Source: an optimization exercise on an open RTL-to-GDS flow (aim: small area and a short achievable clock period). Production flows keep margins and buffers that such runs may drop.
Where RTL was checked, it was by simulation tests only, not by an equivalence proof against the original.
Some runs may be left out. An edit can pass the tests and still lose a function that they never use.
Function not checked in runs 1, 8, 14 and 15: the RTL went through the layout flow alone.
Power and IR drop assume default switching activity.

run_1/clock_wires.png
Bar = 50 um.
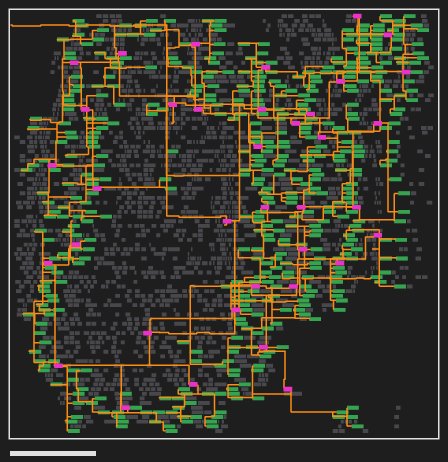
run_1/closeup.png
Region (37, 162) to (87, 212) um. Cells in gray, sequential cells in the stronger gray; small squares are vias.
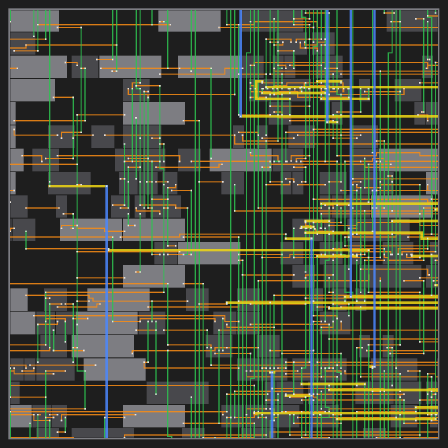
run_1/gates.png
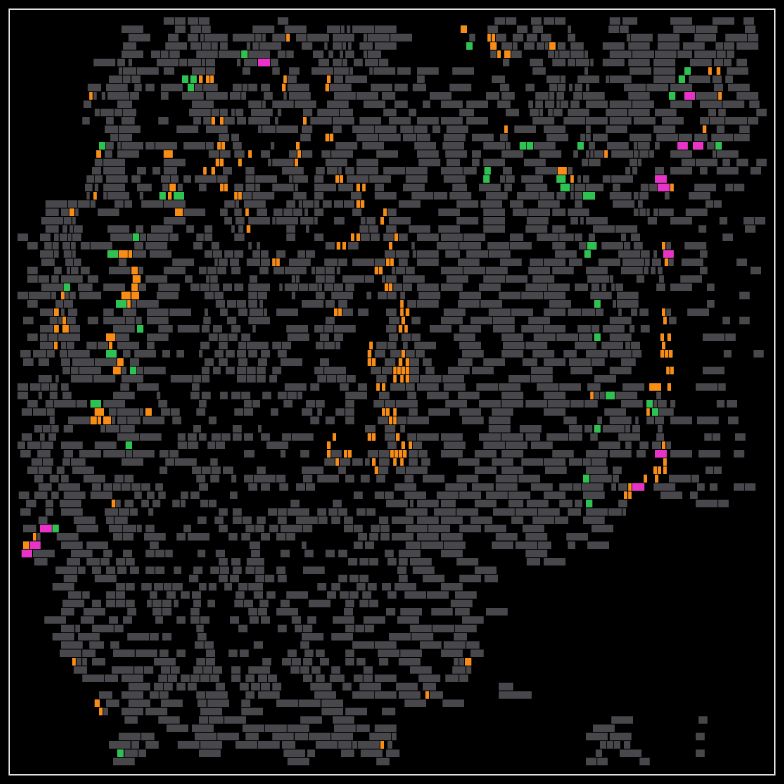
==> design/flow/run.sh <==
#!/bin/bash
# synth_recipe.tcl (not shown) runs the flow's synth.tcl, then flattens the netlist and writes it again
# the make line also repeats each setting of config.mk as NAME=value (left out here)
make -C /OpenROAD-flow-scripts/flow DESIGN_CONFIG=/design/flow/config.mk WORK_HOME=/design/flow/orfs CLKGATE_MAP_FILE= SYNTH_SCRIPT=/design/flow/synth_recipe.tcl finish
==> design/flow/config.mk <==
export PLATFORM = sky130hd
export DESIGN_NAME = fp_multiplier
export DESIGN_NICKNAME = fp_multiplier
export VERILOG_FILES = /design/flow/design.v
export SDC_FILE = /design/flow/constraint.sdc
export NUM_CORES = 4
export LEC_CHECK = 0
export CAP_MARGIN = 20
export CORE_MARGIN = 2
export CORE_UTILIZATION = 40
export CTS_BUF_LIST = sky130_fd_sc_hd__clkbuf_8
export CTS_CLUSTER_DIAMETER = 100
export CTS_CLUSTER_SIZE = 16
export SLEW_MARGIN = 20
export SYNTH_HIERARCHICAL = 1
==> design/flow/constraint.sdc <==
create_clock -name core_clock -period 2.5 [get_ports {clk}]
set_input_delay 0.5000 -clock core_clock [delete_from_list [all_inputs] [get_ports {clk}]]
set_output_delay 0.5000 -clock core_clock [all_outputs]
set_load 0.01 [all_outputs]
==> design/flow/design.v <==
module fp_multiplier(input [31:0] a, input [31:0] b, output [31:0] out, input clk,
	input rst, input in_valid, output out_valid);
	wire [7:0] ea = a[30:23], eb = b[30:23];
	wire za = ~|ea, zb = ~|eb, ia = &ea, ib = &eb;
	wire fn = (ia & zb) | (za & ib);            
	wire fo = ia | ib;                          
	wire fz = (za | zb) & ~fo;                  
	wire [1:0] cl_s0 = {fo, fz | fn};           
	wire sg_s0 = (a[31] ^ b[31]) & ~fz & ~fn;
	wire [7:0] e_s0 = ea + eb + 8'd129;         
	reg n108_r1, n207_r1, n110_r1, n209_r1, n112_r1, n211_r1, n114_r1, n213_r1, n116_r1, n215_r1, n118_r1, n217_r1, n119_r1, n219_r1, n255_r1, a0_r1, n260_r1, b2_r1, a1_r1, n259_r1, n76_r1, a2_r1, n225_r1, n261_r1, a3_r1, n226_r1, a4_r1, n227_r1, a5_r1, n228_r1, a6_r1, n229_r1, a7_r1, n230_r1, a8_r1, n231_r1, a9_r1, n232_r1, a10_r1, n233_r1, a11_r1, n234_r1, a12_r1, n235_r1, a13_r1, n236_r1, a14_r1, n237_r1, a15_r1, n238_r1, a16_r1, n239_r1, a17_r1, a18_r1, a19_r1, a20_r1, a21_r1, a22_r1, n247_r1, n223_r1, n301_r1, n306_r1, n292_r1, n305_r1, n307_r1, n347_r1, n352_r1, n338_r1, n351_r1, n353_r1, n393_r1, n398_r1, n384_r1, n397_r1, n399_r1, n439_r1, n444_r1, n430_r1, n443_r1, n445_r1, n485_r1, n490_r1, n476_r1, n489_r1, n491_r1, n531_r1, n536_r1, n522_r1, n535_r1, n537_r1, n576_r1, n581_r1, n567_r1, n580_r1, n582_r1, n314_r2, n271_r2, n628_r2, n625_r2, n627_r2, n272_r2, n629_r2, n634_r2, n273_r2, n635_r2, n640_r2, n646_r2, n641_r2, n648_r2, n654_r2, n649_r2, n656_r2, n662_r2, n657_r2, n664_r2, n363_r2, n670_r2, n663_r2, n672_r2, n665_r2, n671_r2, n680_r2, n673_r2, n682_r2, n681_r2, n690_r2, n683_r2, n692_r2, n409_r2, n700_r2, n280_r2, n691_r2, n702_r2, n693_r2, n701_r2, n281_r2, n712_r2, n703_r2, n714_r2, n709_r3, n720_r3, n325_r2, n713_r2, n724_r2, n715_r2, n726_r2, n721_r3, n732_r3, n455_r2, n736_r2, n283_r2, n326_r2, n725_r2, n738_r2, n727_r2, n733_r3, n746_r3, n750_r2, n739_r2, n752_r2, n754_r2, n747_r3, n760_r3, n764_r2, n753_r2, n755_r2, n766_r2, n768_r2, n761_r3, n774_r3, n765_r2, n778_r2, n780_r2, n767_r2, n769_r2, n782_r2, n773_r3, n788_r3, n775_r3, n779_r2, n792_r2, n781_r2, n794_r2, n783_r2, n796_r2, n793_r2, n806_r2, n795_r2, n808_r2, n797_r2, n810_r2, n820_r1, n809_r2, n822_r2, n824_r2, n811_r2, n826_r2, n817_r3, n832_r3, n821_r1, n838_r2, n825_r2, n840_r2, n827_r2, n842_r2, n833_r3, n848_r3, n837_r1, n420_r2, n463_r2, n854_r2, n839_r2, n841_r2, n856_r2, n843_r2, n849_r3, n864_r3, n464_r2, n855_r2, n870_r2, n857_r2, n872_r2, n863_r3, n878_r3, n865_r3, n465_r2, n871_r2, n884_r2, n873_r2, n886_r2, n879_r3, n892_r3, n509_r2, n885_r2, n898_r2, n887_r2, n900_r2, n893_r3, n906_r3, n899_r2, n912_r2, n901_r2, n914_r2, n905_r3, n918_r3, n907_r3, n913_r2, n924_r2, n915_r2, n926_r2, n925_r2, n936_r2, n927_r2, n938_r2, n513_r2, n556_r2, n937_r2, n948_r2, n939_r2, n514_r2, n557_r2, n949_r2, n958_r2, n558_r2, n600_r2, n959_r2, n968_r2, n601_r2, n969_r2, n978_r2, n602_r2, n979_r2, n986_r2, n603_r2, n987_r2, n994_r2, n995_r2, n1002_r2, n1003_r2, n1008_r2, n1009_r2, n1014_r2, n1018_r2, n607_r2, n1015_r2, n616_r2, n618_r2, n620_r2, n622_r2, n623_r2, n626_r2, n669_r3, n678_r3, n679_r3, n688_r3, n689_r3, n698_r3, n699_r3, n710_r3, n711_r3, n804_r3, n805_r3, n818_r3, n819_r3, n932_r3, n933_r3, n944_r3, n945_r3, n954_r3, n955_r3, n964_r3, n965_r3, n974_r3, n975_r3, n982_r3, n983_r3, n990_r3, n1024_r2, n1035_r2, n1123_r2, n1034_r2, n1052_r3, n1053_r3, n1133_r3, n1131_r3, n1132_r3, n1069_r4, n1147_r4, n1068_r4, n1109_r3, n1107_r3, n1113_r3, n1111_r3, n1117_r3, n1115_r3, n1075_r4, n1150_r4, n1083_r4, n1153_r4, n1082_r4, n1154_r4, n1091_r4, n1158_r4, n1099_r4, n1162_r4, n1107_r4, n1165_r4, n1106_r3, n1106_r4, n1166_r4, n1167_r3, n1115_r4, n1170_r4, n1169_r3, n1171_r3, n1079_r4, n1176_r4, n1175_r4, n1095_r4, n1183_r4, n1094_r4, n1184_r4, n1161_r4, n1185_r4, n1111_r4, n1191_r4, n1110_r3, n1110_r4, n1192_r4, n1169_r4, n1193_r3, n1193_r4, n1196_r4, n1087_r4, n1203_r4, n1086_r4, n1204_r4, n1157_r4, n1181_r4, n1212_r4, n1211_r4, n1103_r4, n1102_r4, n1219_r4, n1071_r4, n1070_r4, n1073_r4, n1149_r4, n1173_r4, n1077_r4, n1197_r4, n1081_r4, n1085_r4, n1089_r4, n1093_r4, n1097_r4, n1101_r4, n1105_r4, n1109_r4, n1113_r4, n1117_r4, n1119_r2, n1119_r3, n1119_r4, e_s00_r1, e_s00_r2, e_s00_r3, e_s00_r4, e_s01_r1, e_s01_r2, e_s01_r3, e_s01_r4, e_s02_r1, e_s02_r2, e_s02_r3, e_s02_r4, n1331_r4, e_s03_r1, e_s03_r2, e_s03_r3, e_s03_r4, n1333_r4, e_s04_r1, e_s04_r2, e_s04_r3, e_s04_r4, n1335_r4, e_s05_r1, e_s05_r2, e_s05_r3, e_s05_r4, e_s06_r1, e_s06_r2, e_s06_r3, e_s06_r4, e_s07_r1, e_s07_r2, e_s07_r3, e_s07_r4, cl_s01_r1, cl_s01_r2, cl_s01_r3, cl_s01_r4, cl_s00_r1, cl_s00_r2, cl_s00_r3, cl_s00_r4, n1306_r5, n1385_r5, n1386_r5, n1307_r5, n1308_r5, n1309_r5, n1310_r5, n1311_r5, n1312_r5, n1313_r5, n1314_r5, n1315_r5, n1316_r5, n1317_r5, n1318_r5, n1319_r5, n1320_r5, n1321_r5, n1322_r5, n1323_r5, n1324_r5, n1325_r5, n1326_r5, n1327_r5, n1328_r5, n1377_r5, n1378_r5, n1379_r5, n1380_r5, n1381_r5, n1382_r5, n1383_r5, n1384_r5, sg_s0_r1, sg_s0_r2, sg_s0_r3, sg_s0_r4, sg_s0_r5;
	always @(posedge clk) begin
		n108_r1 <= n108;
		n207_r1 <= n207;
		n110_r1 <= n110;
		n209_r1 <= n209;
		n112_r1 <= n112;
		n211_r1 <= n211;
		n114_r1 <= n114;
		n213_r1 <= n213;
		n116_r1 <= n116;
		n215_r1 <= n215;
		n118_r1 <= n118;
		n217_r1 <= n217;
		n119_r1 <= n119;
		n219_r1 <= n219;
		n255_r1 <= n255;
		a0_r1 <= a[0];
		n260_r1 <= n260;
		b2_r1 <= b[2];
		a1_r1 <= a[1];
		n259_r1 <= n259;
		n76_r1 <= n76;
		a2_r1 <= a[2];
		n225_r1 <= n225;
		n261_r1 <= n261;
		a3_r1 <= a[3];
		n226_r1 <= n226;
		a4_r1 <= a[4];
		n227_r1 <= n227;
		a5_r1 <= a[5];
		n228_r1 <= n228;
		a6_r1 <= a[6];
		n229_r1 <= n229;
		a7_r1 <= a[7];
		n230_r1 <= n230;
		a8_r1 <= a[8];
		n231_r1 <= n231;
		a9_r1 <= a[9];
		n232_r1 <= n232;
		a10_r1 <= a[10];
		n233_r1 <= n233;
		a11_r1 <= a[11];
		n234_r1 <= n234;
		a12_r1 <= a[12];
		n235_r1 <= n235;
		a13_r1 <= a[13];
		n236_r1 <= n236;
		a14_r1 <= a[14];
		n237_r1 <= n237;
		a15_r1 <= a[15];
		n238_r1 <= n238;
		a16_r1 <= a[16];
		n239_r1 <= n239;
		a17_r1 <= a[17];
		a18_r1 <= a[18];
		a19_r1 <= a[19];
		a20_r1 <= a[20];
		a21_r1 <= a[21];
		a22_r1 <= a[22];
		n247_r1 <= n247;
		n223_r1 <= n223;
		n301_r1 <= n301;
		n306_r1 <= n306;
		n292_r1 <= n292;
		n305_r1 <= n305;
		n307_r1 <= n307;
		n347_r1 <= n347;
		n352_r1 <= n352;
		n338_r1 <= n338;
		n351_r1 <= n351;
		n353_r1 <= n353;
		n393_r1 <= n393;
		n398_r1 <= n398;
		n384_r1 <= n384;
		n397_r1 <= n397;
		n399_r1 <= n399;
		n439_r1 <= n439;
		n444_r1 <= n444;
		n430_r1 <= n430;
		n443_r1 <= n443;
		n445_r1 <= n445;
		n485_r1 <= n485;
		n490_r1 <= n490;
		n476_r1 <= n476;
		n489_r1 <= n489;
		n491_r1 <= n491;
		n531_r1 <= n531;
		n536_r1 <= n536;
		n522_r1 <= n522;
		n535_r1 <= n535;
		n537_r1 <= n537;
		n576_r1 <= n576;
		n581_r1 <= n581;
		n567_r1 <= n567;
		n580_r1 <= n580;
		n582_r1 <= n582;
		n314_r2 <= n314;
		n271_r2 <= n271;
		n628_r2 <= n628;
		n625_r2 <= n625;
		n627_r2 <= n627;
		n272_r2 <= n272;
		n629_r2 <= n629;
		n634_r2 <= n634;
		n273_r2 <= n273;
		n635_r2 <= n635;
		n640_r2 <= n640;
		n646_r2 <= n646;
		n641_r2 <= n641;
		n648_r2 <= n648;
		n654_r2 <= n654;
		n649_r2 <= n649;
		n656_r2 <= n656;
		n662_r2 <= n662;
		n657_r2 <= n657;
		n664_r2 <= n664;
		n363_r2 <= n363;
		n670_r2 <= n670;
		n663_r2 <= n663;
		n672_r2 <= n672;
		n665_r2 <= n665;
		n671_r2 <= n671;
		n680_r2 <= n680;
		n673_r2 <= n673;
		n682_r2 <= n682;
		n681_r2 <= n681;
		n690_r2 <= n690;
		n683_r2 <= n683;
		n692_r2 <= n692;
		n409_r2 <= n409;
		n700_r2 <= n700;
		n280_r2 <= n280;
		n691_r2 <= n691;
		n702_r2 <= n702;
		n693_r2 <= n693;
		n701_r2 <= n701;
		n281_r2 <= n281;
		n712_r2 <= n712;
		n703_r2 <= n703;
		n714_r2 <= n714;
		n709_r3 <= n709;
		n720_r3 <= n720;
		n325_r2 <= n325;
		n713_r2 <= n713;
		n724_r2 <= n724;
		n715_r2 <= n715;
		n726_r2 <= n726;
		n721_r3 <= n721;
		n732_r3 <= n732;
		n455_r2 <= n455;
		n736_r2 <= n736;
		n283_r2 <= n283;
		n326_r2 <= n326;
		n725_r2 <= n725;
		n738_r2 <= n738;
		n727_r2 <= n727;
		n733_r3 <= n733;
		n746_r3 <= n746;
		n750_r2 <= n750;
		n739_r2 <= n739;
		n752_r2 <= n752;
		n754_r2 <= n754;
		n747_r3 <= n747;
		n760_r3 <= n760;
		n764_r2 <= n764;
		n753_r2 <= n753;
		n755_r2 <= n755;
		n766_r2 <= n766;
		n768_r2 <= n768;
		n761_r3 <= n761;
		n774_r3 <= n774;
		n765_r2 <= n765;
		n778_r2 <= n778;
		n780_r2 <= n780;
		n767_r2 <= n767;
		n769_r2 <= n769;
		n782_r2 <= n782;
		n773_r3 <= n773;
		n788_r3 <= n788;
		n775_r3 <= n775;
		n779_r2 <= n779;
		n792_r2 <= n792;
		n781_r2 <= n781;
		n794_r2 <= n794;
		n783_r2 <= n783;
		n796_r2 <= n796;
		n793_r2 <= n793;
		n806_r2 <= n806;
		n795_r2 <= n795;
		n808_r2 <= n808;
		n797_r2 <= n797;
		n810_r2 <= n810;
		n820_r1 <= n820;
		n809_r2 <= n809;
		n822_r2 <= n822;
		n824_r2 <= n824;
		n811_r2 <= n811;
		n826_r2 <= n826;
		n817_r3 <= n817;
		n832_r3 <= n832;
		n821_r1 <= n821;
		n838_r2 <= n838;
		n825_r2 <= n825;
		n840_r2 <= n840;
		n827_r2 <= n827;
		n842_r2 <= n842;
		n833_r3 <= n833;
		n848_r3 <= n848;
		n837_r1 <= n837;
		n420_r2 <= n420;
		n463_r2 <= n463;
		n854_r2 <= n854;
		n839_r2 <= n839;
		n841_r2 <= n841;
		n856_r2 <= n856;
		n843_r2 <= n843;
		n849_r3 <= n849;
		n864_r3 <= n864;
		n464_r2 <= n464;
		n855_r2 <= n855;
		n870_r2 <= n870;
		n857_r2 <= n857;
		n872_r2 <= n872;
		n863_r3 <= n863;
		n878_r3 <= n878;
		n865_r3 <= n865;
		n465_r2 <= n465;
		n871_r2 <= n871;
		n884_r2 <= n884;
		n873_r2 <= n873;
		n886_r2 <= n886;
		n879_r3 <= n879;
		n892_r3 <= n892;
		n509_r2 <= n509;
		n885_r2 <= n885;
		n898_r2 <= n898;
		n887_r2 <= n887;
		n900_r2 <= n900;
		n893_r3 <= n893;
		n906_r3 <= n906;
		n899_r2 <= n899;
		n912_r2 <= n912;
		n901_r2 <= n901;
		n914_r2 <= n914;
		n905_r3 <= n905;
		n918_r3 <= n918;
		n907_r3 <= n907;
		n913_r2 <= n913;
		n924_r2 <= n924;
		n915_r2 <= n915;
		n926_r2 <= n926;
		n925_r2 <= n925;
		n936_r2 <= n936;
		n927_r2 <= n927;
		n938_r2 <= n938;
		n513_r2 <= n513;
		n556_r2 <= n556;
		n937_r2 <= n937;
		n948_r2 <= n948;
		n939_r2 <= n939;
		n514_r2 <= n514;
		n557_r2 <= n557;
		n949_r2 <= n949;
		n958_r2 <= n958;
		n558_r2 <= n558;
		n600_r2 <= n600;
		n959_r2 <= n959;
		n968_r2 <= n968;
		n601_r2 <= n601;
		n969_r2 <= n969;
		n978_r2 <= n978;
		n602_r2 <= n602;
		n979_r2 <= n979;
		n986_r2 <= n986;
		n603_r2 <= n603;
		n987_r2 <= n987;
		n994_r2 <= n994;
		n995_r2 <= n995;
		n1002_r2 <= n1002;
		n1003_r2 <= n1003;
		n1008_r2 <= n1008;
		n1009_r2 <= n1009;
		n1014_r2 <= n1014;
		n1018_r2 <= n1018;
		n607_r2 <= n607;
		n1015_r2 <= n1015;
		n616_r2 <= n616;
		n618_r2 <= n618;
		n620_r2 <= n620;
		n622_r2 <= n622;
		n623_r2 <= n623;
		n626_r2 <= n626;
		n669_r3 <= n669;
		n678_r3 <= n678;
		n679_r3 <= n679;
		n688_r3 <= n688;
		n689_r3 <= n689;
		n698_r3 <= n698;
		n699_r3 <= n699;
		n710_r3 <= n710;
		n711_r3 <= n711;
		n804_r3 <= n804;
		n805_r3 <= n805;
		n818_r3 <= n818;
		n819_r3 <= n819;
		n932_r3 <= n932;
		n933_r3 <= n933;
		n944_r3 <= n944;
		n945_r3 <= n945;
		n954_r3 <= n954;
		n955_r3 <= n955;
		n964_r3 <= n964;
		n965_r3 <= n965;
		n974_r3 <= n974;
		n975_r3 <= n975;
		n982_r3 <= n982;
		n983_r3 <= n983;
		n990_r3 <= n990;
		n1024_r2 <= n1024;
		n1035_r2 <= n1035;
		n1123_r2 <= n1123;
		n1034_r2 <= n1034;
		n1052_r3 <= n1052;
		n1053_r3 <= n1053;
		n1133_r3 <= n1133;
		n1131_r3 <= n1131;
		n1132_r3 <= n1132;
		n1069_r4 <= n1069;
		n1147_r4 <= n1147;
		n1068_r4 <= n1068;
		n1109_r3 <= n1109;
		n1107_r3 <= n1107;
		n1113_r3 <= n1113;
		n1111_r3 <= n1111;
		n1117_r3 <= n1117;
		n1115_r3 <= n1115;
		n1075_r4 <= n1075;
		n1150_r4 <= n1150;
		n1083_r4 <= n1083;
		n1153_r4 <= n1153;
		n1082_r4 <= n1082;
		n1154_r4 <= n1154;
		n1091_r4 <= n1091;
		n1158_r4 <= n1158;
		n1099_r4 <= n1099;
		n1162_r4 <= n1162;
		n1107_r4 <= n1107_r3;
		n1165_r4 <= n1165;
		n1106_r3 <= n1106;
		n1106_r4 <= n1106_r3;
		n1166_r4 <= n1166;
		n1167_r3 <= n1167;
		n1115_r4 <= n1115_r3;
		n1170_r4 <= n1170;
		n1169_r3 <= n1169;
		n1171_r3 <= n1171;
		n1079_r4 <= n1079;
		n1176_r4 <= n1176;
		n1175_r4 <= n1175;
		n1095_r4 <= n1095;
		n1183_r4 <= n1183;
		n1094_r4 <= n1094;
		n1184_r4 <= n1184;
		n1161_r4 <= n1161;
		n1185_r4 <= n1185;
		n1111_r4 <= n1111_r3;
		n1191_r4 <= n1191;
		n1110_r3 <= n1110;
		n1110_r4 <= n1110_r3;
		n1192_r4 <= n1192;
		n1169_r4 <= n1169_r3;
		n1193_r3 <= n1193;
		n1193_r4 <= n1193_r3;
		n1196_r4 <= n1196;
		n1087_r4 <= n1087;
		n1203_r4 <= n1203;
		n1086_r4 <= n1086;
		n1204_r4 <= n1204;
		n1157_r4 <= n1157;
		n1181_r4 <= n1181;
		n1212_r4 <= n1212;
		n1211_r4 <= n1211;
		n1103_r4 <= n1103;
		n1102_r4 <= n1102;
		n1219_r4 <= n1219;
		n1071_r4 <= n1071;
		n1070_r4 <= n1070;
		n1073_r4 <= n1073;
		n1149_r4 <= n1149;
		n1173_r4 <= n1173;
		n1077_r4 <= n1077;
		n1197_r4 <= n1197;
		n1081_r4 <= n1081;
		n1085_r4 <= n1085;
		n1089_r4 <= n1089;
		n1093_r4 <= n1093;
		n1097_r4 <= n1097;
		n1101_r4 <= n1101;
		n1105_r4 <= n1105;
		n1109_r4 <= n1109_r3;
		n1113_r4 <= n1113_r3;
		n1117_r4 <= n1117_r3;
		n1119_r2 <= n1119;
		n1119_r3 <= n1119_r2;
		n1119_r4 <= n1119_r3;
		e_s00_r1 <= e_s0[0];
		e_s00_r2 <= e_s00_r1;
		e_s00_r3 <= e_s00_r2;
		e_s00_r4 <= e_s00_r3;
		e_s01_r1 <= e_s0[1];
		e_s01_r2 <= e_s01_r1;
		e_s01_r3 <= e_s01_r2;
		e_s01_r4 <= e_s01_r3;
		e_s02_r1 <= e_s0[2];
		e_s02_r2 <= e_s02_r1;
		e_s02_r3 <= e_s02_r2;
		e_s02_r4 <= e_s02_r3;
		n1331_r4 <= n1331;
		e_s03_r1 <= e_s0[3];
		e_s03_r2 <= e_s03_r1;
		e_s03_r3 <= e_s03_r2;
		e_s03_r4 <= e_s03_r3;
		n1333_r4 <= n1333;
		e_s04_r1 <= e_s0[4];
		e_s04_r2 <= e_s04_r1;
		e_s04_r3 <= e_s04_r2;
		e_s04_r4 <= e_s04_r3;
		n1335_r4 <= n1335;
		e_s05_r1 <= e_s0[5];
		e_s05_r2 <= e_s05_r1;
		e_s05_r3 <= e_s05_r2;
		e_s05_r4 <= e_s05_r3;
		e_s06_r1 <= e_s0[6];
		e_s06_r2 <= e_s06_r1;
		e_s06_r3 <= e_s06_r2;
		e_s06_r4 <= e_s06_r3;
		e_s07_r1 <= e_s0[7];
		e_s07_r2 <= e_s07_r1;
		e_s07_r3 <= e_s07_r2;
		e_s07_r4 <= e_s07_r3;
		cl_s01_r1 <= cl_s0[1];
		cl_s01_r2 <= cl_s01_r1;
		cl_s01_r3 <= cl_s01_r2;
		cl_s01_r4 <= cl_s01_r3;
		cl_s00_r1 <= cl_s0[0];
		cl_s00_r2 <= cl_s00_r1;
		cl_s00_r3 <= cl_s00_r2;
		cl_s00_r4 <= cl_s00_r3;
		n1306_r5 <= n1306;
		n1385_r5 <= n1385;
		n1386_r5 <= n1386;
		n1307_r5 <= n1307;
		n1308_r5 <= n1308;
		n1309_r5 <= n1309;
		n1310_r5 <= n1310;
		n1311_r5 <= n1311;
		n1312_r5 <= n1312;
		n1313_r5 <= n1313;
		n1314_r5 <= n1314;
		n1315_r5 <= n1315;
		n1316_r5 <= n1316;
		n1317_r5 <= n1317;
		n1318_r5 <= n1318;
		n1319_r5 <= n1319;
		n1320_r5 <= n1320;
		n1321_r5 <= n1321;
		n1322_r5 <= n1322;
		n1323_r5 <= n1323;
		n1324_r5 <= n1324;
		n1325_r5 <= n1325;
		n1326_r5 <= n1326;
		n1327_r5 <= n1327;
		n1328_r5 <= n1328;
		n1377_r5 <= n1377;
		n1378_r5 <= n1378;
		n1379_r5 <= n1379;
		n1380_r5 <= n1380;
		n1381_r5 <= n1381;
		n1382_r5 <= n1382;
		n1383_r5 <= n1383;
		n1384_r5 <= n1384;
		sg_s0_r1 <= sg_s0;
		sg_s0_r2 <= sg_s0_r1;
		sg_s0_r3 <= sg_s0_r2;
		sg_s0_r4 <= sg_s0_r3;
		sg_s0_r5 <= sg_s0_r4;
	end
	wire n75, n76, n77, n78, n79, n80, n81, n82, n83, n84, n85, n86, n87, n88, n89, n90;
	wire n91, n92, n93, n94, n95, n96, n97, n98, n99, n100, n101, n102, n103, n104, n105, n106;
	wire n107, n108, n109, n110, n111, n112, n113, n114, n115, n116, n117, n118, n119, n121, n122, n123;
	wire n124, n125, n126, n127, n128, n129, n130, n131, n132, n133, n134, n135, n136, n137, n138, n139;
	wire n140, n141, n142, n143, n145, n147, n148, n149, n150, n151, n152, n153, n154, n155, n156, n157;
	wire n158, n159, n160, n161, n162, n163, n164, n165, n166, n167, n169, n171, n173, n175, n176, n177;
	wire n178, n179, n180, n181, n182, n183, n184, n185, n186, n187, n188, n189, n190, n191, n193, n195;
	wire n197, n199, n201, n203, n205, n207, n209, n211, n213, n215, n217, n219, n221, n223, n225, n226;
	wire n227, n228, n229, n230, n231, n232, n233, n234, n235, n236, n237, n238, n239, n240, n241, n242;
	wire n243, n244, n245, n246, n247, n248, n249, n250, n251, n252, n253, n254, n255, n256, n257, n258;
	wire n259, n260, n261, n262, n263, n264, n265, n266, n267, n268, n269, n270, n271, n272, n273, n274;
	wire n275, n276, n277, n278, n279, n280, n281, n282, n283, n284, n285, n286, n287, n288, n289, n290;
	wire n291, n292, n293, n294, n295, n296, n297, n298, n299, n300, n301, n302, n303, n304, n305, n306;
	wire n307, n308, n309, n310, n311, n312, n313, n314, n315, n316, n317, n318, n319, n320, n321, n322;
	wire n323, n324, n325, n326, n327, n328, n329, n330, n331, n332, n333, n334, n335, n336, n337, n338;
	wire n339, n340, n341, n342, n343, n344, n345, n346, n347, n348, n349, n350, n351, n352, n353, n354;
	wire n355, n356, n357, n358, n359, n360, n361, n362, n363, n364, n365, n366, n367, n368, n369, n370;
	wire n371, n372, n373, n374, n375, n376, n377, n378, n379, n380, n381, n382, n383, n384, n385, n386;
	wire n387, n388, n389, n390, n391, n392, n393, n394, n395, n396, n397, n398, n399, n400, n401, n402;
	wire n403, n404, n405, n406, n407, n408, n409, n410, n411, n412, n413, n414, n415, n416, n417, n418;
	wire n419, n420, n421, n422, n423, n424, n425, n426, n427, n428, n429, n430, n431, n432, n433, n434;
	wire n435, n436, n437, n438, n439, n440, n441, n442, n443, n444, n445, n446, n447, n448, n449, n450;
	wire n451, n452, n453, n454, n455, n456, n457, n458, n459, n460, n461, n462, n463, n464, n465, n466;
	wire n467, n468, n469, n470, n471, n472, n473, n474, n475, n476, n477, n478, n479, n480, n481, n482;
	wire n483, n484, n485, n486, n487, n488, n489, n490, n491, n492, n493, n494, n495, n496, n497, n498;
	wire n499, n500, n501, n502, n503, n504, n505, n506, n507, n508, n509, n510, n511, n512, n513, n514;
	wire n515, n516, n517, n518, n519, n520, n521, n522, n523, n524, n525, n526, n527, n528, n529, n530;
	wire n531, n532, n533, n534, n535, n536, n537, n538, n539, n540, n541, n542, n543, n544, n545, n546;
	wire n547, n548, n549, n550, n551, n552, n553, n554, n555, n556, n557, n558, n559, n560, n561, n562;
	wire n563, n564, n565, n566, n567, n568, n569, n570, n571, n572, n573, n574, n575, n576, n577, n578;
	wire n579, n580, n581, n582, n583, n584, n585, n586, n587, n588, n589, n590, n591, n592, n593, n594;
	wire n595, n596, n597, n598, n599, n600, n601, n602, n603, n604, n605, n606, n607, n608, n610, n611;
	wire n612, n613, n614, n615, n616, n617, n618, n619, n620, n621, n622, n623, n624, n625, n626, n627;
	wire n628, n629, n630, n631, n632, n633, n634, n635, n636, n637, n638, n639, n640, n641, n642, n643;
	wire n644, n645, n646, n647, n648, n649, n650, n651, n652, n653, n654, n655, n656, n657, n658, n659;
	wire n660, n661, n662, n663, n664, n665, n666, n667, n668, n669, n670, n671, n672, n673, n674, n675;
	wire n676, n677, n678, n679, n680, n681, n682, n683, n684, n685, n686, n687, n688, n689, n690, n691;
	wire n692, n693, n694, n695, n696, n697, n698, n699, n700, n701, n702, n703, n704, n705, n706, n707;
	wire n708, n709, n710, n711, n712, n713, n714, n715, n716, n717, n718, n719, n720, n721, n722, n723;
	wire n724, n725, n726, n727, n728, n729, n730, n731, n732, n733, n734, n735, n736, n737, n738, n739;
	wire n740, n741, n742, n743, n744, n745, n746, n747, n748, n749, n750, n751, n752, n753, n754, n755;
	wire n756, n757, n758, n759, n760, n761, n762, n763, n764, n765, n766, n767, n768, n769, n770, n771;
	wire n772, n773, n774, n775, n776, n777, n778, n779, n780, n781, n782, n783, n784, n785, n786, n787;
	wire n788, n789, n790, n791, n792, n793, n794, n795, n796, n797, n798, n799, n800, n801, n802, n803;
	wire n804, n805, n806, n807, n808, n809, n810, n811, n812, n813, n814, n815, n816, n817, n818, n819;
	wire n820, n821, n822, n823, n824, n825, n826, n827, n828, n829, n830, n831, n832, n833, n834, n835;
	wire n836, n837, n838, n839, n840, n841, n842, n843, n844, n845, n846, n847, n848, n849, n850, n851;
	wire n852, n853, n854, n855, n856, n857, n858, n859, n860, n861, n862, n863, n864, n865, n866, n867;
	wire n868, n869, n870, n871, n872, n873, n874, n875, n876, n877, n878, n879, n880, n881, n882, n883;
	wire n884, n885, n886, n887, n888, n889, n890, n891, n892, n893, n894, n895, n896, n897, n898, n899;
	wire n900, n901, n902, n903, n904, n905, n906, n907, n908, n909, n910, n911, n912, n913, n914, n915;
	wire n916, n917, n918, n919, n920, n921, n922, n923, n924, n925, n926, n927, n928, n929, n930, n931;
	wire n932, n933, n934, n935, n936, n937, n938, n939, n940, n941, n942, n943, n944, n945, n946, n947;
	wire n948, n949, n950, n951, n952, n953, n954, n955, n956, n957, n958, n959, n960, n961, n962, n963;
	wire n964, n965, n966, n967, n968, n969, n970, n971, n972, n973, n974, n975, n976, n977, n978, n979;
	wire n980, n981, n982, n983, n984, n985, n986, n987, n988, n989, n990, n991, n992, n993, n994, n995;
	wire n996, n997, n998, n999, n1000, n1001, n1002, n1003, n1004, n1005, n1006, n1007, n1008, n1009, n1010, n1011;
	wire n1012, n1013, n1014, n1015, n1016, n1017, n1018, n1019, n1020, n1021, n1022, n1023, n1024, n1025, n1026, n1028;
	wire n1030, n1031, n1032, n1033, n1034, n1035, n1036, n1037, n1038, n1039, n1040, n1041, n1042, n1043, n1044, n1045;
	wire n1046, n1047, n1048, n1049, n1050, n1051, n1052, n1053, n1054, n1055, n1056, n1057, n1058, n1059, n1060, n1061;
	wire n1062, n1063, n1064, n1065, n1066, n1067, n1068, n1069, n1070, n1071, n1072, n1073, n1074, n1075, n1076, n1077;
	wire n1078, n1079, n1080, n1081, n1082, n1083, n1084, n1085, n1086, n1087, n1088, n1089, n1090, n1091, n1092, n1093;
	wire n1094, n1095, n1096, n1097, n1098, n1099, n1100, n1101, n1102, n1103, n1104, n1105, n1106, n1107, n1108, n1109;
	wire n1110, n1111, n1112, n1113, n1114, n1115, n1116, n1117, n1119, n1120, n1121, n1122, n1123, n1124, n1125, n1126;
	wire n1127, n1128, n1129, n1130, n1131, n1132, n1133, n1134, n1135, n1136, n1137, n1138, n1139, n1140, n1141, n1142;
	wire n1143, n1144, n1145, n1146, n1147, n1148, n1149, n1150, n1151, n1152, n1153, n1154, n1155, n1156, n1157, n1158;
	wire n1159, n1160, n1161, n1162, n1163, n1164, n1165, n1166, n1167, n1168, n1169, n1170, n1171, n1172, n1173, n1174;
	wire n1175, n1176, n1177, n1178, n1179, n1180, n1181, n1182, n1183, n1184, n1185, n1186, n1187, n1188, n1189, n1190;
	wire n1191, n1192, n1193, n1194, n1195, n1196, n1197, n1198, n1199, n1200, n1201, n1202, n1203, n1204, n1205, n1206;
	wire n1207, n1208, n1209, n1210, n1211, n1212, n1213, n1214, n1215, n1216, n1217, n1218, n1219, n1220, n1221, n1222;
	wire n1223, n1224, n1225, n1226, n1227, n1228, n1229, n1230, n1231, n1232, n1233, n1234, n1235, n1236, n1239, n1240;
	wire n1241, n1242, n1243, n1244, n1245, n1246, n1247, n1248, n1249, n1250, n1251, n1252, n1253, n1254, n1257, n1258;
	wire n1259, n1260, n1261, n1262, n1263, n1264, n1265, n1266, n1267, n1268, n1269, n1270, n1271, n1272, n1273, n1274;
	wire n1275, n1276, n1277, n1278, n1279, n1280, n1281, n1282, n1283, n1284, n1285, n1286, n1287, n1288, n1289, n1290;
	wire n1291, n1292, n1293, n1294, n1295, n1296, n1297, n1298, n1299, n1300, n1301, n1302, n1303, n1304, n1305, n1306;
	wire n1307, n1308, n1309, n1310, n1311, n1312, n1313, n1314, n1315, n1316, n1317, n1318, n1319, n1320, n1321, n1322;
	wire n1323, n1324, n1325, n1326, n1327, n1328, n1329, n1330, n1331, n1332, n1333, n1334, n1335, n1336, n1337, n1338;
	wire n1339, n1340, n1341, n1342, n1344, n1345, n1346, n1347, n1348, n1349, n1350, n1351, n1352, n1353, n1354, n1355;
	wire n1356, n1357, n1358, n1359, n1360, n1361, n1362, n1363, n1364, n1365, n1366, n1367, n1368, n1369, n1370, n1371;
	wire n1372, n1373, n1374, n1375, n1376, n1377, n1378, n1379, n1380, n1381, n1382, n1383, n1384, n1385, n1386, n1387;
	wire n1388, n1389, n1390, n1391, n1392, n1393, n1394, n1395, n1396, n1397, n1398, n1399, n1400, n1401, n1402, n1403;
	wire n1404, n1405, n1406, n1407, n1408, n1409, n1410, n1411, n1412, n1413, n1414, n1415, n1416, n1417, n1418, n1419;
	wire n1420, n1421, n1422, n1423, n1424, n1425, n1426, n1427, n1428, n1429, n1430, n1431, n1432;
	wire n1026_nc;    
	assign n75 = a[1] & a[0];
	assign n76 = a[1] ^ a[0];
	assign n77 = a[2] & a[1];
	assign n78 = a[2] ^ a[1];
	assign n79 = a[3] & a[2];
	assign n80 = a[3] ^ a[2];
	assign n81 = a[4] & a[3];
	assign n82 = a[4] ^ a[3];
	assign n83 = a[5] & a[4];
	assign n84 = a[5] ^ a[4];
	assign n85 = a[6] & a[5];
	assign n86 = a[6] ^ a[5];
	assign n87 = a[7] & a[6];
	assign n88 = a[7] ^ a[6];
	assign n89 = a[8] & a[7];
	assign n90 = a[8] ^ a[7];
	assign n91 = a[9] & a[8];
	assign n92 = a[9] ^ a[8];
	assign n93 = a[10] & a[9];
	assign n94 = a[10] ^ a[9];
	assign n95 = a[11] & a[10];
	assign n96 = a[11] ^ a[10];
	assign n97 = a[12] & a[11];
	assign n98 = a[12] ^ a[11];
	assign n99 = a[13] & a[12];
	assign n100 = a[13] ^ a[12];
	assign n101 = a[14] & a[13];
	assign n102 = a[14] ^ a[13];
	assign n103 = a[15] & a[14];
	assign n104 = a[15] ^ a[14];
	assign n105 = a[16] & a[15];
	assign n106 = a[16] ^ a[15];
	assign n107 = a[17] & a[16];
	assign n108 = a[17] ^ a[16];
	assign n109 = a[18] & a[17];
	assign n110 = a[18] ^ a[17];
	assign n111 = a[19] & a[18];
	assign n112 = a[19] ^ a[18];
	assign n113 = a[20] & a[19];
	assign n114 = a[20] ^ a[19];
	assign n115 = a[21] & a[20];
	assign n116 = a[21] ^ a[20];
	assign n117 = a[22] & a[21];
	assign n118 = a[22] ^ a[21];
	assign n119 = ~a[22];
	assign n121 = (n80 & n77) | n79;
	assign n122 = n80 & n78;
	assign n123 = (n84 & n81) | n83;
	assign n124 = n84 & n82;
	assign n125 = (n88 & n85) | n87;
	assign n126 = n88 & n86;
	assign n127 = (n92 & n89) | n91;
	assign n128 = n92 & n90;
	assign n129 = (n96 & n93) | n95;
	assign n130 = n96 & n94;
	assign n131 = (n100 & n97) | n99;
	assign n132 = n100 & n98;
	assign n133 = (n104 & n101) | n103;
	assign n134 = n104 & n102;
	assign n135 = (n108 & n105) | n107;
	assign n136 = n108 & n106;
	assign n137 = (n112 & n109) | n111;
	assign n138 = n112 & n110;
	assign n139 = (n116 & n113) | n115;
	assign n140 = n116 & n114;
	assign n141 = (n119 & n117) | a[22];
	assign n142 = n119 & n118;
	assign n143 = (n78 & n75) | n77;
	assign n145 = (n122 & n75) | n121;
	assign n147 = (n86 & n123) | n85;
	assign n148 = n86 & n124;
	assign n149 = (n126 & n123) | n125;
	assign n150 = n126 & n124;
	assign n151 = (n94 & n127) | n93;
	assign n152 = n94 & n128;
	assign n153 = (n130 & n127) | n129;
	assign n154 = n130 & n128;
	assign n155 = (n102 & n131) | n101;
	assign n156 = n102 & n132;
	assign n157 = (n134 & n131) | n133;
	assign n158 = n134 & n132;
	assign n159 = (n110 & n135) | n109;
	assign n160 = n110 & n136;
	assign n161 = (n138 & n135) | n137;
	assign n162 = n138 & n136;
	assign n163 = (n118 & n139) | n117;
	assign n164 = n118 & n140;
	assign n165 = (n142 & n139) | n141;
	assign n166 = n142 & n140;
	assign n167 = (n82 & n145) | n81;
	assign n169 = (n124 & n145) | n123;
	assign n171 = (n148 & n145) | n147;
	assign n173 = (n150 & n145) | n149;
	assign n175 = (n98 & n153) | n97;
	assign n176 = n98 & n154;
	assign n177 = (n132 & n153) | n131;
	assign n178 = n132 & n154;
	assign n179 = (n156 & n153) | n155;
	assign n180 = n156 & n154;
	assign n181 = (n158 & n153) | n157;
	assign n182 = n158 & n154;
	assign n183 = (n114 & n161) | n113;
	assign n184 = n114 & n162;
	assign n185 = (n140 & n161) | n139;
	assign n186 = n140 & n162;
	assign n187 = (n164 & n161) | n163;
	assign n188 = n164 & n162;
	assign n189 = (n166 & n161) | n165;
	assign n190 = n166 & n162;
	assign n191 = (n90 & n173) | n89;
	assign n193 = (n128 & n173) | n127;
	assign n195 = (n152 & n173) | n151;
	assign n197 = (n154 & n173) | n153;
	assign n199 = (n176 & n173) | n175;
	assign n201 = (n178 & n173) | n177;
	assign n203 = (n180 & n173) | n179;
	assign n205 = (n182 & n173) | n181;
	assign n207 = (n106 & n205) | n105;
	assign n209 = (n136 & n205) | n135;
	assign n211 = (n160 & n205) | n159;
	assign n213 = (n162 & n205) | n161;
	assign n215 = (n184 & n205) | n183;
	assign n217 = (n186 & n205) | n185;
	assign n219 = (n188 & n205) | n187;
	assign n221 = (n190 & n205) | n189;
	assign n223 = (n190 & n205) | n189;
	assign n225 = n78 ^ n75;
	assign n226 = n80 ^ n143;
	assign n227 = n82 ^ n145;
	assign n228 = n84 ^ n167;
	assign n229 = n86 ^ n169;
	assign n230 = n88 ^ n171;
	assign n231 = n90 ^ n173;
	assign n232 = n92 ^ n191;
	assign n233 = n94 ^ n193;
	assign n234 = n96 ^ n195;
	assign n235 = n98 ^ n197;
	assign n236 = n100 ^ n199;
	assign n237 = n102 ^ n201;
	assign n238 = n104 ^ n203;
	assign n239 = n106 ^ n205;
	assign n240 = n108_r1 ^ n207_r1;
	assign n241 = n110_r1 ^ n209_r1;
	assign n242 = n112_r1 ^ n211_r1;
	assign n243 = n114_r1 ^ n213_r1;
	assign n244 = n116_r1 ^ n215_r1;
	assign n245 = n118_r1 ^ n217_r1;
	assign n246 = n119_r1 ^ n219_r1;
	assign n247 = ~n221;
	assign n248 = b[1] ^ b[2];
	assign n249 = b[0] ^ b[2];
	assign n250 = n249 ^ b[2];
	assign n251 = n249 & b[2];
	assign n252 = n249 | b[2];
	assign n253 = ~n252;
	assign n254 = ~n248;
	assign n255 = n254 & n250;
	assign n256 = ~n248;
	assign n257 = n256 & n251;
	assign n258 = n248 & n253;
	assign n259 = n257 | n258;
	assign n260 = n248 & n250;
	assign n261 = n248 & n251;
	assign n262 = ((n255_r1 & a0_r1) | (n260_r1 & a0_r1)) ^ b2_r1;
	assign n263 = ((n255_r1 & a1_r1) | (n259_r1 & a0_r1) | (n260_r1 & n76_r1)) ^ b2_r1;
	assign n264 = ((n255_r1 & a2_r1) | (n259_r1 & a1_r1) | (n260_r1 & n225_r1) | (n261_r1 & a0_r1)) ^ b2_r1;
	assign n265 = ((n255_r1 & a3_r1) | (n259_r1 & a2_r1) | (n260_r1 & n226_r1) | (n261_r1 & a1_r1)) ^ b2_r1;
	assign n266 = ((n255_r1 & a4_r1) | (n259_r1 & a3_r1) | (n260_r1 & n227_r1) | (n261_r1 & a2_r1)) ^ b2_r1;
	assign n267 = ((n255_r1 & a5_r1) | (n259_r1 & a4_r1) | (n260_r1 & n228_r1) | (n261_r1 & a3_r1)) ^ b2_r1;
	assign n268 = ((n255_r1 & a6_r1) | (n259_r1 & a5_r1) | (n260_r1 & n229_r1) | (n261_r1 & a4_r1)) ^ b2_r1;
	assign n269 = ((n255_r1 & a7_r1) | (n259_r1 & a6_r1) | (n260_r1 & n230_r1) | (n261_r1 & a5_r1)) ^ b2_r1;
	assign n270 = ((n255_r1 & a8_r1) | (n259_r1 & a7_r1) | (n260_r1 & n231_r1) | (n261_r1 & a6_r1)) ^ b2_r1;
	assign n271 = ((n255_r1 & a9_r1) | (n259_r1 & a8_r1) | (n260_r1 & n232_r1) | (n261_r1 & a7_r1)) ^ b2_r1;
	assign n272 = ((n255_r1 & a10_r1) | (n259_r1 & a9_r1) | (n260_r1 & n233_r1) | (n261_r1 & a8_r1)) ^ b2_r1;
	assign n273 = ((n255_r1 & a11_r1) | (n259_r1 & a10_r1) | (n260_r1 & n234_r1) | (n261_r1 & a9_r1)) ^ b2_r1;
	assign n274 = ((n255_r1 & a12_r1) | (n259_r1 & a11_r1) | (n260_r1 & n235_r1) | (n261_r1 & a10_r1)) ^ b2_r1;
	assign n275 = ((n255_r1 & a13_r1) | (n259_r1 & a12_r1) | (n260_r1 & n236_r1) | (n261_r1 & a11_r1)) ^ b2_r1;
	assign n276 = ((n255_r1 & a14_r1) | (n259_r1 & a13_r1) | (n260_r1 & n237_r1) | (n261_r1 & a12_r1)) ^ b2_r1;
	assign n277 = ((n255_r1 & a15_r1) | (n259_r1 & a14_r1) | (n260_r1 & n238_r1) | (n261_r1 & a13_r1)) ^ b2_r1;
	assign n278 = ((n255_r1 & a16_r1) | (n259_r1 & a15_r1) | (n260_r1 & n239_r1) | (n261_r1 & a14_r1)) ^ b2_r1;
	assign n279 = ((n255_r1 & a17_r1) | (n259_r1 & a16_r1) | (n260_r1 & n240) | (n261_r1 & a15_r1)) ^ b2_r1;
	assign n280 = ((n255_r1 & a18_r1) | (n259_r1 & a17_r1) | (n260_r1 & n241) | (n261_r1 & a16_r1)) ^ b2_r1;
	assign n281 = ((n255_r1 & a19_r1) | (n259_r1 & a18_r1) | (n260_r1 & n242) | (n261_r1 & a17_r1)) ^ b2_r1;
	assign n282 = ((n255_r1 & a20_r1) | (n259_r1 & a19_r1) | (n260_r1 & n243) | (n261_r1 & a18_r1)) ^ b2_r1;
	assign n283 = ((n255_r1 & a21_r1) | (n259_r1 & a20_r1) | (n260_r1 & n244) | (n261_r1 & a19_r1)) ^ b2_r1;
	assign n284 = ((n255_r1 & a22_r1) | (n259_r1 & a21_r1) | (n260_r1 & n245) | (n261_r1 & a20_r1)) ^ b2_r1;
	assign n285 = (n255_r1 | (n259_r1 & a22_r1) | (n260_r1 & n246) | (n261_r1 & a21_r1)) ^ b2_r1;
	assign n286 = (n259_r1 | (n260_r1 & n247_r1) | (n261_r1 & a22_r1)) ^ b2_r1;
	assign n287 = ((n260_r1 & n223_r1) | n261_r1) ^ b2_r1;
	assign n288 = ~b[2];
	assign n289 = b[3] & b[2];
	assign n290 = b[4] & n289;
	assign n291 = ~n290;
	assign n292 = b[5] & n291;
	assign n293 = b[4] ^ b[5];
	assign n294 = b[3] ^ b[5];
	assign n295 = b[2] ^ b[5];
	assign n296 = n294 ^ n295;
	assign n297 = n294 & n295;
	assign n298 = n294 | n295;
	assign n299 = ~n298;
	assign n300 = ~n293;
	assign n301 = n300 & n296;
	assign n302 = ~n293;
	assign n303 = n302 & n297;
	assign n304 = n293 & n299;
	assign n305 = n303 | n304;
	assign n306 = n293 & n296;
	assign n307 = n293 & n297;
	assign n308 = ((n301_r1 & a0_r1) | (n306_r1 & a0_r1)) ^ n292_r1;
	assign n309 = ((n301_r1 & a1_r1) | (n305_r1 & a0_r1) | (n306_r1 & n76_r1)) ^ n292_r1;
	assign n310 = ((n301_r1 & a2_r1) | (n305_r1 & a1_r1) | (n306_r1 & n225_r1) | (n307_r1 & a0_r1)) ^ n292_r1;
	assign n311 = ((n301_r1 & a3_r1) | (n305_r1 & a2_r1) | (n306_r1 & n226_r1) | (n307_r1 & a1_r1)) ^ n292_r1;
	assign n312 = ((n301_r1 & a4_r1) | (n305_r1 & a3_r1) | (n306_r1 & n227_r1) | (n307_r1 & a2_r1)) ^ n292_r1;
	assign n313 = ((n301_r1 & a5_r1) | (n305_r1 & a4_r1) | (n306_r1 & n228_r1) | (n307_r1 & a3_r1)) ^ n292_r1;
	assign n314 = ((n301_r1 & a6_r1) | (n305_r1 & a5_r1) | (n306_r1 & n229_r1) | (n307_r1 & a4_r1)) ^ n292_r1;
	assign n315 = ((n301_r1 & a7_r1) | (n305_r1 & a6_r1) | (n306_r1 & n230_r1) | (n307_r1 & a5_r1)) ^ n292_r1;
	assign n316 = ((n301_r1 & a8_r1) | (n305_r1 & a7_r1) | (n306_r1 & n231_r1) | (n307_r1 & a6_r1)) ^ n292_r1;
	assign n317 = ((n301_r1 & a9_r1) | (n305_r1 & a8_r1) | (n306_r1 & n232_r1) | (n307_r1 & a7_r1)) ^ n292_r1;
	assign n318 = ((n301_r1 & a10_r1) | (n305_r1 & a9_r1) | (n306_r1 & n233_r1) | (n307_r1 & a8_r1)) ^ n292_r1;
	assign n319 = ((n301_r1 & a11_r1) | (n305_r1 & a10_r1) | (n306_r1 & n234_r1) | (n307_r1 & a9_r1)) ^ n292_r1;
	assign n320 = ((n301_r1 & a12_r1) | (n305_r1 & a11_r1) | (n306_r1 & n235_r1) | (n307_r1 & a10_r1)) ^ n292_r1;
	assign n321 = ((n301_r1 & a13_r1) | (n305_r1 & a12_r1) | (n306_r1 & n236_r1) | (n307_r1 & a11_r1)) ^ n292_r1;
	assign n322 = ((n301_r1 & a14_r1) | (n305_r1 & a13_r1) | (n306_r1 & n237_r1) | (n307_r1 & a12_r1)) ^ n292_r1;
	assign n323 = ((n301_r1 & a15_r1) | (n305_r1 & a14_r1) | (n306_r1 & n238_r1) | (n307_r1 & a13_r1)) ^ n292_r1;
	assign n324 = ((n301_r1 & a16_r1) | (n305_r1 & a15_r1) | (n306_r1 & n239_r1) | (n307_r1 & a14_r1)) ^ n292_r1;
	assign n325 = ((n301_r1 & a17_r1) | (n305_r1 & a16_r1) | (n306_r1 & n240) | (n307_r1 & a15_r1)) ^ n292_r1;
	assign n326 = ((n301_r1 & a18_r1) | (n305_r1 & a17_r1) | (n306_r1 & n241) | (n307_r1 & a16_r1)) ^ n292_r1;
	assign n327 = ((n301_r1 & a19_r1) | (n305_r1 & a18_r1) | (n306_r1 & n242) | (n307_r1 & a17_r1)) ^ n292_r1;
	assign n328 = ((n301_r1 & a20_r1) | (n305_r1 & a19_r1) | (n306_r1 & n243) | (n307_r1 & a18_r1)) ^ n292_r1;
	assign n329 = ((n301_r1 & a21_r1) | (n305_r1 & a20_r1) | (n306_r1 & n244) | (n307_r1 & a19_r1)) ^ n292_r1;
	assign n330 = ((n301_r1 & a22_r1) | (n305_r1 & a21_r1) | (n306_r1 & n245) | (n307_r1 & a20_r1)) ^ n292_r1;
	assign n331 = (n301_r1 | (n305_r1 & a22_r1) | (n306_r1 & n246) | (n307_r1 & a21_r1)) ^ n292_r1;
	assign n332 = (n305_r1 | (n306_r1 & n247_r1) | (n307_r1 & a22_r1)) ^ n292_r1;
	assign n333 = ((n306_r1 & n223_r1) | n307_r1) ^ n292_r1;
	assign n334 = ~n292_r1;
	assign n335 = b[6] & b[5];
	assign n336 = b[7] & n335;
	assign n337 = ~n336;
	assign n338 = b[8] & n337;
	assign n339 = b[7] ^ b[8];
	assign n340 = b[6] ^ b[8];
	assign n341 = b[5] ^ b[8];
	assign n342 = n340 ^ n341;
	assign n343 = n340 & n341;
	assign n344 = n340 | n341;
	assign n345 = ~n344;
	assign n346 = ~n339;
	assign n347 = n346 & n342;
	assign n348 = ~n339;
	assign n349 = n348 & n343;
	assign n350 = n339 & n345;
	assign n351 = n349 | n350;
	assign n352 = n339 & n342;
	assign n353 = n339 & n343;
	assign n354 = ((n347_r1 & a0_r1) | (n352_r1 & a0_r1)) ^ n338_r1;
	assign n355 = ((n347_r1 & a1_r1) | (n351_r1 & a0_r1) | (n352_r1 & n76_r1)) ^ n338_r1;
	assign n356 = ((n347_r1 & a2_r1) | (n351_r1 & a1_r1) | (n352_r1 & n225_r1) | (n353_r1 & a0_r1)) ^ n338_r1;
	assign n357 = ((n347_r1 & a3_r1) | (n351_r1 & a2_r1) | (n352_r1 & n226_r1) | (n353_r1 & a1_r1)) ^ n338_r1;
	assign n358 = ((n347_r1 & a4_r1) | (n351_r1 & a3_r1) | (n352_r1 & n227_r1) | (n353_r1 & a2_r1)) ^ n338_r1;
	assign n359 = ((n347_r1 & a5_r1) | (n351_r1 & a4_r1) | (n352_r1 & n228_r1) | (n353_r1 & a3_r1)) ^ n338_r1;
	assign n360 = ((n347_r1 & a6_r1) | (n351_r1 & a5_r1) | (n352_r1 & n229_r1) | (n353_r1 & a4_r1)) ^ n338_r1;
	assign n361 = ((n347_r1 & a7_r1) | (n351_r1 & a6_r1) | (n352_r1 & n230_r1) | (n353_r1 & a5_r1)) ^ n338_r1;
	assign n362 = ((n347_r1 & a8_r1) | (n351_r1 & a7_r1) | (n352_r1 & n231_r1) | (n353_r1 & a6_r1)) ^ n338_r1;
	assign n363 = ((n347_r1 & a9_r1) | (n351_r1 & a8_r1) | (n352_r1 & n232_r1) | (n353_r1 & a7_r1)) ^ n338_r1;
	assign n364 = ((n347_r1 & a10_r1) | (n351_r1 & a9_r1) | (n352_r1 & n233_r1) | (n353_r1 & a8_r1)) ^ n338_r1;
	assign n365 = ((n347_r1 & a11_r1) | (n351_r1 & a10_r1) | (n352_r1 & n234_r1) | (n353_r1 & a9_r1)) ^ n338_r1;
	assign n366 = ((n347_r1 & a12_r1) | (n351_r1 & a11_r1) | (n352_r1 & n235_r1) | (n353_r1 & a10_r1)) ^ n338_r1;
	assign n367 = ((n347_r1 & a13_r1) | (n351_r1 & a12_r1) | (n352_r1 & n236_r1) | (n353_r1 & a11_r1)) ^ n338_r1;
	assign n368 = ((n347_r1 & a14_r1) | (n351_r1 & a13_r1) | (n352_r1 & n237_r1) | (n353_r1 & a12_r1)) ^ n338_r1;
	assign n369 = ((n347_r1 & a15_r1) | (n351_r1 & a14_r1) | (n352_r1 & n238_r1) | (n353_r1 & a13_r1)) ^ n338_r1;
	assign n370 = ((n347_r1 & a16_r1) | (n351_r1 & a15_r1) | (n352_r1 & n239_r1) | (n353_r1 & a14_r1)) ^ n338_r1;
	assign n371 = ((n347_r1 & a17_r1) | (n351_r1 & a16_r1) | (n352_r1 & n240) | (n353_r1 & a15_r1)) ^ n338_r1;
	assign n372 = ((n347_r1 & a18_r1) | (n351_r1 & a17_r1) | (n352_r1 & n241) | (n353_r1 & a16_r1)) ^ n338_r1;
	assign n373 = ((n347_r1 & a19_r1) | (n351_r1 & a18_r1) | (n352_r1 & n242) | (n353_r1 & a17_r1)) ^ n338_r1;
	assign n374 = ((n347_r1 & a20_r1) | (n351_r1 & a19_r1) | (n352_r1 & n243) | (n353_r1 & a18_r1)) ^ n338_r1;
	assign n375 = ((n347_r1 & a21_r1) | (n351_r1 & a20_r1) | (n352_r1 & n244) | (n353_r1 & a19_r1)) ^ n338_r1;
	assign n376 = ((n347_r1 & a22_r1) | (n351_r1 & a21_r1) | (n352_r1 & n245) | (n353_r1 & a20_r1)) ^ n338_r1;
	assign n377 = (n347_r1 | (n351_r1 & a22_r1) | (n352_r1 & n246) | (n353_r1 & a21_r1)) ^ n338_r1;
	assign n378 = (n351_r1 | (n352_r1 & n247_r1) | (n353_r1 & a22_r1)) ^ n338_r1;
	assign n379 = ((n352_r1 & n223_r1) | n353_r1) ^ n338_r1;
	assign n380 = ~n338_r1;
	assign n381 = b[9] & b[8];
	assign n382 = b[10] & n381;
	assign n383 = ~n382;
	assign n384 = b[11] & n383;
	assign n385 = b[10] ^ b[11];
	assign n386 = b[9] ^ b[11];
	assign n387 = b[8] ^ b[11];
	assign n388 = n386 ^ n387;
	assign n389 = n386 & n387;
	assign n390 = n386 | n387;
	assign n391 = ~n390;
	assign n392 = ~n385;
	assign n393 = n392 & n388;
	assign n394 = ~n385;
	assign n395 = n394 & n389;
	assign n396 = n385 & n391;
	assign n397 = n395 | n396;
	assign n398 = n385 & n388;
	assign n399 = n385 & n389;
	assign n400 = ((n393_r1 & a0_r1) | (n398_r1 & a0_r1)) ^ n384_r1;
	assign n401 = ((n393_r1 & a1_r1) | (n397_r1 & a0_r1) | (n398_r1 & n76_r1)) ^ n384_r1;
	assign n402 = ((n393_r1 & a2_r1) | (n397_r1 & a1_r1) | (n398_r1 & n225_r1) | (n399_r1 & a0_r1)) ^ n384_r1;
	assign n403 = ((n393_r1 & a3_r1) | (n397_r1 & a2_r1) | (n398_r1 & n226_r1) | (n399_r1 & a1_r1)) ^ n384_r1;
	assign n404 = ((n393_r1 & a4_r1) | (n397_r1 & a3_r1) | (n398_r1 & n227_r1) | (n399_r1 & a2_r1)) ^ n384_r1;
	assign n405 = ((n393_r1 & a5_r1) | (n397_r1 & a4_r1) | (n398_r1 & n228_r1) | (n399_r1 & a3_r1)) ^ n384_r1;
	assign n406 = ((n393_r1 & a6_r1) | (n397_r1 & a5_r1) | (n398_r1 & n229_r1) | (n399_r1 & a4_r1)) ^ n384_r1;
	assign n407 = ((n393_r1 & a7_r1) | (n397_r1 & a6_r1) | (n398_r1 & n230_r1) | (n399_r1 & a5_r1)) ^ n384_r1;
	assign n408 = ((n393_r1 & a8_r1) | (n397_r1 & a7_r1) | (n398_r1 & n231_r1) | (n399_r1 & a6_r1)) ^ n384_r1;
	assign n409 = ((n393_r1 & a9_r1) | (n397_r1 & a8_r1) | (n398_r1 & n232_r1) | (n399_r1 & a7_r1)) ^ n384_r1;
	assign n410 = ((n393_r1 & a10_r1) | (n397_r1 & a9_r1) | (n398_r1 & n233_r1) | (n399_r1 & a8_r1)) ^ n384_r1;
	assign n411 = ((n393_r1 & a11_r1) | (n397_r1 & a10_r1) | (n398_r1 & n234_r1) | (n399_r1 & a9_r1)) ^ n384_r1;
	assign n412 = ((n393_r1 & a12_r1) | (n397_r1 & a11_r1) | (n398_r1 & n235_r1) | (n399_r1 & a10_r1)) ^ n384_r1;
	assign n413 = ((n393_r1 & a13_r1) | (n397_r1 & a12_r1) | (n398_r1 & n236_r1) | (n399_r1 & a11_r1)) ^ n384_r1;
	assign n414 = ((n393_r1 & a14_r1) | (n397_r1 & a13_r1) | (n398_r1 & n237_r1) | (n399_r1 & a12_r1)) ^ n384_r1;
	assign n415 = ((n393_r1 & a15_r1) | (n397_r1 & a14_r1) | (n398_r1 & n238_r1) | (n399_r1 & a13_r1)) ^ n384_r1;
	assign n416 = ((n393_r1 & a16_r1) | (n397_r1 & a15_r1) | (n398_r1 & n239_r1) | (n399_r1 & a14_r1)) ^ n384_r1;
	assign n417 = ((n393_r1 & a17_r1) | (n397_r1 & a16_r1) | (n398_r1 & n240) | (n399_r1 & a15_r1)) ^ n384_r1;
	assign n418 = ((n393_r1 & a18_r1) | (n397_r1 & a17_r1) | (n398_r1 & n241) | (n399_r1 & a16_r1)) ^ n384_r1;
	assign n419 = ((n393_r1 & a19_r1) | (n397_r1 & a18_r1) | (n398_r1 & n242) | (n399_r1 & a17_r1)) ^ n384_r1;
	assign n420 = ((n393_r1 & a20_r1) | (n397_r1 & a19_r1) | (n398_r1 & n243) | (n399_r1 & a18_r1)) ^ n384_r1;
	assign n421 = ((n393_r1 & a21_r1) | (n397_r1 & a20_r1) | (n398_r1 & n244) | (n399_r1 & a19_r1)) ^ n384_r1;
	assign n422 = ((n393_r1 & a22_r1) | (n397_r1 & a21_r1) | (n398_r1 & n245) | (n399_r1 & a20_r1)) ^ n384_r1;
	assign n423 = (n393_r1 | (n397_r1 & a22_r1) | (n398_r1 & n246) | (n399_r1 & a21_r1)) ^ n384_r1;
	assign n424 = (n397_r1 | (n398_r1 & n247_r1) | (n399_r1 & a22_r1)) ^ n384_r1;
	assign n425 = ((n398_r1 & n223_r1) | n399_r1) ^ n384_r1;
	assign n426 = ~n384_r1;
	assign n427 = b[12] & b[11];
	assign n428 = b[13] & n427;
	assign n429 = ~n428;
	assign n430 = b[14] & n429;
	assign n431 = b[13] ^ b[14];
	assign n432 = b[12] ^ b[14];
	assign n433 = b[11] ^ b[14];
	assign n434 = n432 ^ n433;
	assign n435 = n432 & n433;
	assign n436 = n432 | n433;
	assign n437 = ~n436;
	assign n438 = ~n431;
	assign n439 = n438 & n434;
	assign n440 = ~n431;
	assign n441 = n440 & n435;
	assign n442 = n431 & n437;
	assign n443 = n441 | n442;
	assign n444 = n431 & n434;
	assign n445 = n431 & n435;
	assign n446 = ((n439_r1 & a0_r1) | (n444_r1 & a0_r1)) ^ n430_r1;
	assign n447 = ((n439_r1 & a1_r1) | (n443_r1 & a0_r1) | (n444_r1 & n76_r1)) ^ n430_r1;
	assign n448 = ((n439_r1 & a2_r1) | (n443_r1 & a1_r1) | (n444_r1 & n225_r1) | (n445_r1 & a0_r1)) ^ n430_r1;
	assign n449 = ((n439_r1 & a3_r1) | (n443_r1 & a2_r1) | (n444_r1 & n226_r1) | (n445_r1 & a1_r1)) ^ n430_r1;
	assign n450 = ((n439_r1 & a4_r1) | (n443_r1 & a3_r1) | (n444_r1 & n227_r1) | (n445_r1 & a2_r1)) ^ n430_r1;
	assign n451 = ((n439_r1 & a5_r1) | (n443_r1 & a4_r1) | (n444_r1 & n228_r1) | (n445_r1 & a3_r1)) ^ n430_r1;
	assign n452 = ((n439_r1 & a6_r1) | (n443_r1 & a5_r1) | (n444_r1 & n229_r1) | (n445_r1 & a4_r1)) ^ n430_r1;
	assign n453 = ((n439_r1 & a7_r1) | (n443_r1 & a6_r1) | (n444_r1 & n230_r1) | (n445_r1 & a5_r1)) ^ n430_r1;
	assign n454 = ((n439_r1 & a8_r1) | (n443_r1 & a7_r1) | (n444_r1 & n231_r1) | (n445_r1 & a6_r1)) ^ n430_r1;
	assign n455 = ((n439_r1 & a9_r1) | (n443_r1 & a8_r1) | (n444_r1 & n232_r1) | (n445_r1 & a7_r1)) ^ n430_r1;
	assign n456 = ((n439_r1 & a10_r1) | (n443_r1 & a9_r1) | (n444_r1 & n233_r1) | (n445_r1 & a8_r1)) ^ n430_r1;
	assign n457 = ((n439_r1 & a11_r1) | (n443_r1 & a10_r1) | (n444_r1 & n234_r1) | (n445_r1 & a9_r1)) ^ n430_r1;
	assign n458 = ((n439_r1 & a12_r1) | (n443_r1 & a11_r1) | (n444_r1 & n235_r1) | (n445_r1 & a10_r1)) ^ n430_r1;
	assign n459 = ((n439_r1 & a13_r1) | (n443_r1 & a12_r1) | (n444_r1 & n236_r1) | (n445_r1 & a11_r1)) ^ n430_r1;
	assign n460 = ((n439_r1 & a14_r1) | (n443_r1 & a13_r1) | (n444_r1 & n237_r1) | (n445_r1 & a12_r1)) ^ n430_r1;
	assign n461 = ((n439_r1 & a15_r1) | (n443_r1 & a14_r1) | (n444_r1 & n238_r1) | (n445_r1 & a13_r1)) ^ n430_r1;
	assign n462 = ((n439_r1 & a16_r1) | (n443_r1 & a15_r1) | (n444_r1 & n239_r1) | (n445_r1 & a14_r1)) ^ n430_r1;
	assign n463 = ((n439_r1 & a17_r1) | (n443_r1 & a16_r1) | (n444_r1 & n240) | (n445_r1 & a15_r1)) ^ n430_r1;
	assign n464 = ((n439_r1 & a18_r1) | (n443_r1 & a17_r1) | (n444_r1 & n241) | (n445_r1 & a16_r1)) ^ n430_r1;
	assign n465 = ((n439_r1 & a19_r1) | (n443_r1 & a18_r1) | (n444_r1 & n242) | (n445_r1 & a17_r1)) ^ n430_r1;
	assign n466 = ((n439_r1 & a20_r1) | (n443_r1 & a19_r1) | (n444_r1 & n243) | (n445_r1 & a18_r1)) ^ n430_r1;
	assign n467 = ((n439_r1 & a21_r1) | (n443_r1 & a20_r1) | (n444_r1 & n244) | (n445_r1 & a19_r1)) ^ n430_r1;
	assign n468 = ((n439_r1 & a22_r1) | (n443_r1 & a21_r1) | (n444_r1 & n245) | (n445_r1 & a20_r1)) ^ n430_r1;
	assign n469 = (n439_r1 | (n443_r1 & a22_r1) | (n444_r1 & n246) | (n445_r1 & a21_r1)) ^ n430_r1;
	assign n470 = (n443_r1 | (n444_r1 & n247_r1) | (n445_r1 & a22_r1)) ^ n430_r1;
	assign n471 = ((n444_r1 & n223_r1) | n445_r1) ^ n430_r1;
	assign n472 = ~n430_r1;
	assign n473 = b[15] & b[14];
	assign n474 = b[16] & n473;
	assign n475 = ~n474;
	assign n476 = b[17] & n475;
	assign n477 = b[16] ^ b[17];
	assign n478 = b[15] ^ b[17];
	assign n479 = b[14] ^ b[17];
	assign n480 = n478 ^ n479;
	assign n481 = n478 & n479;
	assign n482 = n478 | n479;
	assign n483 = ~n482;
	assign n484 = ~n477;
	assign n485 = n484 & n480;
	assign n486 = ~n477;
	assign n487 = n486 & n481;
	assign n488 = n477 & n483;
	assign n489 = n487 | n488;
	assign n490 = n477 & n480;
	assign n491 = n477 & n481;
	assign n492 = ((n485_r1 & a0_r1) | (n490_r1 & a0_r1)) ^ n476_r1;
	assign n493 = ((n485_r1 & a1_r1) | (n489_r1 & a0_r1) | (n490_r1 & n76_r1)) ^ n476_r1;
	assign n494 = ((n485_r1 & a2_r1) | (n489_r1 & a1_r1) | (n490_r1 & n225_r1) | (n491_r1 & a0_r1)) ^ n476_r1;
	assign n495 = ((n485_r1 & a3_r1) | (n489_r1 & a2_r1) | (n490_r1 & n226_r1) | (n491_r1 & a1_r1)) ^ n476_r1;
	assign n496 = ((n485_r1 & a4_r1) | (n489_r1 & a3_r1) | (n490_r1 & n227_r1) | (n491_r1 & a2_r1)) ^ n476_r1;
	assign n497 = ((n485_r1 & a5_r1) | (n489_r1 & a4_r1) | (n490_r1 & n228_r1) | (n491_r1 & a3_r1)) ^ n476_r1;
	assign n498 = ((n485_r1 & a6_r1) | (n489_r1 & a5_r1) | (n490_r1 & n229_r1) | (n491_r1 & a4_r1)) ^ n476_r1;
	assign n499 = ((n485_r1 & a7_r1) | (n489_r1 & a6_r1) | (n490_r1 & n230_r1) | (n491_r1 & a5_r1)) ^ n476_r1;
	assign n500 = ((n485_r1 & a8_r1) | (n489_r1 & a7_r1) | (n490_r1 & n231_r1) | (n491_r1 & a6_r1)) ^ n476_r1;
	assign n501 = ((n485_r1 & a9_r1) | (n489_r1 & a8_r1) | (n490_r1 & n232_r1) | (n491_r1 & a7_r1)) ^ n476_r1;
	assign n502 = ((n485_r1 & a10_r1) | (n489_r1 & a9_r1) | (n490_r1 & n233_r1) | (n491_r1 & a8_r1)) ^ n476_r1;
	assign n503 = ((n485_r1 & a11_r1) | (n489_r1 & a10_r1) | (n490_r1 & n234_r1) | (n491_r1 & a9_r1)) ^ n476_r1;
	assign n504 = ((n485_r1 & a12_r1) | (n489_r1 & a11_r1) | (n490_r1 & n235_r1) | (n491_r1 & a10_r1)) ^ n476_r1;
	assign n505 = ((n485_r1 & a13_r1) | (n489_r1 & a12_r1) | (n490_r1 & n236_r1) | (n491_r1 & a11_r1)) ^ n476_r1;
	assign n506 = ((n485_r1 & a14_r1) | (n489_r1 & a13_r1) | (n490_r1 & n237_r1) | (n491_r1 & a12_r1)) ^ n476_r1;
	assign n507 = ((n485_r1 & a15_r1) | (n489_r1 & a14_r1) | (n490_r1 & n238_r1) | (n491_r1 & a13_r1)) ^ n476_r1;
	assign n508 = ((n485_r1 & a16_r1) | (n489_r1 & a15_r1) | (n490_r1 & n239_r1) | (n491_r1 & a14_r1)) ^ n476_r1;
	assign n509 = ((n485_r1 & a17_r1) | (n489_r1 & a16_r1) | (n490_r1 & n240) | (n491_r1 & a15_r1)) ^ n476_r1;
	assign n510 = ((n485_r1 & a18_r1) | (n489_r1 & a17_r1) | (n490_r1 & n241) | (n491_r1 & a16_r1)) ^ n476_r1;
	assign n511 = ((n485_r1 & a19_r1) | (n489_r1 & a18_r1) | (n490_r1 & n242) | (n491_r1 & a17_r1)) ^ n476_r1;
	assign n512 = ((n485_r1 & a20_r1) | (n489_r1 & a19_r1) | (n490_r1 & n243) | (n491_r1 & a18_r1)) ^ n476_r1;
	assign n513 = ((n485_r1 & a21_r1) | (n489_r1 & a20_r1) | (n490_r1 & n244) | (n491_r1 & a19_r1)) ^ n476_r1;
	assign n514 = ((n485_r1 & a22_r1) | (n489_r1 & a21_r1) | (n490_r1 & n245) | (n491_r1 & a20_r1)) ^ n476_r1;
	assign n515 = (n485_r1 | (n489_r1 & a22_r1) | (n490_r1 & n246) | (n491_r1 & a21_r1)) ^ n476_r1;
	assign n516 = (n489_r1 | (n490_r1 & n247_r1) | (n491_r1 & a22_r1)) ^ n476_r1;
	assign n517 = ((n490_r1 & n223_r1) | n491_r1) ^ n476_r1;
	assign n518 = ~n476_r1;
	assign n519 = b[18] & b[17];
	assign n520 = b[19] & n519;
	assign n521 = ~n520;
	assign n522 = b[20] & n521;
	assign n523 = b[19] ^ b[20];
	assign n524 = b[18] ^ b[20];
	assign n525 = b[17] ^ b[20];
	assign n526 = n524 ^ n525;
	assign n527 = n524 & n525;
	assign n528 = n524 | n525;
	assign n529 = ~n528;
	assign n530 = ~n523;
	assign n531 = n530 & n526;
	assign n532 = ~n523;
	assign n533 = n532 & n527;
	assign n534 = n523 & n529;
	assign n535 = n533 | n534;
	assign n536 = n523 & n526;
	assign n537 = n523 & n527;
	assign n538 = ((n531_r1 & a0_r1) | (n536_r1 & a0_r1)) ^ n522_r1;
	assign n539 = ((n531_r1 & a1_r1) | (n535_r1 & a0_r1) | (n536_r1 & n76_r1)) ^ n522_r1;
	assign n540 = ((n531_r1 & a2_r1) | (n535_r1 & a1_r1) | (n536_r1 & n225_r1) | (n537_r1 & a0_r1)) ^ n522_r1;
	assign n541 = ((n531_r1 & a3_r1) | (n535_r1 & a2_r1) | (n536_r1 & n226_r1) | (n537_r1 & a1_r1)) ^ n522_r1;
	assign n542 = ((n531_r1 & a4_r1) | (n535_r1 & a3_r1) | (n536_r1 & n227_r1) | (n537_r1 & a2_r1)) ^ n522_r1;
	assign n543 = ((n531_r1 & a5_r1) | (n535_r1 & a4_r1) | (n536_r1 & n228_r1) | (n537_r1 & a3_r1)) ^ n522_r1;
	assign n544 = ((n531_r1 & a6_r1) | (n535_r1 & a5_r1) | (n536_r1 & n229_r1) | (n537_r1 & a4_r1)) ^ n522_r1;
	assign n545 = ((n531_r1 & a7_r1) | (n535_r1 & a6_r1) | (n536_r1 & n230_r1) | (n537_r1 & a5_r1)) ^ n522_r1;
	assign n546 = ((n531_r1 & a8_r1) | (n535_r1 & a7_r1) | (n536_r1 & n231_r1) | (n537_r1 & a6_r1)) ^ n522_r1;
	assign n547 = ((n531_r1 & a9_r1) | (n535_r1 & a8_r1) | (n536_r1 & n232_r1) | (n537_r1 & a7_r1)) ^ n522_r1;
	assign n548 = ((n531_r1 & a10_r1) | (n535_r1 & a9_r1) | (n536_r1 & n233_r1) | (n537_r1 & a8_r1)) ^ n522_r1;
	assign n549 = ((n531_r1 & a11_r1) | (n535_r1 & a10_r1) | (n536_r1 & n234_r1) | (n537_r1 & a9_r1)) ^ n522_r1;
	assign n550 = ((n531_r1 & a12_r1) | (n535_r1 & a11_r1) | (n536_r1 & n235_r1) | (n537_r1 & a10_r1)) ^ n522_r1;
	assign n551 = ((n531_r1 & a13_r1) | (n535_r1 & a12_r1) | (n536_r1 & n236_r1) | (n537_r1 & a11_r1)) ^ n522_r1;
	assign n552 = ((n531_r1 & a14_r1) | (n535_r1 & a13_r1) | (n536_r1 & n237_r1) | (n537_r1 & a12_r1)) ^ n522_r1;
	assign n553 = ((n531_r1 & a15_r1) | (n535_r1 & a14_r1) | (n536_r1 & n238_r1) | (n537_r1 & a13_r1)) ^ n522_r1;
	assign n554 = ((n531_r1 & a16_r1) | (n535_r1 & a15_r1) | (n536_r1 & n239_r1) | (n537_r1 & a14_r1)) ^ n522_r1;
	assign n555 = ((n531_r1 & a17_r1) | (n535_r1 & a16_r1) | (n536_r1 & n240) | (n537_r1 & a15_r1)) ^ n522_r1;
	assign n556 = ((n531_r1 & a18_r1) | (n535_r1 & a17_r1) | (n536_r1 & n241) | (n537_r1 & a16_r1)) ^ n522_r1;
	assign n557 = ((n531_r1 & a19_r1) | (n535_r1 & a18_r1) | (n536_r1 & n242) | (n537_r1 & a17_r1)) ^ n522_r1;
	assign n558 = ((n531_r1 & a20_r1) | (n535_r1 & a19_r1) | (n536_r1 & n243) | (n537_r1 & a18_r1)) ^ n522_r1;
	assign n559 = ((n531_r1 & a21_r1) | (n535_r1 & a20_r1) | (n536_r1 & n244) | (n537_r1 & a19_r1)) ^ n522_r1;
	assign n560 = ((n531_r1 & a22_r1) | (n535_r1 & a21_r1) | (n536_r1 & n245) | (n537_r1 & a20_r1)) ^ n522_r1;
	assign n561 = (n531_r1 | (n535_r1 & a22_r1) | (n536_r1 & n246) | (n537_r1 & a21_r1)) ^ n522_r1;
	assign n562 = (n535_r1 | (n536_r1 & n247_r1) | (n537_r1 & a22_r1)) ^ n522_r1;
	assign n563 = ((n536_r1 & n223_r1) | n537_r1) ^ n522_r1;
	assign n564 = ~n522_r1;
	assign n565 = b[21] & b[20];
	assign n566 = b[22] & n565;
	assign n567 = ~n566;
	assign n568 = ~b[22];
	assign n569 = ~b[21];
	assign n570 = ~b[20];
	assign n571 = n569 ^ n570;
	assign n572 = n569 & n570;
	assign n573 = n569 | n570;
	assign n574 = ~n573;
	assign n575 = ~n568;
	assign n576 = n575 & n571;
	assign n577 = ~n568;
	assign n578 = n577 & n572;
	assign n579 = n568 & n574;
	assign n580 = n578 | n579;
	assign n581 = n568 & n571;
	assign n582 = n568 & n572;
	assign n583 = ((n576_r1 & a0_r1) | (n581_r1 & a0_r1)) ^ n567_r1;
	assign n584 = ((n576_r1 & a1_r1) | (n580_r1 & a0_r1) | (n581_r1 & n76_r1)) ^ n567_r1;
	assign n585 = ((n576_r1 & a2_r1) | (n580_r1 & a1_r1) | (n581_r1 & n225_r1) | (n582_r1 & a0_r1)) ^ n567_r1;
	assign n586 = ((n576_r1 & a3_r1) | (n580_r1 & a2_r1) | (n581_r1 & n226_r1) | (n582_r1 & a1_r1)) ^ n567_r1;
	assign n587 = ((n576_r1 & a4_r1) | (n580_r1 & a3_r1) | (n581_r1 & n227_r1) | (n582_r1 & a2_r1)) ^ n567_r1;
	assign n588 = ((n576_r1 & a5_r1) | (n580_r1 & a4_r1) | (n581_r1 & n228_r1) | (n582_r1 & a3_r1)) ^ n567_r1;
	assign n589 = ((n576_r1 & a6_r1) | (n580_r1 & a5_r1) | (n581_r1 & n229_r1) | (n582_r1 & a4_r1)) ^ n567_r1;
	assign n590 = ((n576_r1 & a7_r1) | (n580_r1 & a6_r1) | (n581_r1 & n230_r1) | (n582_r1 & a5_r1)) ^ n567_r1;
	assign n591 = ((n576_r1 & a8_r1) | (n580_r1 & a7_r1) | (n581_r1 & n231_r1) | (n582_r1 & a6_r1)) ^ n567_r1;
	assign n592 = ((n576_r1 & a9_r1) | (n580_r1 & a8_r1) | (n581_r1 & n232_r1) | (n582_r1 & a7_r1)) ^ n567_r1;
	assign n593 = ((n576_r1 & a10_r1) | (n580_r1 & a9_r1) | (n581_r1 & n233_r1) | (n582_r1 & a8_r1)) ^ n567_r1;
	assign n594 = ((n576_r1 & a11_r1) | (n580_r1 & a10_r1) | (n581_r1 & n234_r1) | (n582_r1 & a9_r1)) ^ n567_r1;
	assign n595 = ((n576_r1 & a12_r1) | (n580_r1 & a11_r1) | (n581_r1 & n235_r1) | (n582_r1 & a10_r1)) ^ n567_r1;
	assign n596 = ((n576_r1 & a13_r1) | (n580_r1 & a12_r1) | (n581_r1 & n236_r1) | (n582_r1 & a11_r1)) ^ n567_r1;
	assign n597 = ((n576_r1 & a14_r1) | (n580_r1 & a13_r1) | (n581_r1 & n237_r1) | (n582_r1 & a12_r1)) ^ n567_r1;
	assign n598 = ((n576_r1 & a15_r1) | (n580_r1 & a14_r1) | (n581_r1 & n238_r1) | (n582_r1 & a13_r1)) ^ n567_r1;
	assign n599 = ((n576_r1 & a16_r1) | (n580_r1 & a15_r1) | (n581_r1 & n239_r1) | (n582_r1 & a14_r1)) ^ n567_r1;
	assign n600 = ((n576_r1 & a17_r1) | (n580_r1 & a16_r1) | (n581_r1 & n240) | (n582_r1 & a15_r1)) ^ n567_r1;
	assign n601 = ((n576_r1 & a18_r1) | (n580_r1 & a17_r1) | (n581_r1 & n241) | (n582_r1 & a16_r1)) ^ n567_r1;
	assign n602 = ((n576_r1 & a19_r1) | (n580_r1 & a18_r1) | (n581_r1 & n242) | (n582_r1 & a17_r1)) ^ n567_r1;
	assign n603 = ((n576_r1 & a20_r1) | (n580_r1 & a19_r1) | (n581_r1 & n243) | (n582_r1 & a18_r1)) ^ n567_r1;
	assign n604 = ((n576_r1 & a21_r1) | (n580_r1 & a20_r1) | (n581_r1 & n244) | (n582_r1 & a19_r1)) ^ n567_r1;
	assign n605 = ((n576_r1 & a22_r1) | (n580_r1 & a21_r1) | (n581_r1 & n245) | (n582_r1 & a20_r1)) ^ n567_r1;
	assign n606 = (n576_r1 | (n580_r1 & a22_r1) | (n581_r1 & n246) | (n582_r1 & a21_r1)) ^ n567_r1;
	assign n607 = (n580_r1 | (n581_r1 & n247_r1) | (n582_r1 & a22_r1)) ^ n567_r1;
	assign n608 = ((n581_r1 & n223_r1) | n582_r1) ^ n567_r1;
	ha2 u_n610 (n292_r1, n308, n610, n611);
	ha2 u_n612 (n266, n309, n612, n613);
	ha2 u_n614 (n310, n267, n614, n615);
	fa3 u_n616 (n338_r1, n354, n311, n616, n617);
	ha2 u_n618 (n268, n615, n618, n619);
	fa3 u_n620 (n312, n355, n269, n620, n621);
	ha2 u_n622 (n617, n619, n622, n623);
	fa3 u_n624 (n356, n270, n313, n624, n625);
	ha2 u_n626 (n621, n624, n626, n627);
	fa3 u_n628 (n384_r1, n400, n357, n628, n629);
	fa3 u_n630 (n314_r2, n271_r2, n628_r2, n630, n631);
	ha2 u_n632 (n625_r2, n627_r2, n632, n633);
	fa3 u_n634 (n358, n401, n315, n634, n635);
	fa3 u_n636 (n272_r2, n629_r2, n634_r2, n636, n637);
	ha2 u_n638 (n631, n633, n638, n639);
	fa3 u_n640 (n402, n316, n359, n640, n641);
	fa3 u_n642 (n273_r2, n635_r2, n640_r2, n642, n643);
	ha2 u_n644 (n637, n642, n644, n645);
	fa3 u_n646 (n430_r1, n446, n403, n646, n647);
	fa3 u_n648 (n360, n274, n317, n648, n649);
	fa3 u_n650 (n646_r2, n641_r2, n648_r2, n650, n651);
	ha2 u_n652 (n643, n650, n652, n653);
	fa3 u_n654 (n404, n447, n361, n654, n655);
	fa3 u_n656 (n275, n318, n647, n656, n657);
	fa3 u_n658 (n654_r2, n649_r2, n656_r2, n658, n659);
	ha2 u_n660 (n651, n658, n660, n661);
	fa3 u_n662 (n448, n362, n405, n662, n663);
	fa3 u_n664 (n276, n319, n655, n664, n665);
	fa3 u_n666 (n662_r2, n657_r2, n664_r2, n666, n667);
	ha2 u_n668 (n659, n666, n668, n669);
	fa3 u_n670 (n476_r1, n492, n449, n670, n671);
	fa3 u_n672 (n406, n277, n320, n672, n673);
	fa3 u_n674 (n363_r2, n670_r2, n663_r2, n674, n675);
	fa3 u_n676 (n672_r2, n665_r2, n674, n676, n677);
	ha2 u_n678 (n667, n676, n678, n679);
	fa3 u_n680 (n450, n493, n407, n680, n681);
	fa3 u_n682 (n278, n321, n364, n682, n683);
	fa3 u_n684 (n671_r2, n680_r2, n673_r2, n684, n685);
	fa3 u_n686 (n682_r2, n675, n684, n686, n687);
	ha2 u_n688 (n677, n686, n688, n689);
	fa3 u_n690 (n494, n408, n451, n690, n691);
	fa3 u_n692 (n322, n365, n279, n692, n693);
	fa3 u_n694 (n681_r2, n690_r2, n683_r2, n694, n695);
	fa3 u_n696 (n692_r2, n685, n694, n696, n697);
	ha2 u_n698 (n687, n696, n698, n699);
	fa3 u_n700 (n522_r1, n538, n495, n700, n701);
	fa3 u_n702 (n452, n323, n366, n702, n703);
	fa3 u_n704 (n409_r2, n700_r2, n280_r2, n704, n705);
	fa3 u_n706 (n691_r2, n702_r2, n693_r2, n706, n707);
	fa3 u_n708 (n704, n695, n706, n708, n709);
	ha2 u_n710 (n697, n708, n710, n711);
	fa3 u_n712 (n496, n539, n453, n712, n713);
	fa3 u_n714 (n324, n367, n410, n714, n715);
	fa3 u_n716 (n701_r2, n281_r2, n712_r2, n716, n717);
	fa3 u_n718 (n703_r2, n714_r2, n705, n718, n719);
	fa3 u_n720 (n716, n707, n718, n720, n721);
	ha2 u_n722 (n709_r3, n720_r3, n722, n723);
	fa3 u_n724 (n540, n454, n497, n724, n725);
	fa3 u_n726 (n368, n411, n282, n726, n727);
	fa3 u_n728 (n325_r2, n713_r2, n724_r2, n728, n729);
	fa3 u_n730 (n715_r2, n726_r2, n717, n730, n731);
	fa3 u_n732 (n728, n719, n730, n732, n733);
	ha2 u_n734 (n721_r3, n732_r3, n734, n735);
	fa3 u_n736 (n567_r1, n583, n541, n736, n737);
	fa3 u_n738 (n498, n369, n412, n738, n739);
	fa3 u_n740 (n455_r2, n736_r2, n283_r2, n740, n741);
	fa3 u_n742 (n326_r2, n725_r2, n738_r2, n742, n743);
	fa3 u_n744 (n727_r2, n740, n729, n744, n745);
	fa3 u_n746 (n742, n731, n744, n746, n747);
	ha2 u_n748 (n733_r3, n746_r3, n748, n749);
	fa3 u_n750 (n584, n542, n499, n750, n751);
	fa3 u_n752 (n370, n413, n456, n752, n753);
	fa3 u_n754 (n737, n284, n327, n754, n755);
	fa3 u_n756 (n750_r2, n739_r2, n752_r2, n756, n757);
	fa3 u_n758 (n741, n754_r2, n743, n758, n759);
	fa3 u_n760 (n756, n745, n758, n760, n761);
	ha2 u_n762 (n747_r3, n760_r3, n762, n763);
	fa3 u_n764 (n585, n500, n543, n764, n765);
	fa3 u_n766 (n414, n457, n285, n766, n767);
	fa3 u_n768 (n328, n371, n751, n768, n769);
	fa3 u_n770 (n764_r2, n753_r2, n755_r2, n770, n771);
	fa3 u_n772 (n766_r2, n768_r2, n757, n772, n773);
	fa3 u_n774 (n770, n759, n772, n774, n775);
	ha2 u_n776 (n761_r3, n774_r3, n776, n777);
	fa3 u_n778 (a0_r1, n586, n544, n778, n779);
	fa3 u_n780 (n415, n458, n501, n780, n781);
	fa3 u_n782 (n286, n329, n372, n782, n783);
	fa3 u_n784 (n765_r2, n778_r2, n780_r2, n784, n785);
	fa3 u_n786 (n767_r2, n769_r2, n782_r2, n786, n787);
	fa3 u_n788 (n784, n771, n786, n788, n789);
	fa3 u_n790 (n773_r3, n788_r3, n775_r3, n790, n791);
	fa3 u_n792 (a1_r1, n587, n545, n792, n793);
	fa3 u_n794 (n287, n416, n459, n794, n795);
	fa3 u_n796 (n502, n330, n373, n796, n797);
	fa3 u_n798 (n779_r2, n792_r2, n781_r2, n798, n799);
	fa3 u_n800 (n794_r2, n783_r2, n796_r2, n800, n801);
	fa3 u_n802 (n798, n785, n787, n802, n803);
	fa3 u_n804 (n800, n789, n802, n804, n805);
	fa3 u_n806 (b2_r1, a2_r1, n546, n806, n807);
	fa3 u_n808 (n588, n460, n503, n808, n809);
	fa3 u_n810 (n331, n374, n417, n810, n811);
	fa3 u_n812 (n793_r2, n806_r2, n795_r2, n812, n813);
	fa3 u_n814 (n808_r2, n797_r2, n810_r2, n814, n815);
	fa3 u_n816 (n799, n812, n801, n816, n817);
	fa3 u_n818 (n814, n803, n816, n818, n819);
	assign n820 = ~(a[3] ^ n288);
	assign n821 = a[3] | n288;
	fa3 u_n822 (n820_r1, n589, n461, n822, n823);
	fa3 u_n824 (n504, n547, n332, n824, n825);
	fa3 u_n826 (n375, n418, n807, n826, n827);
	fa3 u_n828 (n809_r2, n822_r2, n824_r2, n828, n829);
	fa3 u_n830 (n811_r2, n826_r2, n813, n830, n831);
	fa3 u_n832 (n828, n815, n830, n832, n833);
	ha2 u_n834 (n817_r3, n832_r3, n834, n835);
	assign n836 = ~(a4_r1 ^ n821_r1);
	assign n837 = a[4] | n821;
	fa3 u_n838 (n836, n590, n333, n838, n839);
	fa3 u_n840 (n462, n505, n548, n840, n841);
	fa3 u_n842 (n376, n419, n823, n842, n843);
	fa3 u_n844 (n838_r2, n825_r2, n840_r2, n844, n845);
	fa3 u_n846 (n827_r2, n842_r2, n829, n846, n847);
	fa3 u_n848 (n844, n831, n846, n848, n849);
	ha2 u_n850 (n833_r3, n848_r3, n850, n851);
	assign n852 = ~(a5_r1 ^ n837_r1);
	assign n853 = a5_r1 | n837_r1;
	fa3 u_n854 (n292_r1, n852, n591, n854, n855);
	fa3 u_n856 (n506, n549, n377, n856, n857);
	fa3 u_n858 (n420_r2, n463_r2, n854_r2, n858, n859);
	fa3 u_n860 (n839_r2, n841_r2, n856_r2, n860, n861);
	fa3 u_n862 (n858, n843_r2, n845, n862, n863);
	fa3 u_n864 (n860, n847, n862, n864, n865);
	ha2 u_n866 (n849_r3, n864_r3, n866, n867);
	fa3 u_n868 (a6_r1, n853, n334, n868, n869);
	fa3 u_n870 (n868, n507, n550, n870, n871);
	fa3 u_n872 (n592, n378, n421, n872, n873);
	fa3 u_n874 (n464_r2, n855_r2, n870_r2, n874, n875);
	fa3 u_n876 (n857_r2, n872_r2, n859, n876, n877);
	fa3 u_n878 (n874, n861, n876, n878, n879);
	fa3 u_n880 (n863_r3, n878_r3, n865_r3, n880, n881);
	assign n882 = ~(a7_r1 ^ n869);
	assign n883 = a7_r1 | n869;
	fa3 u_n884 (n882, n379, n508, n884, n885);
	fa3 u_n886 (n551, n593, n422, n886, n887);
	fa3 u_n888 (n465_r2, n871_r2, n884_r2, n888, n889);
	fa3 u_n890 (n873_r2, n886_r2, n875, n890, n891);
	fa3 u_n892 (n888, n877, n890, n892, n893);
	ha2 u_n894 (n879_r3, n892_r3, n894, n895);
	assign n896 = ~(a8_r1 ^ n338_r1);
	assign n897 = a8_r1 | n338_r1;
	fa3 u_n898 (n896, n883, n552, n898, n899);
	fa3 u_n900 (n594, n423, n466, n900, n901);
	fa3 u_n902 (n509_r2, n885_r2, n898_r2, n902, n903);
	fa3 u_n904 (n887_r2, n900_r2, n889, n904, n905);
	fa3 u_n906 (n902, n891, n904, n906, n907);
	ha2 u_n908 (n893_r3, n906_r3, n908, n909);
	fa3 u_n910 (a9_r1, n380, n897, n910, n911);
	fa3 u_n912 (n910, n553, n595, n912, n913);
	fa3 u_n914 (n424, n467, n510, n914, n915);
	fa3 u_n916 (n899_r2, n912_r2, n901_r2, n916, n917);
	fa3 u_n918 (n914_r2, n903, n916, n918, n919);
	fa3 u_n920 (n905_r3, n918_r3, n907_r3, n920, n921);
	assign n922 = ~(a10_r1 ^ n911);
	assign n923 = a10_r1 | n911;
	fa3 u_n924 (n922, n425, n554, n924, n925);
	fa3 u_n926 (n596, n468, n511, n926, n927);
	fa3 u_n928 (n913_r2, n924_r2, n915_r2, n928, n929);
	fa3 u_n930 (n926_r2, n917, n928, n930, n931);
	ha2 u_n932 (n919, n930, n932, n933);
	assign n934 = ~(a11_r1 ^ n384_r1);
	assign n935 = a11_r1 | n384_r1;
	fa3 u_n936 (n934, n923, n597, n936, n937);
	fa3 u_n938 (n469, n512, n555, n938, n939);
	fa3 u_n940 (n925_r2, n936_r2, n927_r2, n940, n941);
	fa3 u_n942 (n938_r2, n929, n940, n942, n943);
	ha2 u_n944 (n931, n942, n944, n945);
	fa3 u_n946 (a12_r1, n426, n935, n946, n947);
	fa3 u_n948 (n946, n598, n470, n948, n949);
	fa3 u_n950 (n513_r2, n556_r2, n937_r2, n950, n951);
	fa3 u_n952 (n948_r2, n939_r2, n950, n952, n953);
	fa3 u_n954 (n941, n952, n943, n954, n955);
	assign n956 = ~(a13_r1 ^ n947);
	assign n957 = a13_r1 | n947;
	fa3 u_n958 (n956, n471, n599, n958, n959);
	fa3 u_n960 (n514_r2, n557_r2, n949_r2, n960, n961);
	fa3 u_n962 (n958_r2, n951, n960, n962, n963);
	ha2 u_n964 (n953, n962, n964, n965);
	assign n966 = ~(a14_r1 ^ n430_r1);
	assign n967 = a14_r1 | n430_r1;
	fa3 u_n968 (n966, n957, n515, n968, n969);
	fa3 u_n970 (n558_r2, n600_r2, n959_r2, n970, n971);
	fa3 u_n972 (n968_r2, n961, n970, n972, n973);
	ha2 u_n974 (n963, n972, n974, n975);
	fa3 u_n976 (a15_r1, n472, n967, n976, n977);
	fa3 u_n978 (n976, n516, n559, n978, n979);
	fa3 u_n980 (n601_r2, n969_r2, n978_r2, n980, n981);
	fa3 u_n982 (n971, n980, n973, n982, n983);
	assign n984 = ~(a16_r1 ^ n977);
	assign n985 = a16_r1 | n977;
	fa3 u_n986 (n984, n517, n560, n986, n987);
	fa3 u_n988 (n602_r2, n979_r2, n986_r2, n988, n989);
	ha2 u_n990 (n981, n988, n990, n991);
	assign n992 = ~(a17_r1 ^ n476_r1);
	assign n993 = a17_r1 | n476_r1;
	fa3 u_n994 (n992, n985, n561, n994, n995);
	fa3 u_n996 (n603_r2, n987_r2, n994_r2, n996, n997);
	ha2 u_n998 (n989, n996, n998, n999);
	fa3 u_n1000 (a18_r1, n518, n993, n1000, n1001);
	fa3 u_n1002 (n1000, n562, n604, n1002, n1003);
	fa3 u_n1004 (n995_r2, n1002_r2, n997, n1004, n1005);
	assign n1006 = ~(a19_r1 ^ n1001);
	assign n1007 = a19_r1 | n1001;
	fa3 u_n1008 (n1006, n563, n605, n1008, n1009);
	ha2 u_n1010 (n1003_r2, n1008_r2, n1010, n1011);
	assign n1012 = ~(a20_r1 ^ n522_r1);
	assign n1013 = a20_r1 | n522_r1;
	fa3 u_n1014 (n1012, n1007, n606, n1014, n1015);
	ha2 u_n1016 (n1009_r2, n1014_r2, n1016, n1017);
	fa3 u_n1018 (a21_r1, n564, n1013, n1018, n1019);
	fa3 u_n1020 (n1018_r2, n607_r2, n1015_r2, n1020, n1021);
	assign n1022 = ~(a22_r1 ^ n1019);
	assign n1023 = a22_r1 | n1019;
	ha2 u_n1024 (n1022, n608, n1024, n1025);
	ha2 u_n1026 (n567_r1, n1023, n1026, n1026_nc);
	assign n1028 = n262 & b2_r1;
	assign n1030 = n265 & n610;
	assign n1031 = n265 ^ n610;
	assign n1032 = n611 & n612;
	assign n1033 = n611 ^ n612;
	assign n1034 = n613 & n614;
	assign n1035 = n613 ^ n614;
	assign n1036 = n616_r2 & n618_r2;
	assign n1037 = n616_r2 ^ n618_r2;
	assign n1038 = n620_r2 & n622_r2;
	assign n1039 = n620_r2 ^ n622_r2;
	assign n1040 = n623_r2 & n626_r2;
	assign n1041 = n623_r2 ^ n626_r2;
	assign n1042 = n630 & n632;
	assign n1043 = n630 ^ n632;
	assign n1044 = n636 & n638;
	assign n1045 = n636 ^ n638;
	assign n1046 = n639 & n644;
	assign n1047 = n639 ^ n644;
	assign n1048 = n645 & n652;
	assign n1049 = n645 ^ n652;
	assign n1050 = n653 & n660;
	assign n1051 = n653 ^ n660;
	assign n1052 = n661 & n668;
	assign n1053 = n661 ^ n668;
	assign n1054 = n669_r3 & n678_r3;
	assign n1055 = n669_r3 ^ n678_r3;
	assign n1056 = n679_r3 & n688_r3;
	assign n1057 = n679_r3 ^ n688_r3;
	assign n1058 = n689_r3 & n698_r3;
	assign n1059 = n689_r3 ^ n698_r3;
	assign n1060 = n699_r3 & n710_r3;
	assign n1061 = n699_r3 ^ n710_r3;
	assign n1062 = n711_r3 & n722;
	assign n1063 = n711_r3 ^ n722;
	assign n1064 = n723 & n734;
	assign n1065 = n723 ^ n734;
	assign n1066 = n735 & n748;
	assign n1067 = n735 ^ n748;
	assign n1068 = n749 & n762;
	assign n1069 = n749 ^ n762;
	assign n1070 = n763 & n776;
	assign n1071 = n763 ^ n776;
	assign n1072 = n777 & n790;
	assign n1073 = n777 ^ n790;
	assign n1074 = n791 & n804_r3;
	assign n1075 = n791 ^ n804_r3;
	assign n1076 = n805_r3 & n818_r3;
	assign n1077 = n805_r3 ^ n818_r3;
	assign n1078 = n819_r3 & n834;
	assign n1079 = n819_r3 ^ n834;
	assign n1080 = n835 & n850;
	assign n1081 = n835 ^ n850;
	assign n1082 = n851 & n866;
	assign n1083 = n851 ^ n866;
	assign n1084 = n867 & n880;
	assign n1085 = n867 ^ n880;
	assign n1086 = n881 & n894;
	assign n1087 = n881 ^ n894;
	assign n1088 = n895 & n908;
	assign n1089 = n895 ^ n908;
	assign n1090 = n909 & n920;
	assign n1091 = n909 ^ n920;
	assign n1092 = n921 & n932_r3;
	assign n1093 = n921 ^ n932_r3;
	assign n1094 = n933_r3 & n944_r3;
	assign n1095 = n933_r3 ^ n944_r3;
	assign n1096 = n945_r3 & n954_r3;
	assign n1097 = n945_r3 ^ n954_r3;
	assign n1098 = n955_r3 & n964_r3;
	assign n1099 = n955_r3 ^ n964_r3;
	assign n1100 = n965_r3 & n974_r3;
	assign n1101 = n965_r3 ^ n974_r3;
	assign n1102 = n975_r3 & n982_r3;
	assign n1103 = n975_r3 ^ n982_r3;
	assign n1104 = n983_r3 & n990_r3;
	assign n1105 = n983_r3 ^ n990_r3;
	assign n1106 = n991 & n998;
	assign n1107 = n991 ^ n998;
	assign n1108 = n999 & n1004;
	assign n1109 = n999 ^ n1004;
	assign n1110 = n1005 & n1010;
	assign n1111 = n1005 ^ n1010;
	assign n1112 = n1011 & n1016;
	assign n1113 = n1011 ^ n1016;
	assign n1114 = n1017 & n1020;
	assign n1115 = n1017 ^ n1020;
	assign n1116 = n1021 & n1024_r2;
	assign n1117 = n1021 ^ n1024_r2;
	assign n1119 = n1025 ^ n1026;
	assign n1120 = n263 & n1028;
	assign n1121 = n264 & n1120;
	assign n1122 = (n1031 & n1121) | n1030;
	assign n1123 = (n1033 & n1122) | n1032;
	assign n1124 = (n1035_r2 & n1123_r2) | n1034_r2;
	assign n1125 = (n1037 & n1124) | n1036;
	assign n1126 = (n1039 & n1125) | n1038;
	assign n1127 = (n1041 & n1126) | n1040;
	assign n1128 = (n1043 & n1127) | n1042;
	assign n1129 = (n1047 & n1044) | n1046;
	assign n1130 = n1047 & n1045;
	assign n1131 = (n1130 & n1128) | n1129;
	assign n1132 = (n1051 & n1048) | n1050;
	assign n1133 = n1051 & n1049;
	assign n1134 = (n1055 & n1052_r3) | n1054;
	assign n1135 = n1055 & n1053_r3;
	assign n1136 = (n1133_r3 & n1131_r3) | n1132_r3;
	assign n1137 = (n1057 & n1134) | n1056;
	assign n1138 = n1057 & n1135;
	assign n1139 = (n1138 & n1136) | n1137;
	assign n1140 = (n1061 & n1058) | n1060;
	assign n1141 = n1061 & n1059;
	assign n1142 = (n1065 & n1062) | n1064;
	assign n1143 = n1065 & n1063;
	assign n1144 = (n1141 & n1139) | n1140;
	assign n1145 = (n1067 & n1142) | n1066;
	assign n1146 = n1067 & n1143;
	assign n1147 = (n1146 & n1144) | n1145;
	assign n1148 = (n1069_r4 & n1147_r4) | n1068_r4;
	assign n1149 = (n1073 & n1070) | n1072;
	assign n1150 = n1073 & n1071;
	assign n1151 = (n1077 & n1074) | n1076;
	assign n1152 = n1077 & n1075;
	assign n1153 = (n1081 & n1078) | n1080;
	assign n1154 = n1081 & n1079;
	assign n1155 = (n1085 & n1082) | n1084;
	assign n1156 = n1085 & n1083;
	assign n1157 = (n1089 & n1086) | n1088;
	assign n1158 = n1089 & n1087;
	assign n1159 = (n1093 & n1090) | n1092;
	assign n1160 = n1093 & n1091;
	assign n1161 = (n1097 & n1094) | n1096;
	assign n1162 = n1097 & n1095;
	assign n1163 = (n1101 & n1098) | n1100;
	assign n1164 = n1101 & n1099;
	assign n1165 = (n1105 & n1102) | n1104;
	assign n1166 = n1105 & n1103;
	assign n1167 = (n1109 & n1106) | n1108;
	assign n1168 = n1109_r3 & n1107_r3;
	assign n1169 = (n1113 & n1110) | n1112;
	assign n1170 = n1113_r3 & n1111_r3;
	assign n1171 = (n1117 & n1114) | n1116;
	assign n1172 = n1117_r3 & n1115_r3;
	assign n1173 = (n1075 & n1149) | n1074;
	assign n1174 = n1075_r4 & n1150_r4;
	assign n1175 = (n1152 & n1149) | n1151;
	assign n1176 = n1152 & n1150;
	assign n1177 = (n1083_r4 & n1153_r4) | n1082_r4;
	assign n1178 = n1083_r4 & n1154_r4;
	assign n1179 = (n1156 & n1153) | n1155;
	assign n1180 = n1156 & n1154;
	assign n1181 = (n1091 & n1157) | n1090;
	assign n1182 = n1091_r4 & n1158_r4;
	assign n1183 = (n1160 & n1157) | n1159;
	assign n1184 = n1160 & n1158;
	assign n1185 = (n1099 & n1161) | n1098;
	assign n1186 = n1099_r4 & n1162_r4;
	assign n1187 = (n1164 & n1161) | n1163;
	assign n1188 = n1164 & n1162;
	assign n1189 = (n1107_r4 & n1165_r4) | n1106_r4;
	assign n1190 = n1107_r4 & n1166_r4;
	assign n1191 = (n1168 & n1165) | n1167_r3;
	assign n1192 = n1168 & n1166;
	assign n1193 = (n1115 & n1169) | n1114;
	assign n1194 = n1115_r4 & n1170_r4;
	assign n1195 = (n1172 & n1169_r3) | n1171_r3;
	assign n1196 = n1172 & n1170;
	assign n1197 = (n1079 & n1175) | n1078;
	assign n1198 = n1079_r4 & n1176_r4;
	assign n1199 = (n1154_r4 & n1175_r4) | n1153_r4;
	assign n1200 = n1154_r4 & n1176_r4;
	assign n1201 = (n1178 & n1175_r4) | n1177;
	assign n1202 = n1178 & n1176_r4;
	assign n1203 = (n1180 & n1175) | n1179;
	assign n1204 = n1180 & n1176;
	assign n1205 = (n1095_r4 & n1183_r4) | n1094_r4;
	assign n1206 = n1095_r4 & n1184_r4;
	assign n1207 = (n1162_r4 & n1183_r4) | n1161_r4;
	assign n1208 = n1162_r4 & n1184_r4;
	assign n1209 = (n1186 & n1183_r4) | n1185_r4;
	assign n1210 = n1186 & n1184_r4;
	assign n1211 = (n1188 & n1183) | n1187;
	assign n1212 = n1188 & n1184;
	assign n1213 = (n1111_r4 & n1191_r4) | n1110_r4;
	assign n1214 = n1111_r4 & n1192_r4;
	assign n1215 = (n1170_r4 & n1191_r4) | n1169_r4;
	assign n1216 = n1170_r4 & n1192_r4;
	assign n1217 = (n1194 & n1191_r4) | n1193_r4;
	assign n1218 = n1194 & n1192_r4;
	assign n1219 = (n1196 & n1191) | n1195;
	assign n1220 = n1196_r4 & n1192_r4;
	assign n1221 = (n1087_r4 & n1203_r4) | n1086_r4;
	assign n1222 = n1087_r4 & n1204_r4;
	assign n1223 = (n1158_r4 & n1203_r4) | n1157_r4;
	assign n1224 = n1158_r4 & n1204_r4;
	assign n1225 = (n1182 & n1203_r4) | n1181_r4;
	assign n1226 = n1182 & n1204_r4;
	assign n1227 = (n1184_r4 & n1203_r4) | n1183_r4;
	assign n1228 = n1184_r4 & n1204_r4;
	assign n1229 = (n1206 & n1203_r4) | n1205;
	assign n1230 = n1206 & n1204_r4;
	assign n1231 = (n1208 & n1203_r4) | n1207;
	assign n1232 = n1208 & n1204_r4;
	assign n1233 = (n1210 & n1203_r4) | n1209;
	assign n1234 = n1210 & n1204_r4;
	assign n1235 = (n1212_r4 & n1203_r4) | n1211_r4;
	assign n1236 = n1212_r4 & n1204_r4;
	assign n1239 = (n1103_r4 & n1235) | n1102_r4;
	assign n1240 = n1103_r4 & n1236;
	assign n1241 = (n1166_r4 & n1235) | n1165_r4;
	assign n1242 = n1166_r4 & n1236;
	assign n1243 = (n1190 & n1235) | n1189;
	assign n1244 = n1190 & n1236;
	assign n1245 = (n1192_r4 & n1235) | n1191_r4;
	assign n1246 = n1192_r4 & n1236;
	assign n1247 = (n1214 & n1235) | n1213;
	assign n1248 = n1214 & n1236;
	assign n1249 = (n1216 & n1235) | n1215;
	assign n1250 = n1216 & n1236;
	assign n1251 = (n1218 & n1235) | n1217;
	assign n1252 = n1218 & n1236;
	assign n1253 = (n1220 & n1235) | n1219_r4;
	assign n1254 = n1220 & n1236;
	assign n1257 = n1071_r4 ^ n1148;
	assign n1258 = (n1071_r4 & n1148) | n1070_r4;
	assign n1259 = n1073_r4 ^ n1258;
	assign n1260 = (n1150_r4 & n1148) | n1149_r4;
	assign n1261 = n1075_r4 ^ n1260;
	assign n1262 = (n1174 & n1148) | n1173_r4;
	assign n1263 = n1077_r4 ^ n1262;
	assign n1264 = (n1176_r4 & n1148) | n1175_r4;
	assign n1265 = n1079_r4 ^ n1264;
	assign n1266 = (n1198 & n1148) | n1197_r4;
	assign n1267 = n1081_r4 ^ n1266;
	assign n1268 = (n1200 & n1148) | n1199;
	assign n1269 = n1083_r4 ^ n1268;
	assign n1270 = (n1202 & n1148) | n1201;
	assign n1271 = n1085_r4 ^ n1270;
	assign n1272 = (n1204_r4 & n1148) | n1203_r4;
	assign n1273 = n1087_r4 ^ n1272;
	assign n1274 = (n1222 & n1148) | n1221;
	assign n1275 = n1089_r4 ^ n1274;
	assign n1276 = (n1224 & n1148) | n1223;
	assign n1277 = n1091_r4 ^ n1276;
	assign n1278 = (n1226 & n1148) | n1225;
	assign n1279 = n1093_r4 ^ n1278;
	assign n1280 = (n1228 & n1148) | n1227;
	assign n1281 = n1095_r4 ^ n1280;
	assign n1282 = (n1230 & n1148) | n1229;
	assign n1283 = n1097_r4 ^ n1282;
	assign n1284 = (n1232 & n1148) | n1231;
	assign n1285 = n1099_r4 ^ n1284;
	assign n1286 = (n1234 & n1148) | n1233;
	assign n1287 = n1101_r4 ^ n1286;
	assign n1288 = (n1236 & n1148) | n1235;
	assign n1289 = n1103_r4 ^ n1288;
	assign n1290 = (n1240 & n1148) | n1239;
	assign n1291 = n1105_r4 ^ n1290;
	assign n1292 = (n1242 & n1148) | n1241;
	assign n1293 = n1107_r4 ^ n1292;
	assign n1294 = (n1244 & n1148) | n1243;
	assign n1295 = n1109_r4 ^ n1294;
	assign n1296 = (n1246 & n1148) | n1245;
	assign n1297 = n1111_r4 ^ n1296;
	assign n1298 = (n1248 & n1148) | n1247;
	assign n1299 = n1113_r4 ^ n1298;
	assign n1300 = (n1250 & n1148) | n1249;
	assign n1301 = n1115_r4 ^ n1300;
	assign n1302 = (n1252 & n1148) | n1251;
	assign n1303 = n1117_r4 ^ n1302;
	assign n1304 = (n1254 & n1148) | n1253;
	assign n1305 = n1119_r4 ^ n1304;
	assign n1306 = n1305 ? n1259 : n1257;
	assign n1307 = n1305 ? n1261 : n1259;
	assign n1308 = n1305 ? n1263 : n1261;
	assign n1309 = n1305 ? n1265 : n1263;
	assign n1310 = n1305 ? n1267 : n1265;
	assign n1311 = n1305 ? n1269 : n1267;
	assign n1312 = n1305 ? n1271 : n1269;
	assign n1313 = n1305 ? n1273 : n1271;
	assign n1314 = n1305 ? n1275 : n1273;
	assign n1315 = n1305 ? n1277 : n1275;
	assign n1316 = n1305 ? n1279 : n1277;
	assign n1317 = n1305 ? n1281 : n1279;
	assign n1318 = n1305 ? n1283 : n1281;
	assign n1319 = n1305 ? n1285 : n1283;
	assign n1320 = n1305 ? n1287 : n1285;
	assign n1321 = n1305 ? n1289 : n1287;
	assign n1322 = n1305 ? n1291 : n1289;
	assign n1323 = n1305 ? n1293 : n1291;
	assign n1324 = n1305 ? n1295 : n1293;
	assign n1325 = n1305 ? n1297 : n1295;
	assign n1326 = n1305 ? n1299 : n1297;
	assign n1327 = n1305 ? n1301 : n1299;
	assign n1328 = n1305 ? n1303 : n1301;
	assign n1329 = ~e_s00_r4;
	assign n1330 = e_s01_r4 ^ e_s00_r4;
	assign n1331 = e_s01_r3 & e_s00_r3;
	assign n1332 = e_s02_r4 ^ n1331_r4;
	assign n1333 = e_s02_r3 & n1331;
	assign n1334 = e_s03_r4 ^ n1333_r4;
	assign n1335 = e_s03_r3 & n1333;
	assign n1336 = e_s04_r4 ^ n1335_r4;
	assign n1337 = e_s04_r4 & n1335_r4;
	assign n1338 = e_s05_r4 ^ n1337;
	assign n1339 = e_s05_r4 & n1337;
	assign n1340 = e_s06_r4 ^ n1339;
	assign n1341 = e_s06_r4 & n1339;
	assign n1342 = e_s07_r4 ^ n1341;
	assign n1344 = cl_s01_r4 | ~cl_s00_r4;
	assign n1345 = e_s00_r4 & n1344;
	assign n1346 = n1345 | cl_s01_r4;
	assign n1347 = e_s01_r4 & n1344;
	assign n1348 = n1347 | cl_s01_r4;
	assign n1349 = e_s02_r4 & n1344;
	assign n1350 = n1349 | cl_s01_r4;
	assign n1351 = e_s03_r4 & n1344;
	assign n1352 = n1351 | cl_s01_r4;
	assign n1353 = e_s04_r4 & n1344;
	assign n1354 = n1353 | cl_s01_r4;
	assign n1355 = e_s05_r4 & n1344;
	assign n1356 = n1355 | cl_s01_r4;
	assign n1357 = e_s06_r4 & n1344;
	assign n1358 = n1357 | cl_s01_r4;
	assign n1359 = e_s07_r4 & n1344;
	assign n1360 = n1359 | cl_s01_r4;
	assign n1361 = n1329 & n1344;
	assign n1362 = n1361 | cl_s01_r4;
	assign n1363 = n1330 & n1344;
	assign n1364 = n1363 | cl_s01_r4;
	assign n1365 = n1332 & n1344;
	assign n1366 = n1365 | cl_s01_r4;
	assign n1367 = n1334 & n1344;
	assign n1368 = n1367 | cl_s01_r4;
	assign n1369 = n1336 & n1344;
	assign n1370 = n1369 | cl_s01_r4;
	assign n1371 = n1338 & n1344;
	assign n1372 = n1371 | cl_s01_r4;
	assign n1373 = n1340 & n1344;
	assign n1374 = n1373 | cl_s01_r4;
	assign n1375 = n1342 & n1344;
	assign n1376 = n1375 | cl_s01_r4;
	assign n1377 = n1305 ? n1362 : n1346;
	assign n1378 = n1305 ? n1364 : n1348;
	assign n1379 = n1305 ? n1366 : n1350;
	assign n1380 = n1305 ? n1368 : n1352;
	assign n1381 = n1305 ? n1370 : n1354;
	assign n1382 = n1305 ? n1372 : n1356;
	assign n1383 = n1305 ? n1374 : n1358;
	assign n1384 = n1305 ? n1376 : n1360;
	assign n1385 = ~(cl_s01_r4 | cl_s00_r4);
	assign n1386 = cl_s01_r4 & cl_s00_r4;
	assign n1387 = n1306_r5 & n1385_r5;
	assign n1388 = n1387 | n1386_r5;
	assign n1389 = n1307_r5 & n1385_r5;
	assign n1390 = n1389 | n1386_r5;
	assign n1391 = n1308_r5 & n1385_r5;
	assign n1392 = n1391 | n1386_r5;
	assign n1393 = n1309_r5 & n1385_r5;
	assign n1394 = n1393 | n1386_r5;
	assign n1395 = n1310_r5 & n1385_r5;
	assign n1396 = n1395 | n1386_r5;
	assign n1397 = n1311_r5 & n1385_r5;
	assign n1398 = n1397 | n1386_r5;
	assign n1399 = n1312_r5 & n1385_r5;
	assign n1400 = n1399 | n1386_r5;
	assign n1401 = n1313_r5 & n1385_r5;
	assign n1402 = n1401 | n1386_r5;
	assign n1403 = n1314_r5 & n1385_r5;
	assign n1404 = n1403 | n1386_r5;
	assign n1405 = n1315_r5 & n1385_r5;
	assign n1406 = n1405 | n1386_r5;
	assign n1407 = n1316_r5 & n1385_r5;
	assign n1408 = n1407 | n1386_r5;
	assign n1409 = n1317_r5 & n1385_r5;
	assign n1410 = n1409 | n1386_r5;
	assign n1411 = n1318_r5 & n1385_r5;
	assign n1412 = n1411 | n1386_r5;
	assign n1413 = n1319_r5 & n1385_r5;
	assign n1414 = n1413 | n1386_r5;
	assign n1415 = n1320_r5 & n1385_r5;
	assign n1416 = n1415 | n1386_r5;
	assign n1417 = n1321_r5 & n1385_r5;
	assign n1418 = n1417 | n1386_r5;
	assign n1419 = n1322_r5 & n1385_r5;
	assign n1420 = n1419 | n1386_r5;
	assign n1421 = n1323_r5 & n1385_r5;
	assign n1422 = n1421 | n1386_r5;
	assign n1423 = n1324_r5 & n1385_r5;
	assign n1424 = n1423 | n1386_r5;
	assign n1425 = n1325_r5 & n1385_r5;
	assign n1426 = n1425 | n1386_r5;
	assign n1427 = n1326_r5 & n1385_r5;
	assign n1428 = n1427 | n1386_r5;
	assign n1429 = n1327_r5 & n1385_r5;
	assign n1430 = n1429 | n1386_r5;
	assign n1431 = n1328_r5 & n1385_r5;
	assign n1432 = n1431 | n1386_r5;
	reg [4:0] valid;
	always @(posedge clk)
		if (rst) valid <= 5'b0;
		else valid <= {valid[3:0], in_valid};
	assign out_valid = valid[4];
	assign out = {sg_s0_r5, n1384_r5, n1383_r5, n1382_r5, n1381_r5, n1380_r5, n1379_r5, n1378_r5, n1377_r5, n1432, n1430, n1428, n1426, n1424, n1422, n1420, n1418, n1416, n1414, n1412, n1410, n1408, n1406, n1404, n1402, n1400, n1398, n1396, n1394, n1392, n1390, n1388};
endmodule
module fa3(input a, input b, input c, output s, output co);
	assign s = a ^ b ^ c;
	assign co = (a & b) | (a & c) | (b & c);
endmodule
module ha2(input a, input b, output s, output co);
	assign s = a ^ b;
	assign co = a & b;
endmodule
==> flow_summary.toml, run 1 <==
[outcome]
outcome = "no timing/DRC/antenna violations"

[drt]
drc = 0
top_layer_used = "met4"
num_vias = 16726
routed_wl_um = 64500
drt-met1-wl_um = 28800
routed-wl-met2_um = 27900
wl_per_cell_um = 21.3
wl_met3_um = 5330
drtPass1Iterations = 10
dr.first_iter.drc_count = 1741
via_per_inst = 5.53

[place]
dp_cells = 2978
io_buffer_count = 99
dp_hpwl_um = 48200
placed_cell_area_sq_um = 26300
dp_slack_ns = -0.506
gp_congestion = 0.930

[critical_path]
reg2reg_to = "n1123_r2$_DFF_P_"
crit_path_start_kind = "flop"
slowest_delay_ns = 0.81
r2r_slack_ns = 0.13
worstPathMaxFanout = 14
critPathRequiredTime_ns = 3.03
crit_path_frequent_cell = "ha_1"
reg2reg_depth = 8
rr_startpoint = "n301_r1$_DFF_P_"
worst-path-buf-inv = 0
critPathArrivalTime_ns = 2.90
cp_slowest_cell = "dfxtp_1"
path_cells = "o21ai_0 > xnor2_1 > ha_1 > ha_1 > nand2_1 > a21oi_1 > a41o_1 > a21o_1"

[global_route]
track_usage_pct = 20.6
use_met3_pct = 4.30
antenna_found_initial = 1
grt_pass1_wl_um = 100000
use_met1_pct = 28.1
grt_max_degree = 29
met2_usage_pct = 31.7
grt_pass1_vias = 17009
gr-max-usage-layer = "met2"

[die]
rows = 90
die_h_um = 250
start_util_pct = 40.2
io_pins = 100
core-area_sq_um = 60000

[pwr]
leakage_nw = 11.2
seqPwrFrac_pct = 42.6
intPower_mw = 18.5
comb-power_mw = 12.8
peakVddDrop_mv = 0.491
switching_share_pct = 36.8
power.total_mw = 29.3
pwr_density_cell_nw_per_um2 = 1090
p_sw_mw = 10.8
combPwrFrac_pct = 43.7
seq-power_mw = 12.5

[finish]
area_growth_pct = 11.6
largest_register_ffs = 5
final_cell_count_no_fill = 3025
seq_area_sq_um = 9810
drive_gt1_share_pct = 9.63
fin_area_sq_um = 27000
multiInputGateArea_sq_um = 13100
layout_common_cells = "489 x dfxtp_1, 227 x xnor2_1, 164 x fa_1"
regMostFlops = "valid"
fillCellCount = 5584
mostFrequentLayoutCell = "dfxtp_1"

[sta]
hold_viol = 0
relSlewSlack_pct = 39.3
tns_ns = 0
fin_crit_ns = 2.37
fin_hold_ws_ns = 0.321
tightest_slew_ns = 0.903
max_freq_mhz = 422
rsz0062_at_grt = "no"
slew_violations = 0

[cts]
clk_pin_slew_ns = 0.09
max-clock-path-buffers = 3
cts-root-buf = "clkbuf_8"
h-tree-depth = 2
cts_buffers = 37
cts_tree = "built"
hold_buffers = 0
clock_sinks = 490
post_cts_buffers = 0
cts_resized = 6

[synthesis]
yosys-top-cells-area = "dfxtp_1 41%, fa_1 14%, xnor2_1 8.2%"
yosysMostFrequentCell = "dfxtp_1"
ys_seq_area_share_pct = 40.6
syn_avg_cell_area_sq_um = 11.1
synthArstFlopShare_pct = 0
synth_largest_area_cell = "dfxtp_1"
synth_ff_type = "dfxtp_1"
synthCells = 2171
synth-seq-cells = 490
synth_cell_types = 65
synth_edf_count = 0
syn-cell-area_sq_um = 24200

[min_path]
hp-class = "reg2reg"
worstHoldPathCells = 0
min_from = "sg_s0_r4$_DFF_P_"
min_to = "sg_s0_r5$_DFF_P_"

[job]
drv_cap = 0
Back to the opening pictures, clock_wires.png:
clock-net drivers: drawn in magenta, count 37. flip-flops: drawn in green, count 490. clock wires: drawn in orange, length 5730 um.
Position of the flops: all over the die. There are 38 routed clock nets.
Clock Latency Late Sink: 0.66 ns
Clock group: 4.03 mW
clock share of power: 13.8%
Post-Route Skew: 0.0460 ns

Back to the opening pictures, closeup.png:
M3: drawn in yellow. M4: drawn in blue. M2: drawn in green. M1: drawn in orange.
124 logic cells have their middle in the window. Most frequent: dfxtp_1 (19), buf_4 (18), nand2_1 (17). Sequential cells in the window: 19.

Back to the opening pictures, gates.png:
and/or cells: drawn in green, cells 41. nand cells: drawn in orange, cells 182. mux cells: drawn in magenta, cells 12.

run 1: worst max path at each step:
stage | start | endpoint | depth (start not counted)
final | n301_r1$_DFF_P_ | n1123_r2$_DFF_P_ | 8
after CTS | n1385_r5$_DFF_P_ | out[4] | 3
after detailed placement | a[4] | n239_r1$_DFF_P_ | 10
after global routing | n1385_r5$_DFF_P_ | out[4] | 3
after global placement | a[4] | n239_r1$_DFF_P_ | 10
after floorplan | a[1] | n232_r1$_DFF_P_ | 7
run 1: Yosys stat by module, one instance, submodules excluded:
module,cells inside,cell area [sq um],copies in the design
fp_multiplier,1976,20500,1
fa3,1,20.0,159
ha2,1,12.5,36
run 1: cells by family after synthesis:
kind of cell,after synthesis,synth area share (%)
flip-flops,490,40.6
AND/OR/NAND/NOR,274,5.54
multiplexers,12,0.528
XOR/XNOR,269,9.75
AO/OA/AOI/OAI,515,17.3
buffers and inverters,303,5.27
adder cells (fa/ha/maj),308,21.0
run 1: layout make-up:
cell class                 count  area share, %
antenna                        1        0.00928
tap                          782           3.63
timing repair buffer         241           8.03
inverter                      87           1.21
sequential                   490           36.4
multi-input combinational   1378           48.5
clock inverter                 9          0.362
clock buffer                  37           1.89
run_1/class_map.png
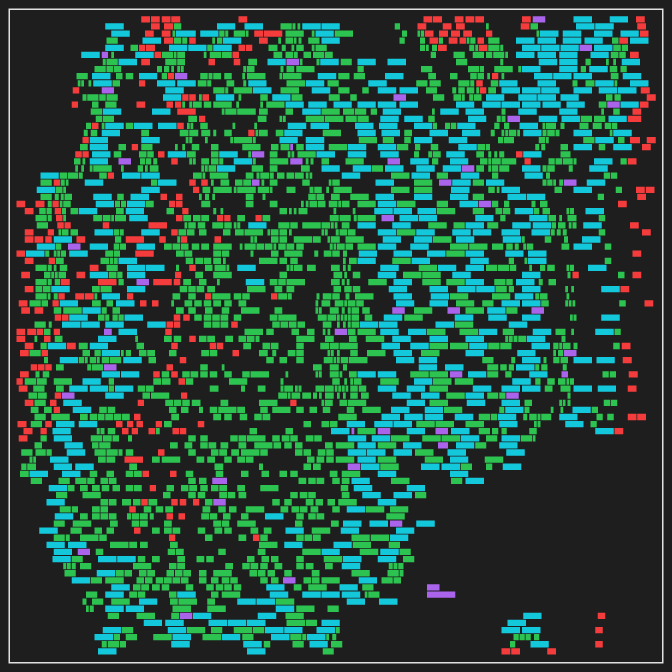

==> run 2: too many edits to list; what changed since run 1 <==
design/flow/design.v: 1728 -> 1602 lines; modules unchanged: 2
  fp_multiplier: edited, 1720 -> 1594 lines
--- a/design/flow/config.mk
+++ b/design/flow/config.mk
@@ -12,4 +12,5 @@
 export CTS_CLUSTER_DIAMETER = 100
 export CTS_CLUSTER_SIZE = 16
+export SETUP_SLACK_MARGIN = 0.4
 export SLEW_MARGIN = 20
 export SYNTH_HIERARCHICAL = 1
run_2/class_map.png
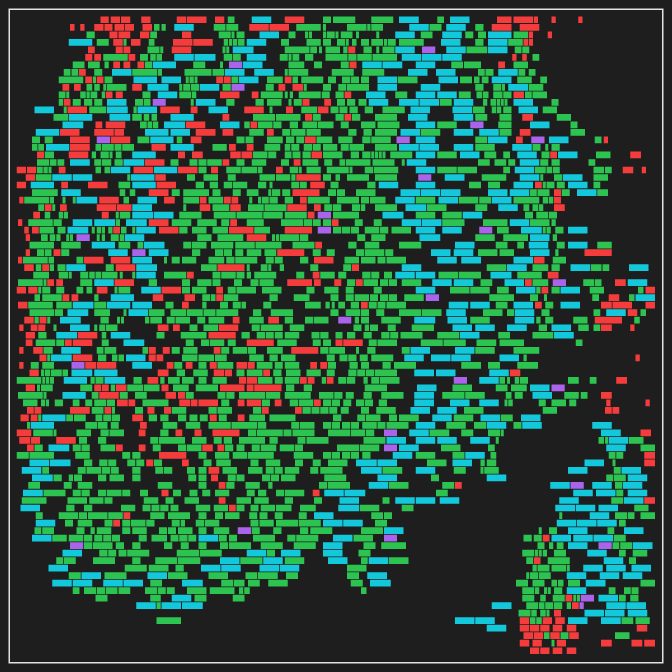
remaining buffers and delay cells: drawn in red, cells 368, share of their area 15%. registers: drawn in cyan, cells 363, share of their area 27%. remaining logic cells: drawn in green, cells 1389, share of their area 57%. clock drivers and dummy loads: drawn in purple, cells 29, share of their area 1.4%.

run_2/closeup.png
Region (34, 152) to (84, 202) um. Cells in gray, sequential cells in the stronger gray; small squares are vias.
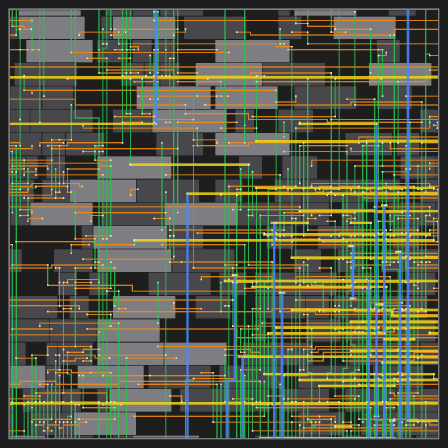
M1: drawn in orange. M3: drawn in yellow. M2: drawn in green. M4: drawn in blue.
Most frequent: buf_12 (15), buf_4 (12). Sequential cells in the window: 25. 129 logic cells have their middle in the window.

==> flow_summary.toml, run 2 <==
[pwr]
p_clk_share_pct = 9.5
combPwrFrac_pct = 57.7
maxPowerGroup = "combinational cells"
powerClk_mw = 2.77
peakVddDrop_mv = 0.550
comb-power_mw = 16.9
pwr_density_cell_nw_per_um2 = 1030
seq-power_mw = 9.61
switching_share_pct = 38.0
seqPwrFrac_pct = 32.8
p_sw_mw = 11.1
leakage_nw = 11.4
intPower_mw = 18.2

[global_route]
met2_usage_pct = 37.5
grt_pass1_wl_um = 102000
antenna_found_initial = 1
grt_pass1_vias = 17041
track_usage_pct = 23.6
grt_max_degree = 28
use_met3_pct = 4.86
use_met1_pct = 30.5
overflow = 0
gr-max-usage-layer = "met2"

[synthesis]
synth_nets = 2347
syn-cell-area_sq_um = 21500
synthXorXnorAreaFrac_pct = 10.4
syn_avg_cell_area_sq_um = 10.9
synthSimpleGateAreaFrac_pct = 4.27
synth_top_family_by_area = "adder cells"
yosys-top-cells-count = "363 x dfxtp_1, 239 x xnor2_1, 174 x a221oi_1"
synthArstFlopShare_pct = 0
synth_largest_area_cell = "dfxtp_1"
synth_edf_count = 0
yosys-top-cells-area = "dfxtp_1 34%, fa_1 15%, xnor2_1 9.7%"
yosysMostFrequentCell = "dfxtp_1"
yosys-mux-area-fraction_pct = 1.72
synth_ff_type = "dfxtp_1"
synth_cell_types = 60
yosys.area_share.adder_pct = 23.5
synth-seq-cells = 363
synth_compound_area_share_pct = 20.6
yosys.area.top_type_share_pct = 33.7
synth_warnings = 7
ys_seq_area_share_pct = 33.7
synthCells = 1973

[sta]
hold_viol = 0
rsz0062_at_grt = "yes"
setup_viol = 0
max_freq_mhz = 406
min_period_over_period_pct = 98.6
slew_violations = 0
relSlewSlack_pct = 61.4
tightest_slew_ns = 0.578
fin_crit_ns = 2.46
skew_ns = 0.0138

[critical_path]
critPathRequiredTime_ns = 2.00
cp_top_family = "buffers and inverters"
critPathKind = "reg2out"
rr_startpoint = "a11_r1$_DFF_P_"
critPathArrivalTime_ns = 1.96
startpoint = "n1305_r4$_DFF_P_"
endpoint_kind = "primary output"
worst-path-buf-inv = 4
worstPathMaxFanout = 8
reg2reg_depth = 7
cp_slowest_cell = "dfxtp_4"
slowest_delay_ns = 0.37
path_depth = 6
crit_path_start_kind = "flop"
path_cells = "buf_6 > buf_12 > buf_16 > mux2_4 > a21o_1 > buf_2"

[cts]
cts-root-buf = "clkbuf_8"
hold_buffers = 1
cts_resized = 424
cts_buffers = 26
cts_tree = "built"
clock_latency_ns = 0.62
clock_sinks = 363
h-tree-depth = 1
post_cts_buffers = 59
clk_pin_slew_ns = 0.10
max-clock-path-buffers = 3

[finish]
clk_share_pct = 1.37
drive_gt1_share_pct = 38.4
largest_register_ffs = 4
regMostFlops = "valid"
n_antenna_cell = 1
seq_area_sq_um = 7410
area_growth_pct = 32.1
n_sequential_cell = 363
buffers_excl_clock = 368
buf_share_pct = 14.2
sh_seq_area_pct = 26.0
multiInputGateArea_sq_um = 15400
comb.multi_input.count = 1318
largestClassByArea = "multi-input combinational cells"
nets = 2522
layout_common_cells = "300 x dfxtp_1, 205 x xnor2_1, 164 x a22o_1"
clockBufferCount = 28
fillCellCount = 4469
inverters = 71
final_cell_count_no_fill = 2846
mostFrequentLayoutCell = "dfxtp_1"
multi_input_area_share_pct = 54.3

[place]
dp_hpwl_um = 44900
gp_congestion = 0.903
io_buffer_count = 99
dp_cells = 2715

[drt]
drt-met1-wl_um = 28000
routed_wl_um = 68100
dr.first_iter.drc_count = 1509
num_vias = 16596
via_per_inst = 5.83
drtPass1Iterations = 6
top_layer_used = "met4"
routed-wl-met2_um = 30200
drtAntennaViolNets = 0
wl_per_cell_um = 23.9
wl_met3_um = 6070
drc = 0

[die]
die_h_um = 236
die_area_sq_um = 55700
core-area_sq_um = 53500
tap_cells = 696
die_w_um = 236
start_util_pct = 40.3

[job]
drv_cap = 0

[min_path]
hp-class = "in2reg"
worstHoldPathCells = 1
min_from = "a[13]"

[outcome]
outcome = "no timing/DRC/antenna violations"
run_2/clock_wires.png
Bar = 50 um.
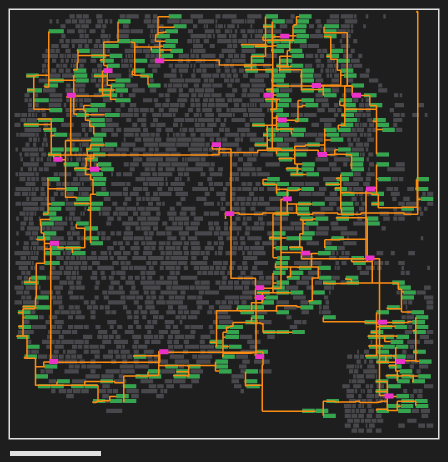
flip-flops: drawn in green, count 363. clock wires: drawn in orange, length 4190 um. clock-net drivers: drawn in magenta, count 26.
There are 27 routed clock nets.

run_2/top_view.png
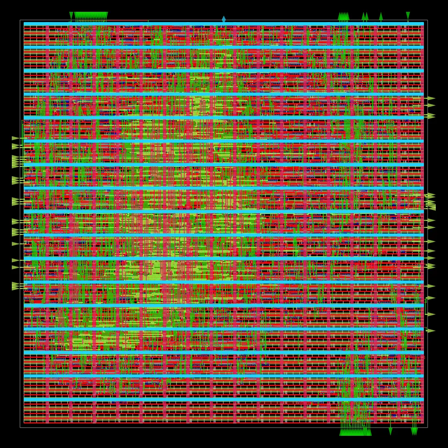
num rows: 85
Boundary Pins: 100
final core utilization: 53.2%

run 2: changes by cell type in the layout (fill, tap and decap cells not counted), moves of 45 or more:
cell             change
a221oi_1            -81
a221oi_2           +113
a222oi_1            -55
a22o_1              +45
buf_6               +54
clkdlybuf4s50_1     -46
dfxtp_1            -189
fa_1                -83
fa_2                +83
nand2_1            -119
run 2: path summary, 6_finish.rpt:
path / end / slack [ns]
setup reg to reg: n800_r2$_DFF_P_ / 0.09
hold reg to reg: cl_s00_r3$_DFF_P_ / 0.32
hold / removal: a13_r1$_DFF_P_ / 0.05
setup / recovery: out[18] / 0.04
run 2: through the flow:
step	power, mW	hold slack [ns]	worst slack, ns	setup TNS, ns	instance area (sq um)
3_3_place_gp	23.3	0.310	-0.757	-6.71	24900
4_1_cts	27.8	0.0274	-0.00766	-0.0384	27000
5_1_grt	31.9	0.0127	-0.0338	-0.351	28500
6_report	29.3	0.0470	0.0355	0	28500
2_1_floorplan	19.2	0.310	-0.0440	-0.0440	22800
3_5_place_dp	23.7	0.312	-0.825	-7.78	24900
run 2: Yosys stat by module, one instance, submodules excluded:
module | cells | times used
fa3 | 1 | 159
ha2 | 1 | 36
fp_multiplier | 1778 | 1
run_2/gates.png
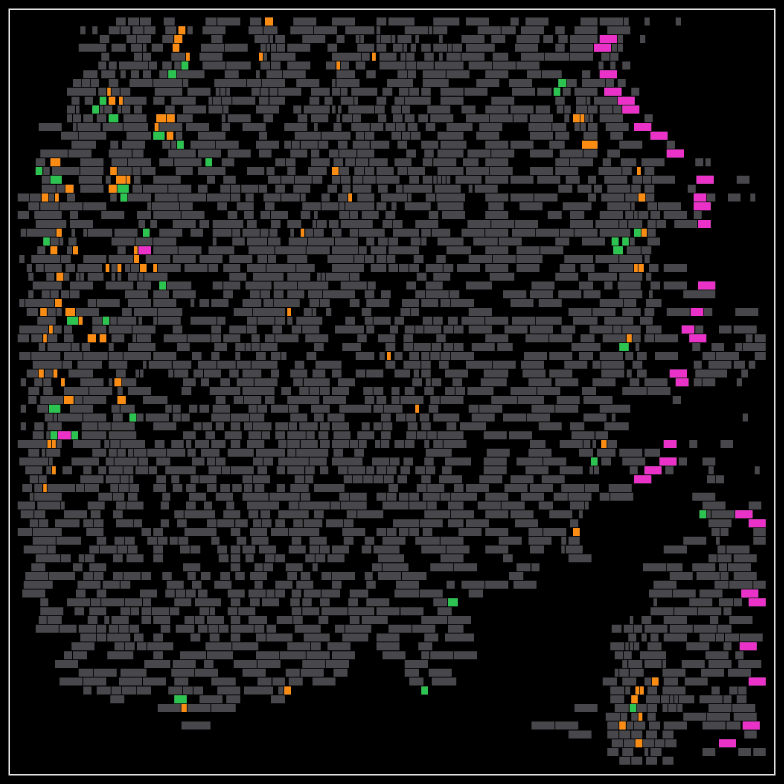

==> run 3: changes to the inputs <==
--- a/design/flow/config.mk
+++ b/design/flow/config.mk
@@ -11,6 +11,6 @@
 export CTS_BUF_LIST = sky130_fd_sc_hd__clkbuf_8
 export CTS_CLUSTER_DIAMETER = 100
 export CTS_CLUSTER_SIZE = 16
-export SETUP_SLACK_MARGIN = 0.4
+export SETUP_SLACK_MARGIN = 0.2
 export SLEW_MARGIN = 20
 export SYNTH_HIERARCHICAL = 1
run_3/gates.png
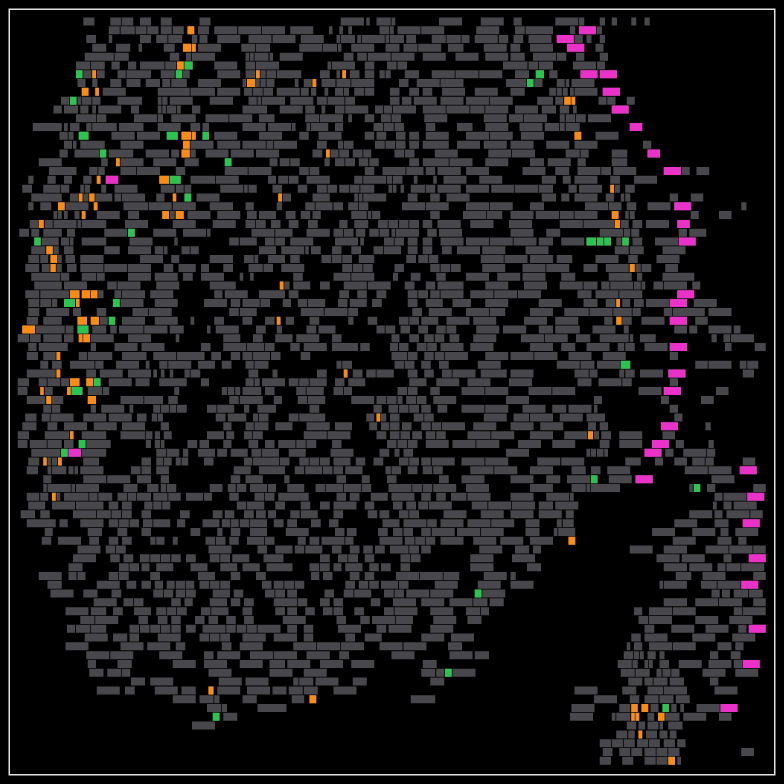
nand cells: drawn in orange, cells 77, where all over the die. and/or cells: drawn in green, cells 34, where all over the die. mux cells: drawn in magenta, cells 33, where a vertical strip on the right.

run_3/closeup.png
Region (34, 152) to (84, 202) um. Cells in gray, sequential cells in the stronger gray; small squares are vias.
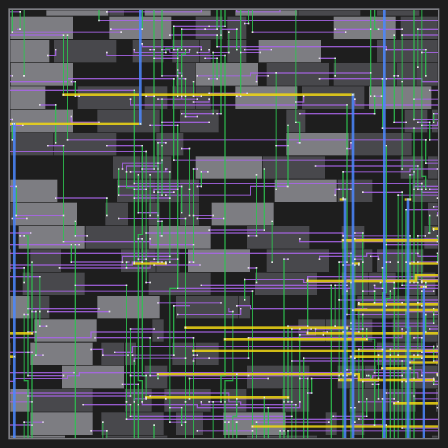

run_3/top_view.png
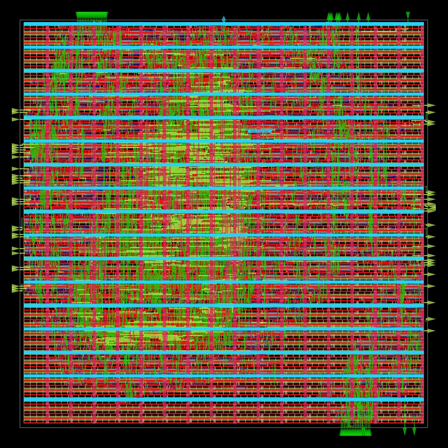
final non-filler cell total: 2764
Final Routed Wirelength: 60500 um
Layout Cell Area excl Fill: 26000 sq um

run_3/class_map.png
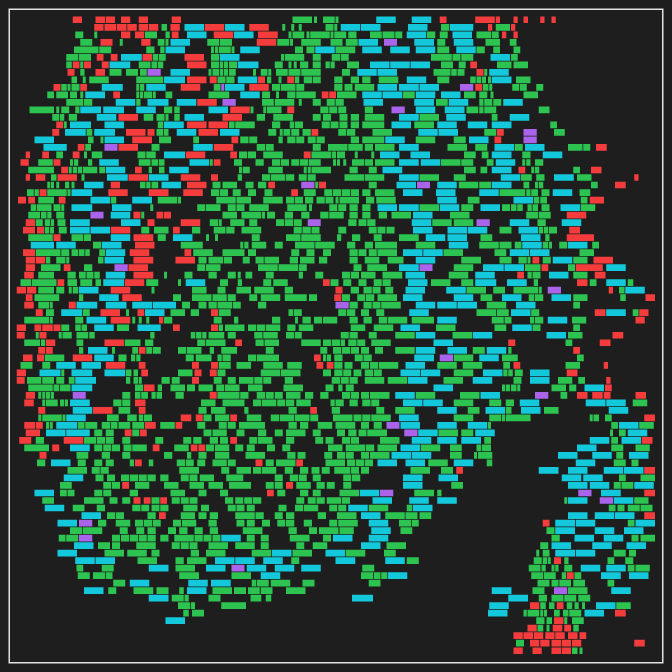
clock drivers and dummy loads: drawn in purple, cells 30, share of their area 1.6%. remaining buffers and delay cells: drawn in red, cells 284, share of their area 12%. registers: drawn in cyan, cells 363, share of their area 29%. remaining logic cells: drawn in green, cells 1389, share of their area 57%.
core area: 53500 sq um
final core utilization: 48.7%
fraction of area in registers: 28.1%

==> flow_summary.toml, run 3 <==
[outcome]
outcome = "no timing/DRC/antenna violations"

[finish]
comb.multi_input.count = 1318
inverters = 71
mostFrequentLayoutCell = "dfxtp_1"
n_antenna_cell = 2
drive_gt1_share_pct = 23.3
buf_share_pct = 11.7
multi_input_area_share_pct = 54.2
clockBufferCount = 29
layout_common_cells = "329 x dfxtp_1, 233 x xnor2_1, 165 x a22o_1"
nets = 2438
buffers_excl_clock = 284
multiInputGateArea_sq_um = 14100
clk_share_pct = 1.55
area_growth_pct = 20.8
largestClassByArea = "multi-input combinational cells"
n_sequential_cell = 363
fillCellCount = 4769
regMostFlops = "valid"
seq_area_sq_um = 7320

[drt]
routed-wl-met2_um = 26800
top_layer_used = "met5"
wl_per_cell_um = 21.9
drtAntennaViolNets = 0
drt-met1-wl_um = 25700
wl_met3_um = 5290
via_per_inst = 5.77
drtPass1Iterations = 5
num_vias = 15956
dr.first_iter.drc_count = 1328

[synthesis]
syn-cell-area_sq_um = 21500
synth_edf_count = 0
synth_nets = 2347
yosys-top-cells-count = "363 x dfxtp_1, 239 x xnor2_1, 174 x a221oi_1"
syn_avg_cell_area_sq_um = 10.9
synth_largest_area_cell = "dfxtp_1"
yosys.area.top_type_share_pct = 33.7
synth-seq-cells = 363
synth_ff_type = "dfxtp_1"
synthArstFlopShare_pct = 0
synth_warnings = 7
synth_cell_types = 60
synthCells = 1973
yosysMostFrequentCell = "dfxtp_1"
ys_seq_area_share_pct = 33.7
yosys-top-cells-area = "dfxtp_1 34%, fa_1 15%, xnor2_1 9.7%"

[pwr]
leakage_nw = 10.6
intPower_mw = 16.9
switching_share_pct = 37.5
p_clk_share_pct = 10.3
seqPwrFrac_pct = 35.0
pwr_density_cell_nw_per_um2 = 1040
power.total_mw = 27.1

[cts]
max-clock-path-buffers = 3
hold_buffers = 0
cts_resized = 241
h-tree-depth = 1
clk_pin_slew_ns = 0.10
clock_sinks = 363
post_cts_buffers = 8
cts_buffers = 26
cts_tree = "built"
cts-root-buf = "clkbuf_8"

[sta]
skew_ns = 0.0139
tightest_slew_ns = 0.612
max_freq_mhz = 420
tns_ns = 0
setup_viol = 0
hold_viol = 0
worst_slack_ns = 0.119
min_period_over_period_pct = 95.3
rsz0062_at_grt = "yes"
relSlewSlack_pct = 59.1
fin_hold_ws_ns = 0.105
slew_violations = 0
fin_crit_ns = 2.38

[critical_path]
reg2reg_depth = 6
endpoint_kind = "flop"
critPathKind = "reg2reg"
cp_top_family = "adder cells"
critPathArrivalTime_ns = 2.94
path_cells = "buf_12 > a22o_1 > a221oi_2 > xnor2_2 > fa_2 > fa_2"
cp_slowest_cell = "fa_2"
worst-path-buf-inv = 1
r2r_slack_ns = 0.12
startpoint = "n581_r1$_DFF_P_"
slowest_delay_ns = 0.57
crit_end = "n814_r2$_DFF_P_"
path_depth = 6
critPathRequiredTime_ns = 3.06
reg2reg_to = "n814_r2$_DFF_P_"
worstPathMaxFanout = 26
crit_path_start_kind = "flop"

[die]
die_w_um = 236
die_area_sq_um = 55700
rows = 85
die_h_um = 236
tap_cells = 696
start_util_pct = 40.3
io_pins = 100

[min_path]
worstHoldPathCells = 2
min_from = "a[1]"
min_to = "a1_r1$_DFF_P_"
hp-class = "in2reg"

[place]
placed_cell_area_sq_um = 24400
gp_congestion = 0.919
dp_cells = 2698
dp_slack_ns = -0.846
io_buffer_count = 99
dp_hpwl_um = 42000

[job]
drv_cap = 0

[global_route]
grt_max_degree = 28
grt_pass1_vias = 16363
grt_pass1_wl_um = 94000
antenna_found_initial = 2
overflow = 0
track_usage_pct = 21.3
## run 3: power by group through the flow
stage | clock (mW) | sequential [mW] | combinational, mW
after floorplan | 0 | 9.03 | 9.83
after global placement | 0 | 9.50 | 13.6
after detailed placement | 0 | 9.57 | 13.9
after CTS | 2.95 | 9.50 | 14.5
after global routing | 3.17 | 9.74 | 17.0
final | 2.78 | 9.50 | 14.8
## run 3: metal layers
| layer | GRT usage (%) | up-vias |
|---|---|---|
| met4 | 10.0 | 2 |
| met5 | 0 | - |
| met1 | 28.7 | 7788 |
| met2 | 32.9 | 747 |
| li1 | - | 7225 |
| met3 | 4.34 | 194 |
## run 3: cells by family (layout without fill, tap and decap cells)
| kind of cell | Yosys count | in the layout | synth area share (%) |
|---|---|---|---|
| xor gates and xnor gates | 257 | 257 | 10.4 |
| adders and majority gates | 307 | 307 | 23.5 |
| AOI/OAI and AO/OA | 552 | 552 | 20.6 |
| DFF | 363 | 363 | 33.7 |
| and+or+nand+nor | 169 | 169 | 4.27 |
| buffers and inverters | 292 | 385 | 5.65 |
| other | 0 | 2 | 0 |
| muxes | 33 | 33 | 1.72 |
run_3/clock_wires.png
Bar = 50 um.
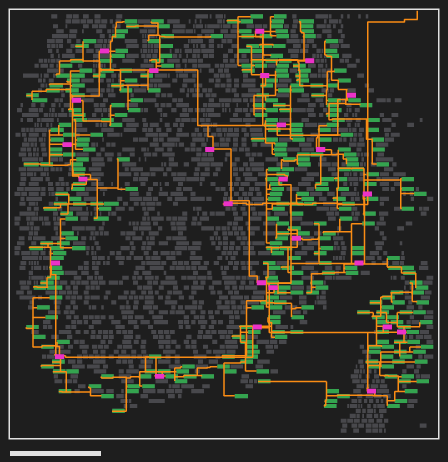

==> run 4: changes to the inputs <==
--- a/design/flow/config.mk
+++ b/design/flow/config.mk
@@ -11,6 +11,6 @@
 export CTS_BUF_LIST = sky130_fd_sc_hd__clkbuf_8
 export CTS_CLUSTER_DIAMETER = 100
 export CTS_CLUSTER_SIZE = 16
-export SETUP_SLACK_MARGIN = 0.2
+export GPL_TIMING_DRIVEN = 0
 export SLEW_MARGIN = 20
 export SYNTH_HIERARCHICAL = 1
run_4/clock_wires.png
Bar = 50 um.
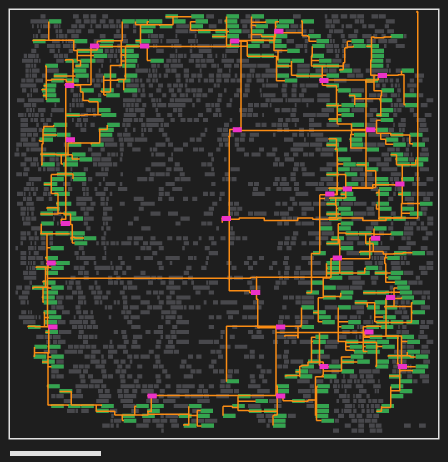
flip-flops: drawn in green, count 363. clock wires: drawn in orange, length 4170 um. clock-net drivers: drawn in magenta, count 27.
Position of the flops: all over the die. There are 28 routed clock nets.

run_4/top_view.png
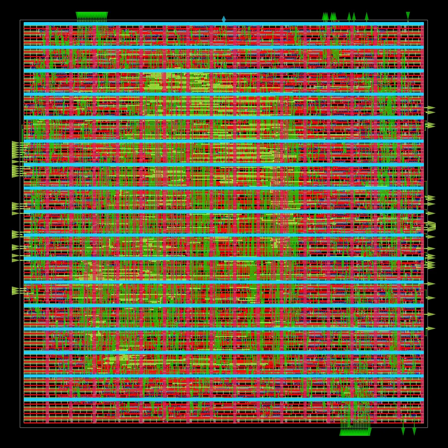
Final Routed Wirelength: 76900 um
final non-filler cell total: 2787

==> flow_summary.toml, run 4 <==
[finish]
nets = 2462
drive_gt1_share_pct = 23.8
regMostFlops = "valid"
layout_common_cells = "316 x dfxtp_1, 221 x xnor2_1, 166 x a22o_1"
fin_area_sq_um = 25500
area_growth_pct = 18.6
post-route-util_pct = 47.8

[global_route]
grt_pass1_vias = 16691
track_usage_pct = 27.2
grt_pass1_wl_um = 112000
use_met1_pct = 36.8
use_met3_pct = 3.83
met2_usage_pct = 43.4
grt_max_degree = 17
overflow = 0
antenna_found_initial = 1

[critical_path]
path_cells = "buf_4 > a221oi_1 > xnor2_1 > fa_1 > fa_1"
endpoint_kind = "flop"
worstPathMaxFanout = 10
r2r_slack_ns = -0.04
slowest_delay_ns = 0.55
crit_end = "n800_r2$_DFF_P_"
cp_slowest_cell = "fa_1"
critPathKind = "reg2reg"
crit_path_start_kind = "flop"
cp_top_family = "adder cells"
reg2reg_depth = 5
critPathRequiredTime_ns = 3.02
reg2reg_to = "n800_r2$_DFF_P_"
startpoint = "a9_r1$_DFF_P_"
worst-path-buf-inv = 1
path_depth = 5
critPathArrivalTime_ns = 3.06

[sta]
fin_hold_ws_ns = 0.0601
rsz0062_at_grt = "yes"
setup_viol = 4
hold_viol = 0
min_period_over_period_pct = 102
worst_slack_ns = -0.0385
max_freq_mhz = 394
tns_ns = -0.0798
relSlewSlack_pct = 49.8
fin_crit_ns = 2.54
slew_violations = 0
tightest_slew_ns = 0.752
skew_ns = 0.0194

[die]
start_util_pct = 40.3
die_h_um = 236
core-area_sq_um = 53500
die_area_sq_um = 55700
io_pins = 100
die_w_um = 236
rows = 85

[place]
dp_cells = 2767
io_buffer_count = 98
placed_cell_area_sq_um = 23500
dp_slack_ns = -1.03
gp_congestion = 1.04
dp_hpwl_um = 59800

[synthesis]
ys_seq_area_share_pct = 33.7
synth_nets = 2347
yosys.area.top_type_share_pct = 33.7
syn-cell-area_sq_um = 21500
yosys-top-cells-count = "363 x dfxtp_1, 239 x xnor2_1, 174 x a221oi_1"
synth_ff_type = "dfxtp_1"
synth_edf_count = 0
synth_cell_types = 60
synthCells = 1973
synth_warnings = 7
syn_avg_cell_area_sq_um = 10.9
synthArstFlopShare_pct = 0
synth_largest_area_cell = "dfxtp_1"
yosysMostFrequentCell = "dfxtp_1"
synth-seq-cells = 363
yosys-top-cells-area = "dfxtp_1 34%, fa_1 15%, xnor2_1 9.7%"

[drt]
dr.first_iter.drc_count = 1149
drtPass1Iterations = 5
num_vias = 16218
drtAntennaViolNets = 0
via_per_inst = 5.82
wl_per_cell_um = 27.6

[cts]
cts_resized = 533
clock_sinks = 363
cts_buffers = 27
max-clock-path-buffers = 3
post_cts_buffers = 38
cts_tree = "built"
clk_pin_slew_ns = 0.09
h-tree-depth = 1
cts-root-buf = "clkbuf_8"
hold_buffers = 0

[pwr]
p_clk_share_pct = 10.4
leakage_nw = 10.5
switching_share_pct = 38.8
pwr_density_cell_nw_per_um2 = 1070
combPwrFrac_pct = 54.4
power.total_mw = 27.4
seqPwrFrac_pct = 35.2
intPower_mw = 16.8

[outcome]
outcome = "complete, but fails checks"
failed_checks = "setup timing"

[min_path]
min_to = "a1_r1$_DFF_P_"
hp-class = "in2reg"
min_from = "a[1]"
worstHoldPathCells = 1

[job]
drv_cap = 0
run_4/gates.png
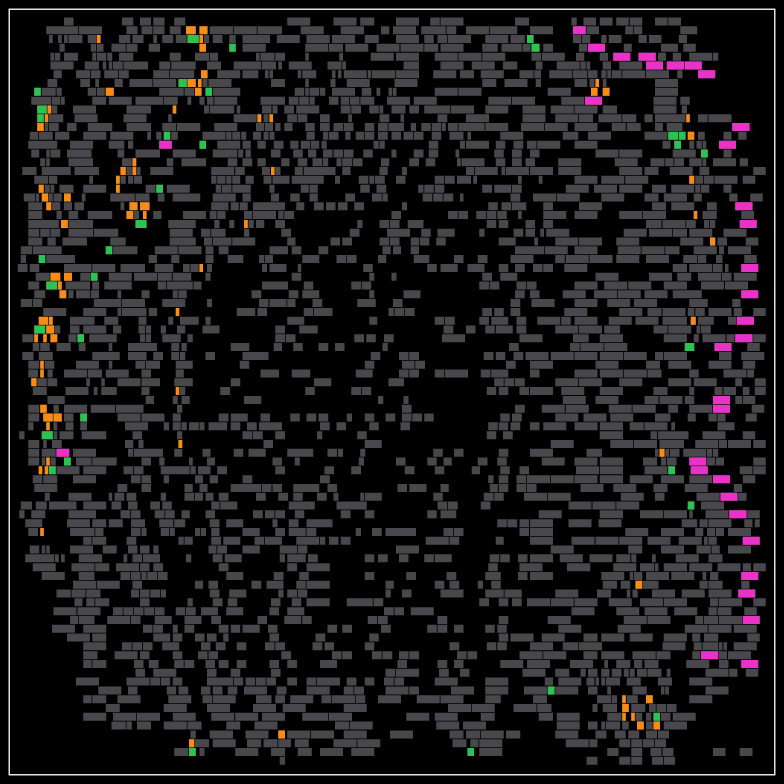
most common cell after layout, fill and taps aside: dfxtp_1
fraction of area in multi-input gates: 55.1%

run_4/closeup.png
Region (34, 152) to (84, 202) um. Cells in gray, sequential cells in the stronger gray; small squares are vias.
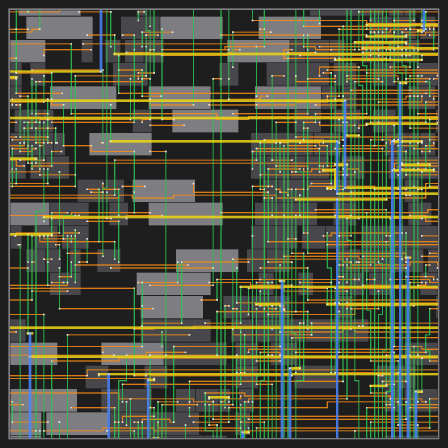

run 4: area by class of cell:
cell class	instances	area, sq um
diodes	1	2.50
plain buffers	165	1130
clock buffers	28	385
clock inverters	3	32.5
fillers	4956	27900
inverters	71	299
multi-input cells	1318	14100
flip-flops and latches	363	7360
well taps	696	871
repair buffers	142	1400
run 4: power by group through the flow:
stage / Combinational, mW / Sequential, mW / Clock (mW)
3_3_place_gp: 14.1 / 9.33 / 0
5_1_grt: 16.9 / 9.84 / 3.20
4_1_cts: 15.2 / 9.54 / 2.99
2_1_floorplan: 9.77 / 9.03 / 0
3_5_place_dp: 14.4 / 9.40 / 0
6_report: 14.9 / 9.63 / 2.84
run 4: routing by layer:
layer,up-vias,routed length [um],share of wire [%]
met5,-,0,0
met4,0,3770,4.9
met3,173,5240,6.8
met2,649,34300,45
met1,8095,33600,44
li1,7301,-,-
run 4: cell families after synthesis:
logic type | count (synthesis) | share of synthesized area [%]
and+or+nand+nor | 169 | 4.27
adders and majority gates | 307 | 23.5
DFF | 363 | 33.7
xor gates and xnor gates | 257 | 10.4
muxes | 33 | 1.72
buffers and inverters | 292 | 5.65
AOI/OAI and AO/OA | 552 | 20.6
run_4/class_map.png
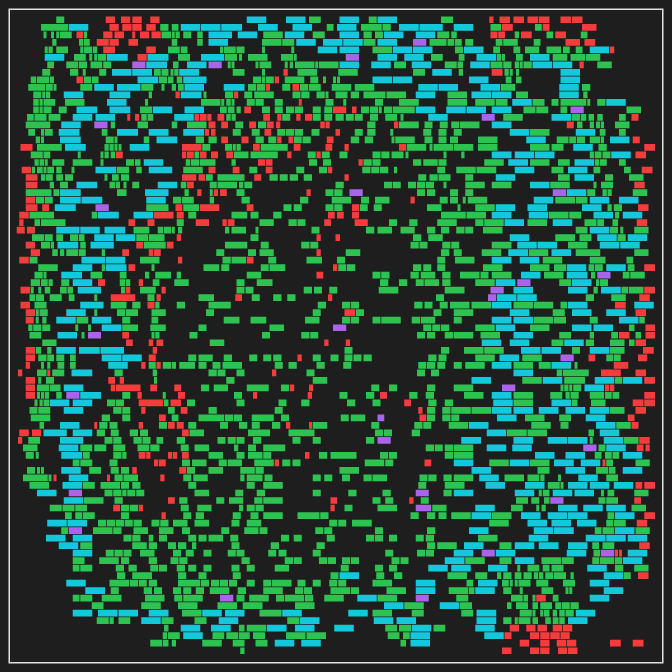

==> run 5: changes to the inputs <==
--- a/design/flow/config.mk
+++ b/design/flow/config.mk
@@ -11,6 +11,5 @@
 export CTS_BUF_LIST = sky130_fd_sc_hd__clkbuf_8
 export CTS_CLUSTER_DIAMETER = 100
 export CTS_CLUSTER_SIZE = 16
-export GPL_TIMING_DRIVEN = 0
 export SLEW_MARGIN = 20
 export SYNTH_HIERARCHICAL = 1
run_5/class_map.png
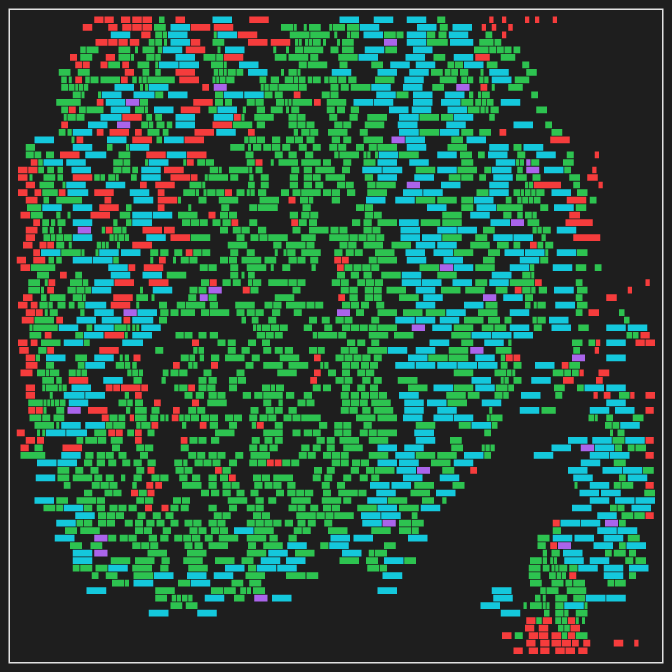
remaining buffers and delay cells: drawn in red, cells 266, share of their area 12%. clock drivers and dummy loads: drawn in purple, cells 29, share of their area 1.6%. remaining logic cells: drawn in green, cells 1389, share of their area 56%. registers: drawn in cyan, cells 363, share of their area 30%.
final core utilization: 46.5%
Layout Cell Area excl Fill: 24900 sq um
fraction of area in registers: 29.3%

run_5/gates.png
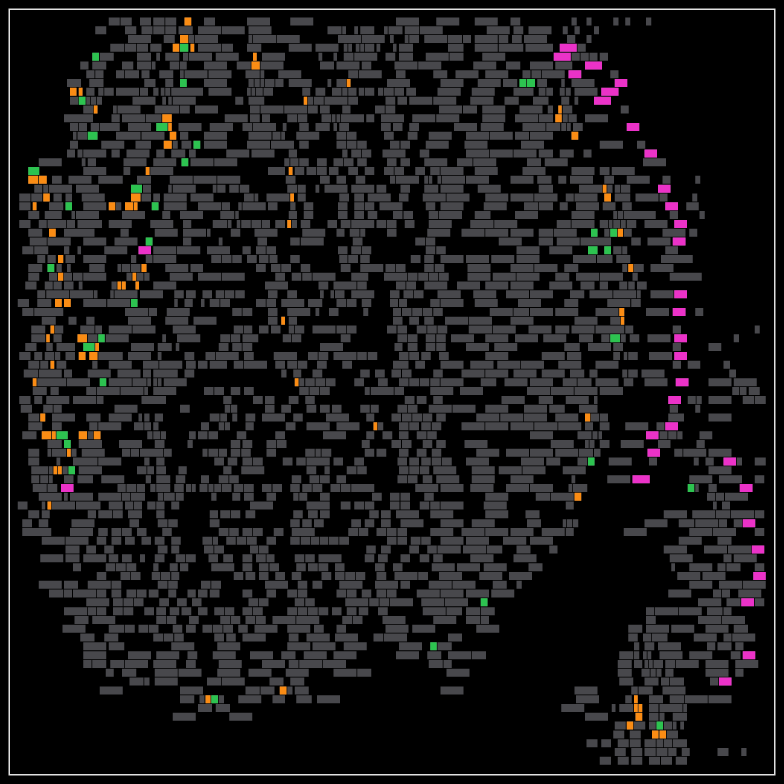
mux cells: drawn in magenta, cells 33, where a vertical strip on the right. and/or cells: drawn in green, cells 34, where all over the die. nand cells: drawn in orange, cells 77, where all over the die.

run_5/clock_wires.png
Bar = 50 um.
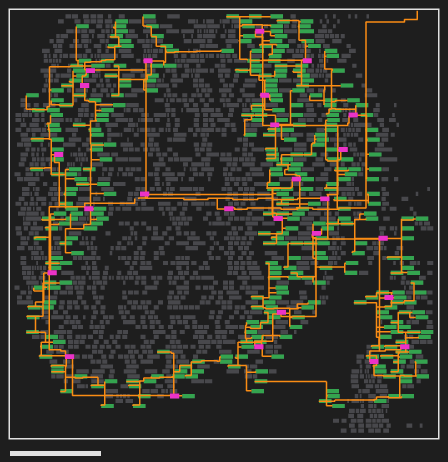
flip-flops: drawn in green, count 363. clock wires: drawn in orange, length 4130 um. clock-net drivers: drawn in magenta, count 26.
Position of the flops: all over the die. There are 27 routed clock nets.
clock share of power: 10.5%
Clock group: 2.74 mW
Post-Route Skew: 0.0364 ns
Clock Latency Late Sink: 0.64 ns

run_5/closeup.png
Region (34, 152) to (84, 202) um. Cells in gray, sequential cells in the stronger gray; small squares are vias.
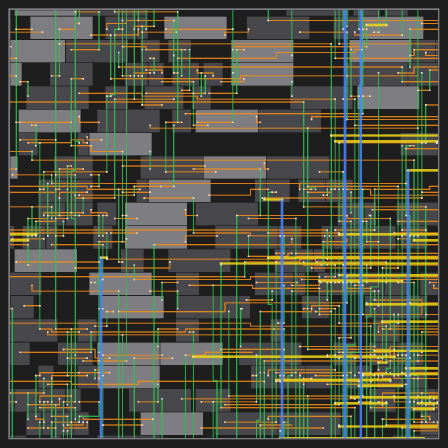

==> flow_summary.toml, run 5 <==
[place]
dp_hpwl_um = 41900
dp_slack_ns = -0.825
io_buffer_count = 99
gp_congestion = 0.925

[synthesis]
syn-cell-area_sq_um = 21500
yosys-top-cells-count = "363 x dfxtp_1, 239 x xnor2_1, 174 x a221oi_1"
synth_ff_type = "dfxtp_1"
synthCells = 1973
synthArstFlopShare_pct = 0
synth_edf_count = 0
synth_warnings = 7
synth_nets = 2347
synth_cell_types = 60
yosys-top-cells-area = "dfxtp_1 34%, fa_1 15%, xnor2_1 9.7%"
yosysMostFrequentCell = "dfxtp_1"
syn_avg_cell_area_sq_um = 10.9
ys_seq_area_share_pct = 33.7
synth_largest_area_cell = "dfxtp_1"
yosys.area.top_type_share_pct = 33.7
synth-seq-cells = 363

[finish]
area_growth_pct = 15.4
layout_common_cells = "353 x dfxtp_1, 239 x xnor2_1, 171 x a221oi_1"
regMostFlops = "valid"
n_antenna_cell = 0
mostFrequentLayoutCell = "dfxtp_1"
nets = 2420

[cts]
max-clock-path-buffers = 3
cts_resized = 120
cts-root-buf = "clkbuf_8"
hold_buffers = 0
post_cts_buffers = 6
clock_sinks = 363
cts_buffers = 26
cts_tree = "built"
h-tree-depth = 1
clk_pin_slew_ns = 0.09

[die]
start_util_pct = 40.3
rows = 85
die_area_sq_um = 55700
io_pins = 100
core-area_sq_um = 53500
die_h_um = 236
die_w_um = 236

[global_route]
grt_pass1_wl_um = 93300
grt_max_degree = 28
use_met1_pct = 28.8
grt_pass1_vias = 15980
antenna_found_initial = 0
met2_usage_pct = 33.4
use_met3_pct = 4.27
track_usage_pct = 21.1

[pwr]
comb-power_mw = 13.9
pwr_density_cell_nw_per_um2 = 1050
intPower_mw = 16.3
seqPwrFrac_pct = 36.1
leakage_nw = 10.2
combPwrFrac_pct = 53.3
switching_share_pct = 37.7
power.total_mw = 26.1
seq-power_mw = 9.44
maxPowerGroup = "combinational cells"

[critical_path]
reg2reg_depth = 5
reg2reg_to = "n844_r2$_DFF_P_"
cp_slowest_cell = "dfxtp_1"
worst-path-buf-inv = 0
startpoint = "n236_r1$_DFF_P_"
critPathArrivalTime_ns = 2.93
path_cells = "a22o_1 > a221oi_1 > xnor2_1 > fa_1 > fa_1"
cp_top_family = "adder cells"
crit_end = "n844_r2$_DFF_P_"
path_depth = 5
r2r_slack_ns = 0.06
critPathRequiredTime_ns = 2.99
slowest_delay_ns = 0.77
worstPathMaxFanout = 8
endpoint_kind = "flop"
crit_path_start_kind = "flop"

[min_path]
worstHoldPathCells = 1
min_from = "a[9]"
min_to = "a9_r1$_DFF_P_"

[drt]
num_vias = 15841
via_per_inst = 5.78
wl_met3_um = 5150
routed-wl-met2_um = 26500
drtAntennaViolNets = 0
wl_per_cell_um = 21.7
drtPass1Iterations = 8
top_layer_used = "met4"
routed_wl_um = 59500

[sta]
setup_viol = 0
rsz0062_at_grt = "yes"
max_freq_mhz = 409
slew_violations = 0
relSlewSlack_pct = 54.0
worst_slack_ns = 0.0576
hold_viol = 0
min_period_over_period_pct = 97.7

[job]
drv_cap = 0

[outcome]
outcome = "no timing/DRC/antenna violations"
run 5: kinds of logic (layout without fill, tap and decap cells):
kind of cell	count (synthesis)	count (layout)	synth area share, %
compound gates	552	552	20.6
flops	363	363	33.7
fa+ha+maj	307	307	23.5
buf+inv	292	366	5.65
xor+xnor	257	257	10.4
simple gates	169	169	4.27
mux	33	33	1.72
run 5: metrics by stage:
| step | cell area [sq um] | hold WS (ns) | cells |
|---|---|---|---|
| floorplan | 21600 | 0.310 | 1973 |
| global placement | 24200 | 0.312 | 2696 |
| detailed placement | 24200 | 0.312 | 2696 |
| CTS | 24700 | 0.159 | 2734 |
| global route | 24900 | 0.0441 | 2743 |
| finish | 24900 | 0.0825 | 2743 |
run 5: per-module statistics from Yosys (local to each module, per instance):
module	cells	area (sq um)	times used	flip-flops and latches
fp_multiplier	1778	17900	1	363
fa3	1	20.0	159	0
ha2	1	12.5	36	0
run 5: layout make-up:
type                       instances  area (sq um)
sequential                       363          7280
clock buffer                      27           372
timing repair buffer             266          2800
multi-input combinational       1318         13300
tap                              696           871
inverter                          71           274
fill                            4986         28600
clock inverter                     2          13.8
run_5/top_view.png
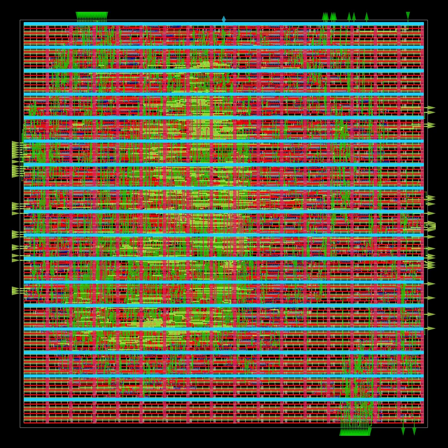

==> run 6: changes to the inputs <==
--- a/design/flow/config.mk
+++ b/design/flow/config.mk
@@ -11,5 +11,6 @@
 export CTS_BUF_LIST = sky130_fd_sc_hd__clkbuf_8
 export CTS_CLUSTER_DIAMETER = 100
 export CTS_CLUSTER_SIZE = 16
+export SETUP_SLACK_MARGIN = 0.05
 export SLEW_MARGIN = 20
 export SYNTH_HIERARCHICAL = 1
run_6/top_view.png
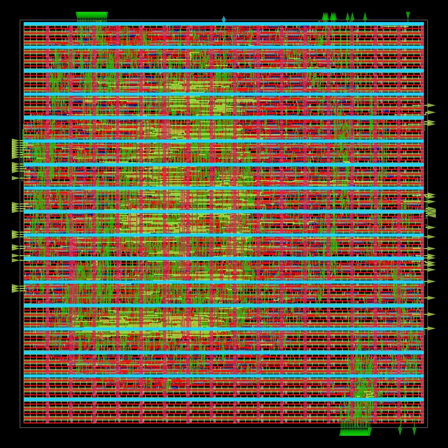
final non-filler cell total: 2746
Layout Cell Area excl Fill: 25100 sq um

run_6/closeup.png
Region (34, 152) to (84, 202) um. Cells in gray, sequential cells in the stronger gray; small squares are vias.
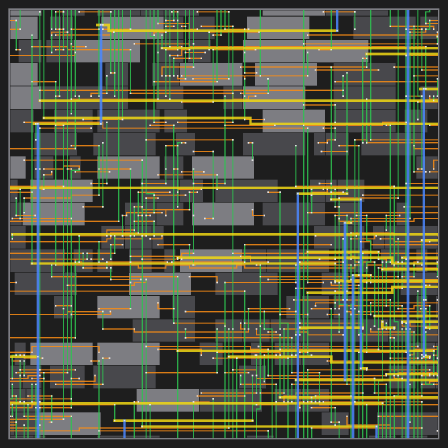
M2: drawn in green. M3: drawn in yellow. M4: drawn in blue. M1: drawn in orange.
Most frequent: dfxtp_1 (21), buf_12 (15), buf_4 (12). 125 logic cells have their middle in the window. Sequential cells in the window: 22.

run_6/class_map.png
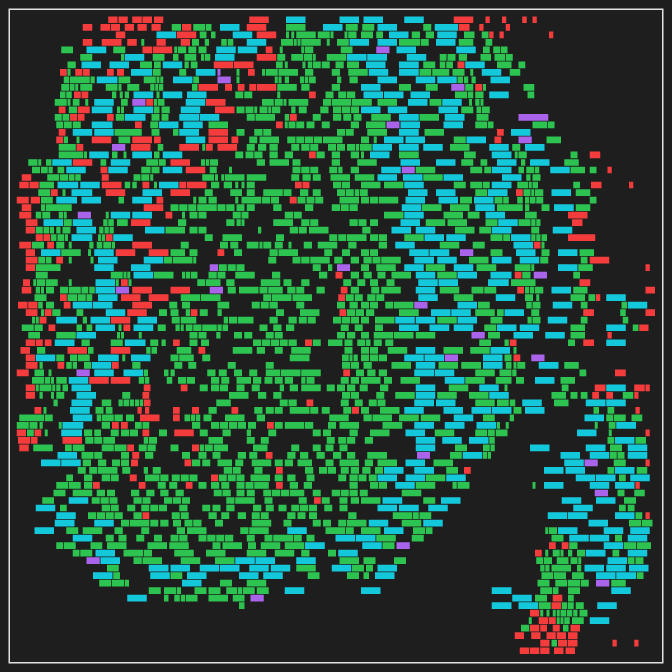
final core utilization: 46.9%
fraction of area in registers: 29.1%

run_6/clock_wires.png
Bar = 50 um.
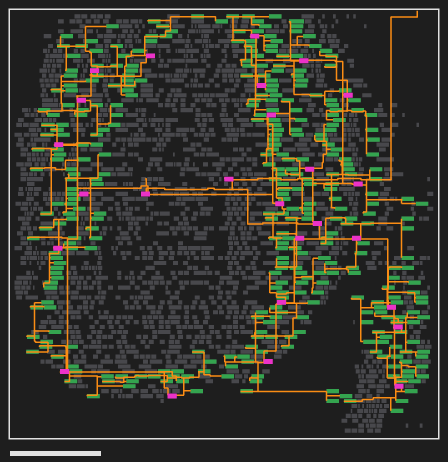
flip-flops: drawn in green, count 363. clock-net drivers: drawn in magenta, count 26. clock wires: drawn in orange, length 4110 um.
Position of the flops: all over the die.
Post-Route Skew: 0.0433 ns
Clock Latency Late Sink: 0.65 ns
clock share of power: 10.6%

==> flow_summary.toml, run 6 <==
[finish]
seq_area_sq_um = 7290
fillCellCount = 4896
mostFrequentLayoutCell = "dfxtp_1"
area_growth_pct = 16.3
multiInputGateArea_sq_um = 13400
regMostFlops = "valid"
layout_common_cells = "345 x dfxtp_1, 237 x xnor2_1, 166 x a22o_1"

[cts]
hold_buffers = 0
clock_sinks = 363
cts-root-buf = "clkbuf_8"
cts_tree = "built"
cts_buffers = 26
clk_pin_slew_ns = 0.10

[sta]
min_period_over_period_pct = 97.7
rsz0062_at_grt = "yes"
hold_viol = 0
relSlewSlack_pct = 51.1
tns_ns = 0
worst_slack_ns = 0.0563
setup_viol = 0
max_freq_mhz = 409
fin_hold_ws_ns = 0.0397
slew_violations = 0

[drt]
wl_met3_um = 5400
drtPass1Iterations = 6
dr.first_iter.drc_count = 1338
routed_wl_um = 59500
via_per_inst = 5.75
num_vias = 15781

[synthesis]
synthSimpleGateAreaFrac_pct = 4.27
synth_ff_type = "dfxtp_1"
synthCells = 1973
synthArstFlopShare_pct = 0
yosysMostFrequentCell = "dfxtp_1"
synth_nets = 2347
synth_top_family_by_area = "adder cells"
synthXorXnorAreaFrac_pct = 10.4
yosys.area.top_type_share_pct = 33.7
yosys.area_share.adder_pct = 23.5
syn_avg_cell_area_sq_um = 10.9
synth_compound_area_share_pct = 20.6
syn-cell-area_sq_um = 21500
synth-seq-cells = 363
synth_edf_count = 0
synth_cell_types = 60
yosys-top-cells-area = "dfxtp_1 34%, fa_1 15%, xnor2_1 9.7%"
synth_warnings = 7
yosys-mux-area-fraction_pct = 1.72
synth_largest_area_cell = "dfxtp_1"

[place]
gp_congestion = 0.914
placed_cell_area_sq_um = 24300
dp_hpwl_um = 42300
io_buffer_count = 99
dp_cells = 2701

[global_route]
grt_pass1_vias = 16158
grt_pass1_wl_um = 93200
use_met1_pct = 27.5
track_usage_pct = 21.0
grt_max_degree = 28
antenna_found_initial = 0
use_met3_pct = 5.25
met2_usage_pct = 33.5

[pwr]
seq-power_mw = 9.48
pwr_density_cell_nw_per_um2 = 1050
combPwrFrac_pct = 53.5
leakage_nw = 10.3
p_sw_mw = 9.95
maxPowerGroup = "combinational cells"
power.total_mw = 26.4
switching_share_pct = 37.7
comb-power_mw = 14.1
seqPwrFrac_pct = 35.9
powerClk_mw = 2.80

[critical_path]
endpoint_kind = "flop"
worstPathMaxFanout = 6
crit_path_start_kind = "flop"
critPathArrivalTime_ns = 2.97
critPathRequiredTime_ns = 3.03

[die]
core-area_sq_um = 53500
die_h_um = 236
die_w_um = 236
rows = 85
die_area_sq_um = 55700
io_pins = 100

[outcome]
outcome = "no timing/DRC/antenna violations"

[job]
drv_cap = 0
[run 6: cell counts after synthesis]
Identical to the previous run, type by type.
[run 6: final cells by class]
class	instances	share of cell area (%)
Clock buffer	26	1.43
Clock inverter	3	0.170
Timing Repair Buffer	269	11.3
Inverter	71	1.09
Multi-Input combinational cell	1318	53.5
Tap cell	696	3.47
Sequential cell	363	29.1
[run 6: worst paths after layout]
path / start / depth (start not counted) / to / slack [ns]
max: a0_r1$_DFF_P_ / 7 / n684_r2$_DFF_P_ / 0.06
min: a[10] / 1 / a10_r1$_DFF_P_ / 0.04
max reg2reg: a0_r1$_DFF_P_ / 7 / n684_r2$_DFF_P_ / 0.06
min reg2reg: e_s02_r2$_DFF_P_ / 0 / e_s02_r3$_DFF_P_ / 0.33
[run 6: worst max-delay path, stage by stage (launching register included)]
cell and delay [ns]:
dfxtp_2 0.41, clkinvlp_4 0.18, buf_2 0.21, a21oi_1 0.18, o22ai_2 0.13, xnor2_2 0.26, fa_1 0.49, fa_1 0.48
[run 6: what timing repair did]
item | CTS | global route
setup endpoints to repair | 47 | 56
gates resized for setup | 163 | 65
buffers inserted | 4 | 11
pin swaps | 18 | 24
cloned | 2 | 0
==> run 7: changes to the inputs <==
--- a/design/flow/config.mk
+++ b/design/flow/config.mk
@@ -8,9 +8,8 @@
 export CAP_MARGIN = 20
 export CORE_MARGIN = 2
 export CORE_UTILIZATION = 40
-export CTS_BUF_LIST = sky130_fd_sc_hd__clkbuf_8
+export CTS_BUF_LIST = sky130_fd_sc_hd__clkbuf_4 sky130_fd_sc_hd__clkbuf_8
 export CTS_CLUSTER_DIAMETER = 100
 export CTS_CLUSTER_SIZE = 16
-export SETUP_SLACK_MARGIN = 0.05
 export SLEW_MARGIN = 20
 export SYNTH_HIERARCHICAL = 1
==> flow_summary.toml, run 7 <==
[cts]
clock_latency_ns = 0.64
cts_buffers = 26
cts_tree = "built"
cts_resized = 120
clk_pin_slew_ns = 0.09
cts-root-buf = "clkbuf_8"
max-clock-path-buffers = 3
post_cts_buffers = 6
h-tree-depth = 1
clock_sinks = 363
hold_buffers = 0

[critical_path]
cp_top_family = "adder cells"
rr_startpoint = "n236_r1$_DFF_P_"
critPathRequiredTime_ns = 2.99
worst-path-buf-inv = 0
crit_path_frequent_cell = "fa_1"
startpoint = "n236_r1$_DFF_P_"
path_cells = "a22o_1 > a221oi_1 > xnor2_1 > fa_1 > fa_1"
cp_slowest_cell = "dfxtp_1"
slowest_delay_ns = 0.77
critPathKind = "reg2reg"
critPathArrivalTime_ns = 2.93
endpoint_kind = "flop"
path_depth = 5
reg2reg_depth = 5
crit_end = "n844_r2$_DFF_P_"
crit_path_start_kind = "flop"
r2r_slack_ns = 0.06
worstPathMaxFanout = 8
reg2reg_to = "n844_r2$_DFF_P_"

[finish]
fillCellCount = 4986
mostFrequentLayoutCell = "dfxtp_1"
nets = 2420
drive_gt1_share_pct = 14.9
area_growth_pct = 15.4
largest_register_ffs = 4
regMostFlops = "valid"
n_antenna_cell = 0
final_cell_count_no_fill = 2743
fin_area_sq_um = 24900
seq_area_sq_um = 7280
multiInputGateArea_sq_um = 13300
layout_common_cells = "353 x dfxtp_1, 239 x xnor2_1, 171 x a221oi_1"

[die]
die_area_sq_um = 55700
rows = 85
core-area_sq_um = 53500
io_pins = 100
die_h_um = 236
die_w_um = 236
start_util_pct = 40.3

[synthesis]
ys_seq_area_share_pct = 33.7
synth_cell_types = 60
yosys-top-cells-count = "363 x dfxtp_1, 239 x xnor2_1, 174 x a221oi_1"
synth_edf_count = 0
yosysMostFrequentCell = "dfxtp_1"
synth_ff_type = "dfxtp_1"
synth_nets = 2347
synthArstFlopShare_pct = 0
yosys-top-cells-area = "dfxtp_1 34%, fa_1 15%, xnor2_1 9.7%"
synth_warnings = 7
synth-seq-cells = 363
synth_largest_area_cell = "dfxtp_1"
syn-cell-area_sq_um = 21500
syn_avg_cell_area_sq_um = 10.9
yosys.area.top_type_share_pct = 33.7
synthCells = 1973

[pwr]
peakVddDrop_mv = 0.489
power.total_mw = 26.1
leakage_nw = 10.2
combPwrFrac_pct = 53.3
intPower_mw = 16.3
p_clk_share_pct = 10.5
switching_share_pct = 37.7
pwr_density_cell_nw_per_um2 = 1050
powerClk_mw = 2.74
maxPowerGroup = "combinational cells"
p_sw_mw = 9.85
seq-power_mw = 9.44
seqPwrFrac_pct = 36.1
comb-power_mw = 13.9

[sta]
tightest_slew_ns = 0.690
skew_ns = 0.0364
slew_violations = 0
max_freq_mhz = 409
relSlewSlack_pct = 54.0
fin_hold_ws_ns = 0.0825
min_period_over_period_pct = 97.7
hold_viol = 0
setup_viol = 0
fin_crit_ns = 2.44
rsz0062_at_grt = "yes"

[global_route]
overflow = 0
use_met1_pct = 28.8
use_met3_pct = 4.27
grt_max_degree = 28
track_usage_pct = 21.1
antenna_found_initial = 0
gr-max-usage-layer = "met2"
grt_pass1_wl_um = 93300
grt_pass1_vias = 15980
met2_usage_pct = 33.4

[drt]
top_layer_used = "met4"
wl_per_cell_um = 21.7
drtPass1Iterations = 8
via_per_inst = 5.78
wl_met3_um = 5150
drtAntennaViolNets = 0
num_vias = 15841
dr.first_iter.drc_count = 1797
drt-met1-wl_um = 25600
routed_wl_um = 59500
routed-wl-met2_um = 26500
drc = 0

[place]
io_buffer_count = 99
placed_cell_area_sq_um = 24200
dp_hpwl_um = 41900
gp_congestion = 0.925
dp_cells = 2696

[min_path]
min_to = "a9_r1$_DFF_P_"
hp-class = "in2reg"
worstHoldPathCells = 1
min_from = "a[9]"

[outcome]
outcome = "no timing/DRC/antenna violations"

[job]
drv_cap = 0
run 7: cell counts after synthesis:
Identical to the previous run, type by type.
run 7: kinds of logic after synthesis:
family / count (synthesis) / synth area share, %
muxes: 33 / 1.72
adders and majority gates: 307 / 23.5
buffers and inverters: 292 / 5.65
xor gates and xnor gates: 257 / 10.4
AOI/OAI and AO/OA: 552 / 20.6
and+or+nand+nor: 169 / 4.27
DFF: 363 / 33.7
run 7: per-stage QoR:
| step | setup slack, ns | setup TNS (ns) | util (%) |
|---|---|---|---|
| final | 0.0576 | 0 | 46.5 |
| after detailed placement | -0.825 | -7.83 | 45.2 |
| after floorplan | -0.0459 | -0.0459 | - |
| after CTS | -0.0670 | -0.162 | 46.1 |
| after global routing | -0.0165 | -0.0316 | 46.5 |
| after global placement | -0.770 | -6.49 | 45.2 |
run 7: cell type report:
cell class	count	share of cell area (%)
multi-input combinational	1318	53.3
sequential	363	29.3
timing repair buffer	266	11.3
tap	696	3.50
clock buffer	27	1.49
inverter	71	1.10
clock inverter	2	0.0554
run 7: Yosys stat by module, one instance, submodules excluded:
module,copies in the design,area (sq um),flip-flops and latches
fp_multiplier,1,17900,363
fa3,159,20.0,0
ha2,36,12.5,0
==> run 8: too many edits to list; what changed since run 7 <==
design/flow/design.v: 1602 -> 1610 lines; modules unchanged: 2
  fp_multiplier: edited, 1594 -> 1602 lines
--- a/design/flow/config.mk
+++ b/design/flow/config.mk
@@ -9,5 +9,5 @@
 export CORE_MARGIN = 2
 export CORE_UTILIZATION = 40
-export CTS_BUF_LIST = sky130_fd_sc_hd__clkbuf_4 sky130_fd_sc_hd__clkbuf_8
+export CTS_BUF_LIST = sky130_fd_sc_hd__clkbuf_8
 export CTS_CLUSTER_DIAMETER = 100
 export CTS_CLUSTER_SIZE = 16
run_8/top_view.png
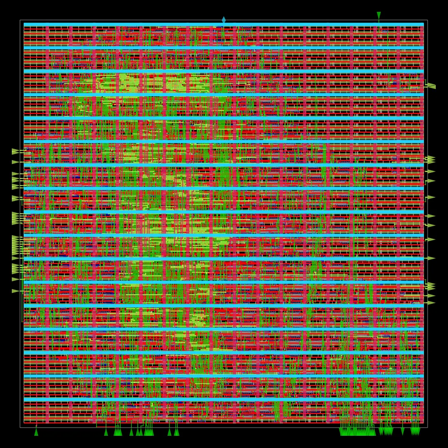
final core utilization: 47.0%
Final Routed Wirelength: 59100 um
final non-filler cell total: 2767
Die W: 236 um
Layout Cell Area excl Fill: 25200 sq um

run_8/gates.png
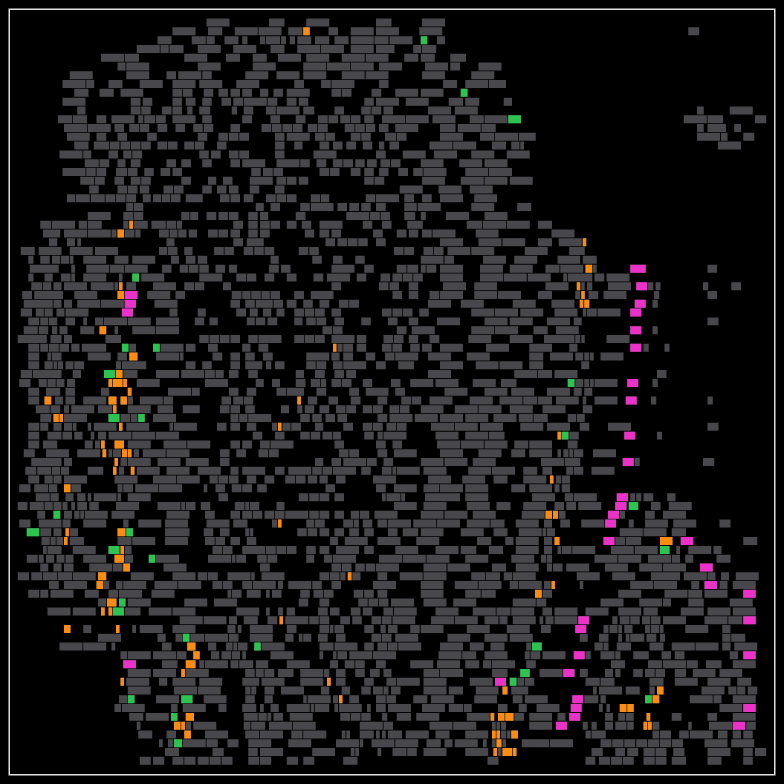
fraction of area in multi-input gates: 52.4%

run_8/class_map.png
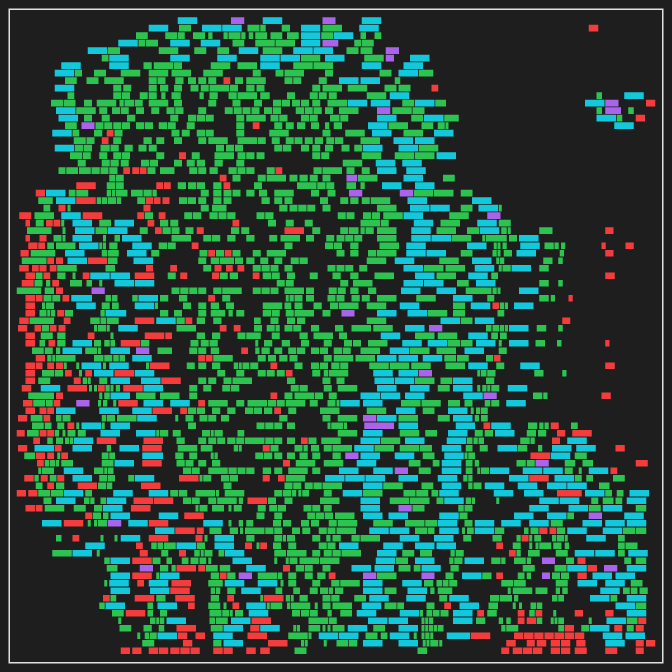
remaining buffers and delay cells: drawn in red, cells 282, share of their area 12%. remaining logic cells: drawn in green, cells 1382, share of their area 55%. clock drivers and dummy loads: drawn in purple, cells 35, share of their area 2.0%. registers: drawn in cyan, cells 371, share of their area 31%.
core area: 53600 sq um
fraction of area in registers: 29.5%

run_8/closeup.png
Region (34, 152) to (84, 202) um. Cells in gray, sequential cells in the stronger gray; small squares are vias.
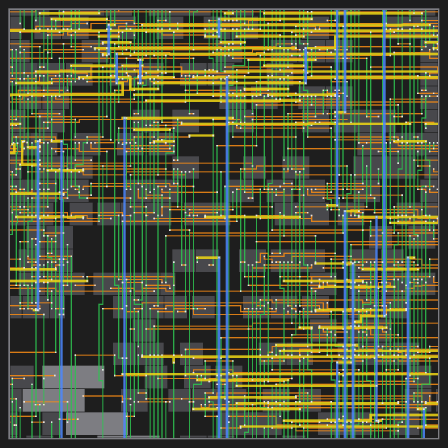
M4: drawn in blue. M2: drawn in green. M3: drawn in yellow. M1: drawn in orange.
Sequential cells in the window: 3. 143 logic cells have their middle in the window. Most frequent: a22o_1 (46), a221oi_1 (37), buf_4 (20).

==> flow_summary.toml, run 8 <==
[outcome]
outcome = "no timing/DRC/antenna violations"

[finish]
layout_common_cells = "367 x dfxtp_1, 242 x xnor2_1, 168 x a221oi_1"
clockBufferCount = 29
area_growth_pct = 16.6
comb.multi_input.count = 1319
largestClassByArea = "multi-input combinational cells"
buf_share_pct = 11.7
regMostFlops = "valid"
seq_area_sq_um = 7430
nets = 2438
inverters = 63
largest_register_ffs = 4
n_antenna_cell = 1
buffers_excl_clock = 282
mostFrequentLayoutCell = "dfxtp_1"
drive_gt1_share_pct = 14.1
multiInputGateArea_sq_um = 13200
n_sequential_cell = 371
fillCellCount = 5009
clk_share_pct = 1.95

[drt]
via_per_inst = 5.68
drc = 0
wl_per_cell_um = 21.4
dr.first_iter.drc_count = 1630
num_vias = 15727
drtPass1Iterations = 6
drtAntennaViolNets = 0

[sta]
min_period_over_period_pct = 98.4
setup_viol = 0
max_freq_mhz = 407
tns_ns = 0
hold_viol = 0
tightest_slew_ns = 0.728
relSlewSlack_pct = 51.4
fin_crit_ns = 2.46
worst_slack_ns = 0.0406
rsz0062_at_grt = "yes"
skew_ns = 0.0250
slew_violations = 0

[synthesis]
synth_largest_area_cell = "dfxtp_1"
synth_cell_types = 56
yosysMostFrequentCell = "dfxtp_1"
synth_nets = 2348
synth_edf_count = 0
yosys.area_share.adder_pct = 23.4
synth-seq-cells = 371
synthXorXnorAreaFrac_pct = 10.7
synth_warnings = 7
ys_seq_area_share_pct = 34.4
synthArstFlopShare_pct = 0
yosys.area.top_type_share_pct = 34.4
synth_ff_type = "dfxtp_1"
syn-cell-area_sq_um = 21600
synth_top_family_by_area = "adder cells"
yosys-mux-area-fraction_pct = 1.73
yosys-top-cells-count = "371 x dfxtp_1, 242 x xnor2_1, 175 x clkbuf_1"
synthCells = 1976
syn_avg_cell_area_sq_um = 10.9
synth_compound_area_share_pct = 19.9
yosys-top-cells-area = "dfxtp_1 34%, fa_1 15%, xnor2_1 9.8%"
synthSimpleGateAreaFrac_pct = 4.42

[critical_path]
slowest_delay_ns = 0.36
r2r_slack_ns = 0.06
path_depth = 4
critPathArrivalTime_ns = 1.96
crit_end = "out[18]"
critPathKind = "reg2out"
worstPathMaxFanout = 5
critPathRequiredTime_ns = 2.00
path_cells = "or2_4 > buf_12 > o21ai_0 > clkdlybuf4s15_1"
rr_startpoint = "n398_r1$_DFF_P_"
endpoint_kind = "primary output"
cp_top_family = "buffers and inverters"
reg2reg_to = "n800_r2$_DFF_P_"
crit_path_start_kind = "flop"
startpoint = "cl_s00_r4$_DFF_P_"
reg2reg_depth = 7
cp_slowest_cell = "dfxtp_1"
worst-path-buf-inv = 2

[die]
start_util_pct = 40.3
rows = 85
tap_cells = 696
io_pins = 100
die_area_sq_um = 55900

[cts]
hold_buffers = 0
max-clock-path-buffers = 3
cts_buffers = 29
post_cts_buffers = 3
cts_tree = "built"
clk_pin_slew_ns = 0.10
clock_latency_ns = 0.66
cts-root-buf = "clkbuf_8"
clock_sinks = 371
h-tree-depth = 1
cts_resized = 46

[min_path]
min_to = "a1_r1$_DFF_P_"
worstHoldPathCells = 2
min_from = "a[1]"
hp-class = "in2reg"

[pwr]
pwr_density_cell_nw_per_um2 = 1030
leakage_nw = 10.3
switching_share_pct = 38.0
seqPwrFrac_pct = 37.3
combPwrFrac_pct = 50.8
intPower_mw = 16.1
peakVddDrop_mv = 0.512
power.total_mw = 26.0
p_clk_share_pct = 11.9
p_sw_mw = 9.87

[global_route]
overflow = 0
antenna_found_initial = 1
grt_pass1_wl_um = 92200
track_usage_pct = 20.8
grt_max_degree = 32
grt_pass1_vias = 16343

[place]
placed_cell_area_sq_um = 24400
gp_congestion = 0.958
dp_slack_ns = -0.880
dp_hpwl_um = 42800
io_buffer_count = 99

[job]
drv_cap = 0
==> run 8: cell count changes in the layout (fill, tap and decap cells not counted), moves of 10 or more <==
cell,previous run,this run
buf_2,21,0
a21o_1,60,44
mux2i_1,0,25
dfxtp_1,353,367
dlygate4sd2_1,7,20
mux2_2,27,10
nand2_1,36,46
o21ai_1,1,13
a21oi_1,54,34
buf_4,114,132
==> run 8: through the flow <==
stage                     hold WS [ns]  util, %  std cells
after floorplan                  0.310        -       1976
after global placement           0.312     45.5       2715
after detailed placement         0.312     45.5       2715
after CTS                        0.135     46.4       2753
after global routing             0.109     47.0       2767
final                            0.123     47.0       2767
==> run 8: power by group through the flow <==
stage	clock network (mW)	logic, mW	registers, mW
2_1_floorplan	0	9.27	9.28
3_3_place_gp	0	13.0	9.75
3_5_place_dp	0	13.3	9.83
4_1_cts	3.28	13.2	9.68
5_1_grt	3.46	15.3	9.94
6_report	3.10	13.2	9.70
==> run 8: routing by layer <==
layer	up-vias	global-route usage (%)	wire length, um
met4	0	7.88	1970
met5	-	0	0
met3	145	4.07	4570
met2	755	33.9	27200
met1	7606	27.4	25400
li1	7221	-	-
run_8/clock_wires.png
Bar = 50 um.
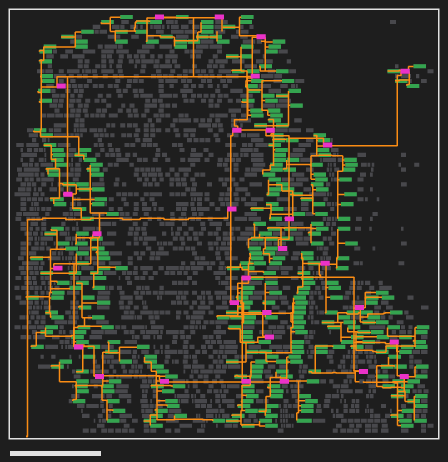

==> run 9: too many edits to list; what changed since run 8 <==
design/flow/design.v: 1610 -> 1582 lines; modules unchanged: 2
  fp_multiplier: edited, 1602 -> 1574 lines
--- a/design/flow/config.mk
+++ b/design/flow/config.mk
@@ -12,4 +12,5 @@
 export CTS_CLUSTER_DIAMETER = 100
 export CTS_CLUSTER_SIZE = 16
+export SETUP_SLACK_MARGIN = 0.05
 export SLEW_MARGIN = 20
 export SYNTH_HIERARCHICAL = 1
run_9/clock_wires.png
Bar = 50 um.
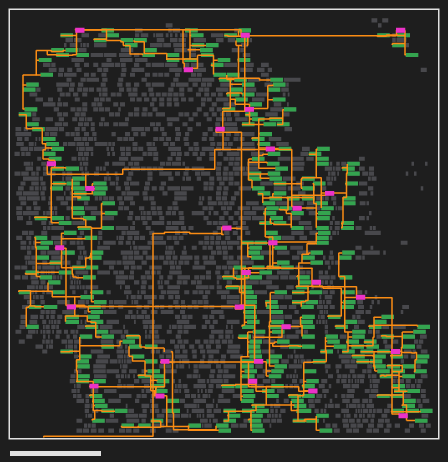
flip-flops: drawn in green, count 363. clock-net drivers: drawn in magenta, count 28. clock wires: drawn in orange, length 4260 um.
Position of the flops: all over the die. There are 29 routed clock nets.
Post-Route Skew: 0.0399 ns
clock share of power: 11.5%
Clock group: 2.97 mW
Clock Latency Late Sink: 0.67 ns

run_9/gates.png
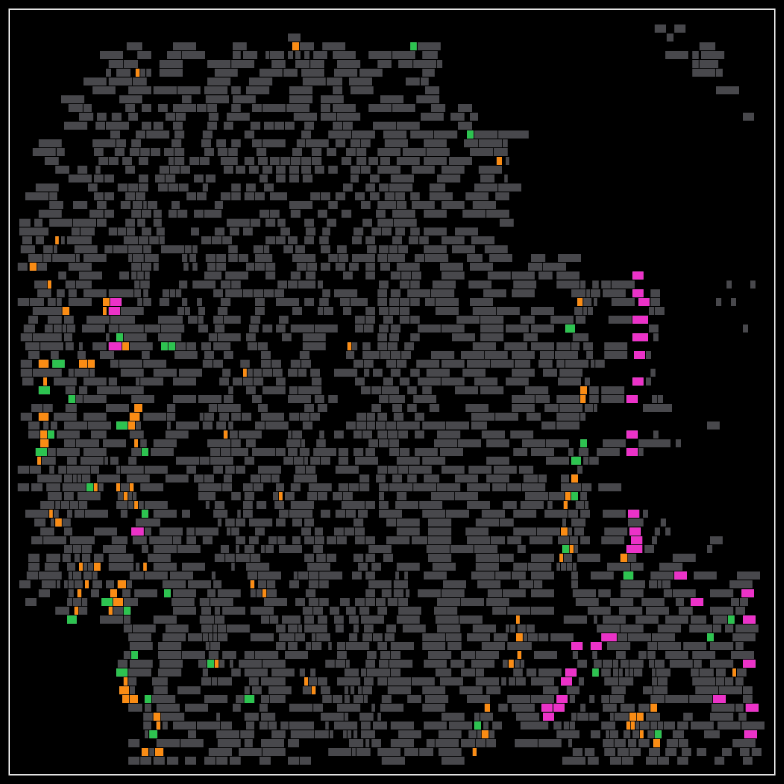
and/or cells: drawn in green, cells 35. nand cells: drawn in orange, cells 81. mux cells: drawn in magenta, cells 35.

==> flow_summary.toml, run 9 <==
[synthesis]
ys_seq_area_share_pct = 33.9
syn_avg_cell_area_sq_um = 10.9
yosys-top-cells-count = "363 x dfxtp_1, 240 x xnor2_1, 174 x a221oi_1"
synthArstFlopShare_pct = 0
synth_compound_area_share_pct = 20.4
synth_largest_area_cell = "dfxtp_1"
synth-seq-cells = 363
synth_top_family_by_area = "adder cells"
yosysMostFrequentCell = "dfxtp_1"
syn-cell-area_sq_um = 21500
synthSimpleGateAreaFrac_pct = 3.96
synth_ff_type = "dfxtp_1"

[cts]
clock_sinks = 363
max-clock-path-buffers = 3
cts-root-buf = "clkbuf_8"

[finish]
buffers_excl_clock = 254
n_sequential_cell = 363
regMostFlops = "valid"
n_antenna_cell = 1
largestClassByArea = "multi-input combinational cells"
area_growth_pct = 15.4
seq_area_sq_um = 7290
largest_register_ffs = 4
clk_share_pct = 1.86
drive_gt1_share_pct = 13.9

[sta]
tns_ns = 0
min_period_over_period_pct = 96.0
fin_hold_ws_ns = 0.0891
max_freq_mhz = 417
tightest_slew_ns = 0.709
worst_slack_ns = 0.100
slew_violations = 0

[global_route]
grt_pass1_wl_um = 91800
use_met3_pct = 4.35
use_met1_pct = 27.1
met2_usage_pct = 33.0
gr-max-usage-layer = "met2"
antenna_found_initial = 2
track_usage_pct = 20.8

[critical_path]
startpoint = "n581_r1$_DFF_P_"
crit_end = "n844_r2$_DFF_P_"
rr_startpoint = "n581_r1$_DFF_P_"
worstPathMaxFanout = 26
r2r_slack_ns = 0.1
reg2reg_depth = 6

[pwr]
leakage_nw = 9.98
peakVddDrop_mv = 0.511

[place]
io_buffer_count = 99
dp_cells = 2685

[die]
io_pins = 100
start_util_pct = 40.7
tap_cells = 688
die_w_um = 236

[drt]
drtPass1Iterations = 6
routed_wl_um = 58500
drt-met1-wl_um = 25100
drc = 0
wl_per_cell_um = 21.4
wl_met3_um = 5080

[job]
drv_cap = 0

[outcome]
outcome = "no timing/DRC/antenna violations"

[min_path]
worstHoldPathCells = 1
run_9/top_view.png
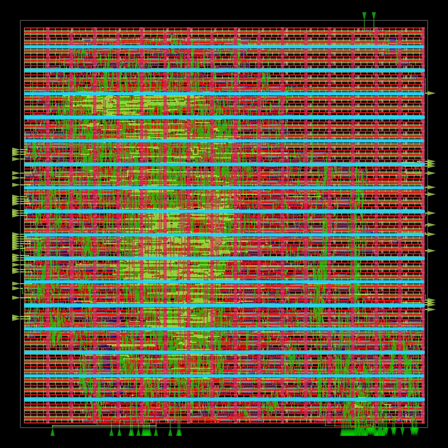
DIE HEIGHT: 236 um
die area: 55500 sq um
final non-filler cell total: 2731

run_9/class_map.png
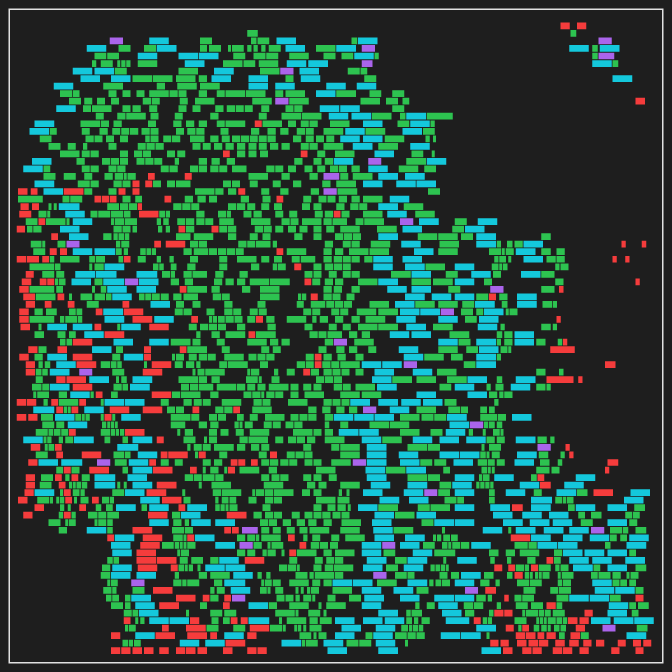
core area: 52800 sq um
fraction of area in registers: 29.4%
num rows: 84
final core utilization: 46.9%
Layout Cell Area excl Fill: 24800 sq um

## run 9: cell count changes after synthesis, moves of 4 or more
cell	change
a21oi_1	+28
dfxtp_1	-8
nor2_1	-12
o21bai_1	+4
a21o_1	-10
clkbuf_1	-14
a222oi_1	-7
o22ai_1	+7
nand2_1	-6
buf_1	+13
o21a_1	-6
inv_1	+14
xor2_1	+5
nor3_1	-7
## run 9: power by group
part / leakage [nW] / internal, mW / switching [mW] / total [mW]
logic: 6.70 / 6.69 / 6.76 / 13.4
clock network: 0.235 / 1.08 / 1.89 / 2.97
registers: 3.05 / 8.14 / 1.35 / 9.48
## run 9: repair_timing
item,4_1_cts,5_1_grt
hold buffers,0,0
setup endpoints to repair,33,46
buffers inserted,5,4
gates cloned,1,2
resized for setup,92,56
pin swaps,3,7
## run 9: critical path: stages (launching register included)
cell and delay, ns:
dfxtp_1 0.34, buf_12 0.16, a22o_1 0.23, a221oi_1 0.26, xnor2_1 0.19, fa_1 0.49, fa_1 0.63
## run 9: Yosys stat by module, one instance, submodules excluded
module	cells	copies in the design	flops+latches	cell area, sq um
fp_multiplier	1782	1	363	17800
fa3	1	159	0	20.0
ha2	1	36	0	12.5
run_9/closeup.png
Region (34, 152) to (84, 202) um. Cells in gray, sequential cells in the stronger gray; small squares are vias.
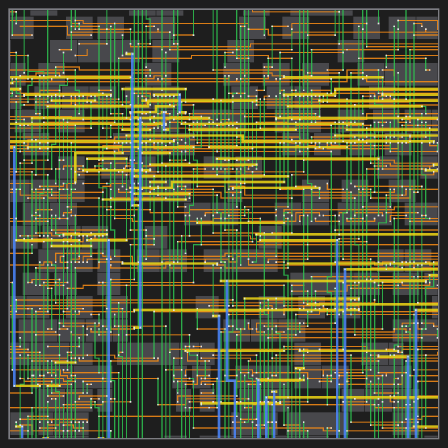

==> run 10: changes to the inputs <==
--- a/design/flow/config.mk
+++ b/design/flow/config.mk
@@ -11,6 +11,5 @@
 export CTS_BUF_LIST = sky130_fd_sc_hd__clkbuf_8
 export CTS_CLUSTER_DIAMETER = 100
 export CTS_CLUSTER_SIZE = 16
-export SETUP_SLACK_MARGIN = 0.05
 export SLEW_MARGIN = 20
 export SYNTH_HIERARCHICAL = 1
run_10/closeup.png
Region (34, 152) to (84, 202) um. Cells in gray, sequential cells in the stronger gray; small squares are vias.
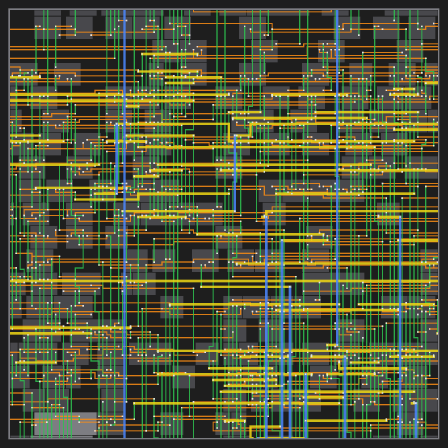
M4: drawn in blue. M3: drawn in yellow. M1: drawn in orange. M2: drawn in green.
Sequential cells in the window: 1. Most frequent: a22o_1 (40), a221oi_1 (40), buf_4 (22). 151 logic cells have their middle in the window. Netlist names of flops here include `n260_r1` (1).

run_10/gates.png
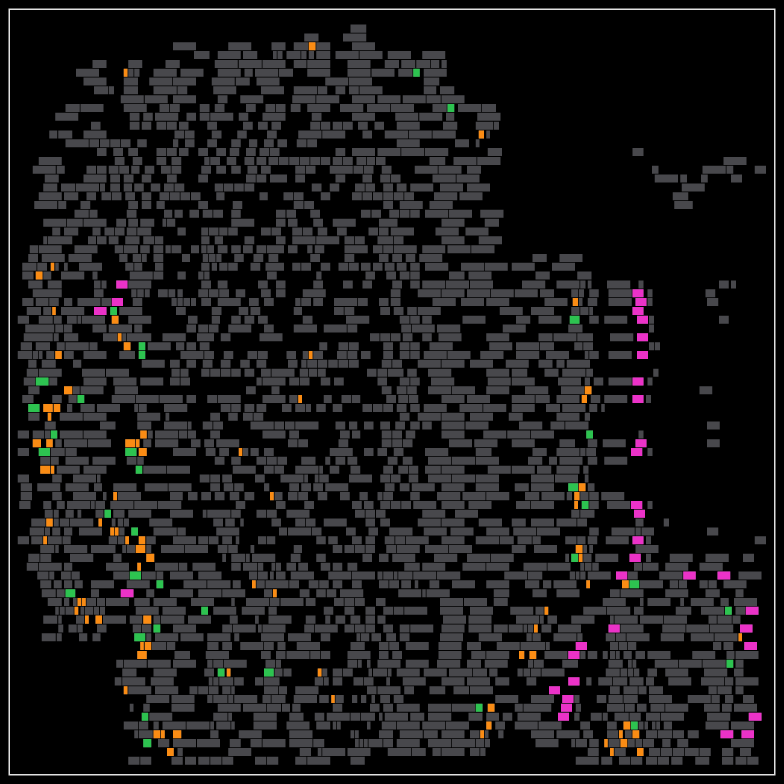
and/or cells: drawn in green, cells 34. nand cells: drawn in orange, cells 81. mux cells: drawn in magenta, cells 35.

==> flow_summary.toml, run 10 <==
[critical_path]
crit_end = "out[13]"
reg2reg_to = "n814_r2$_DFF_P_"
rr_startpoint = "n490_r1$_DFF_P_"
cp_top_family = "buffers and inverters"
slowest_delay_ns = 0.57
critPathRequiredTime_ns = 2.00
worstPathMaxFanout = 13
reg2reg_depth = 6
crit_path_start_kind = "flop"
cp_slowest_cell = "clkdlybuf4s50_1"
critPathKind = "reg2out"
r2r_slack_ns = 0.07
endpoint_kind = "primary output"
startpoint = "cl_s00_r4$_DFF_P_"
worst-path-buf-inv = 1
critPathArrivalTime_ns = 2.07
path_depth = 3
path_cells = "or2_4 > o21ai_1 > clkdlybuf4s50_1"

[place]
gp_congestion = 0.937
placed_cell_area_sq_um = 24000
dp_cells = 2687
io_buffer_count = 99
dp_slack_ns = -0.730
dp_hpwl_um = 42200

[synthesis]
synthCells = 1977
synthArstFlopShare_pct = 0
ys_seq_area_share_pct = 33.9
yosys.area.top_type_share_pct = 33.9
syn-cell-area_sq_um = 21500
synth_warnings = 7
yosysMostFrequentCell = "dfxtp_1"
synth_largest_area_cell = "dfxtp_1"
synth_ff_type = "dfxtp_1"
synth-seq-cells = 363
yosys-top-cells-count = "363 x dfxtp_1, 240 x xnor2_1, 174 x a221oi_1"
syn_avg_cell_area_sq_um = 10.9
yosys-top-cells-area = "dfxtp_1 34%, fa_1 15%, xnor2_1 9.8%"
synth_cell_types = 61
synth_edf_count = 0
synth_nets = 2346

[cts]
clock_sinks = 363
cts_resized = 51
clk_pin_slew_ns = 0.09
post_cts_buffers = 1
cts_tree = "built"
hold_buffers = 0
cts-root-buf = "clkbuf_8"
max-clock-path-buffers = 3
cts_buffers = 28
h-tree-depth = 1
clock_latency_ns = 0.65

[pwr]
pwr_density_cell_nw_per_um2 = 1040
peakVddDrop_mv = 0.467
power.total_mw = 25.7
leakage_nw = 9.96

[sta]
tightest_slew_ns = 0.692
fin_hold_ws_ns = 0.0885
rsz0062_at_grt = "yes"
relSlewSlack_pct = 53.8
slew_violations = 0
min_period_over_period_pct = 103
worst_slack_ns = -0.0670
hold_viol = 0
setup_viol = 2
max_freq_mhz = 390
fin_crit_ns = 2.57
skew_ns = 0.0256
tns_ns = -0.0691

[finish]
layout_common_cells = "359 x dfxtp_1, 239 x xnor2_1, 171 x a221oi_1"
drive_gt1_share_pct = 12.0
area_growth_pct = 14.8
largest_register_ffs = 4
regMostFlops = "valid"
mostFrequentLayoutCell = "dfxtp_1"
nets = 2406

[global_route]
antenna_found_initial = 1
track_usage_pct = 21.2
grt_pass1_wl_um = 92900
grt_max_degree = 28
grt_pass1_vias = 16012
overflow = 0

[min_path]
worstHoldPathCells = 1
hp-class = "in2reg"
min_to = "a1_r1$_DFF_P_"
min_from = "a[1]"

[drt]
drtPass1Iterations = 6
via_per_inst = 5.78
num_vias = 15774
dr.first_iter.drc_count = 1474
drtAntennaViolNets = 0
wl_per_cell_um = 21.9
drc = 0

[die]
die_area_sq_um = 55500
io_pins = 100
start_util_pct = 40.7
rows = 84
core-area_sq_um = 52800

[outcome]
outcome = "complete, but fails checks"
failed_checks = "setup timing"

[job]
drv_cap = 0
run_10/top_view.png
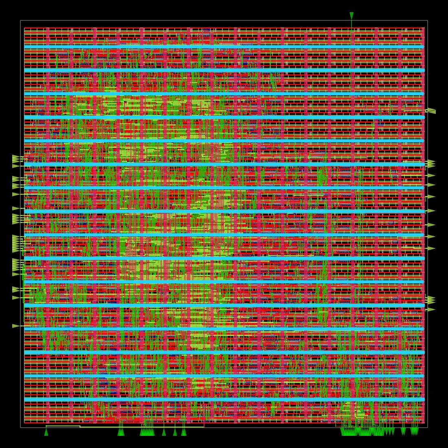
Final Routed Wirelength: 59700 um
final core utilization: 46.7%
Die W: 236 um
final non-filler cell total: 2729

run_10/class_map.png
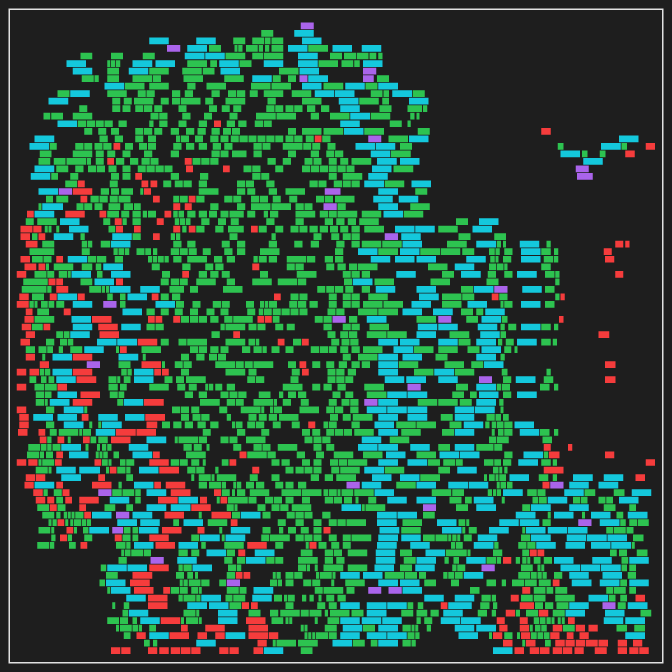
remaining logic cells: drawn in green, cells 1391, share of their area 56%. clock drivers and dummy loads: drawn in purple, cells 33, share of their area 1.9%. registers: drawn in cyan, cells 363, share of their area 31%. remaining buffers and delay cells: drawn in red, cells 253, share of their area 11%.
Layout Cell Area excl Fill: 24600 sq um
fraction of area in registers: 29.5%

## run 10: cell counts after synthesis
No cell type changed its count.
## run 10: layout make-up
type	instances	area (sq um)
fillers	4837	28100
multi-input cells	1314	13000
flip-flops and latches	363	7270
repair buffers	253	2700
well taps	688	861
clock buffers	28	385
inverters	77	297
clock inverters	5	63.8
diodes	1	2.50
## run 10: modules after synthesis, one instance, submodules excluded
module,copies in the design,area (sq um)
fp_multiplier,1,17800
fa3,159,20.0
ha2,36,12.5
## run 10: kinds of logic after synthesis
logic type	count (synthesis)	synth area share, %
buffers and inverters	300	5.82
multiplexers	35	1.69
XOR/XNOR	266	10.9
adder cells (fa/ha/maj)	302	23.4
flip-flops	363	33.9
AND/OR/NAND/NOR	152	3.96
AO/OA/AOI/OAI	559	20.4
## run 10: report_power, final
| part | switching, mW | total, mW | internal [mW] |
|---|---|---|---|
| Sequential | 1.38 | 9.51 | 8.13 |
| Clock | 1.88 | 2.94 | 1.06 |
| Combinational | 6.64 | 13.2 | 6.58 |
## run 10: layer usage
metal	share of wire, %	wire, um	track usage, %
met2	44	26400	34.0
met3	8.5	5070	3.96
met5	0	0	0
met1	43	25500	28.0
met4	4.6	2720	9.28
run_10/clock_wires.png
Bar = 50 um.
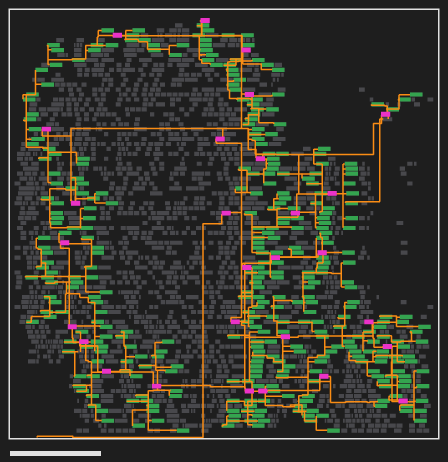

==> run 11: changes to the inputs <==
--- a/design/flow/config.mk
+++ b/design/flow/config.mk
@@ -11,5 +11,6 @@
 export CTS_BUF_LIST = sky130_fd_sc_hd__clkbuf_8
 export CTS_CLUSTER_DIAMETER = 100
 export CTS_CLUSTER_SIZE = 16
+export SETUP_SLACK_MARGIN = 0.1
 export SLEW_MARGIN = 20
 export SYNTH_HIERARCHICAL = 1
run_11/clock_wires.png
Bar = 50 um.
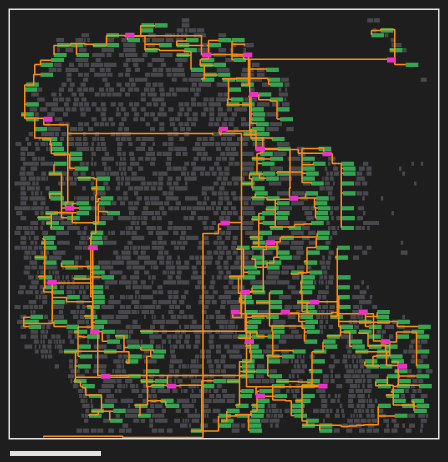
clock-net drivers: drawn in magenta, count 28. flip-flops: drawn in green, count 363. clock wires: drawn in orange, length 4100 um.
Position of the flops: all over the die. There are 29 routed clock nets.
clock share of power: 11.2%
Clock group: 2.92 mW
Post-Route Skew: 0.0321 ns
Clock Latency Late Sink: 0.65 ns

run_11/closeup.png
Region (34, 152) to (84, 202) um. Cells in gray, sequential cells in the stronger gray; small squares are vias.
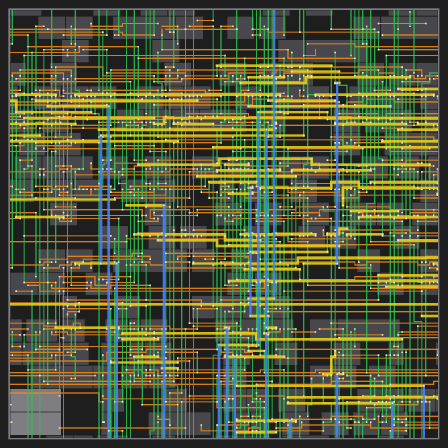

run_11/top_view.png
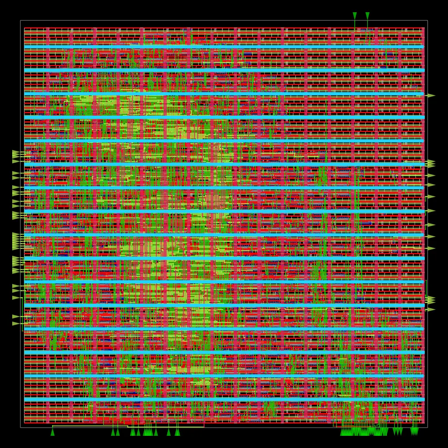
Final Routed Wirelength: 58600 um
final core utilization: 47.2%
Layout Cell Area excl Fill: 24900 sq um
final non-filler cell total: 2740

run_11/gates.png
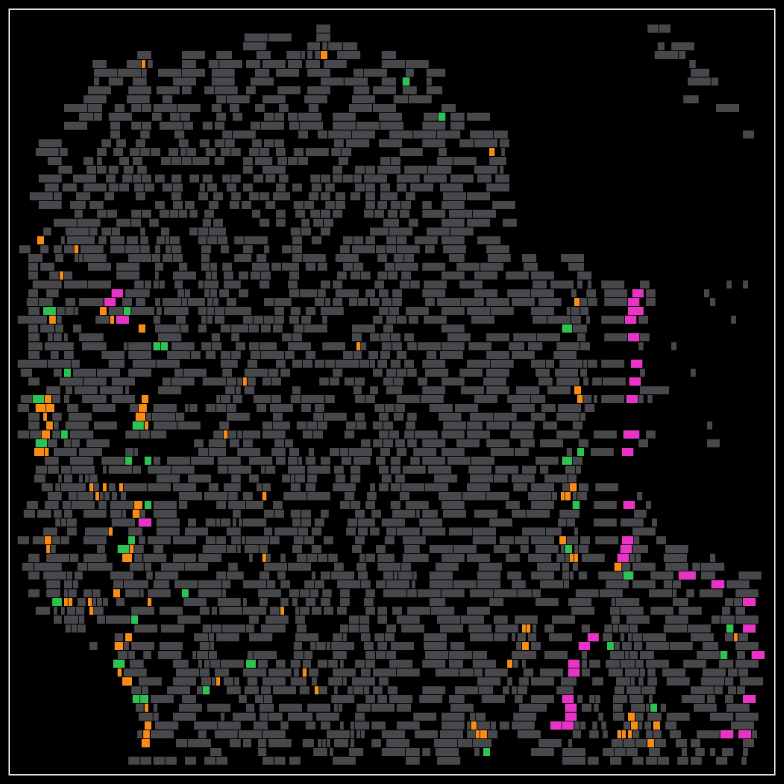
and/or cells: drawn in green, cells 35. mux cells: drawn in magenta, cells 35. nand cells: drawn in orange, cells 81.

==> flow_summary.toml, run 11 <==
[outcome]
outcome = "no timing/DRC/antenna violations"

[drt]
wl_met3_um = 5220
num_vias = 15811
top_layer_used = "met4"
drt-met1-wl_um = 24600
via_per_inst = 5.77
drtPass1Iterations = 5
dr.first_iter.drc_count = 1416
drc = 0
drtAntennaViolNets = 0
routed-wl-met2_um = 26100
wl_per_cell_um = 21.4

[finish]
fillCellCount = 4876
nets = 2415
area_growth_pct = 16.2
largest_register_ffs = 4
regMostFlops = "valid"
drive_gt1_share_pct = 15.7
layout_common_cells = "346 x dfxtp_1, 239 x xnor2_1, 166 x a22o_1"
mostFrequentLayoutCell = "dfxtp_1"

[synthesis]
synth-seq-cells = 363
yosys-top-cells-count = "363 x dfxtp_1, 240 x xnor2_1, 174 x a221oi_1"
synthCells = 1977
ys_seq_area_share_pct = 33.9
synth_ff_type = "dfxtp_1"
synth_cell_types = 61
syn_avg_cell_area_sq_um = 10.9
synth_largest_area_cell = "dfxtp_1"
synth_warnings = 7
synth_edf_count = 0
synthXorXnorAreaFrac_pct = 10.9
yosys.area.top_type_share_pct = 33.9
yosys-mux-area-fraction_pct = 1.69
synth_compound_area_share_pct = 20.4
synthSimpleGateAreaFrac_pct = 3.96
synthArstFlopShare_pct = 0
yosys-top-cells-area = "dfxtp_1 34%, fa_1 15%, xnor2_1 9.8%"
syn-cell-area_sq_um = 21500
yosysMostFrequentCell = "dfxtp_1"
yosys.area_share.adder_pct = 23.4
synth_nets = 2346
synth_top_family_by_area = "adder cells"

[place]
dp_slack_ns = -0.703
gp_congestion = 0.913
dp_cells = 2686
io_buffer_count = 99
placed_cell_area_sq_um = 24100
dp_hpwl_um = 41700

[sta]
slew_violations = 0
setup_viol = 0
max_freq_mhz = 424
fin_crit_ns = 2.36
tns_ns = 0
rsz0062_at_grt = "yes"
relSlewSlack_pct = 60.0
hold_viol = 0
worst_slack_ns = 0.140
min_period_over_period_pct = 94.4
tightest_slew_ns = 0.600

[global_route]
overflow = 0
antenna_found_initial = 1
grt_max_degree = 28
met2_usage_pct = 33.8
use_met1_pct = 27.1
grt_pass1_vias = 16309
track_usage_pct = 20.9
use_met3_pct = 3.96
gr-max-usage-layer = "met2"
grt_pass1_wl_um = 92300

[cts]
cts-root-buf = "clkbuf_8"
cts_resized = 105
clock_sinks = 363
cts_buffers = 28
cts_tree = "built"
clk_pin_slew_ns = 0.10
max-clock-path-buffers = 3
post_cts_buffers = 3
hold_buffers = 0
h-tree-depth = 1

[critical_path]
cp_slowest_cell = "dfxtp_1"
slowest_delay_ns = 0.48
endpoint_kind = "flop"
reg2reg_to = "n756_r2$_DFF_P_"
critPathRequiredTime_ns = 3.01
critPathKind = "reg2reg"
cp_top_family = "adder cells"
rr_startpoint = "n233_r1$_DFF_P_"
path_depth = 5
crit_path_frequent_cell = "fa_1"
startpoint = "n233_r1$_DFF_P_"
crit_path_start_kind = "flop"
path_cells = "a22o_1 > a221oi_1 > xnor2_1 > fa_1 > fa_1"
reg2reg_depth = 5
worst-path-buf-inv = 0
r2r_slack_ns = 0.14
worstPathMaxFanout = 5
crit_end = "n756_r2$_DFF_P_"
critPathArrivalTime_ns = 2.87

[die]
die_w_um = 236
die_area_sq_um = 55500
start_util_pct = 40.7
rows = 84
die_h_um = 236
core-area_sq_um = 52800
io_pins = 100

[pwr]
pwr_density_cell_nw_per_um2 = 1040
p_sw_mw = 10.0
combPwrFrac_pct = 52.1
leakage_nw = 10.0
power.total_mw = 25.9
seqPwrFrac_pct = 36.7
intPower_mw = 15.9
switching_share_pct = 38.6
peakVddDrop_mv = 0.474

[min_path]
worstHoldPathCells = 2
min_from = "a[1]"
min_to = "a1_r1$_DFF_P_"
hp-class = "in2reg"

[job]
drv_cap = 0
## run 11: changes by cell type in the layout (fill, tap and decap cells not counted), sizes merged, moves of 3 or more
cell / before / now
buf: 153 / 174
clkinv: 2 / 5
clkdlybuf4s15: 15 / 6
clkbuf: 33 / 37
dlymetal6s2s: 7 / 2
## run 11: area by class of cell
type	instances	area, sq um	area share (%)
diodes	2	5.00	0.0201
clock buffers	28	385	1.55
clock inverters	6	70.1	0.281
inverters	77	293	1.17
multi-input cells	1315	13300	53.3
flip-flops and latches	363	7300	29.3
well taps	688	861	3.45
repair buffers	261	2740	11.0
## run 11: power groups by stage
stage,clock network (mW),registers (mW),logic [mW]
finish,2.92,9.51,13.5
global placement,0,9.57,13.2
floorplan,0,9.07,9.54
global route,3.28,9.73,15.6
CTS,3.07,9.50,13.5
detailed placement,0,9.64,13.5
## run 11: through the flow
| step | hold slack, ns | util, % |
|---|---|---|
| after CTS | 0.271 | 46.6 |
| after detailed placement | 0.312 | 45.6 |
| after global placement | 0.310 | 45.6 |
| after global routing | 0.107 | 47.2 |
| after floorplan | 0.310 | - |
| final | 0.148 | 47.2 |
run_11/class_map.png
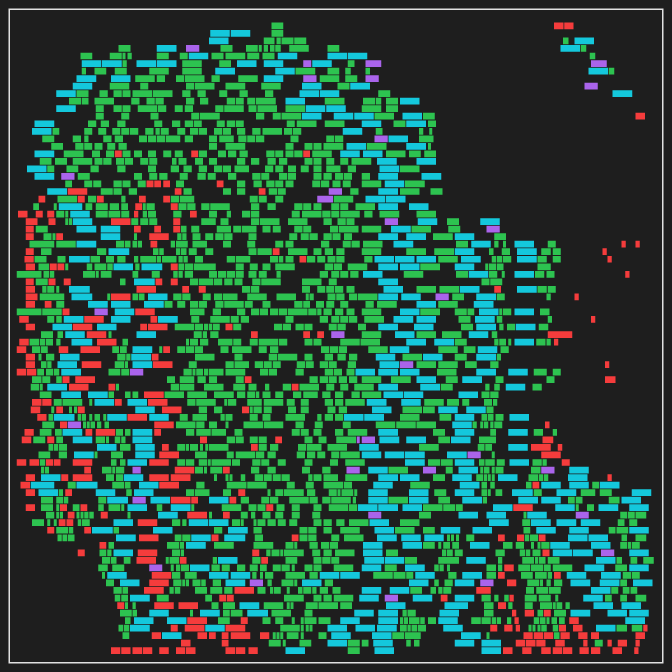

==> run 12: changes to the inputs <==
--- a/design/flow/config.mk
+++ b/design/flow/config.mk
@@ -11,6 +11,6 @@
 export CTS_BUF_LIST = sky130_fd_sc_hd__clkbuf_8
 export CTS_CLUSTER_DIAMETER = 100
 export CTS_CLUSTER_SIZE = 16
-export SETUP_SLACK_MARGIN = 0.1
+export SETUP_SLACK_MARGIN = 0.15
 export SLEW_MARGIN = 20
 export SYNTH_HIERARCHICAL = 1
run_12/class_map.png
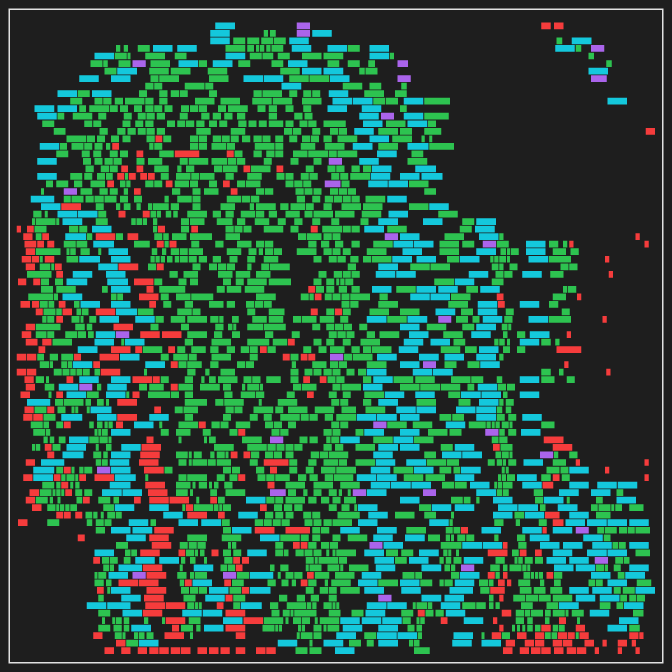
remaining buffers and delay cells: drawn in red, cells 277, share of their area 12%. clock drivers and dummy loads: drawn in purple, cells 33, share of their area 1.9%. registers: drawn in cyan, cells 363, share of their area 30%. remaining logic cells: drawn in green, cells 1393, share of their area 57%.

run_12/top_view.png
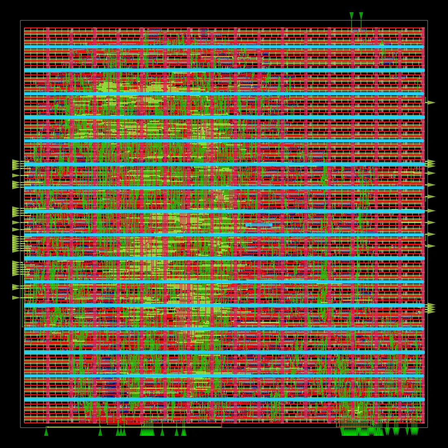
final non-filler cell total: 2755
final core utilization: 48.4%
Final Routed Wirelength: 60600 um
Layout Cell Area excl Fill: 25500 sq um

==> flow_summary.toml, run 12 <==
[cts]
cts_tree = "built"
post_cts_buffers = 11
cts-root-buf = "clkbuf_8"
h-tree-depth = 1
clock_sinks = 363
hold_buffers = 0

[drt]
drt-met1-wl_um = 25900
routed-wl-met2_um = 27100
drtPass1Iterations = 7
wl_per_cell_um = 22.0
via_per_inst = 5.80
wl_met3_um = 4980
top_layer_used = "met5"

[finish]
nets = 2432
drive_gt1_share_pct = 20.7
mostFrequentLayoutCell = "dfxtp_1"
largest_register_ffs = 4

[critical_path]
startpoint = "n536_r1$_DFF_P_"
crit_end = "n784_r2$_DFF_P_"
reg2reg_depth = 7
reg2reg_to = "n784_r2$_DFF_P_"
r2r_slack_ns = 0.13
critPathArrivalTime_ns = 2.98
worstPathMaxFanout = 13
slowest_delay_ns = 0.58
path_cells = "buf_12 > clkbuf_16 > a22o_1 > a221oi_2 > xnor2_1 > fa_1 > fa_2"
endpoint_kind = "flop"
path_depth = 7

[synthesis]
yosysMostFrequentCell = "dfxtp_1"
yosys-top-cells-area = "dfxtp_1 34%, fa_1 15%, xnor2_1 9.8%"
synth-seq-cells = 363
yosys-top-cells-count = "363 x dfxtp_1, 240 x xnor2_1, 174 x a221oi_1"
synth_largest_area_cell = "dfxtp_1"
synthArstFlopShare_pct = 0
syn_avg_cell_area_sq_um = 10.9
yosys.area.top_type_share_pct = 33.9

[global_route]
met2_usage_pct = 34.5
grt_max_degree = 28
use_met1_pct = 27.9
antenna_found_initial = 1
grt_pass1_wl_um = 93200
use_met3_pct = 3.82
track_usage_pct = 21.3

[sta]
hold_viol = 0
skew_ns = 0.0243
worst_slack_ns = 0.127
tightest_slew_ns = 0.586
setup_viol = 0
slew_violations = 0
max_freq_mhz = 421
fin_hold_ws_ns = 0.105
tns_ns = 0
min_period_over_period_pct = 94.9

[min_path]
worstHoldPathCells = 2
min_to = "a1_r1$_DFF_P_"

[die]
core-area_sq_um = 52800
die_w_um = 236
rows = 84
start_util_pct = 40.7

[pwr]
peakVddDrop_mv = 0.437
leakage_nw = 10.2
p_sw_mw = 10.4
powerClk_mw = 2.99
maxPowerGroup = "combinational cells"
power.total_mw = 26.7
seqPwrFrac_pct = 35.8
pwr_density_cell_nw_per_um2 = 1040

[place]
dp_hpwl_um = 42600

[outcome]
outcome = "no timing/DRC/antenna violations"

[job]
drv_cap = 0
run_12/closeup.png
Region (34, 152) to (84, 202) um. Cells in gray, sequential cells in the stronger gray; small squares are vias.
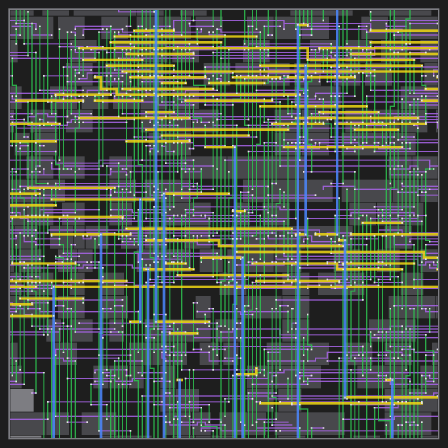
M4: drawn in blue. M3: drawn in yellow. M2: drawn in green. M1: drawn in purple.
Sequential cells in the window: 0. Most frequent: a22o_1 (41), xnor2_1 (22), a221oi_1 (20). 155 logic cells have their middle in the window.

run_12/gates.png
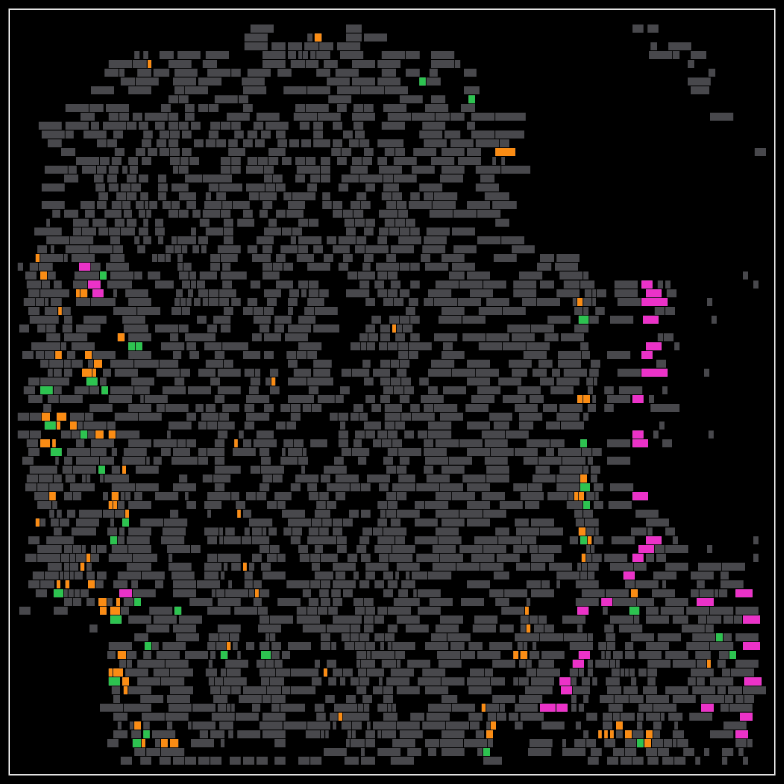
and/or cells: drawn in green, cells 34. mux cells: drawn in magenta, cells 35. nand cells: drawn in orange, cells 81.
fraction of area in multi-input gates: 53.7%

-- run 12: cell types whose count changed in the layout (fill, tap and decap cells not counted), sizes merged, moves of 2 or more --
cell         change
clkinv           -2
clkinvlp         +3
dlygate4sd2      -7
buf             +24
-- run 12: cell families (layout without fill, tap and decap cells) --
family	count (synthesis)	count (layout)	synth area share [%]
AO/OA/AOI/OAI	559	559	20.4
flip-flops	363	363	33.9
adder cells (fa/ha/maj)	302	302	23.4
buffers and inverters	300	389	5.82
XOR/XNOR	266	266	10.9
AND/OR/NAND/NOR	152	152	3.96
multiplexers	35	35	1.69
other	0	1	0
-- run 12: cell type report --
| type | instances | area [sq um] |
|---|---|---|
| Fill cell | 4768 | 27200 |
| Multi-Input combinational cell | 1314 | 13700 |
| Sequential cell | 363 | 7310 |
| Timing Repair Buffer | 277 | 2880 |
| Tap cell | 688 | 861 |
| Clock buffer | 29 | 399 |
| Inverter | 77 | 297 |
| Clock inverter | 4 | 60.1 |
| Timing Repair inverter | 2 | 10.0 |
| Antenna cell | 1 | 2.50 |
-- run 12: modules after synthesis (local to each module, per instance) --
module,times used,cells inside
fa3,159,1
fp_multiplier,1,1782
ha2,36,1
run_12/clock_wires.png
Bar = 50 um.
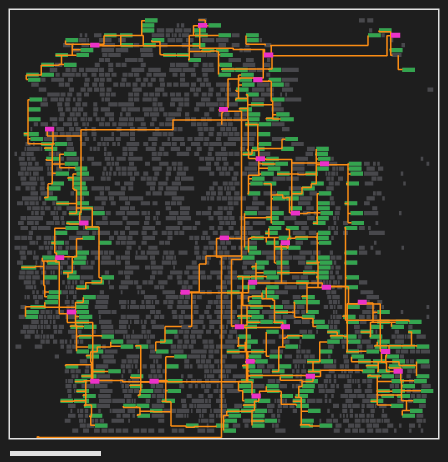

==> run 13: changes to the inputs <==
--- a/design/flow/config.mk
+++ b/design/flow/config.mk
@@ -11,6 +11,6 @@
 export CTS_BUF_LIST = sky130_fd_sc_hd__clkbuf_8
 export CTS_CLUSTER_DIAMETER = 100
 export CTS_CLUSTER_SIZE = 16
-export SETUP_SLACK_MARGIN = 0.15
+export SETUP_SLACK_MARGIN = 0.075
 export SLEW_MARGIN = 20
 export SYNTH_HIERARCHICAL = 1
run_13/clock_wires.png
Bar = 50 um.
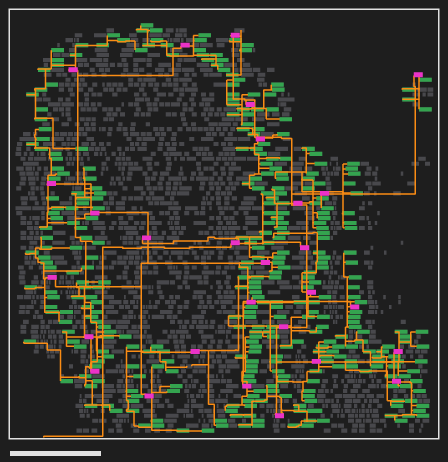
flip-flops: drawn in green, count 363. clock-net drivers: drawn in magenta, count 28. clock wires: drawn in orange, length 4250 um.
There are 29 routed clock nets. Position of the flops: all over the die.

run_13/class_map.png
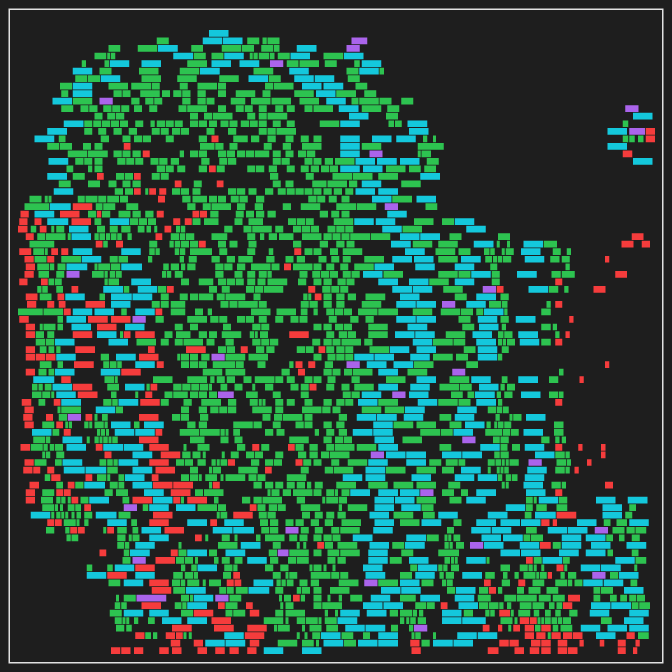
remaining buffers and delay cells: drawn in red, cells 256, share of their area 11%. registers: drawn in cyan, cells 363, share of their area 30%. clock drivers and dummy loads: drawn in purple, cells 33, share of their area 2.0%. remaining logic cells: drawn in green, cells 1392, share of their area 56%.

run_13/top_view.png
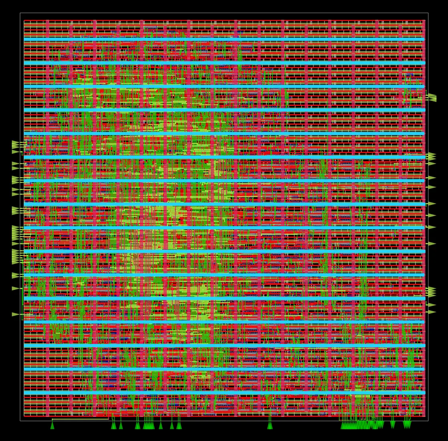
final core utilization: 47.0%
Final Routed Wirelength: 58600 um

run_13/closeup.png
Region (34, 152) to (84, 202) um. Cells in gray, sequential cells in the stronger gray; small squares are vias.
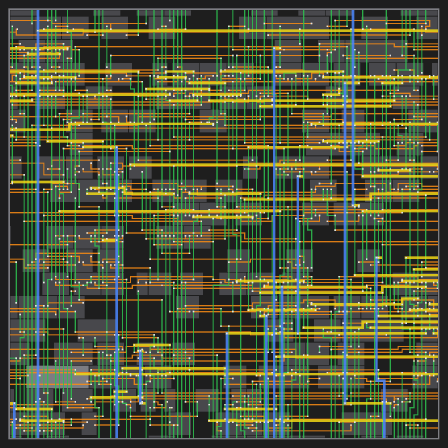
M4: drawn in blue. M1: drawn in orange. M3: drawn in yellow. M2: drawn in green.
144 logic cells have their middle in the window. Sequential cells in the window: 1. Netlist names of flops here include `n255_r1` (1). Most frequent: a22o_1 (42), a221oi_1 (36), xnor2_1 (20).

==> flow_summary.toml, run 13 <==
[synthesis]
synth_edf_count = 0
synth-seq-cells = 363
ys_seq_area_share_pct = 33.9
synth_top_family_by_area = "adder cells"
synthXorXnorAreaFrac_pct = 10.9
synth_compound_area_share_pct = 20.4
synth_largest_area_cell = "dfxtp_1"
synth_nets = 2346
yosysMostFrequentCell = "dfxtp_1"
synthSimpleGateAreaFrac_pct = 3.96
syn_avg_cell_area_sq_um = 10.9
yosys.area_share.adder_pct = 23.4
synthCells = 1977
yosys-mux-area-fraction_pct = 1.69
synthArstFlopShare_pct = 0
yosys.area.top_type_share_pct = 33.9
synth_ff_type = "dfxtp_1"
syn-cell-area_sq_um = 21500
yosys-top-cells-count = "363 x dfxtp_1, 240 x xnor2_1, 174 x a221oi_1"
synth_warnings = 7
synth_cell_types = 61
yosys-top-cells-area = "dfxtp_1 34%, fa_1 15%, xnor2_1 9.8%"

[global_route]
track_usage_pct = 20.8
grt_max_degree = 28
antenna_found_initial = 0
overflow = 0
grt_pass1_vias = 16090
grt_pass1_wl_um = 91800

[die]
die_area_sq_um = 55500
core-area_sq_um = 52800
start_util_pct = 40.7
rows = 84
io_pins = 100
die_w_um = 236
die_h_um = 236

[pwr]
leakage_nw = 10.0
power.total_mw = 26.0
pwr_density_cell_nw_per_um2 = 1050
peakVddDrop_mv = 0.529

[finish]
nets = 2410
largest_register_ffs = 4
final_cell_count_no_fill = 2732
regMostFlops = "valid"
mostFrequentLayoutCell = "dfxtp_1"
fin_area_sq_um = 24800
n_antenna_cell = 0
layout_common_cells = "349 x dfxtp_1, 239 x xnor2_1, 166 x a22o_1"
area_growth_pct = 15.5
drive_gt1_share_pct = 14.3

[sta]
fin_hold_ws_ns = 0.177
relSlewSlack_pct = 57.0
tightest_slew_ns = 0.645
min_period_over_period_pct = 96.4
tns_ns = 0
hold_viol = 0
fin_crit_ns = 2.41
slew_violations = 0
skew_ns = 0.0442
rsz0062_at_grt = "yes"
setup_viol = 0
worst_slack_ns = 0.0895
max_freq_mhz = 415

[drt]
dr.first_iter.drc_count = 1415
num_vias = 15774
drc = 0
wl_per_cell_um = 21.4
drtPass1Iterations = 6
drtAntennaViolNets = 0
via_per_inst = 5.77

[critical_path]
reg2reg_to = "n828_r2$_DFF_P_"
endpoint_kind = "flop"
r2r_slack_ns = 0.09
critPathRequiredTime_ns = 3.08
worstPathMaxFanout = 26
crit_path_start_kind = "flop"
rr_startpoint = "n581_r1$_DFF_P_"
critPathArrivalTime_ns = 2.99
crit_end = "n828_r2$_DFF_P_"
critPathKind = "reg2reg"
reg2reg_depth = 6
startpoint = "n581_r1$_DFF_P_"

[cts]
clk_pin_slew_ns = 0.10
post_cts_buffers = 5
cts_tree = "built"
max-clock-path-buffers = 3
cts_resized = 63
cts-root-buf = "clkbuf_8"
hold_buffers = 0
cts_buffers = 28
clock_sinks = 363
clock_latency_ns = 0.68
h-tree-depth = 1

[place]
gp_congestion = 0.924
io_buffer_count = 99
dp_hpwl_um = 41400
placed_cell_area_sq_um = 24000
dp_slack_ns = -0.722
dp_cells = 2682

[min_path]
hp-class = "in2reg"
worstHoldPathCells = 1
min_from = "a[1]"
min_to = "a1_r1$_DFF_P_"

[outcome]
outcome = "no timing/DRC/antenna violations"

[job]
drv_cap = 0
[run 13: per-layer routing]
layer	share of wire, %	GRT usage [%]	vias to the layer above
met2	44	32.9	808
li1	-	-	7181
met5	0	0	-
met4	4.7	9.25	0
met3	8.5	4.14	190
met1	43	27.5	7595
[run 13: critical path, cell delays in order (launching register included)]
cell,delay (ns)
dfxtp_1,0.34
buf_12,0.17
a22o_1,0.24
a221oi_1,0.30
xnor2_1,0.15
fa_1,0.48
fa_2,0.63
[run 13: logic make-up (layout without fill, tap and decap cells)]
kind of cell,count (synthesis),after routing
xor+xnor,266,266
buf+inv,300,366
fa+ha+maj,302,302
compound gates,559,559
simple gates,152,153
flops,363,363
mux,35,35
[run 13: power by group]
part	switching, mW	internal, mW
clock	1.91	1.15
sequential	1.37	8.14
combinational	6.74	6.68
total	10.0	16.0
[run 13: area by class of cell]
class,instances,area (sq um)
timing repair buffer,256,2670
sequential,363,7290
multi-input combinational,1315,13200
fill,4896,28000
tap,688,861
clock buffer,28,385
clock inverter,5,90.1
inverter,77,293
[run 13: Yosys stat by module (local to each module, per instance)]
module         times used  cell area, sq um  cells
fa3                   159              20.0      1
ha2                    36              12.5      1
fp_multiplier           1             17800   1782
run_13/gates.png
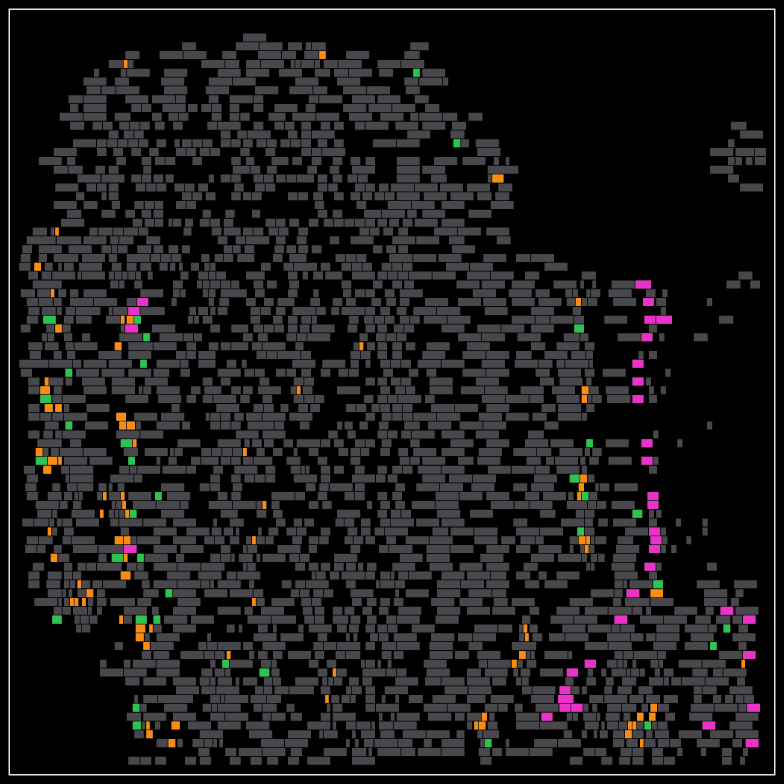

## Run 14: large edit since run 13, in outline
design/flow/design.v: 1582 -> 1566 lines; modules unchanged: 2
  fp_multiplier: edited, 1574 -> 1558 lines
--- a/design/flow/config.mk
+++ b/design/flow/config.mk
@@ -12,5 +12,5 @@
 export CTS_CLUSTER_DIAMETER = 100
 export CTS_CLUSTER_SIZE = 16
-export SETUP_SLACK_MARGIN = 0.075
+export SETUP_SLACK_MARGIN = 0.1
 export SLEW_MARGIN = 20
 export SYNTH_HIERARCHICAL = 1
run_14/gates.png
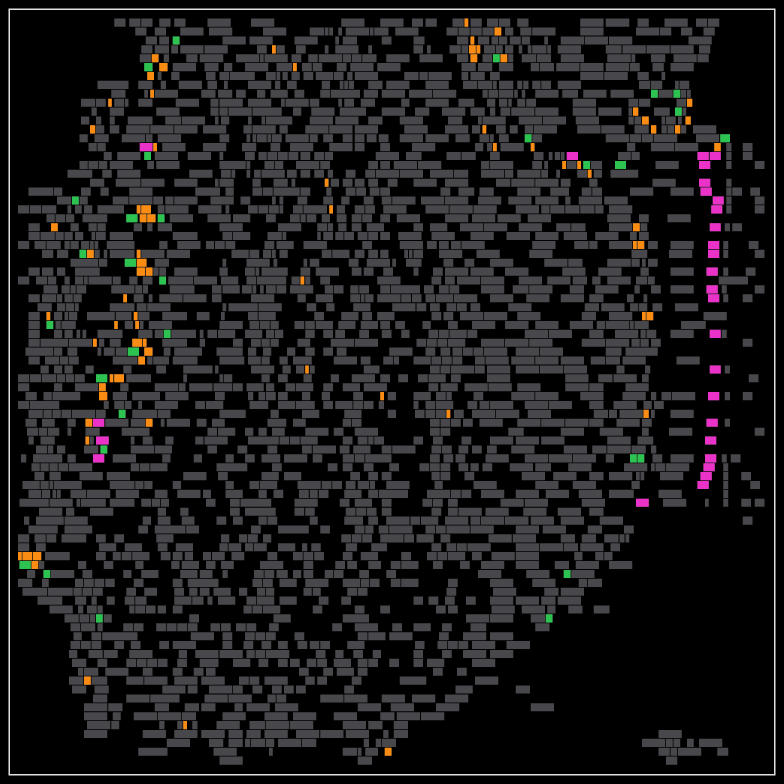
and/or cells: drawn in green, cells 30, where all over the die. nand cells: drawn in orange, cells 75. mux cells: drawn in magenta, cells 28.
fraction of area in multi-input gates: 53.9%
final non-filler cell total: 2775

run_14/top_view.png
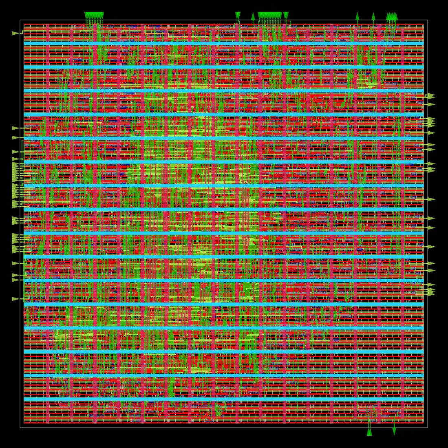
Die W: 234 um
DIE HEIGHT: 234 um
die area: 54600 sq um

==> flow_summary.toml, run 14 <==
[critical_path]
crit_path_start_kind = "input port"
critPathKind = "in2reg"
slowest_delay_ns = 0.44
critPathArrivalTime_ns = 3.01
cp_top_family = "compound AO/OA/AOI/OAI gates"
path_cells = "buf_8 > ha_4 > a211o_1 > a221o_1 > a21o_1 > a21oi_2 > fa_1 > o21ai_1 > nand2_1 > inv_1 > o21ai_1 > a311o_1 > a21oi_2"
worst-path-buf-inv = 2
endpoint_kind = "flop"
critPathRequiredTime_ns = 3.08
worstPathMaxFanout = 4
cp_slowest_cell = "fa_1"

[synthesis]
yosys.area.top_type_share_pct = 32.9
syn_avg_cell_area_sq_um = 10.8
yosysMostFrequentCell = "dfxtp_1"
synthXorXnorAreaFrac_pct = 10.7
synth_nets = 2324
synth-seq-cells = 347
yosys.area_share.adder_pct = 24.0
yosys-mux-area-fraction_pct = 1.35
synth_largest_area_cell = "dfxtp_1"
synth_warnings = 7
yosys-top-cells-area = "dfxtp_1 33%, fa_1 16%, xnor2_1 9.8%"
syn-cell-area_sq_um = 21100
synth_ff_type = "dfxtp_1"
synth_compound_area_share_pct = 20.9
yosys-top-cells-count = "347 x dfxtp_1, 235 x xnor2_1, 174 x a221oi_1"
ys_seq_area_share_pct = 32.9
synthCells = 1950
synthSimpleGateAreaFrac_pct = 4.21
synthArstFlopShare_pct = 0
synth_cell_types = 62
synth_top_family_by_area = "adder cells"
synth_edf_count = 0

[finish]
regMostFlops = "valid"
fin_area_sq_um = 25700
largest_register_ffs = 4
nets = 2460
area_growth_pct = 21.6
drive_gt1_share_pct = 22.4
layout_common_cells = "303 x dfxtp_1, 227 x xnor2_1, 169 x buf_4"
mostFrequentLayoutCell = "dfxtp_1"
n_antenna_cell = 0
post-route-util_pct = 49.0

[outcome]
outcome = "no timing/DRC/antenna violations"

[sta]
slew_violations = 0
max_freq_mhz = 411
relSlewSlack_pct = 58.7
rsz0062_at_grt = "yes"
setup_viol = 0
tightest_slew_ns = 0.618
worst_slack_ns = 0.0692
hold_viol = 0
tns_ns = 0
fin_crit_ns = 2.43
min_period_over_period_pct = 97.2
fin_hold_ws_ns = 0.0876
skew_ns = 0.0308

[global_route]
gr-max-usage-layer = "met2"
grt_pass1_wl_um = 95500
grt_pass1_vias = 16312
track_usage_pct = 22.5
antenna_found_initial = 0
met2_usage_pct = 35.5
grt_max_degree = 28
use_met1_pct = 31.1
use_met3_pct = 3.52
overflow = 0

[drt]
wl_met3_um = 4660
dr.first_iter.drc_count = 1424
drc = 0
top_layer_used = "met4"
num_vias = 15826
drtAntennaViolNets = 0
wl_per_cell_um = 22.2
routed_wl_um = 61700
routed-wl-met2_um = 27500
via_per_inst = 5.70
drt-met1-wl_um = 27300
drtPass1Iterations = 5

[cts]
clk_pin_slew_ns = 0.10
cts_tree = "built"
h-tree-depth = 1
max-clock-path-buffers = 3
clock_latency_ns = 0.64
cts_buffers = 25
clock_sinks = 347
cts-root-buf = "clkbuf_8"

[place]
dp_hpwl_um = 45600
dp_cells = 2720
gp_congestion = 0.931
io_buffer_count = 99
placed_cell_area_sq_um = 24000
dp_slack_ns = -1.09

[pwr]
peakVddDrop_mv = 0.454
leakage_nw = 10.4
pwr_density_cell_nw_per_um2 = 1030
power.total_mw = 26.4

[die]
rows = 84
start_util_pct = 40.3
io_pins = 100
core-area_sq_um = 52300

[job]
drv_cap = 0

[min_path]
hp-class = "in2reg"
run_14/closeup.png
Region (33, 150) to (83, 200) um. Cells in gray, sequential cells in the stronger gray; small squares are vias.
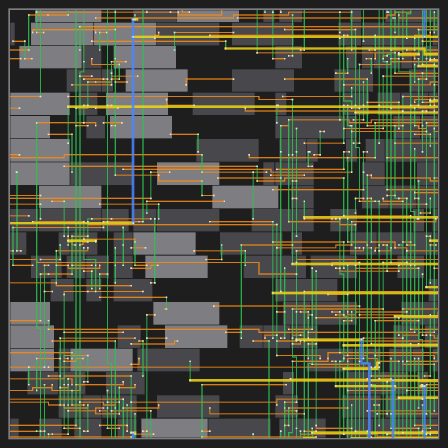

run_14/clock_wires.png
Bar = 50 um.
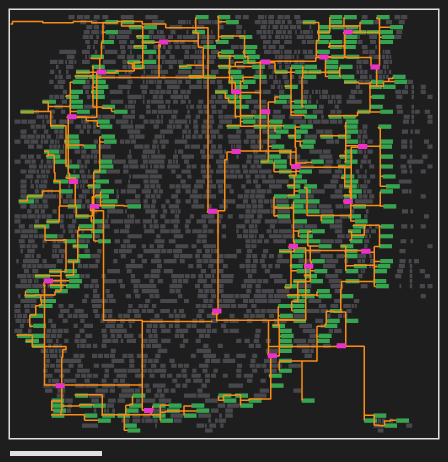
flip-flops: drawn in green, count 347. clock wires: drawn in orange, length 4000 um. clock-net drivers: drawn in magenta, count 25.
There are 26 routed clock nets.

==> run 14: final timing paths <==
path | start | end | slack (ns) | cells past startpoint
max | a[2] | n591_r1$_DFF_P_ | 0.07 | 13
max reg2reg | a3_r1$_DFF_P_ | n652_r2$_DFF_P_ | 0.07 | 6
min | a[1] | a1_r1$_DFF_P_ | 0.09 | 2
min reg2reg | e_s05_r2$_DFF_P_ | e_s05_r3$_DFF_P_ | 0.33 | 0
==> run 14: cell type report <==
class	instances	area [sq um]
fill	4843	26700
tap	688	861
timing repair buffer	328	3240
inverter	83	319
multi-input combinational	1301	13800
clock inverter	3	45.0
clock buffer	25	344
sequential	347	7030
==> run 14: repair_timing <==
item	CTS	global route
hold buffers	0	2
gates cloned	1	2
setup endpoints to repair	90	90
endpoints found under the hold margin	0	2
resized for setup	106	174
pin swaps	34	86
setup buffers	13	11
==> run 14: modules after synthesis (local to each module, per instance) <==
module	copies in the design	cells inside	cell area, sq um	flops+latches
fp_multiplier	1	1755	17500	347
fa3	159	1	20.0	0
ha2	36	1	12.5	0
==> run 14: where the power goes <==
group / switching, mW / internal, mW / leakage (nW)
clock network: 1.72 / 1.01 / 0.205
registers: 1.38 / 7.82 / 2.92
logic: 7.23 / 7.23 / 7.30
run_14/class_map.png
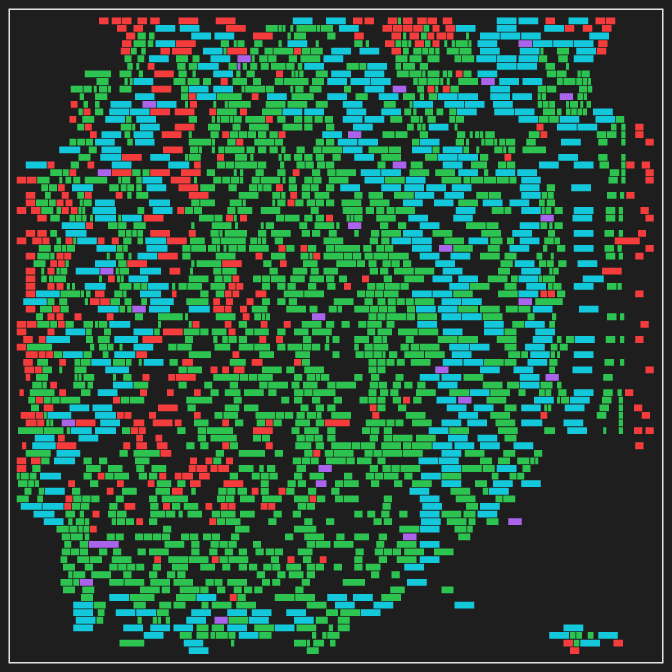

## Run 15: large edit since run 14, in outline
design/flow/design.v: 1566 -> 1707 lines; modules unchanged: 2
  fp_multiplier: edited, 1558 -> 1699 lines
--- a/design/flow/config.mk
+++ b/design/flow/config.mk
@@ -12,5 +12,4 @@
 export CTS_CLUSTER_DIAMETER = 100
 export CTS_CLUSTER_SIZE = 16
-export SETUP_SLACK_MARGIN = 0.1
 export SLEW_MARGIN = 20
 export SYNTH_HIERARCHICAL = 1
run_15/class_map.png
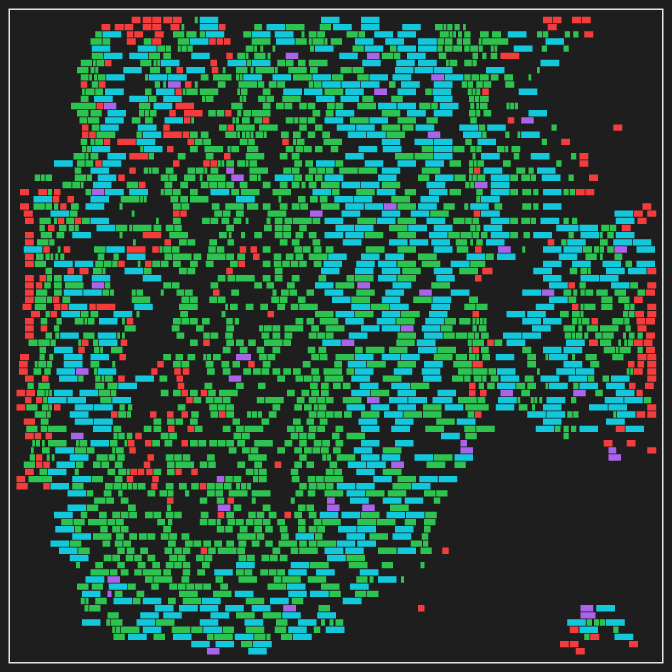
clock drivers and dummy loads: drawn in purple, cells 45, share of their area 2.3%. remaining buffers and delay cells: drawn in red, cells 257, share of their area 9.0%. remaining logic cells: drawn in green, cells 1407, share of their area 52%. registers: drawn in cyan, cells 467, share of their area 36%.
Layout Cell Area excl Fill: 26600 sq um
fraction of area in registers: 35.1%
final core utilization: 45.3%

run_15/top_view.png
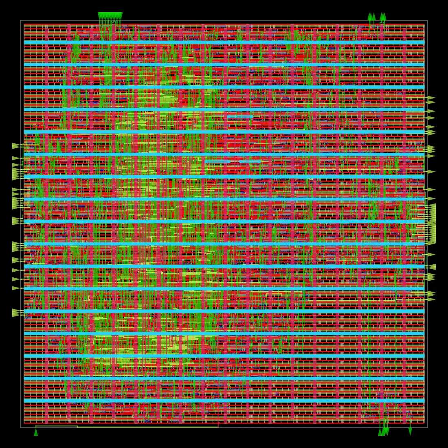
final non-filler cell total: 2950
Final Routed Wirelength: 63700 um
DIE HEIGHT: 247 um
die area: 61100 sq um

==> flow_summary.toml, run 15 <==
[outcome]
outcome = "complete, but fails checks"
failed_checks = "setup timing"

[global_route]
grt_max_degree = 30
overflow = 0
grt_pass1_wl_um = 99000
antenna_found_initial = 5
grt_pass1_vias = 17259

[finish]
regMostFlops = "valid"
area_growth_pct = 12.6
nets = 2544
layout_common_cells = "465 x dfxtp_1, 247 x xnor2_1, 178 x a221oi_1"
fillCellCount = 5483
drive_gt1_share_pct = 11.7
comb.multi_input.count = 1332
largest_register_ffs = 5
n_sequential_cell = 467
n_antenna_cell = 1
clockBufferCount = 37
largestClassByArea = "multi-input combinational cells"
inverters = 75
mostFrequentLayoutCell = "dfxtp_1"
buf_share_pct = 8.64
multi_input_area_share_pct = 49.3
multiInputGateArea_sq_um = 13100
clk_share_pct = 2.21
seq_area_sq_um = 9350

[critical_path]
slowest_delay_ns = 0.57
reg2reg_depth = 9
startpoint = "n775_r3$_DFF_P_"
r2r_slack_ns = -0.07
worstPathMaxFanout = 6
rr_startpoint = "n775_r3$_DFF_P_"
critPathRequiredTime_ns = 3.02
critPathKind = "reg2reg"
path_cells = "fa_1 > ha_4 > a21o_1 > a21o_1 > a21o_1 > a221o_1 > a21oi_4 > nor3_1 > or2_4"
endpoint_kind = "flop"
crit_path_start_kind = "flop"
cp_slowest_cell = "fa_1"
crit_end = "n1283_r4$_DFF_P_"
critPathArrivalTime_ns = 3.09

[synthesis]
syn-cell-area_sq_um = 23700
yosys-mux-area-fraction_pct = 1.16
yosysMostFrequentCell = "dfxtp_1"
synth-seq-cells = 467
synth_ff_type = "dfxtp_1"
syn_avg_cell_area_sq_um = 11.3
synth_cell_types = 58
synth_edf_count = 0
synth_largest_area_cell = "dfxtp_1"
synthCells = 2101
yosys.area.top_type_share_pct = 39.5
yosys-top-cells-count = "467 x dfxtp_1, 247 x xnor2_1, 178 x a221oi_1"
ys_seq_area_share_pct = 39.5
synth_top_family_by_area = "adder cells"
synth_warnings = 7
synthSimpleGateAreaFrac_pct = 4.43
synth_nets = 2475
yosys.area_share.adder_pct = 21.5
synth_compound_area_share_pct = 18.0
synthXorXnorAreaFrac_pct = 10.1

[sta]
slew_violations = 0
hold_viol = 0
min_period_over_period_pct = 103
worst_slack_ns = -0.0696
tightest_slew_ns = 1.21
setup_viol = 7
fin_crit_ns = 2.57
max_freq_mhz = 389
rsz0062_at_grt = "yes"
fin_hold_ws_ns = 0.206
tns_ns = -0.304
relSlewSlack_pct = 19.4

[die]
rows = 89
io_pins = 100
core-area_sq_um = 58800
tap_cells = 773
die_w_um = 247
start_util_pct = 40.2

[drt]
dr.first_iter.drc_count = 1648
drtPass1Iterations = 6
drtAntennaViolNets = 0
wl_per_cell_um = 21.6
num_vias = 16538
drc = 0

[pwr]
peakVddDrop_mv = 0.601
pwr_density_cell_nw_per_um2 = 1140
maxPowerGroup = "combinational cells"
comb-power_mw = 14.5
power.total_mw = 30.4
intPower_mw = 19.1
combPwrFrac_pct = 47.8
p_sw_mw = 11.3
seq-power_mw = 12.0
leakage_nw = 10.9
seqPwrFrac_pct = 39.5

[cts]
cts_tree = "built"
clock_latency_ns = 0.65
cts_buffers = 37
clk_pin_slew_ns = 0.09
h-tree-depth = 2
clock_sinks = 467
hold_buffers = 0
cts_resized = 10
cts-root-buf = "clkbuf_8"

[place]
dp_cells = 2900
dp_slack_ns = -0.693
gp_congestion = 0.938
dp_hpwl_um = 45400
io_buffer_count = 99
placed_cell_area_sq_um = 25900

[job]
drv_cap = 0

[min_path]
min_to = "a2_r1$_DFF_P_"
run_15/clock_wires.png
Bar = 50 um.
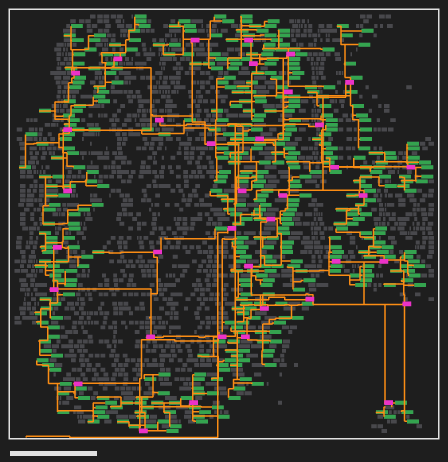
clock wires: drawn in orange, length 5420 um. flip-flops: drawn in green, count 467. clock-net drivers: drawn in magenta, count 37.
There are 38 routed clock nets. Position of the flops: all over the die.
Clock group: 3.87 mW
Post-Route Skew: 0.0403 ns
clock share of power: 12.7%

run_15/closeup.png
Region (37, 160) to (87, 210) um. Cells in gray, sequential cells in the stronger gray; small squares are vias.
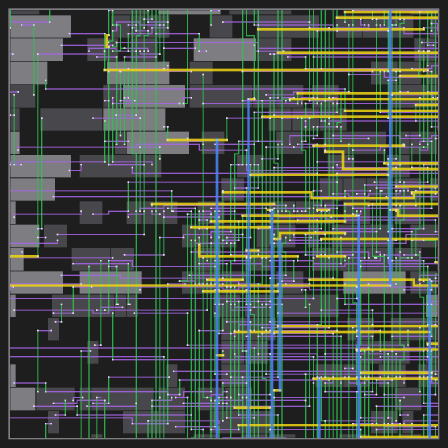
M1: drawn in purple. M4: drawn in blue. M3: drawn in yellow. M2: drawn in green.
Sequential cells in the window: 13. Most frequent: a22o_1 (18), inv_1 (17), buf_4 (17). 123 logic cells have their middle in the window.

==> run 15: cell types whose count changed in the layout (fill, tap and decap cells not counted), moves of 17 or more <==
cell / before / now
dlygate4sd2_1: 23 / 0
buf_12: 37 / 9
a21oi_1: 39 / 56
xnor2_1: 227 / 247
clkdlybuf4s50_1: 70 / 97
buf_6: 19 / 2
dfxtp_1: 303 / 465
dfxtp_2: 32 / 1
or2_2: 2 / 25
buf_4: 169 / 147
a221oi_2: 80 / 0
a221oi_1: 87 / 178
o21ai_0: 43 / 22
==> run 15: per-layer routing <==
metal	GRT usage [%]	part of all wire, %	vias to the layer above
met3	4.20	7.7	175
met4	9.63	4.4	6
met2	32.2	43	805
met5	0	0.060	-
met1	28.1	44	8015
li1	-	-	7537
==> run 15: per-module statistics from Yosys, one instance, submodules excluded <==
module / cell area, sq um / flops+latches / times used / cells
fp_multiplier: 20000 / 467 / 1 / 1906
fa3: 20.0 / 0 / 159 / 1
ha2: 12.5 / 0 / 36 / 1

==> re-timing with driven ports <==
The flow's constraints put no driver on any port. The routed layouts listed below were extracted and timed again, unchanged, in two steps. Step 1 sets driving cells, clkbuf_16 on the clock port and buf_2 on the other inputs (assumed; they add their load-dependent delay and slew). Step 2, shift: input delay + t, output delay - t, t = (earliest + latest rising clock arrival at the registers) / 2. This alone moves slack from input paths to output paths. Slacks: ideal / step 1 / step 2; pairs: ideal / step 1.
run	t, ns	setup WS [ns]	worst setup path after step 2	clock arrival spread, ns
run 1	0.700	0.132 / 0.074 / -0.483	input to register	0.054 / 0.055
run 2	0.665	0.036 / -0.019 / -0.245	input to register	0.019 / 0.019
run 3	0.662	0.119 / 0.078 / -0.398	input to register	0.018 / 0.018
run 4	0.692	-0.039 / -0.039 / -0.554	input to register	0.020 / 0.020
run 5	0.677	0.058 / 0.029 / -0.548	input to register	0.040 / 0.040
run 6	0.680	0.056 / 0.056 / -0.567	input to register	0.044 / 0.045
run 7	0.677	0.058 / 0.029 / -0.548	input to register	0.040 / 0.040
run 8	0.700	0.041 / -0.019 / -0.554	input to register	0.031 / 0.031
run 9	0.702	0.100 / 0.079 / -0.517	input to register	0.050 / 0.050
run 10	0.692	-0.067 / -0.121 / -0.519	input to register	0.026 / 0.026
run 11	0.685	0.140 / 0.104 / -0.470	input to register	0.036 / 0.035
run 12	0.708	0.127 / 0.127 / -0.455	input to register	0.025 / 0.026
run 13	0.710	0.090 / 0.090 / -0.466	input to register	0.045 / 0.045
run 14	0.675	0.069 / 0.073 / -0.592	input to register	0.030 / 0.031
run 15	0.676	-0.070 / -0.070 / -0.546	input to register	0.059 / 0.059
With both steps, setup timing fails in 12 of these runs, where it was met with ideal ports. For run 14, which loses most, drivers alone change the setup slack by +0.004 ns; drivers and shift together by -0.661 ns.
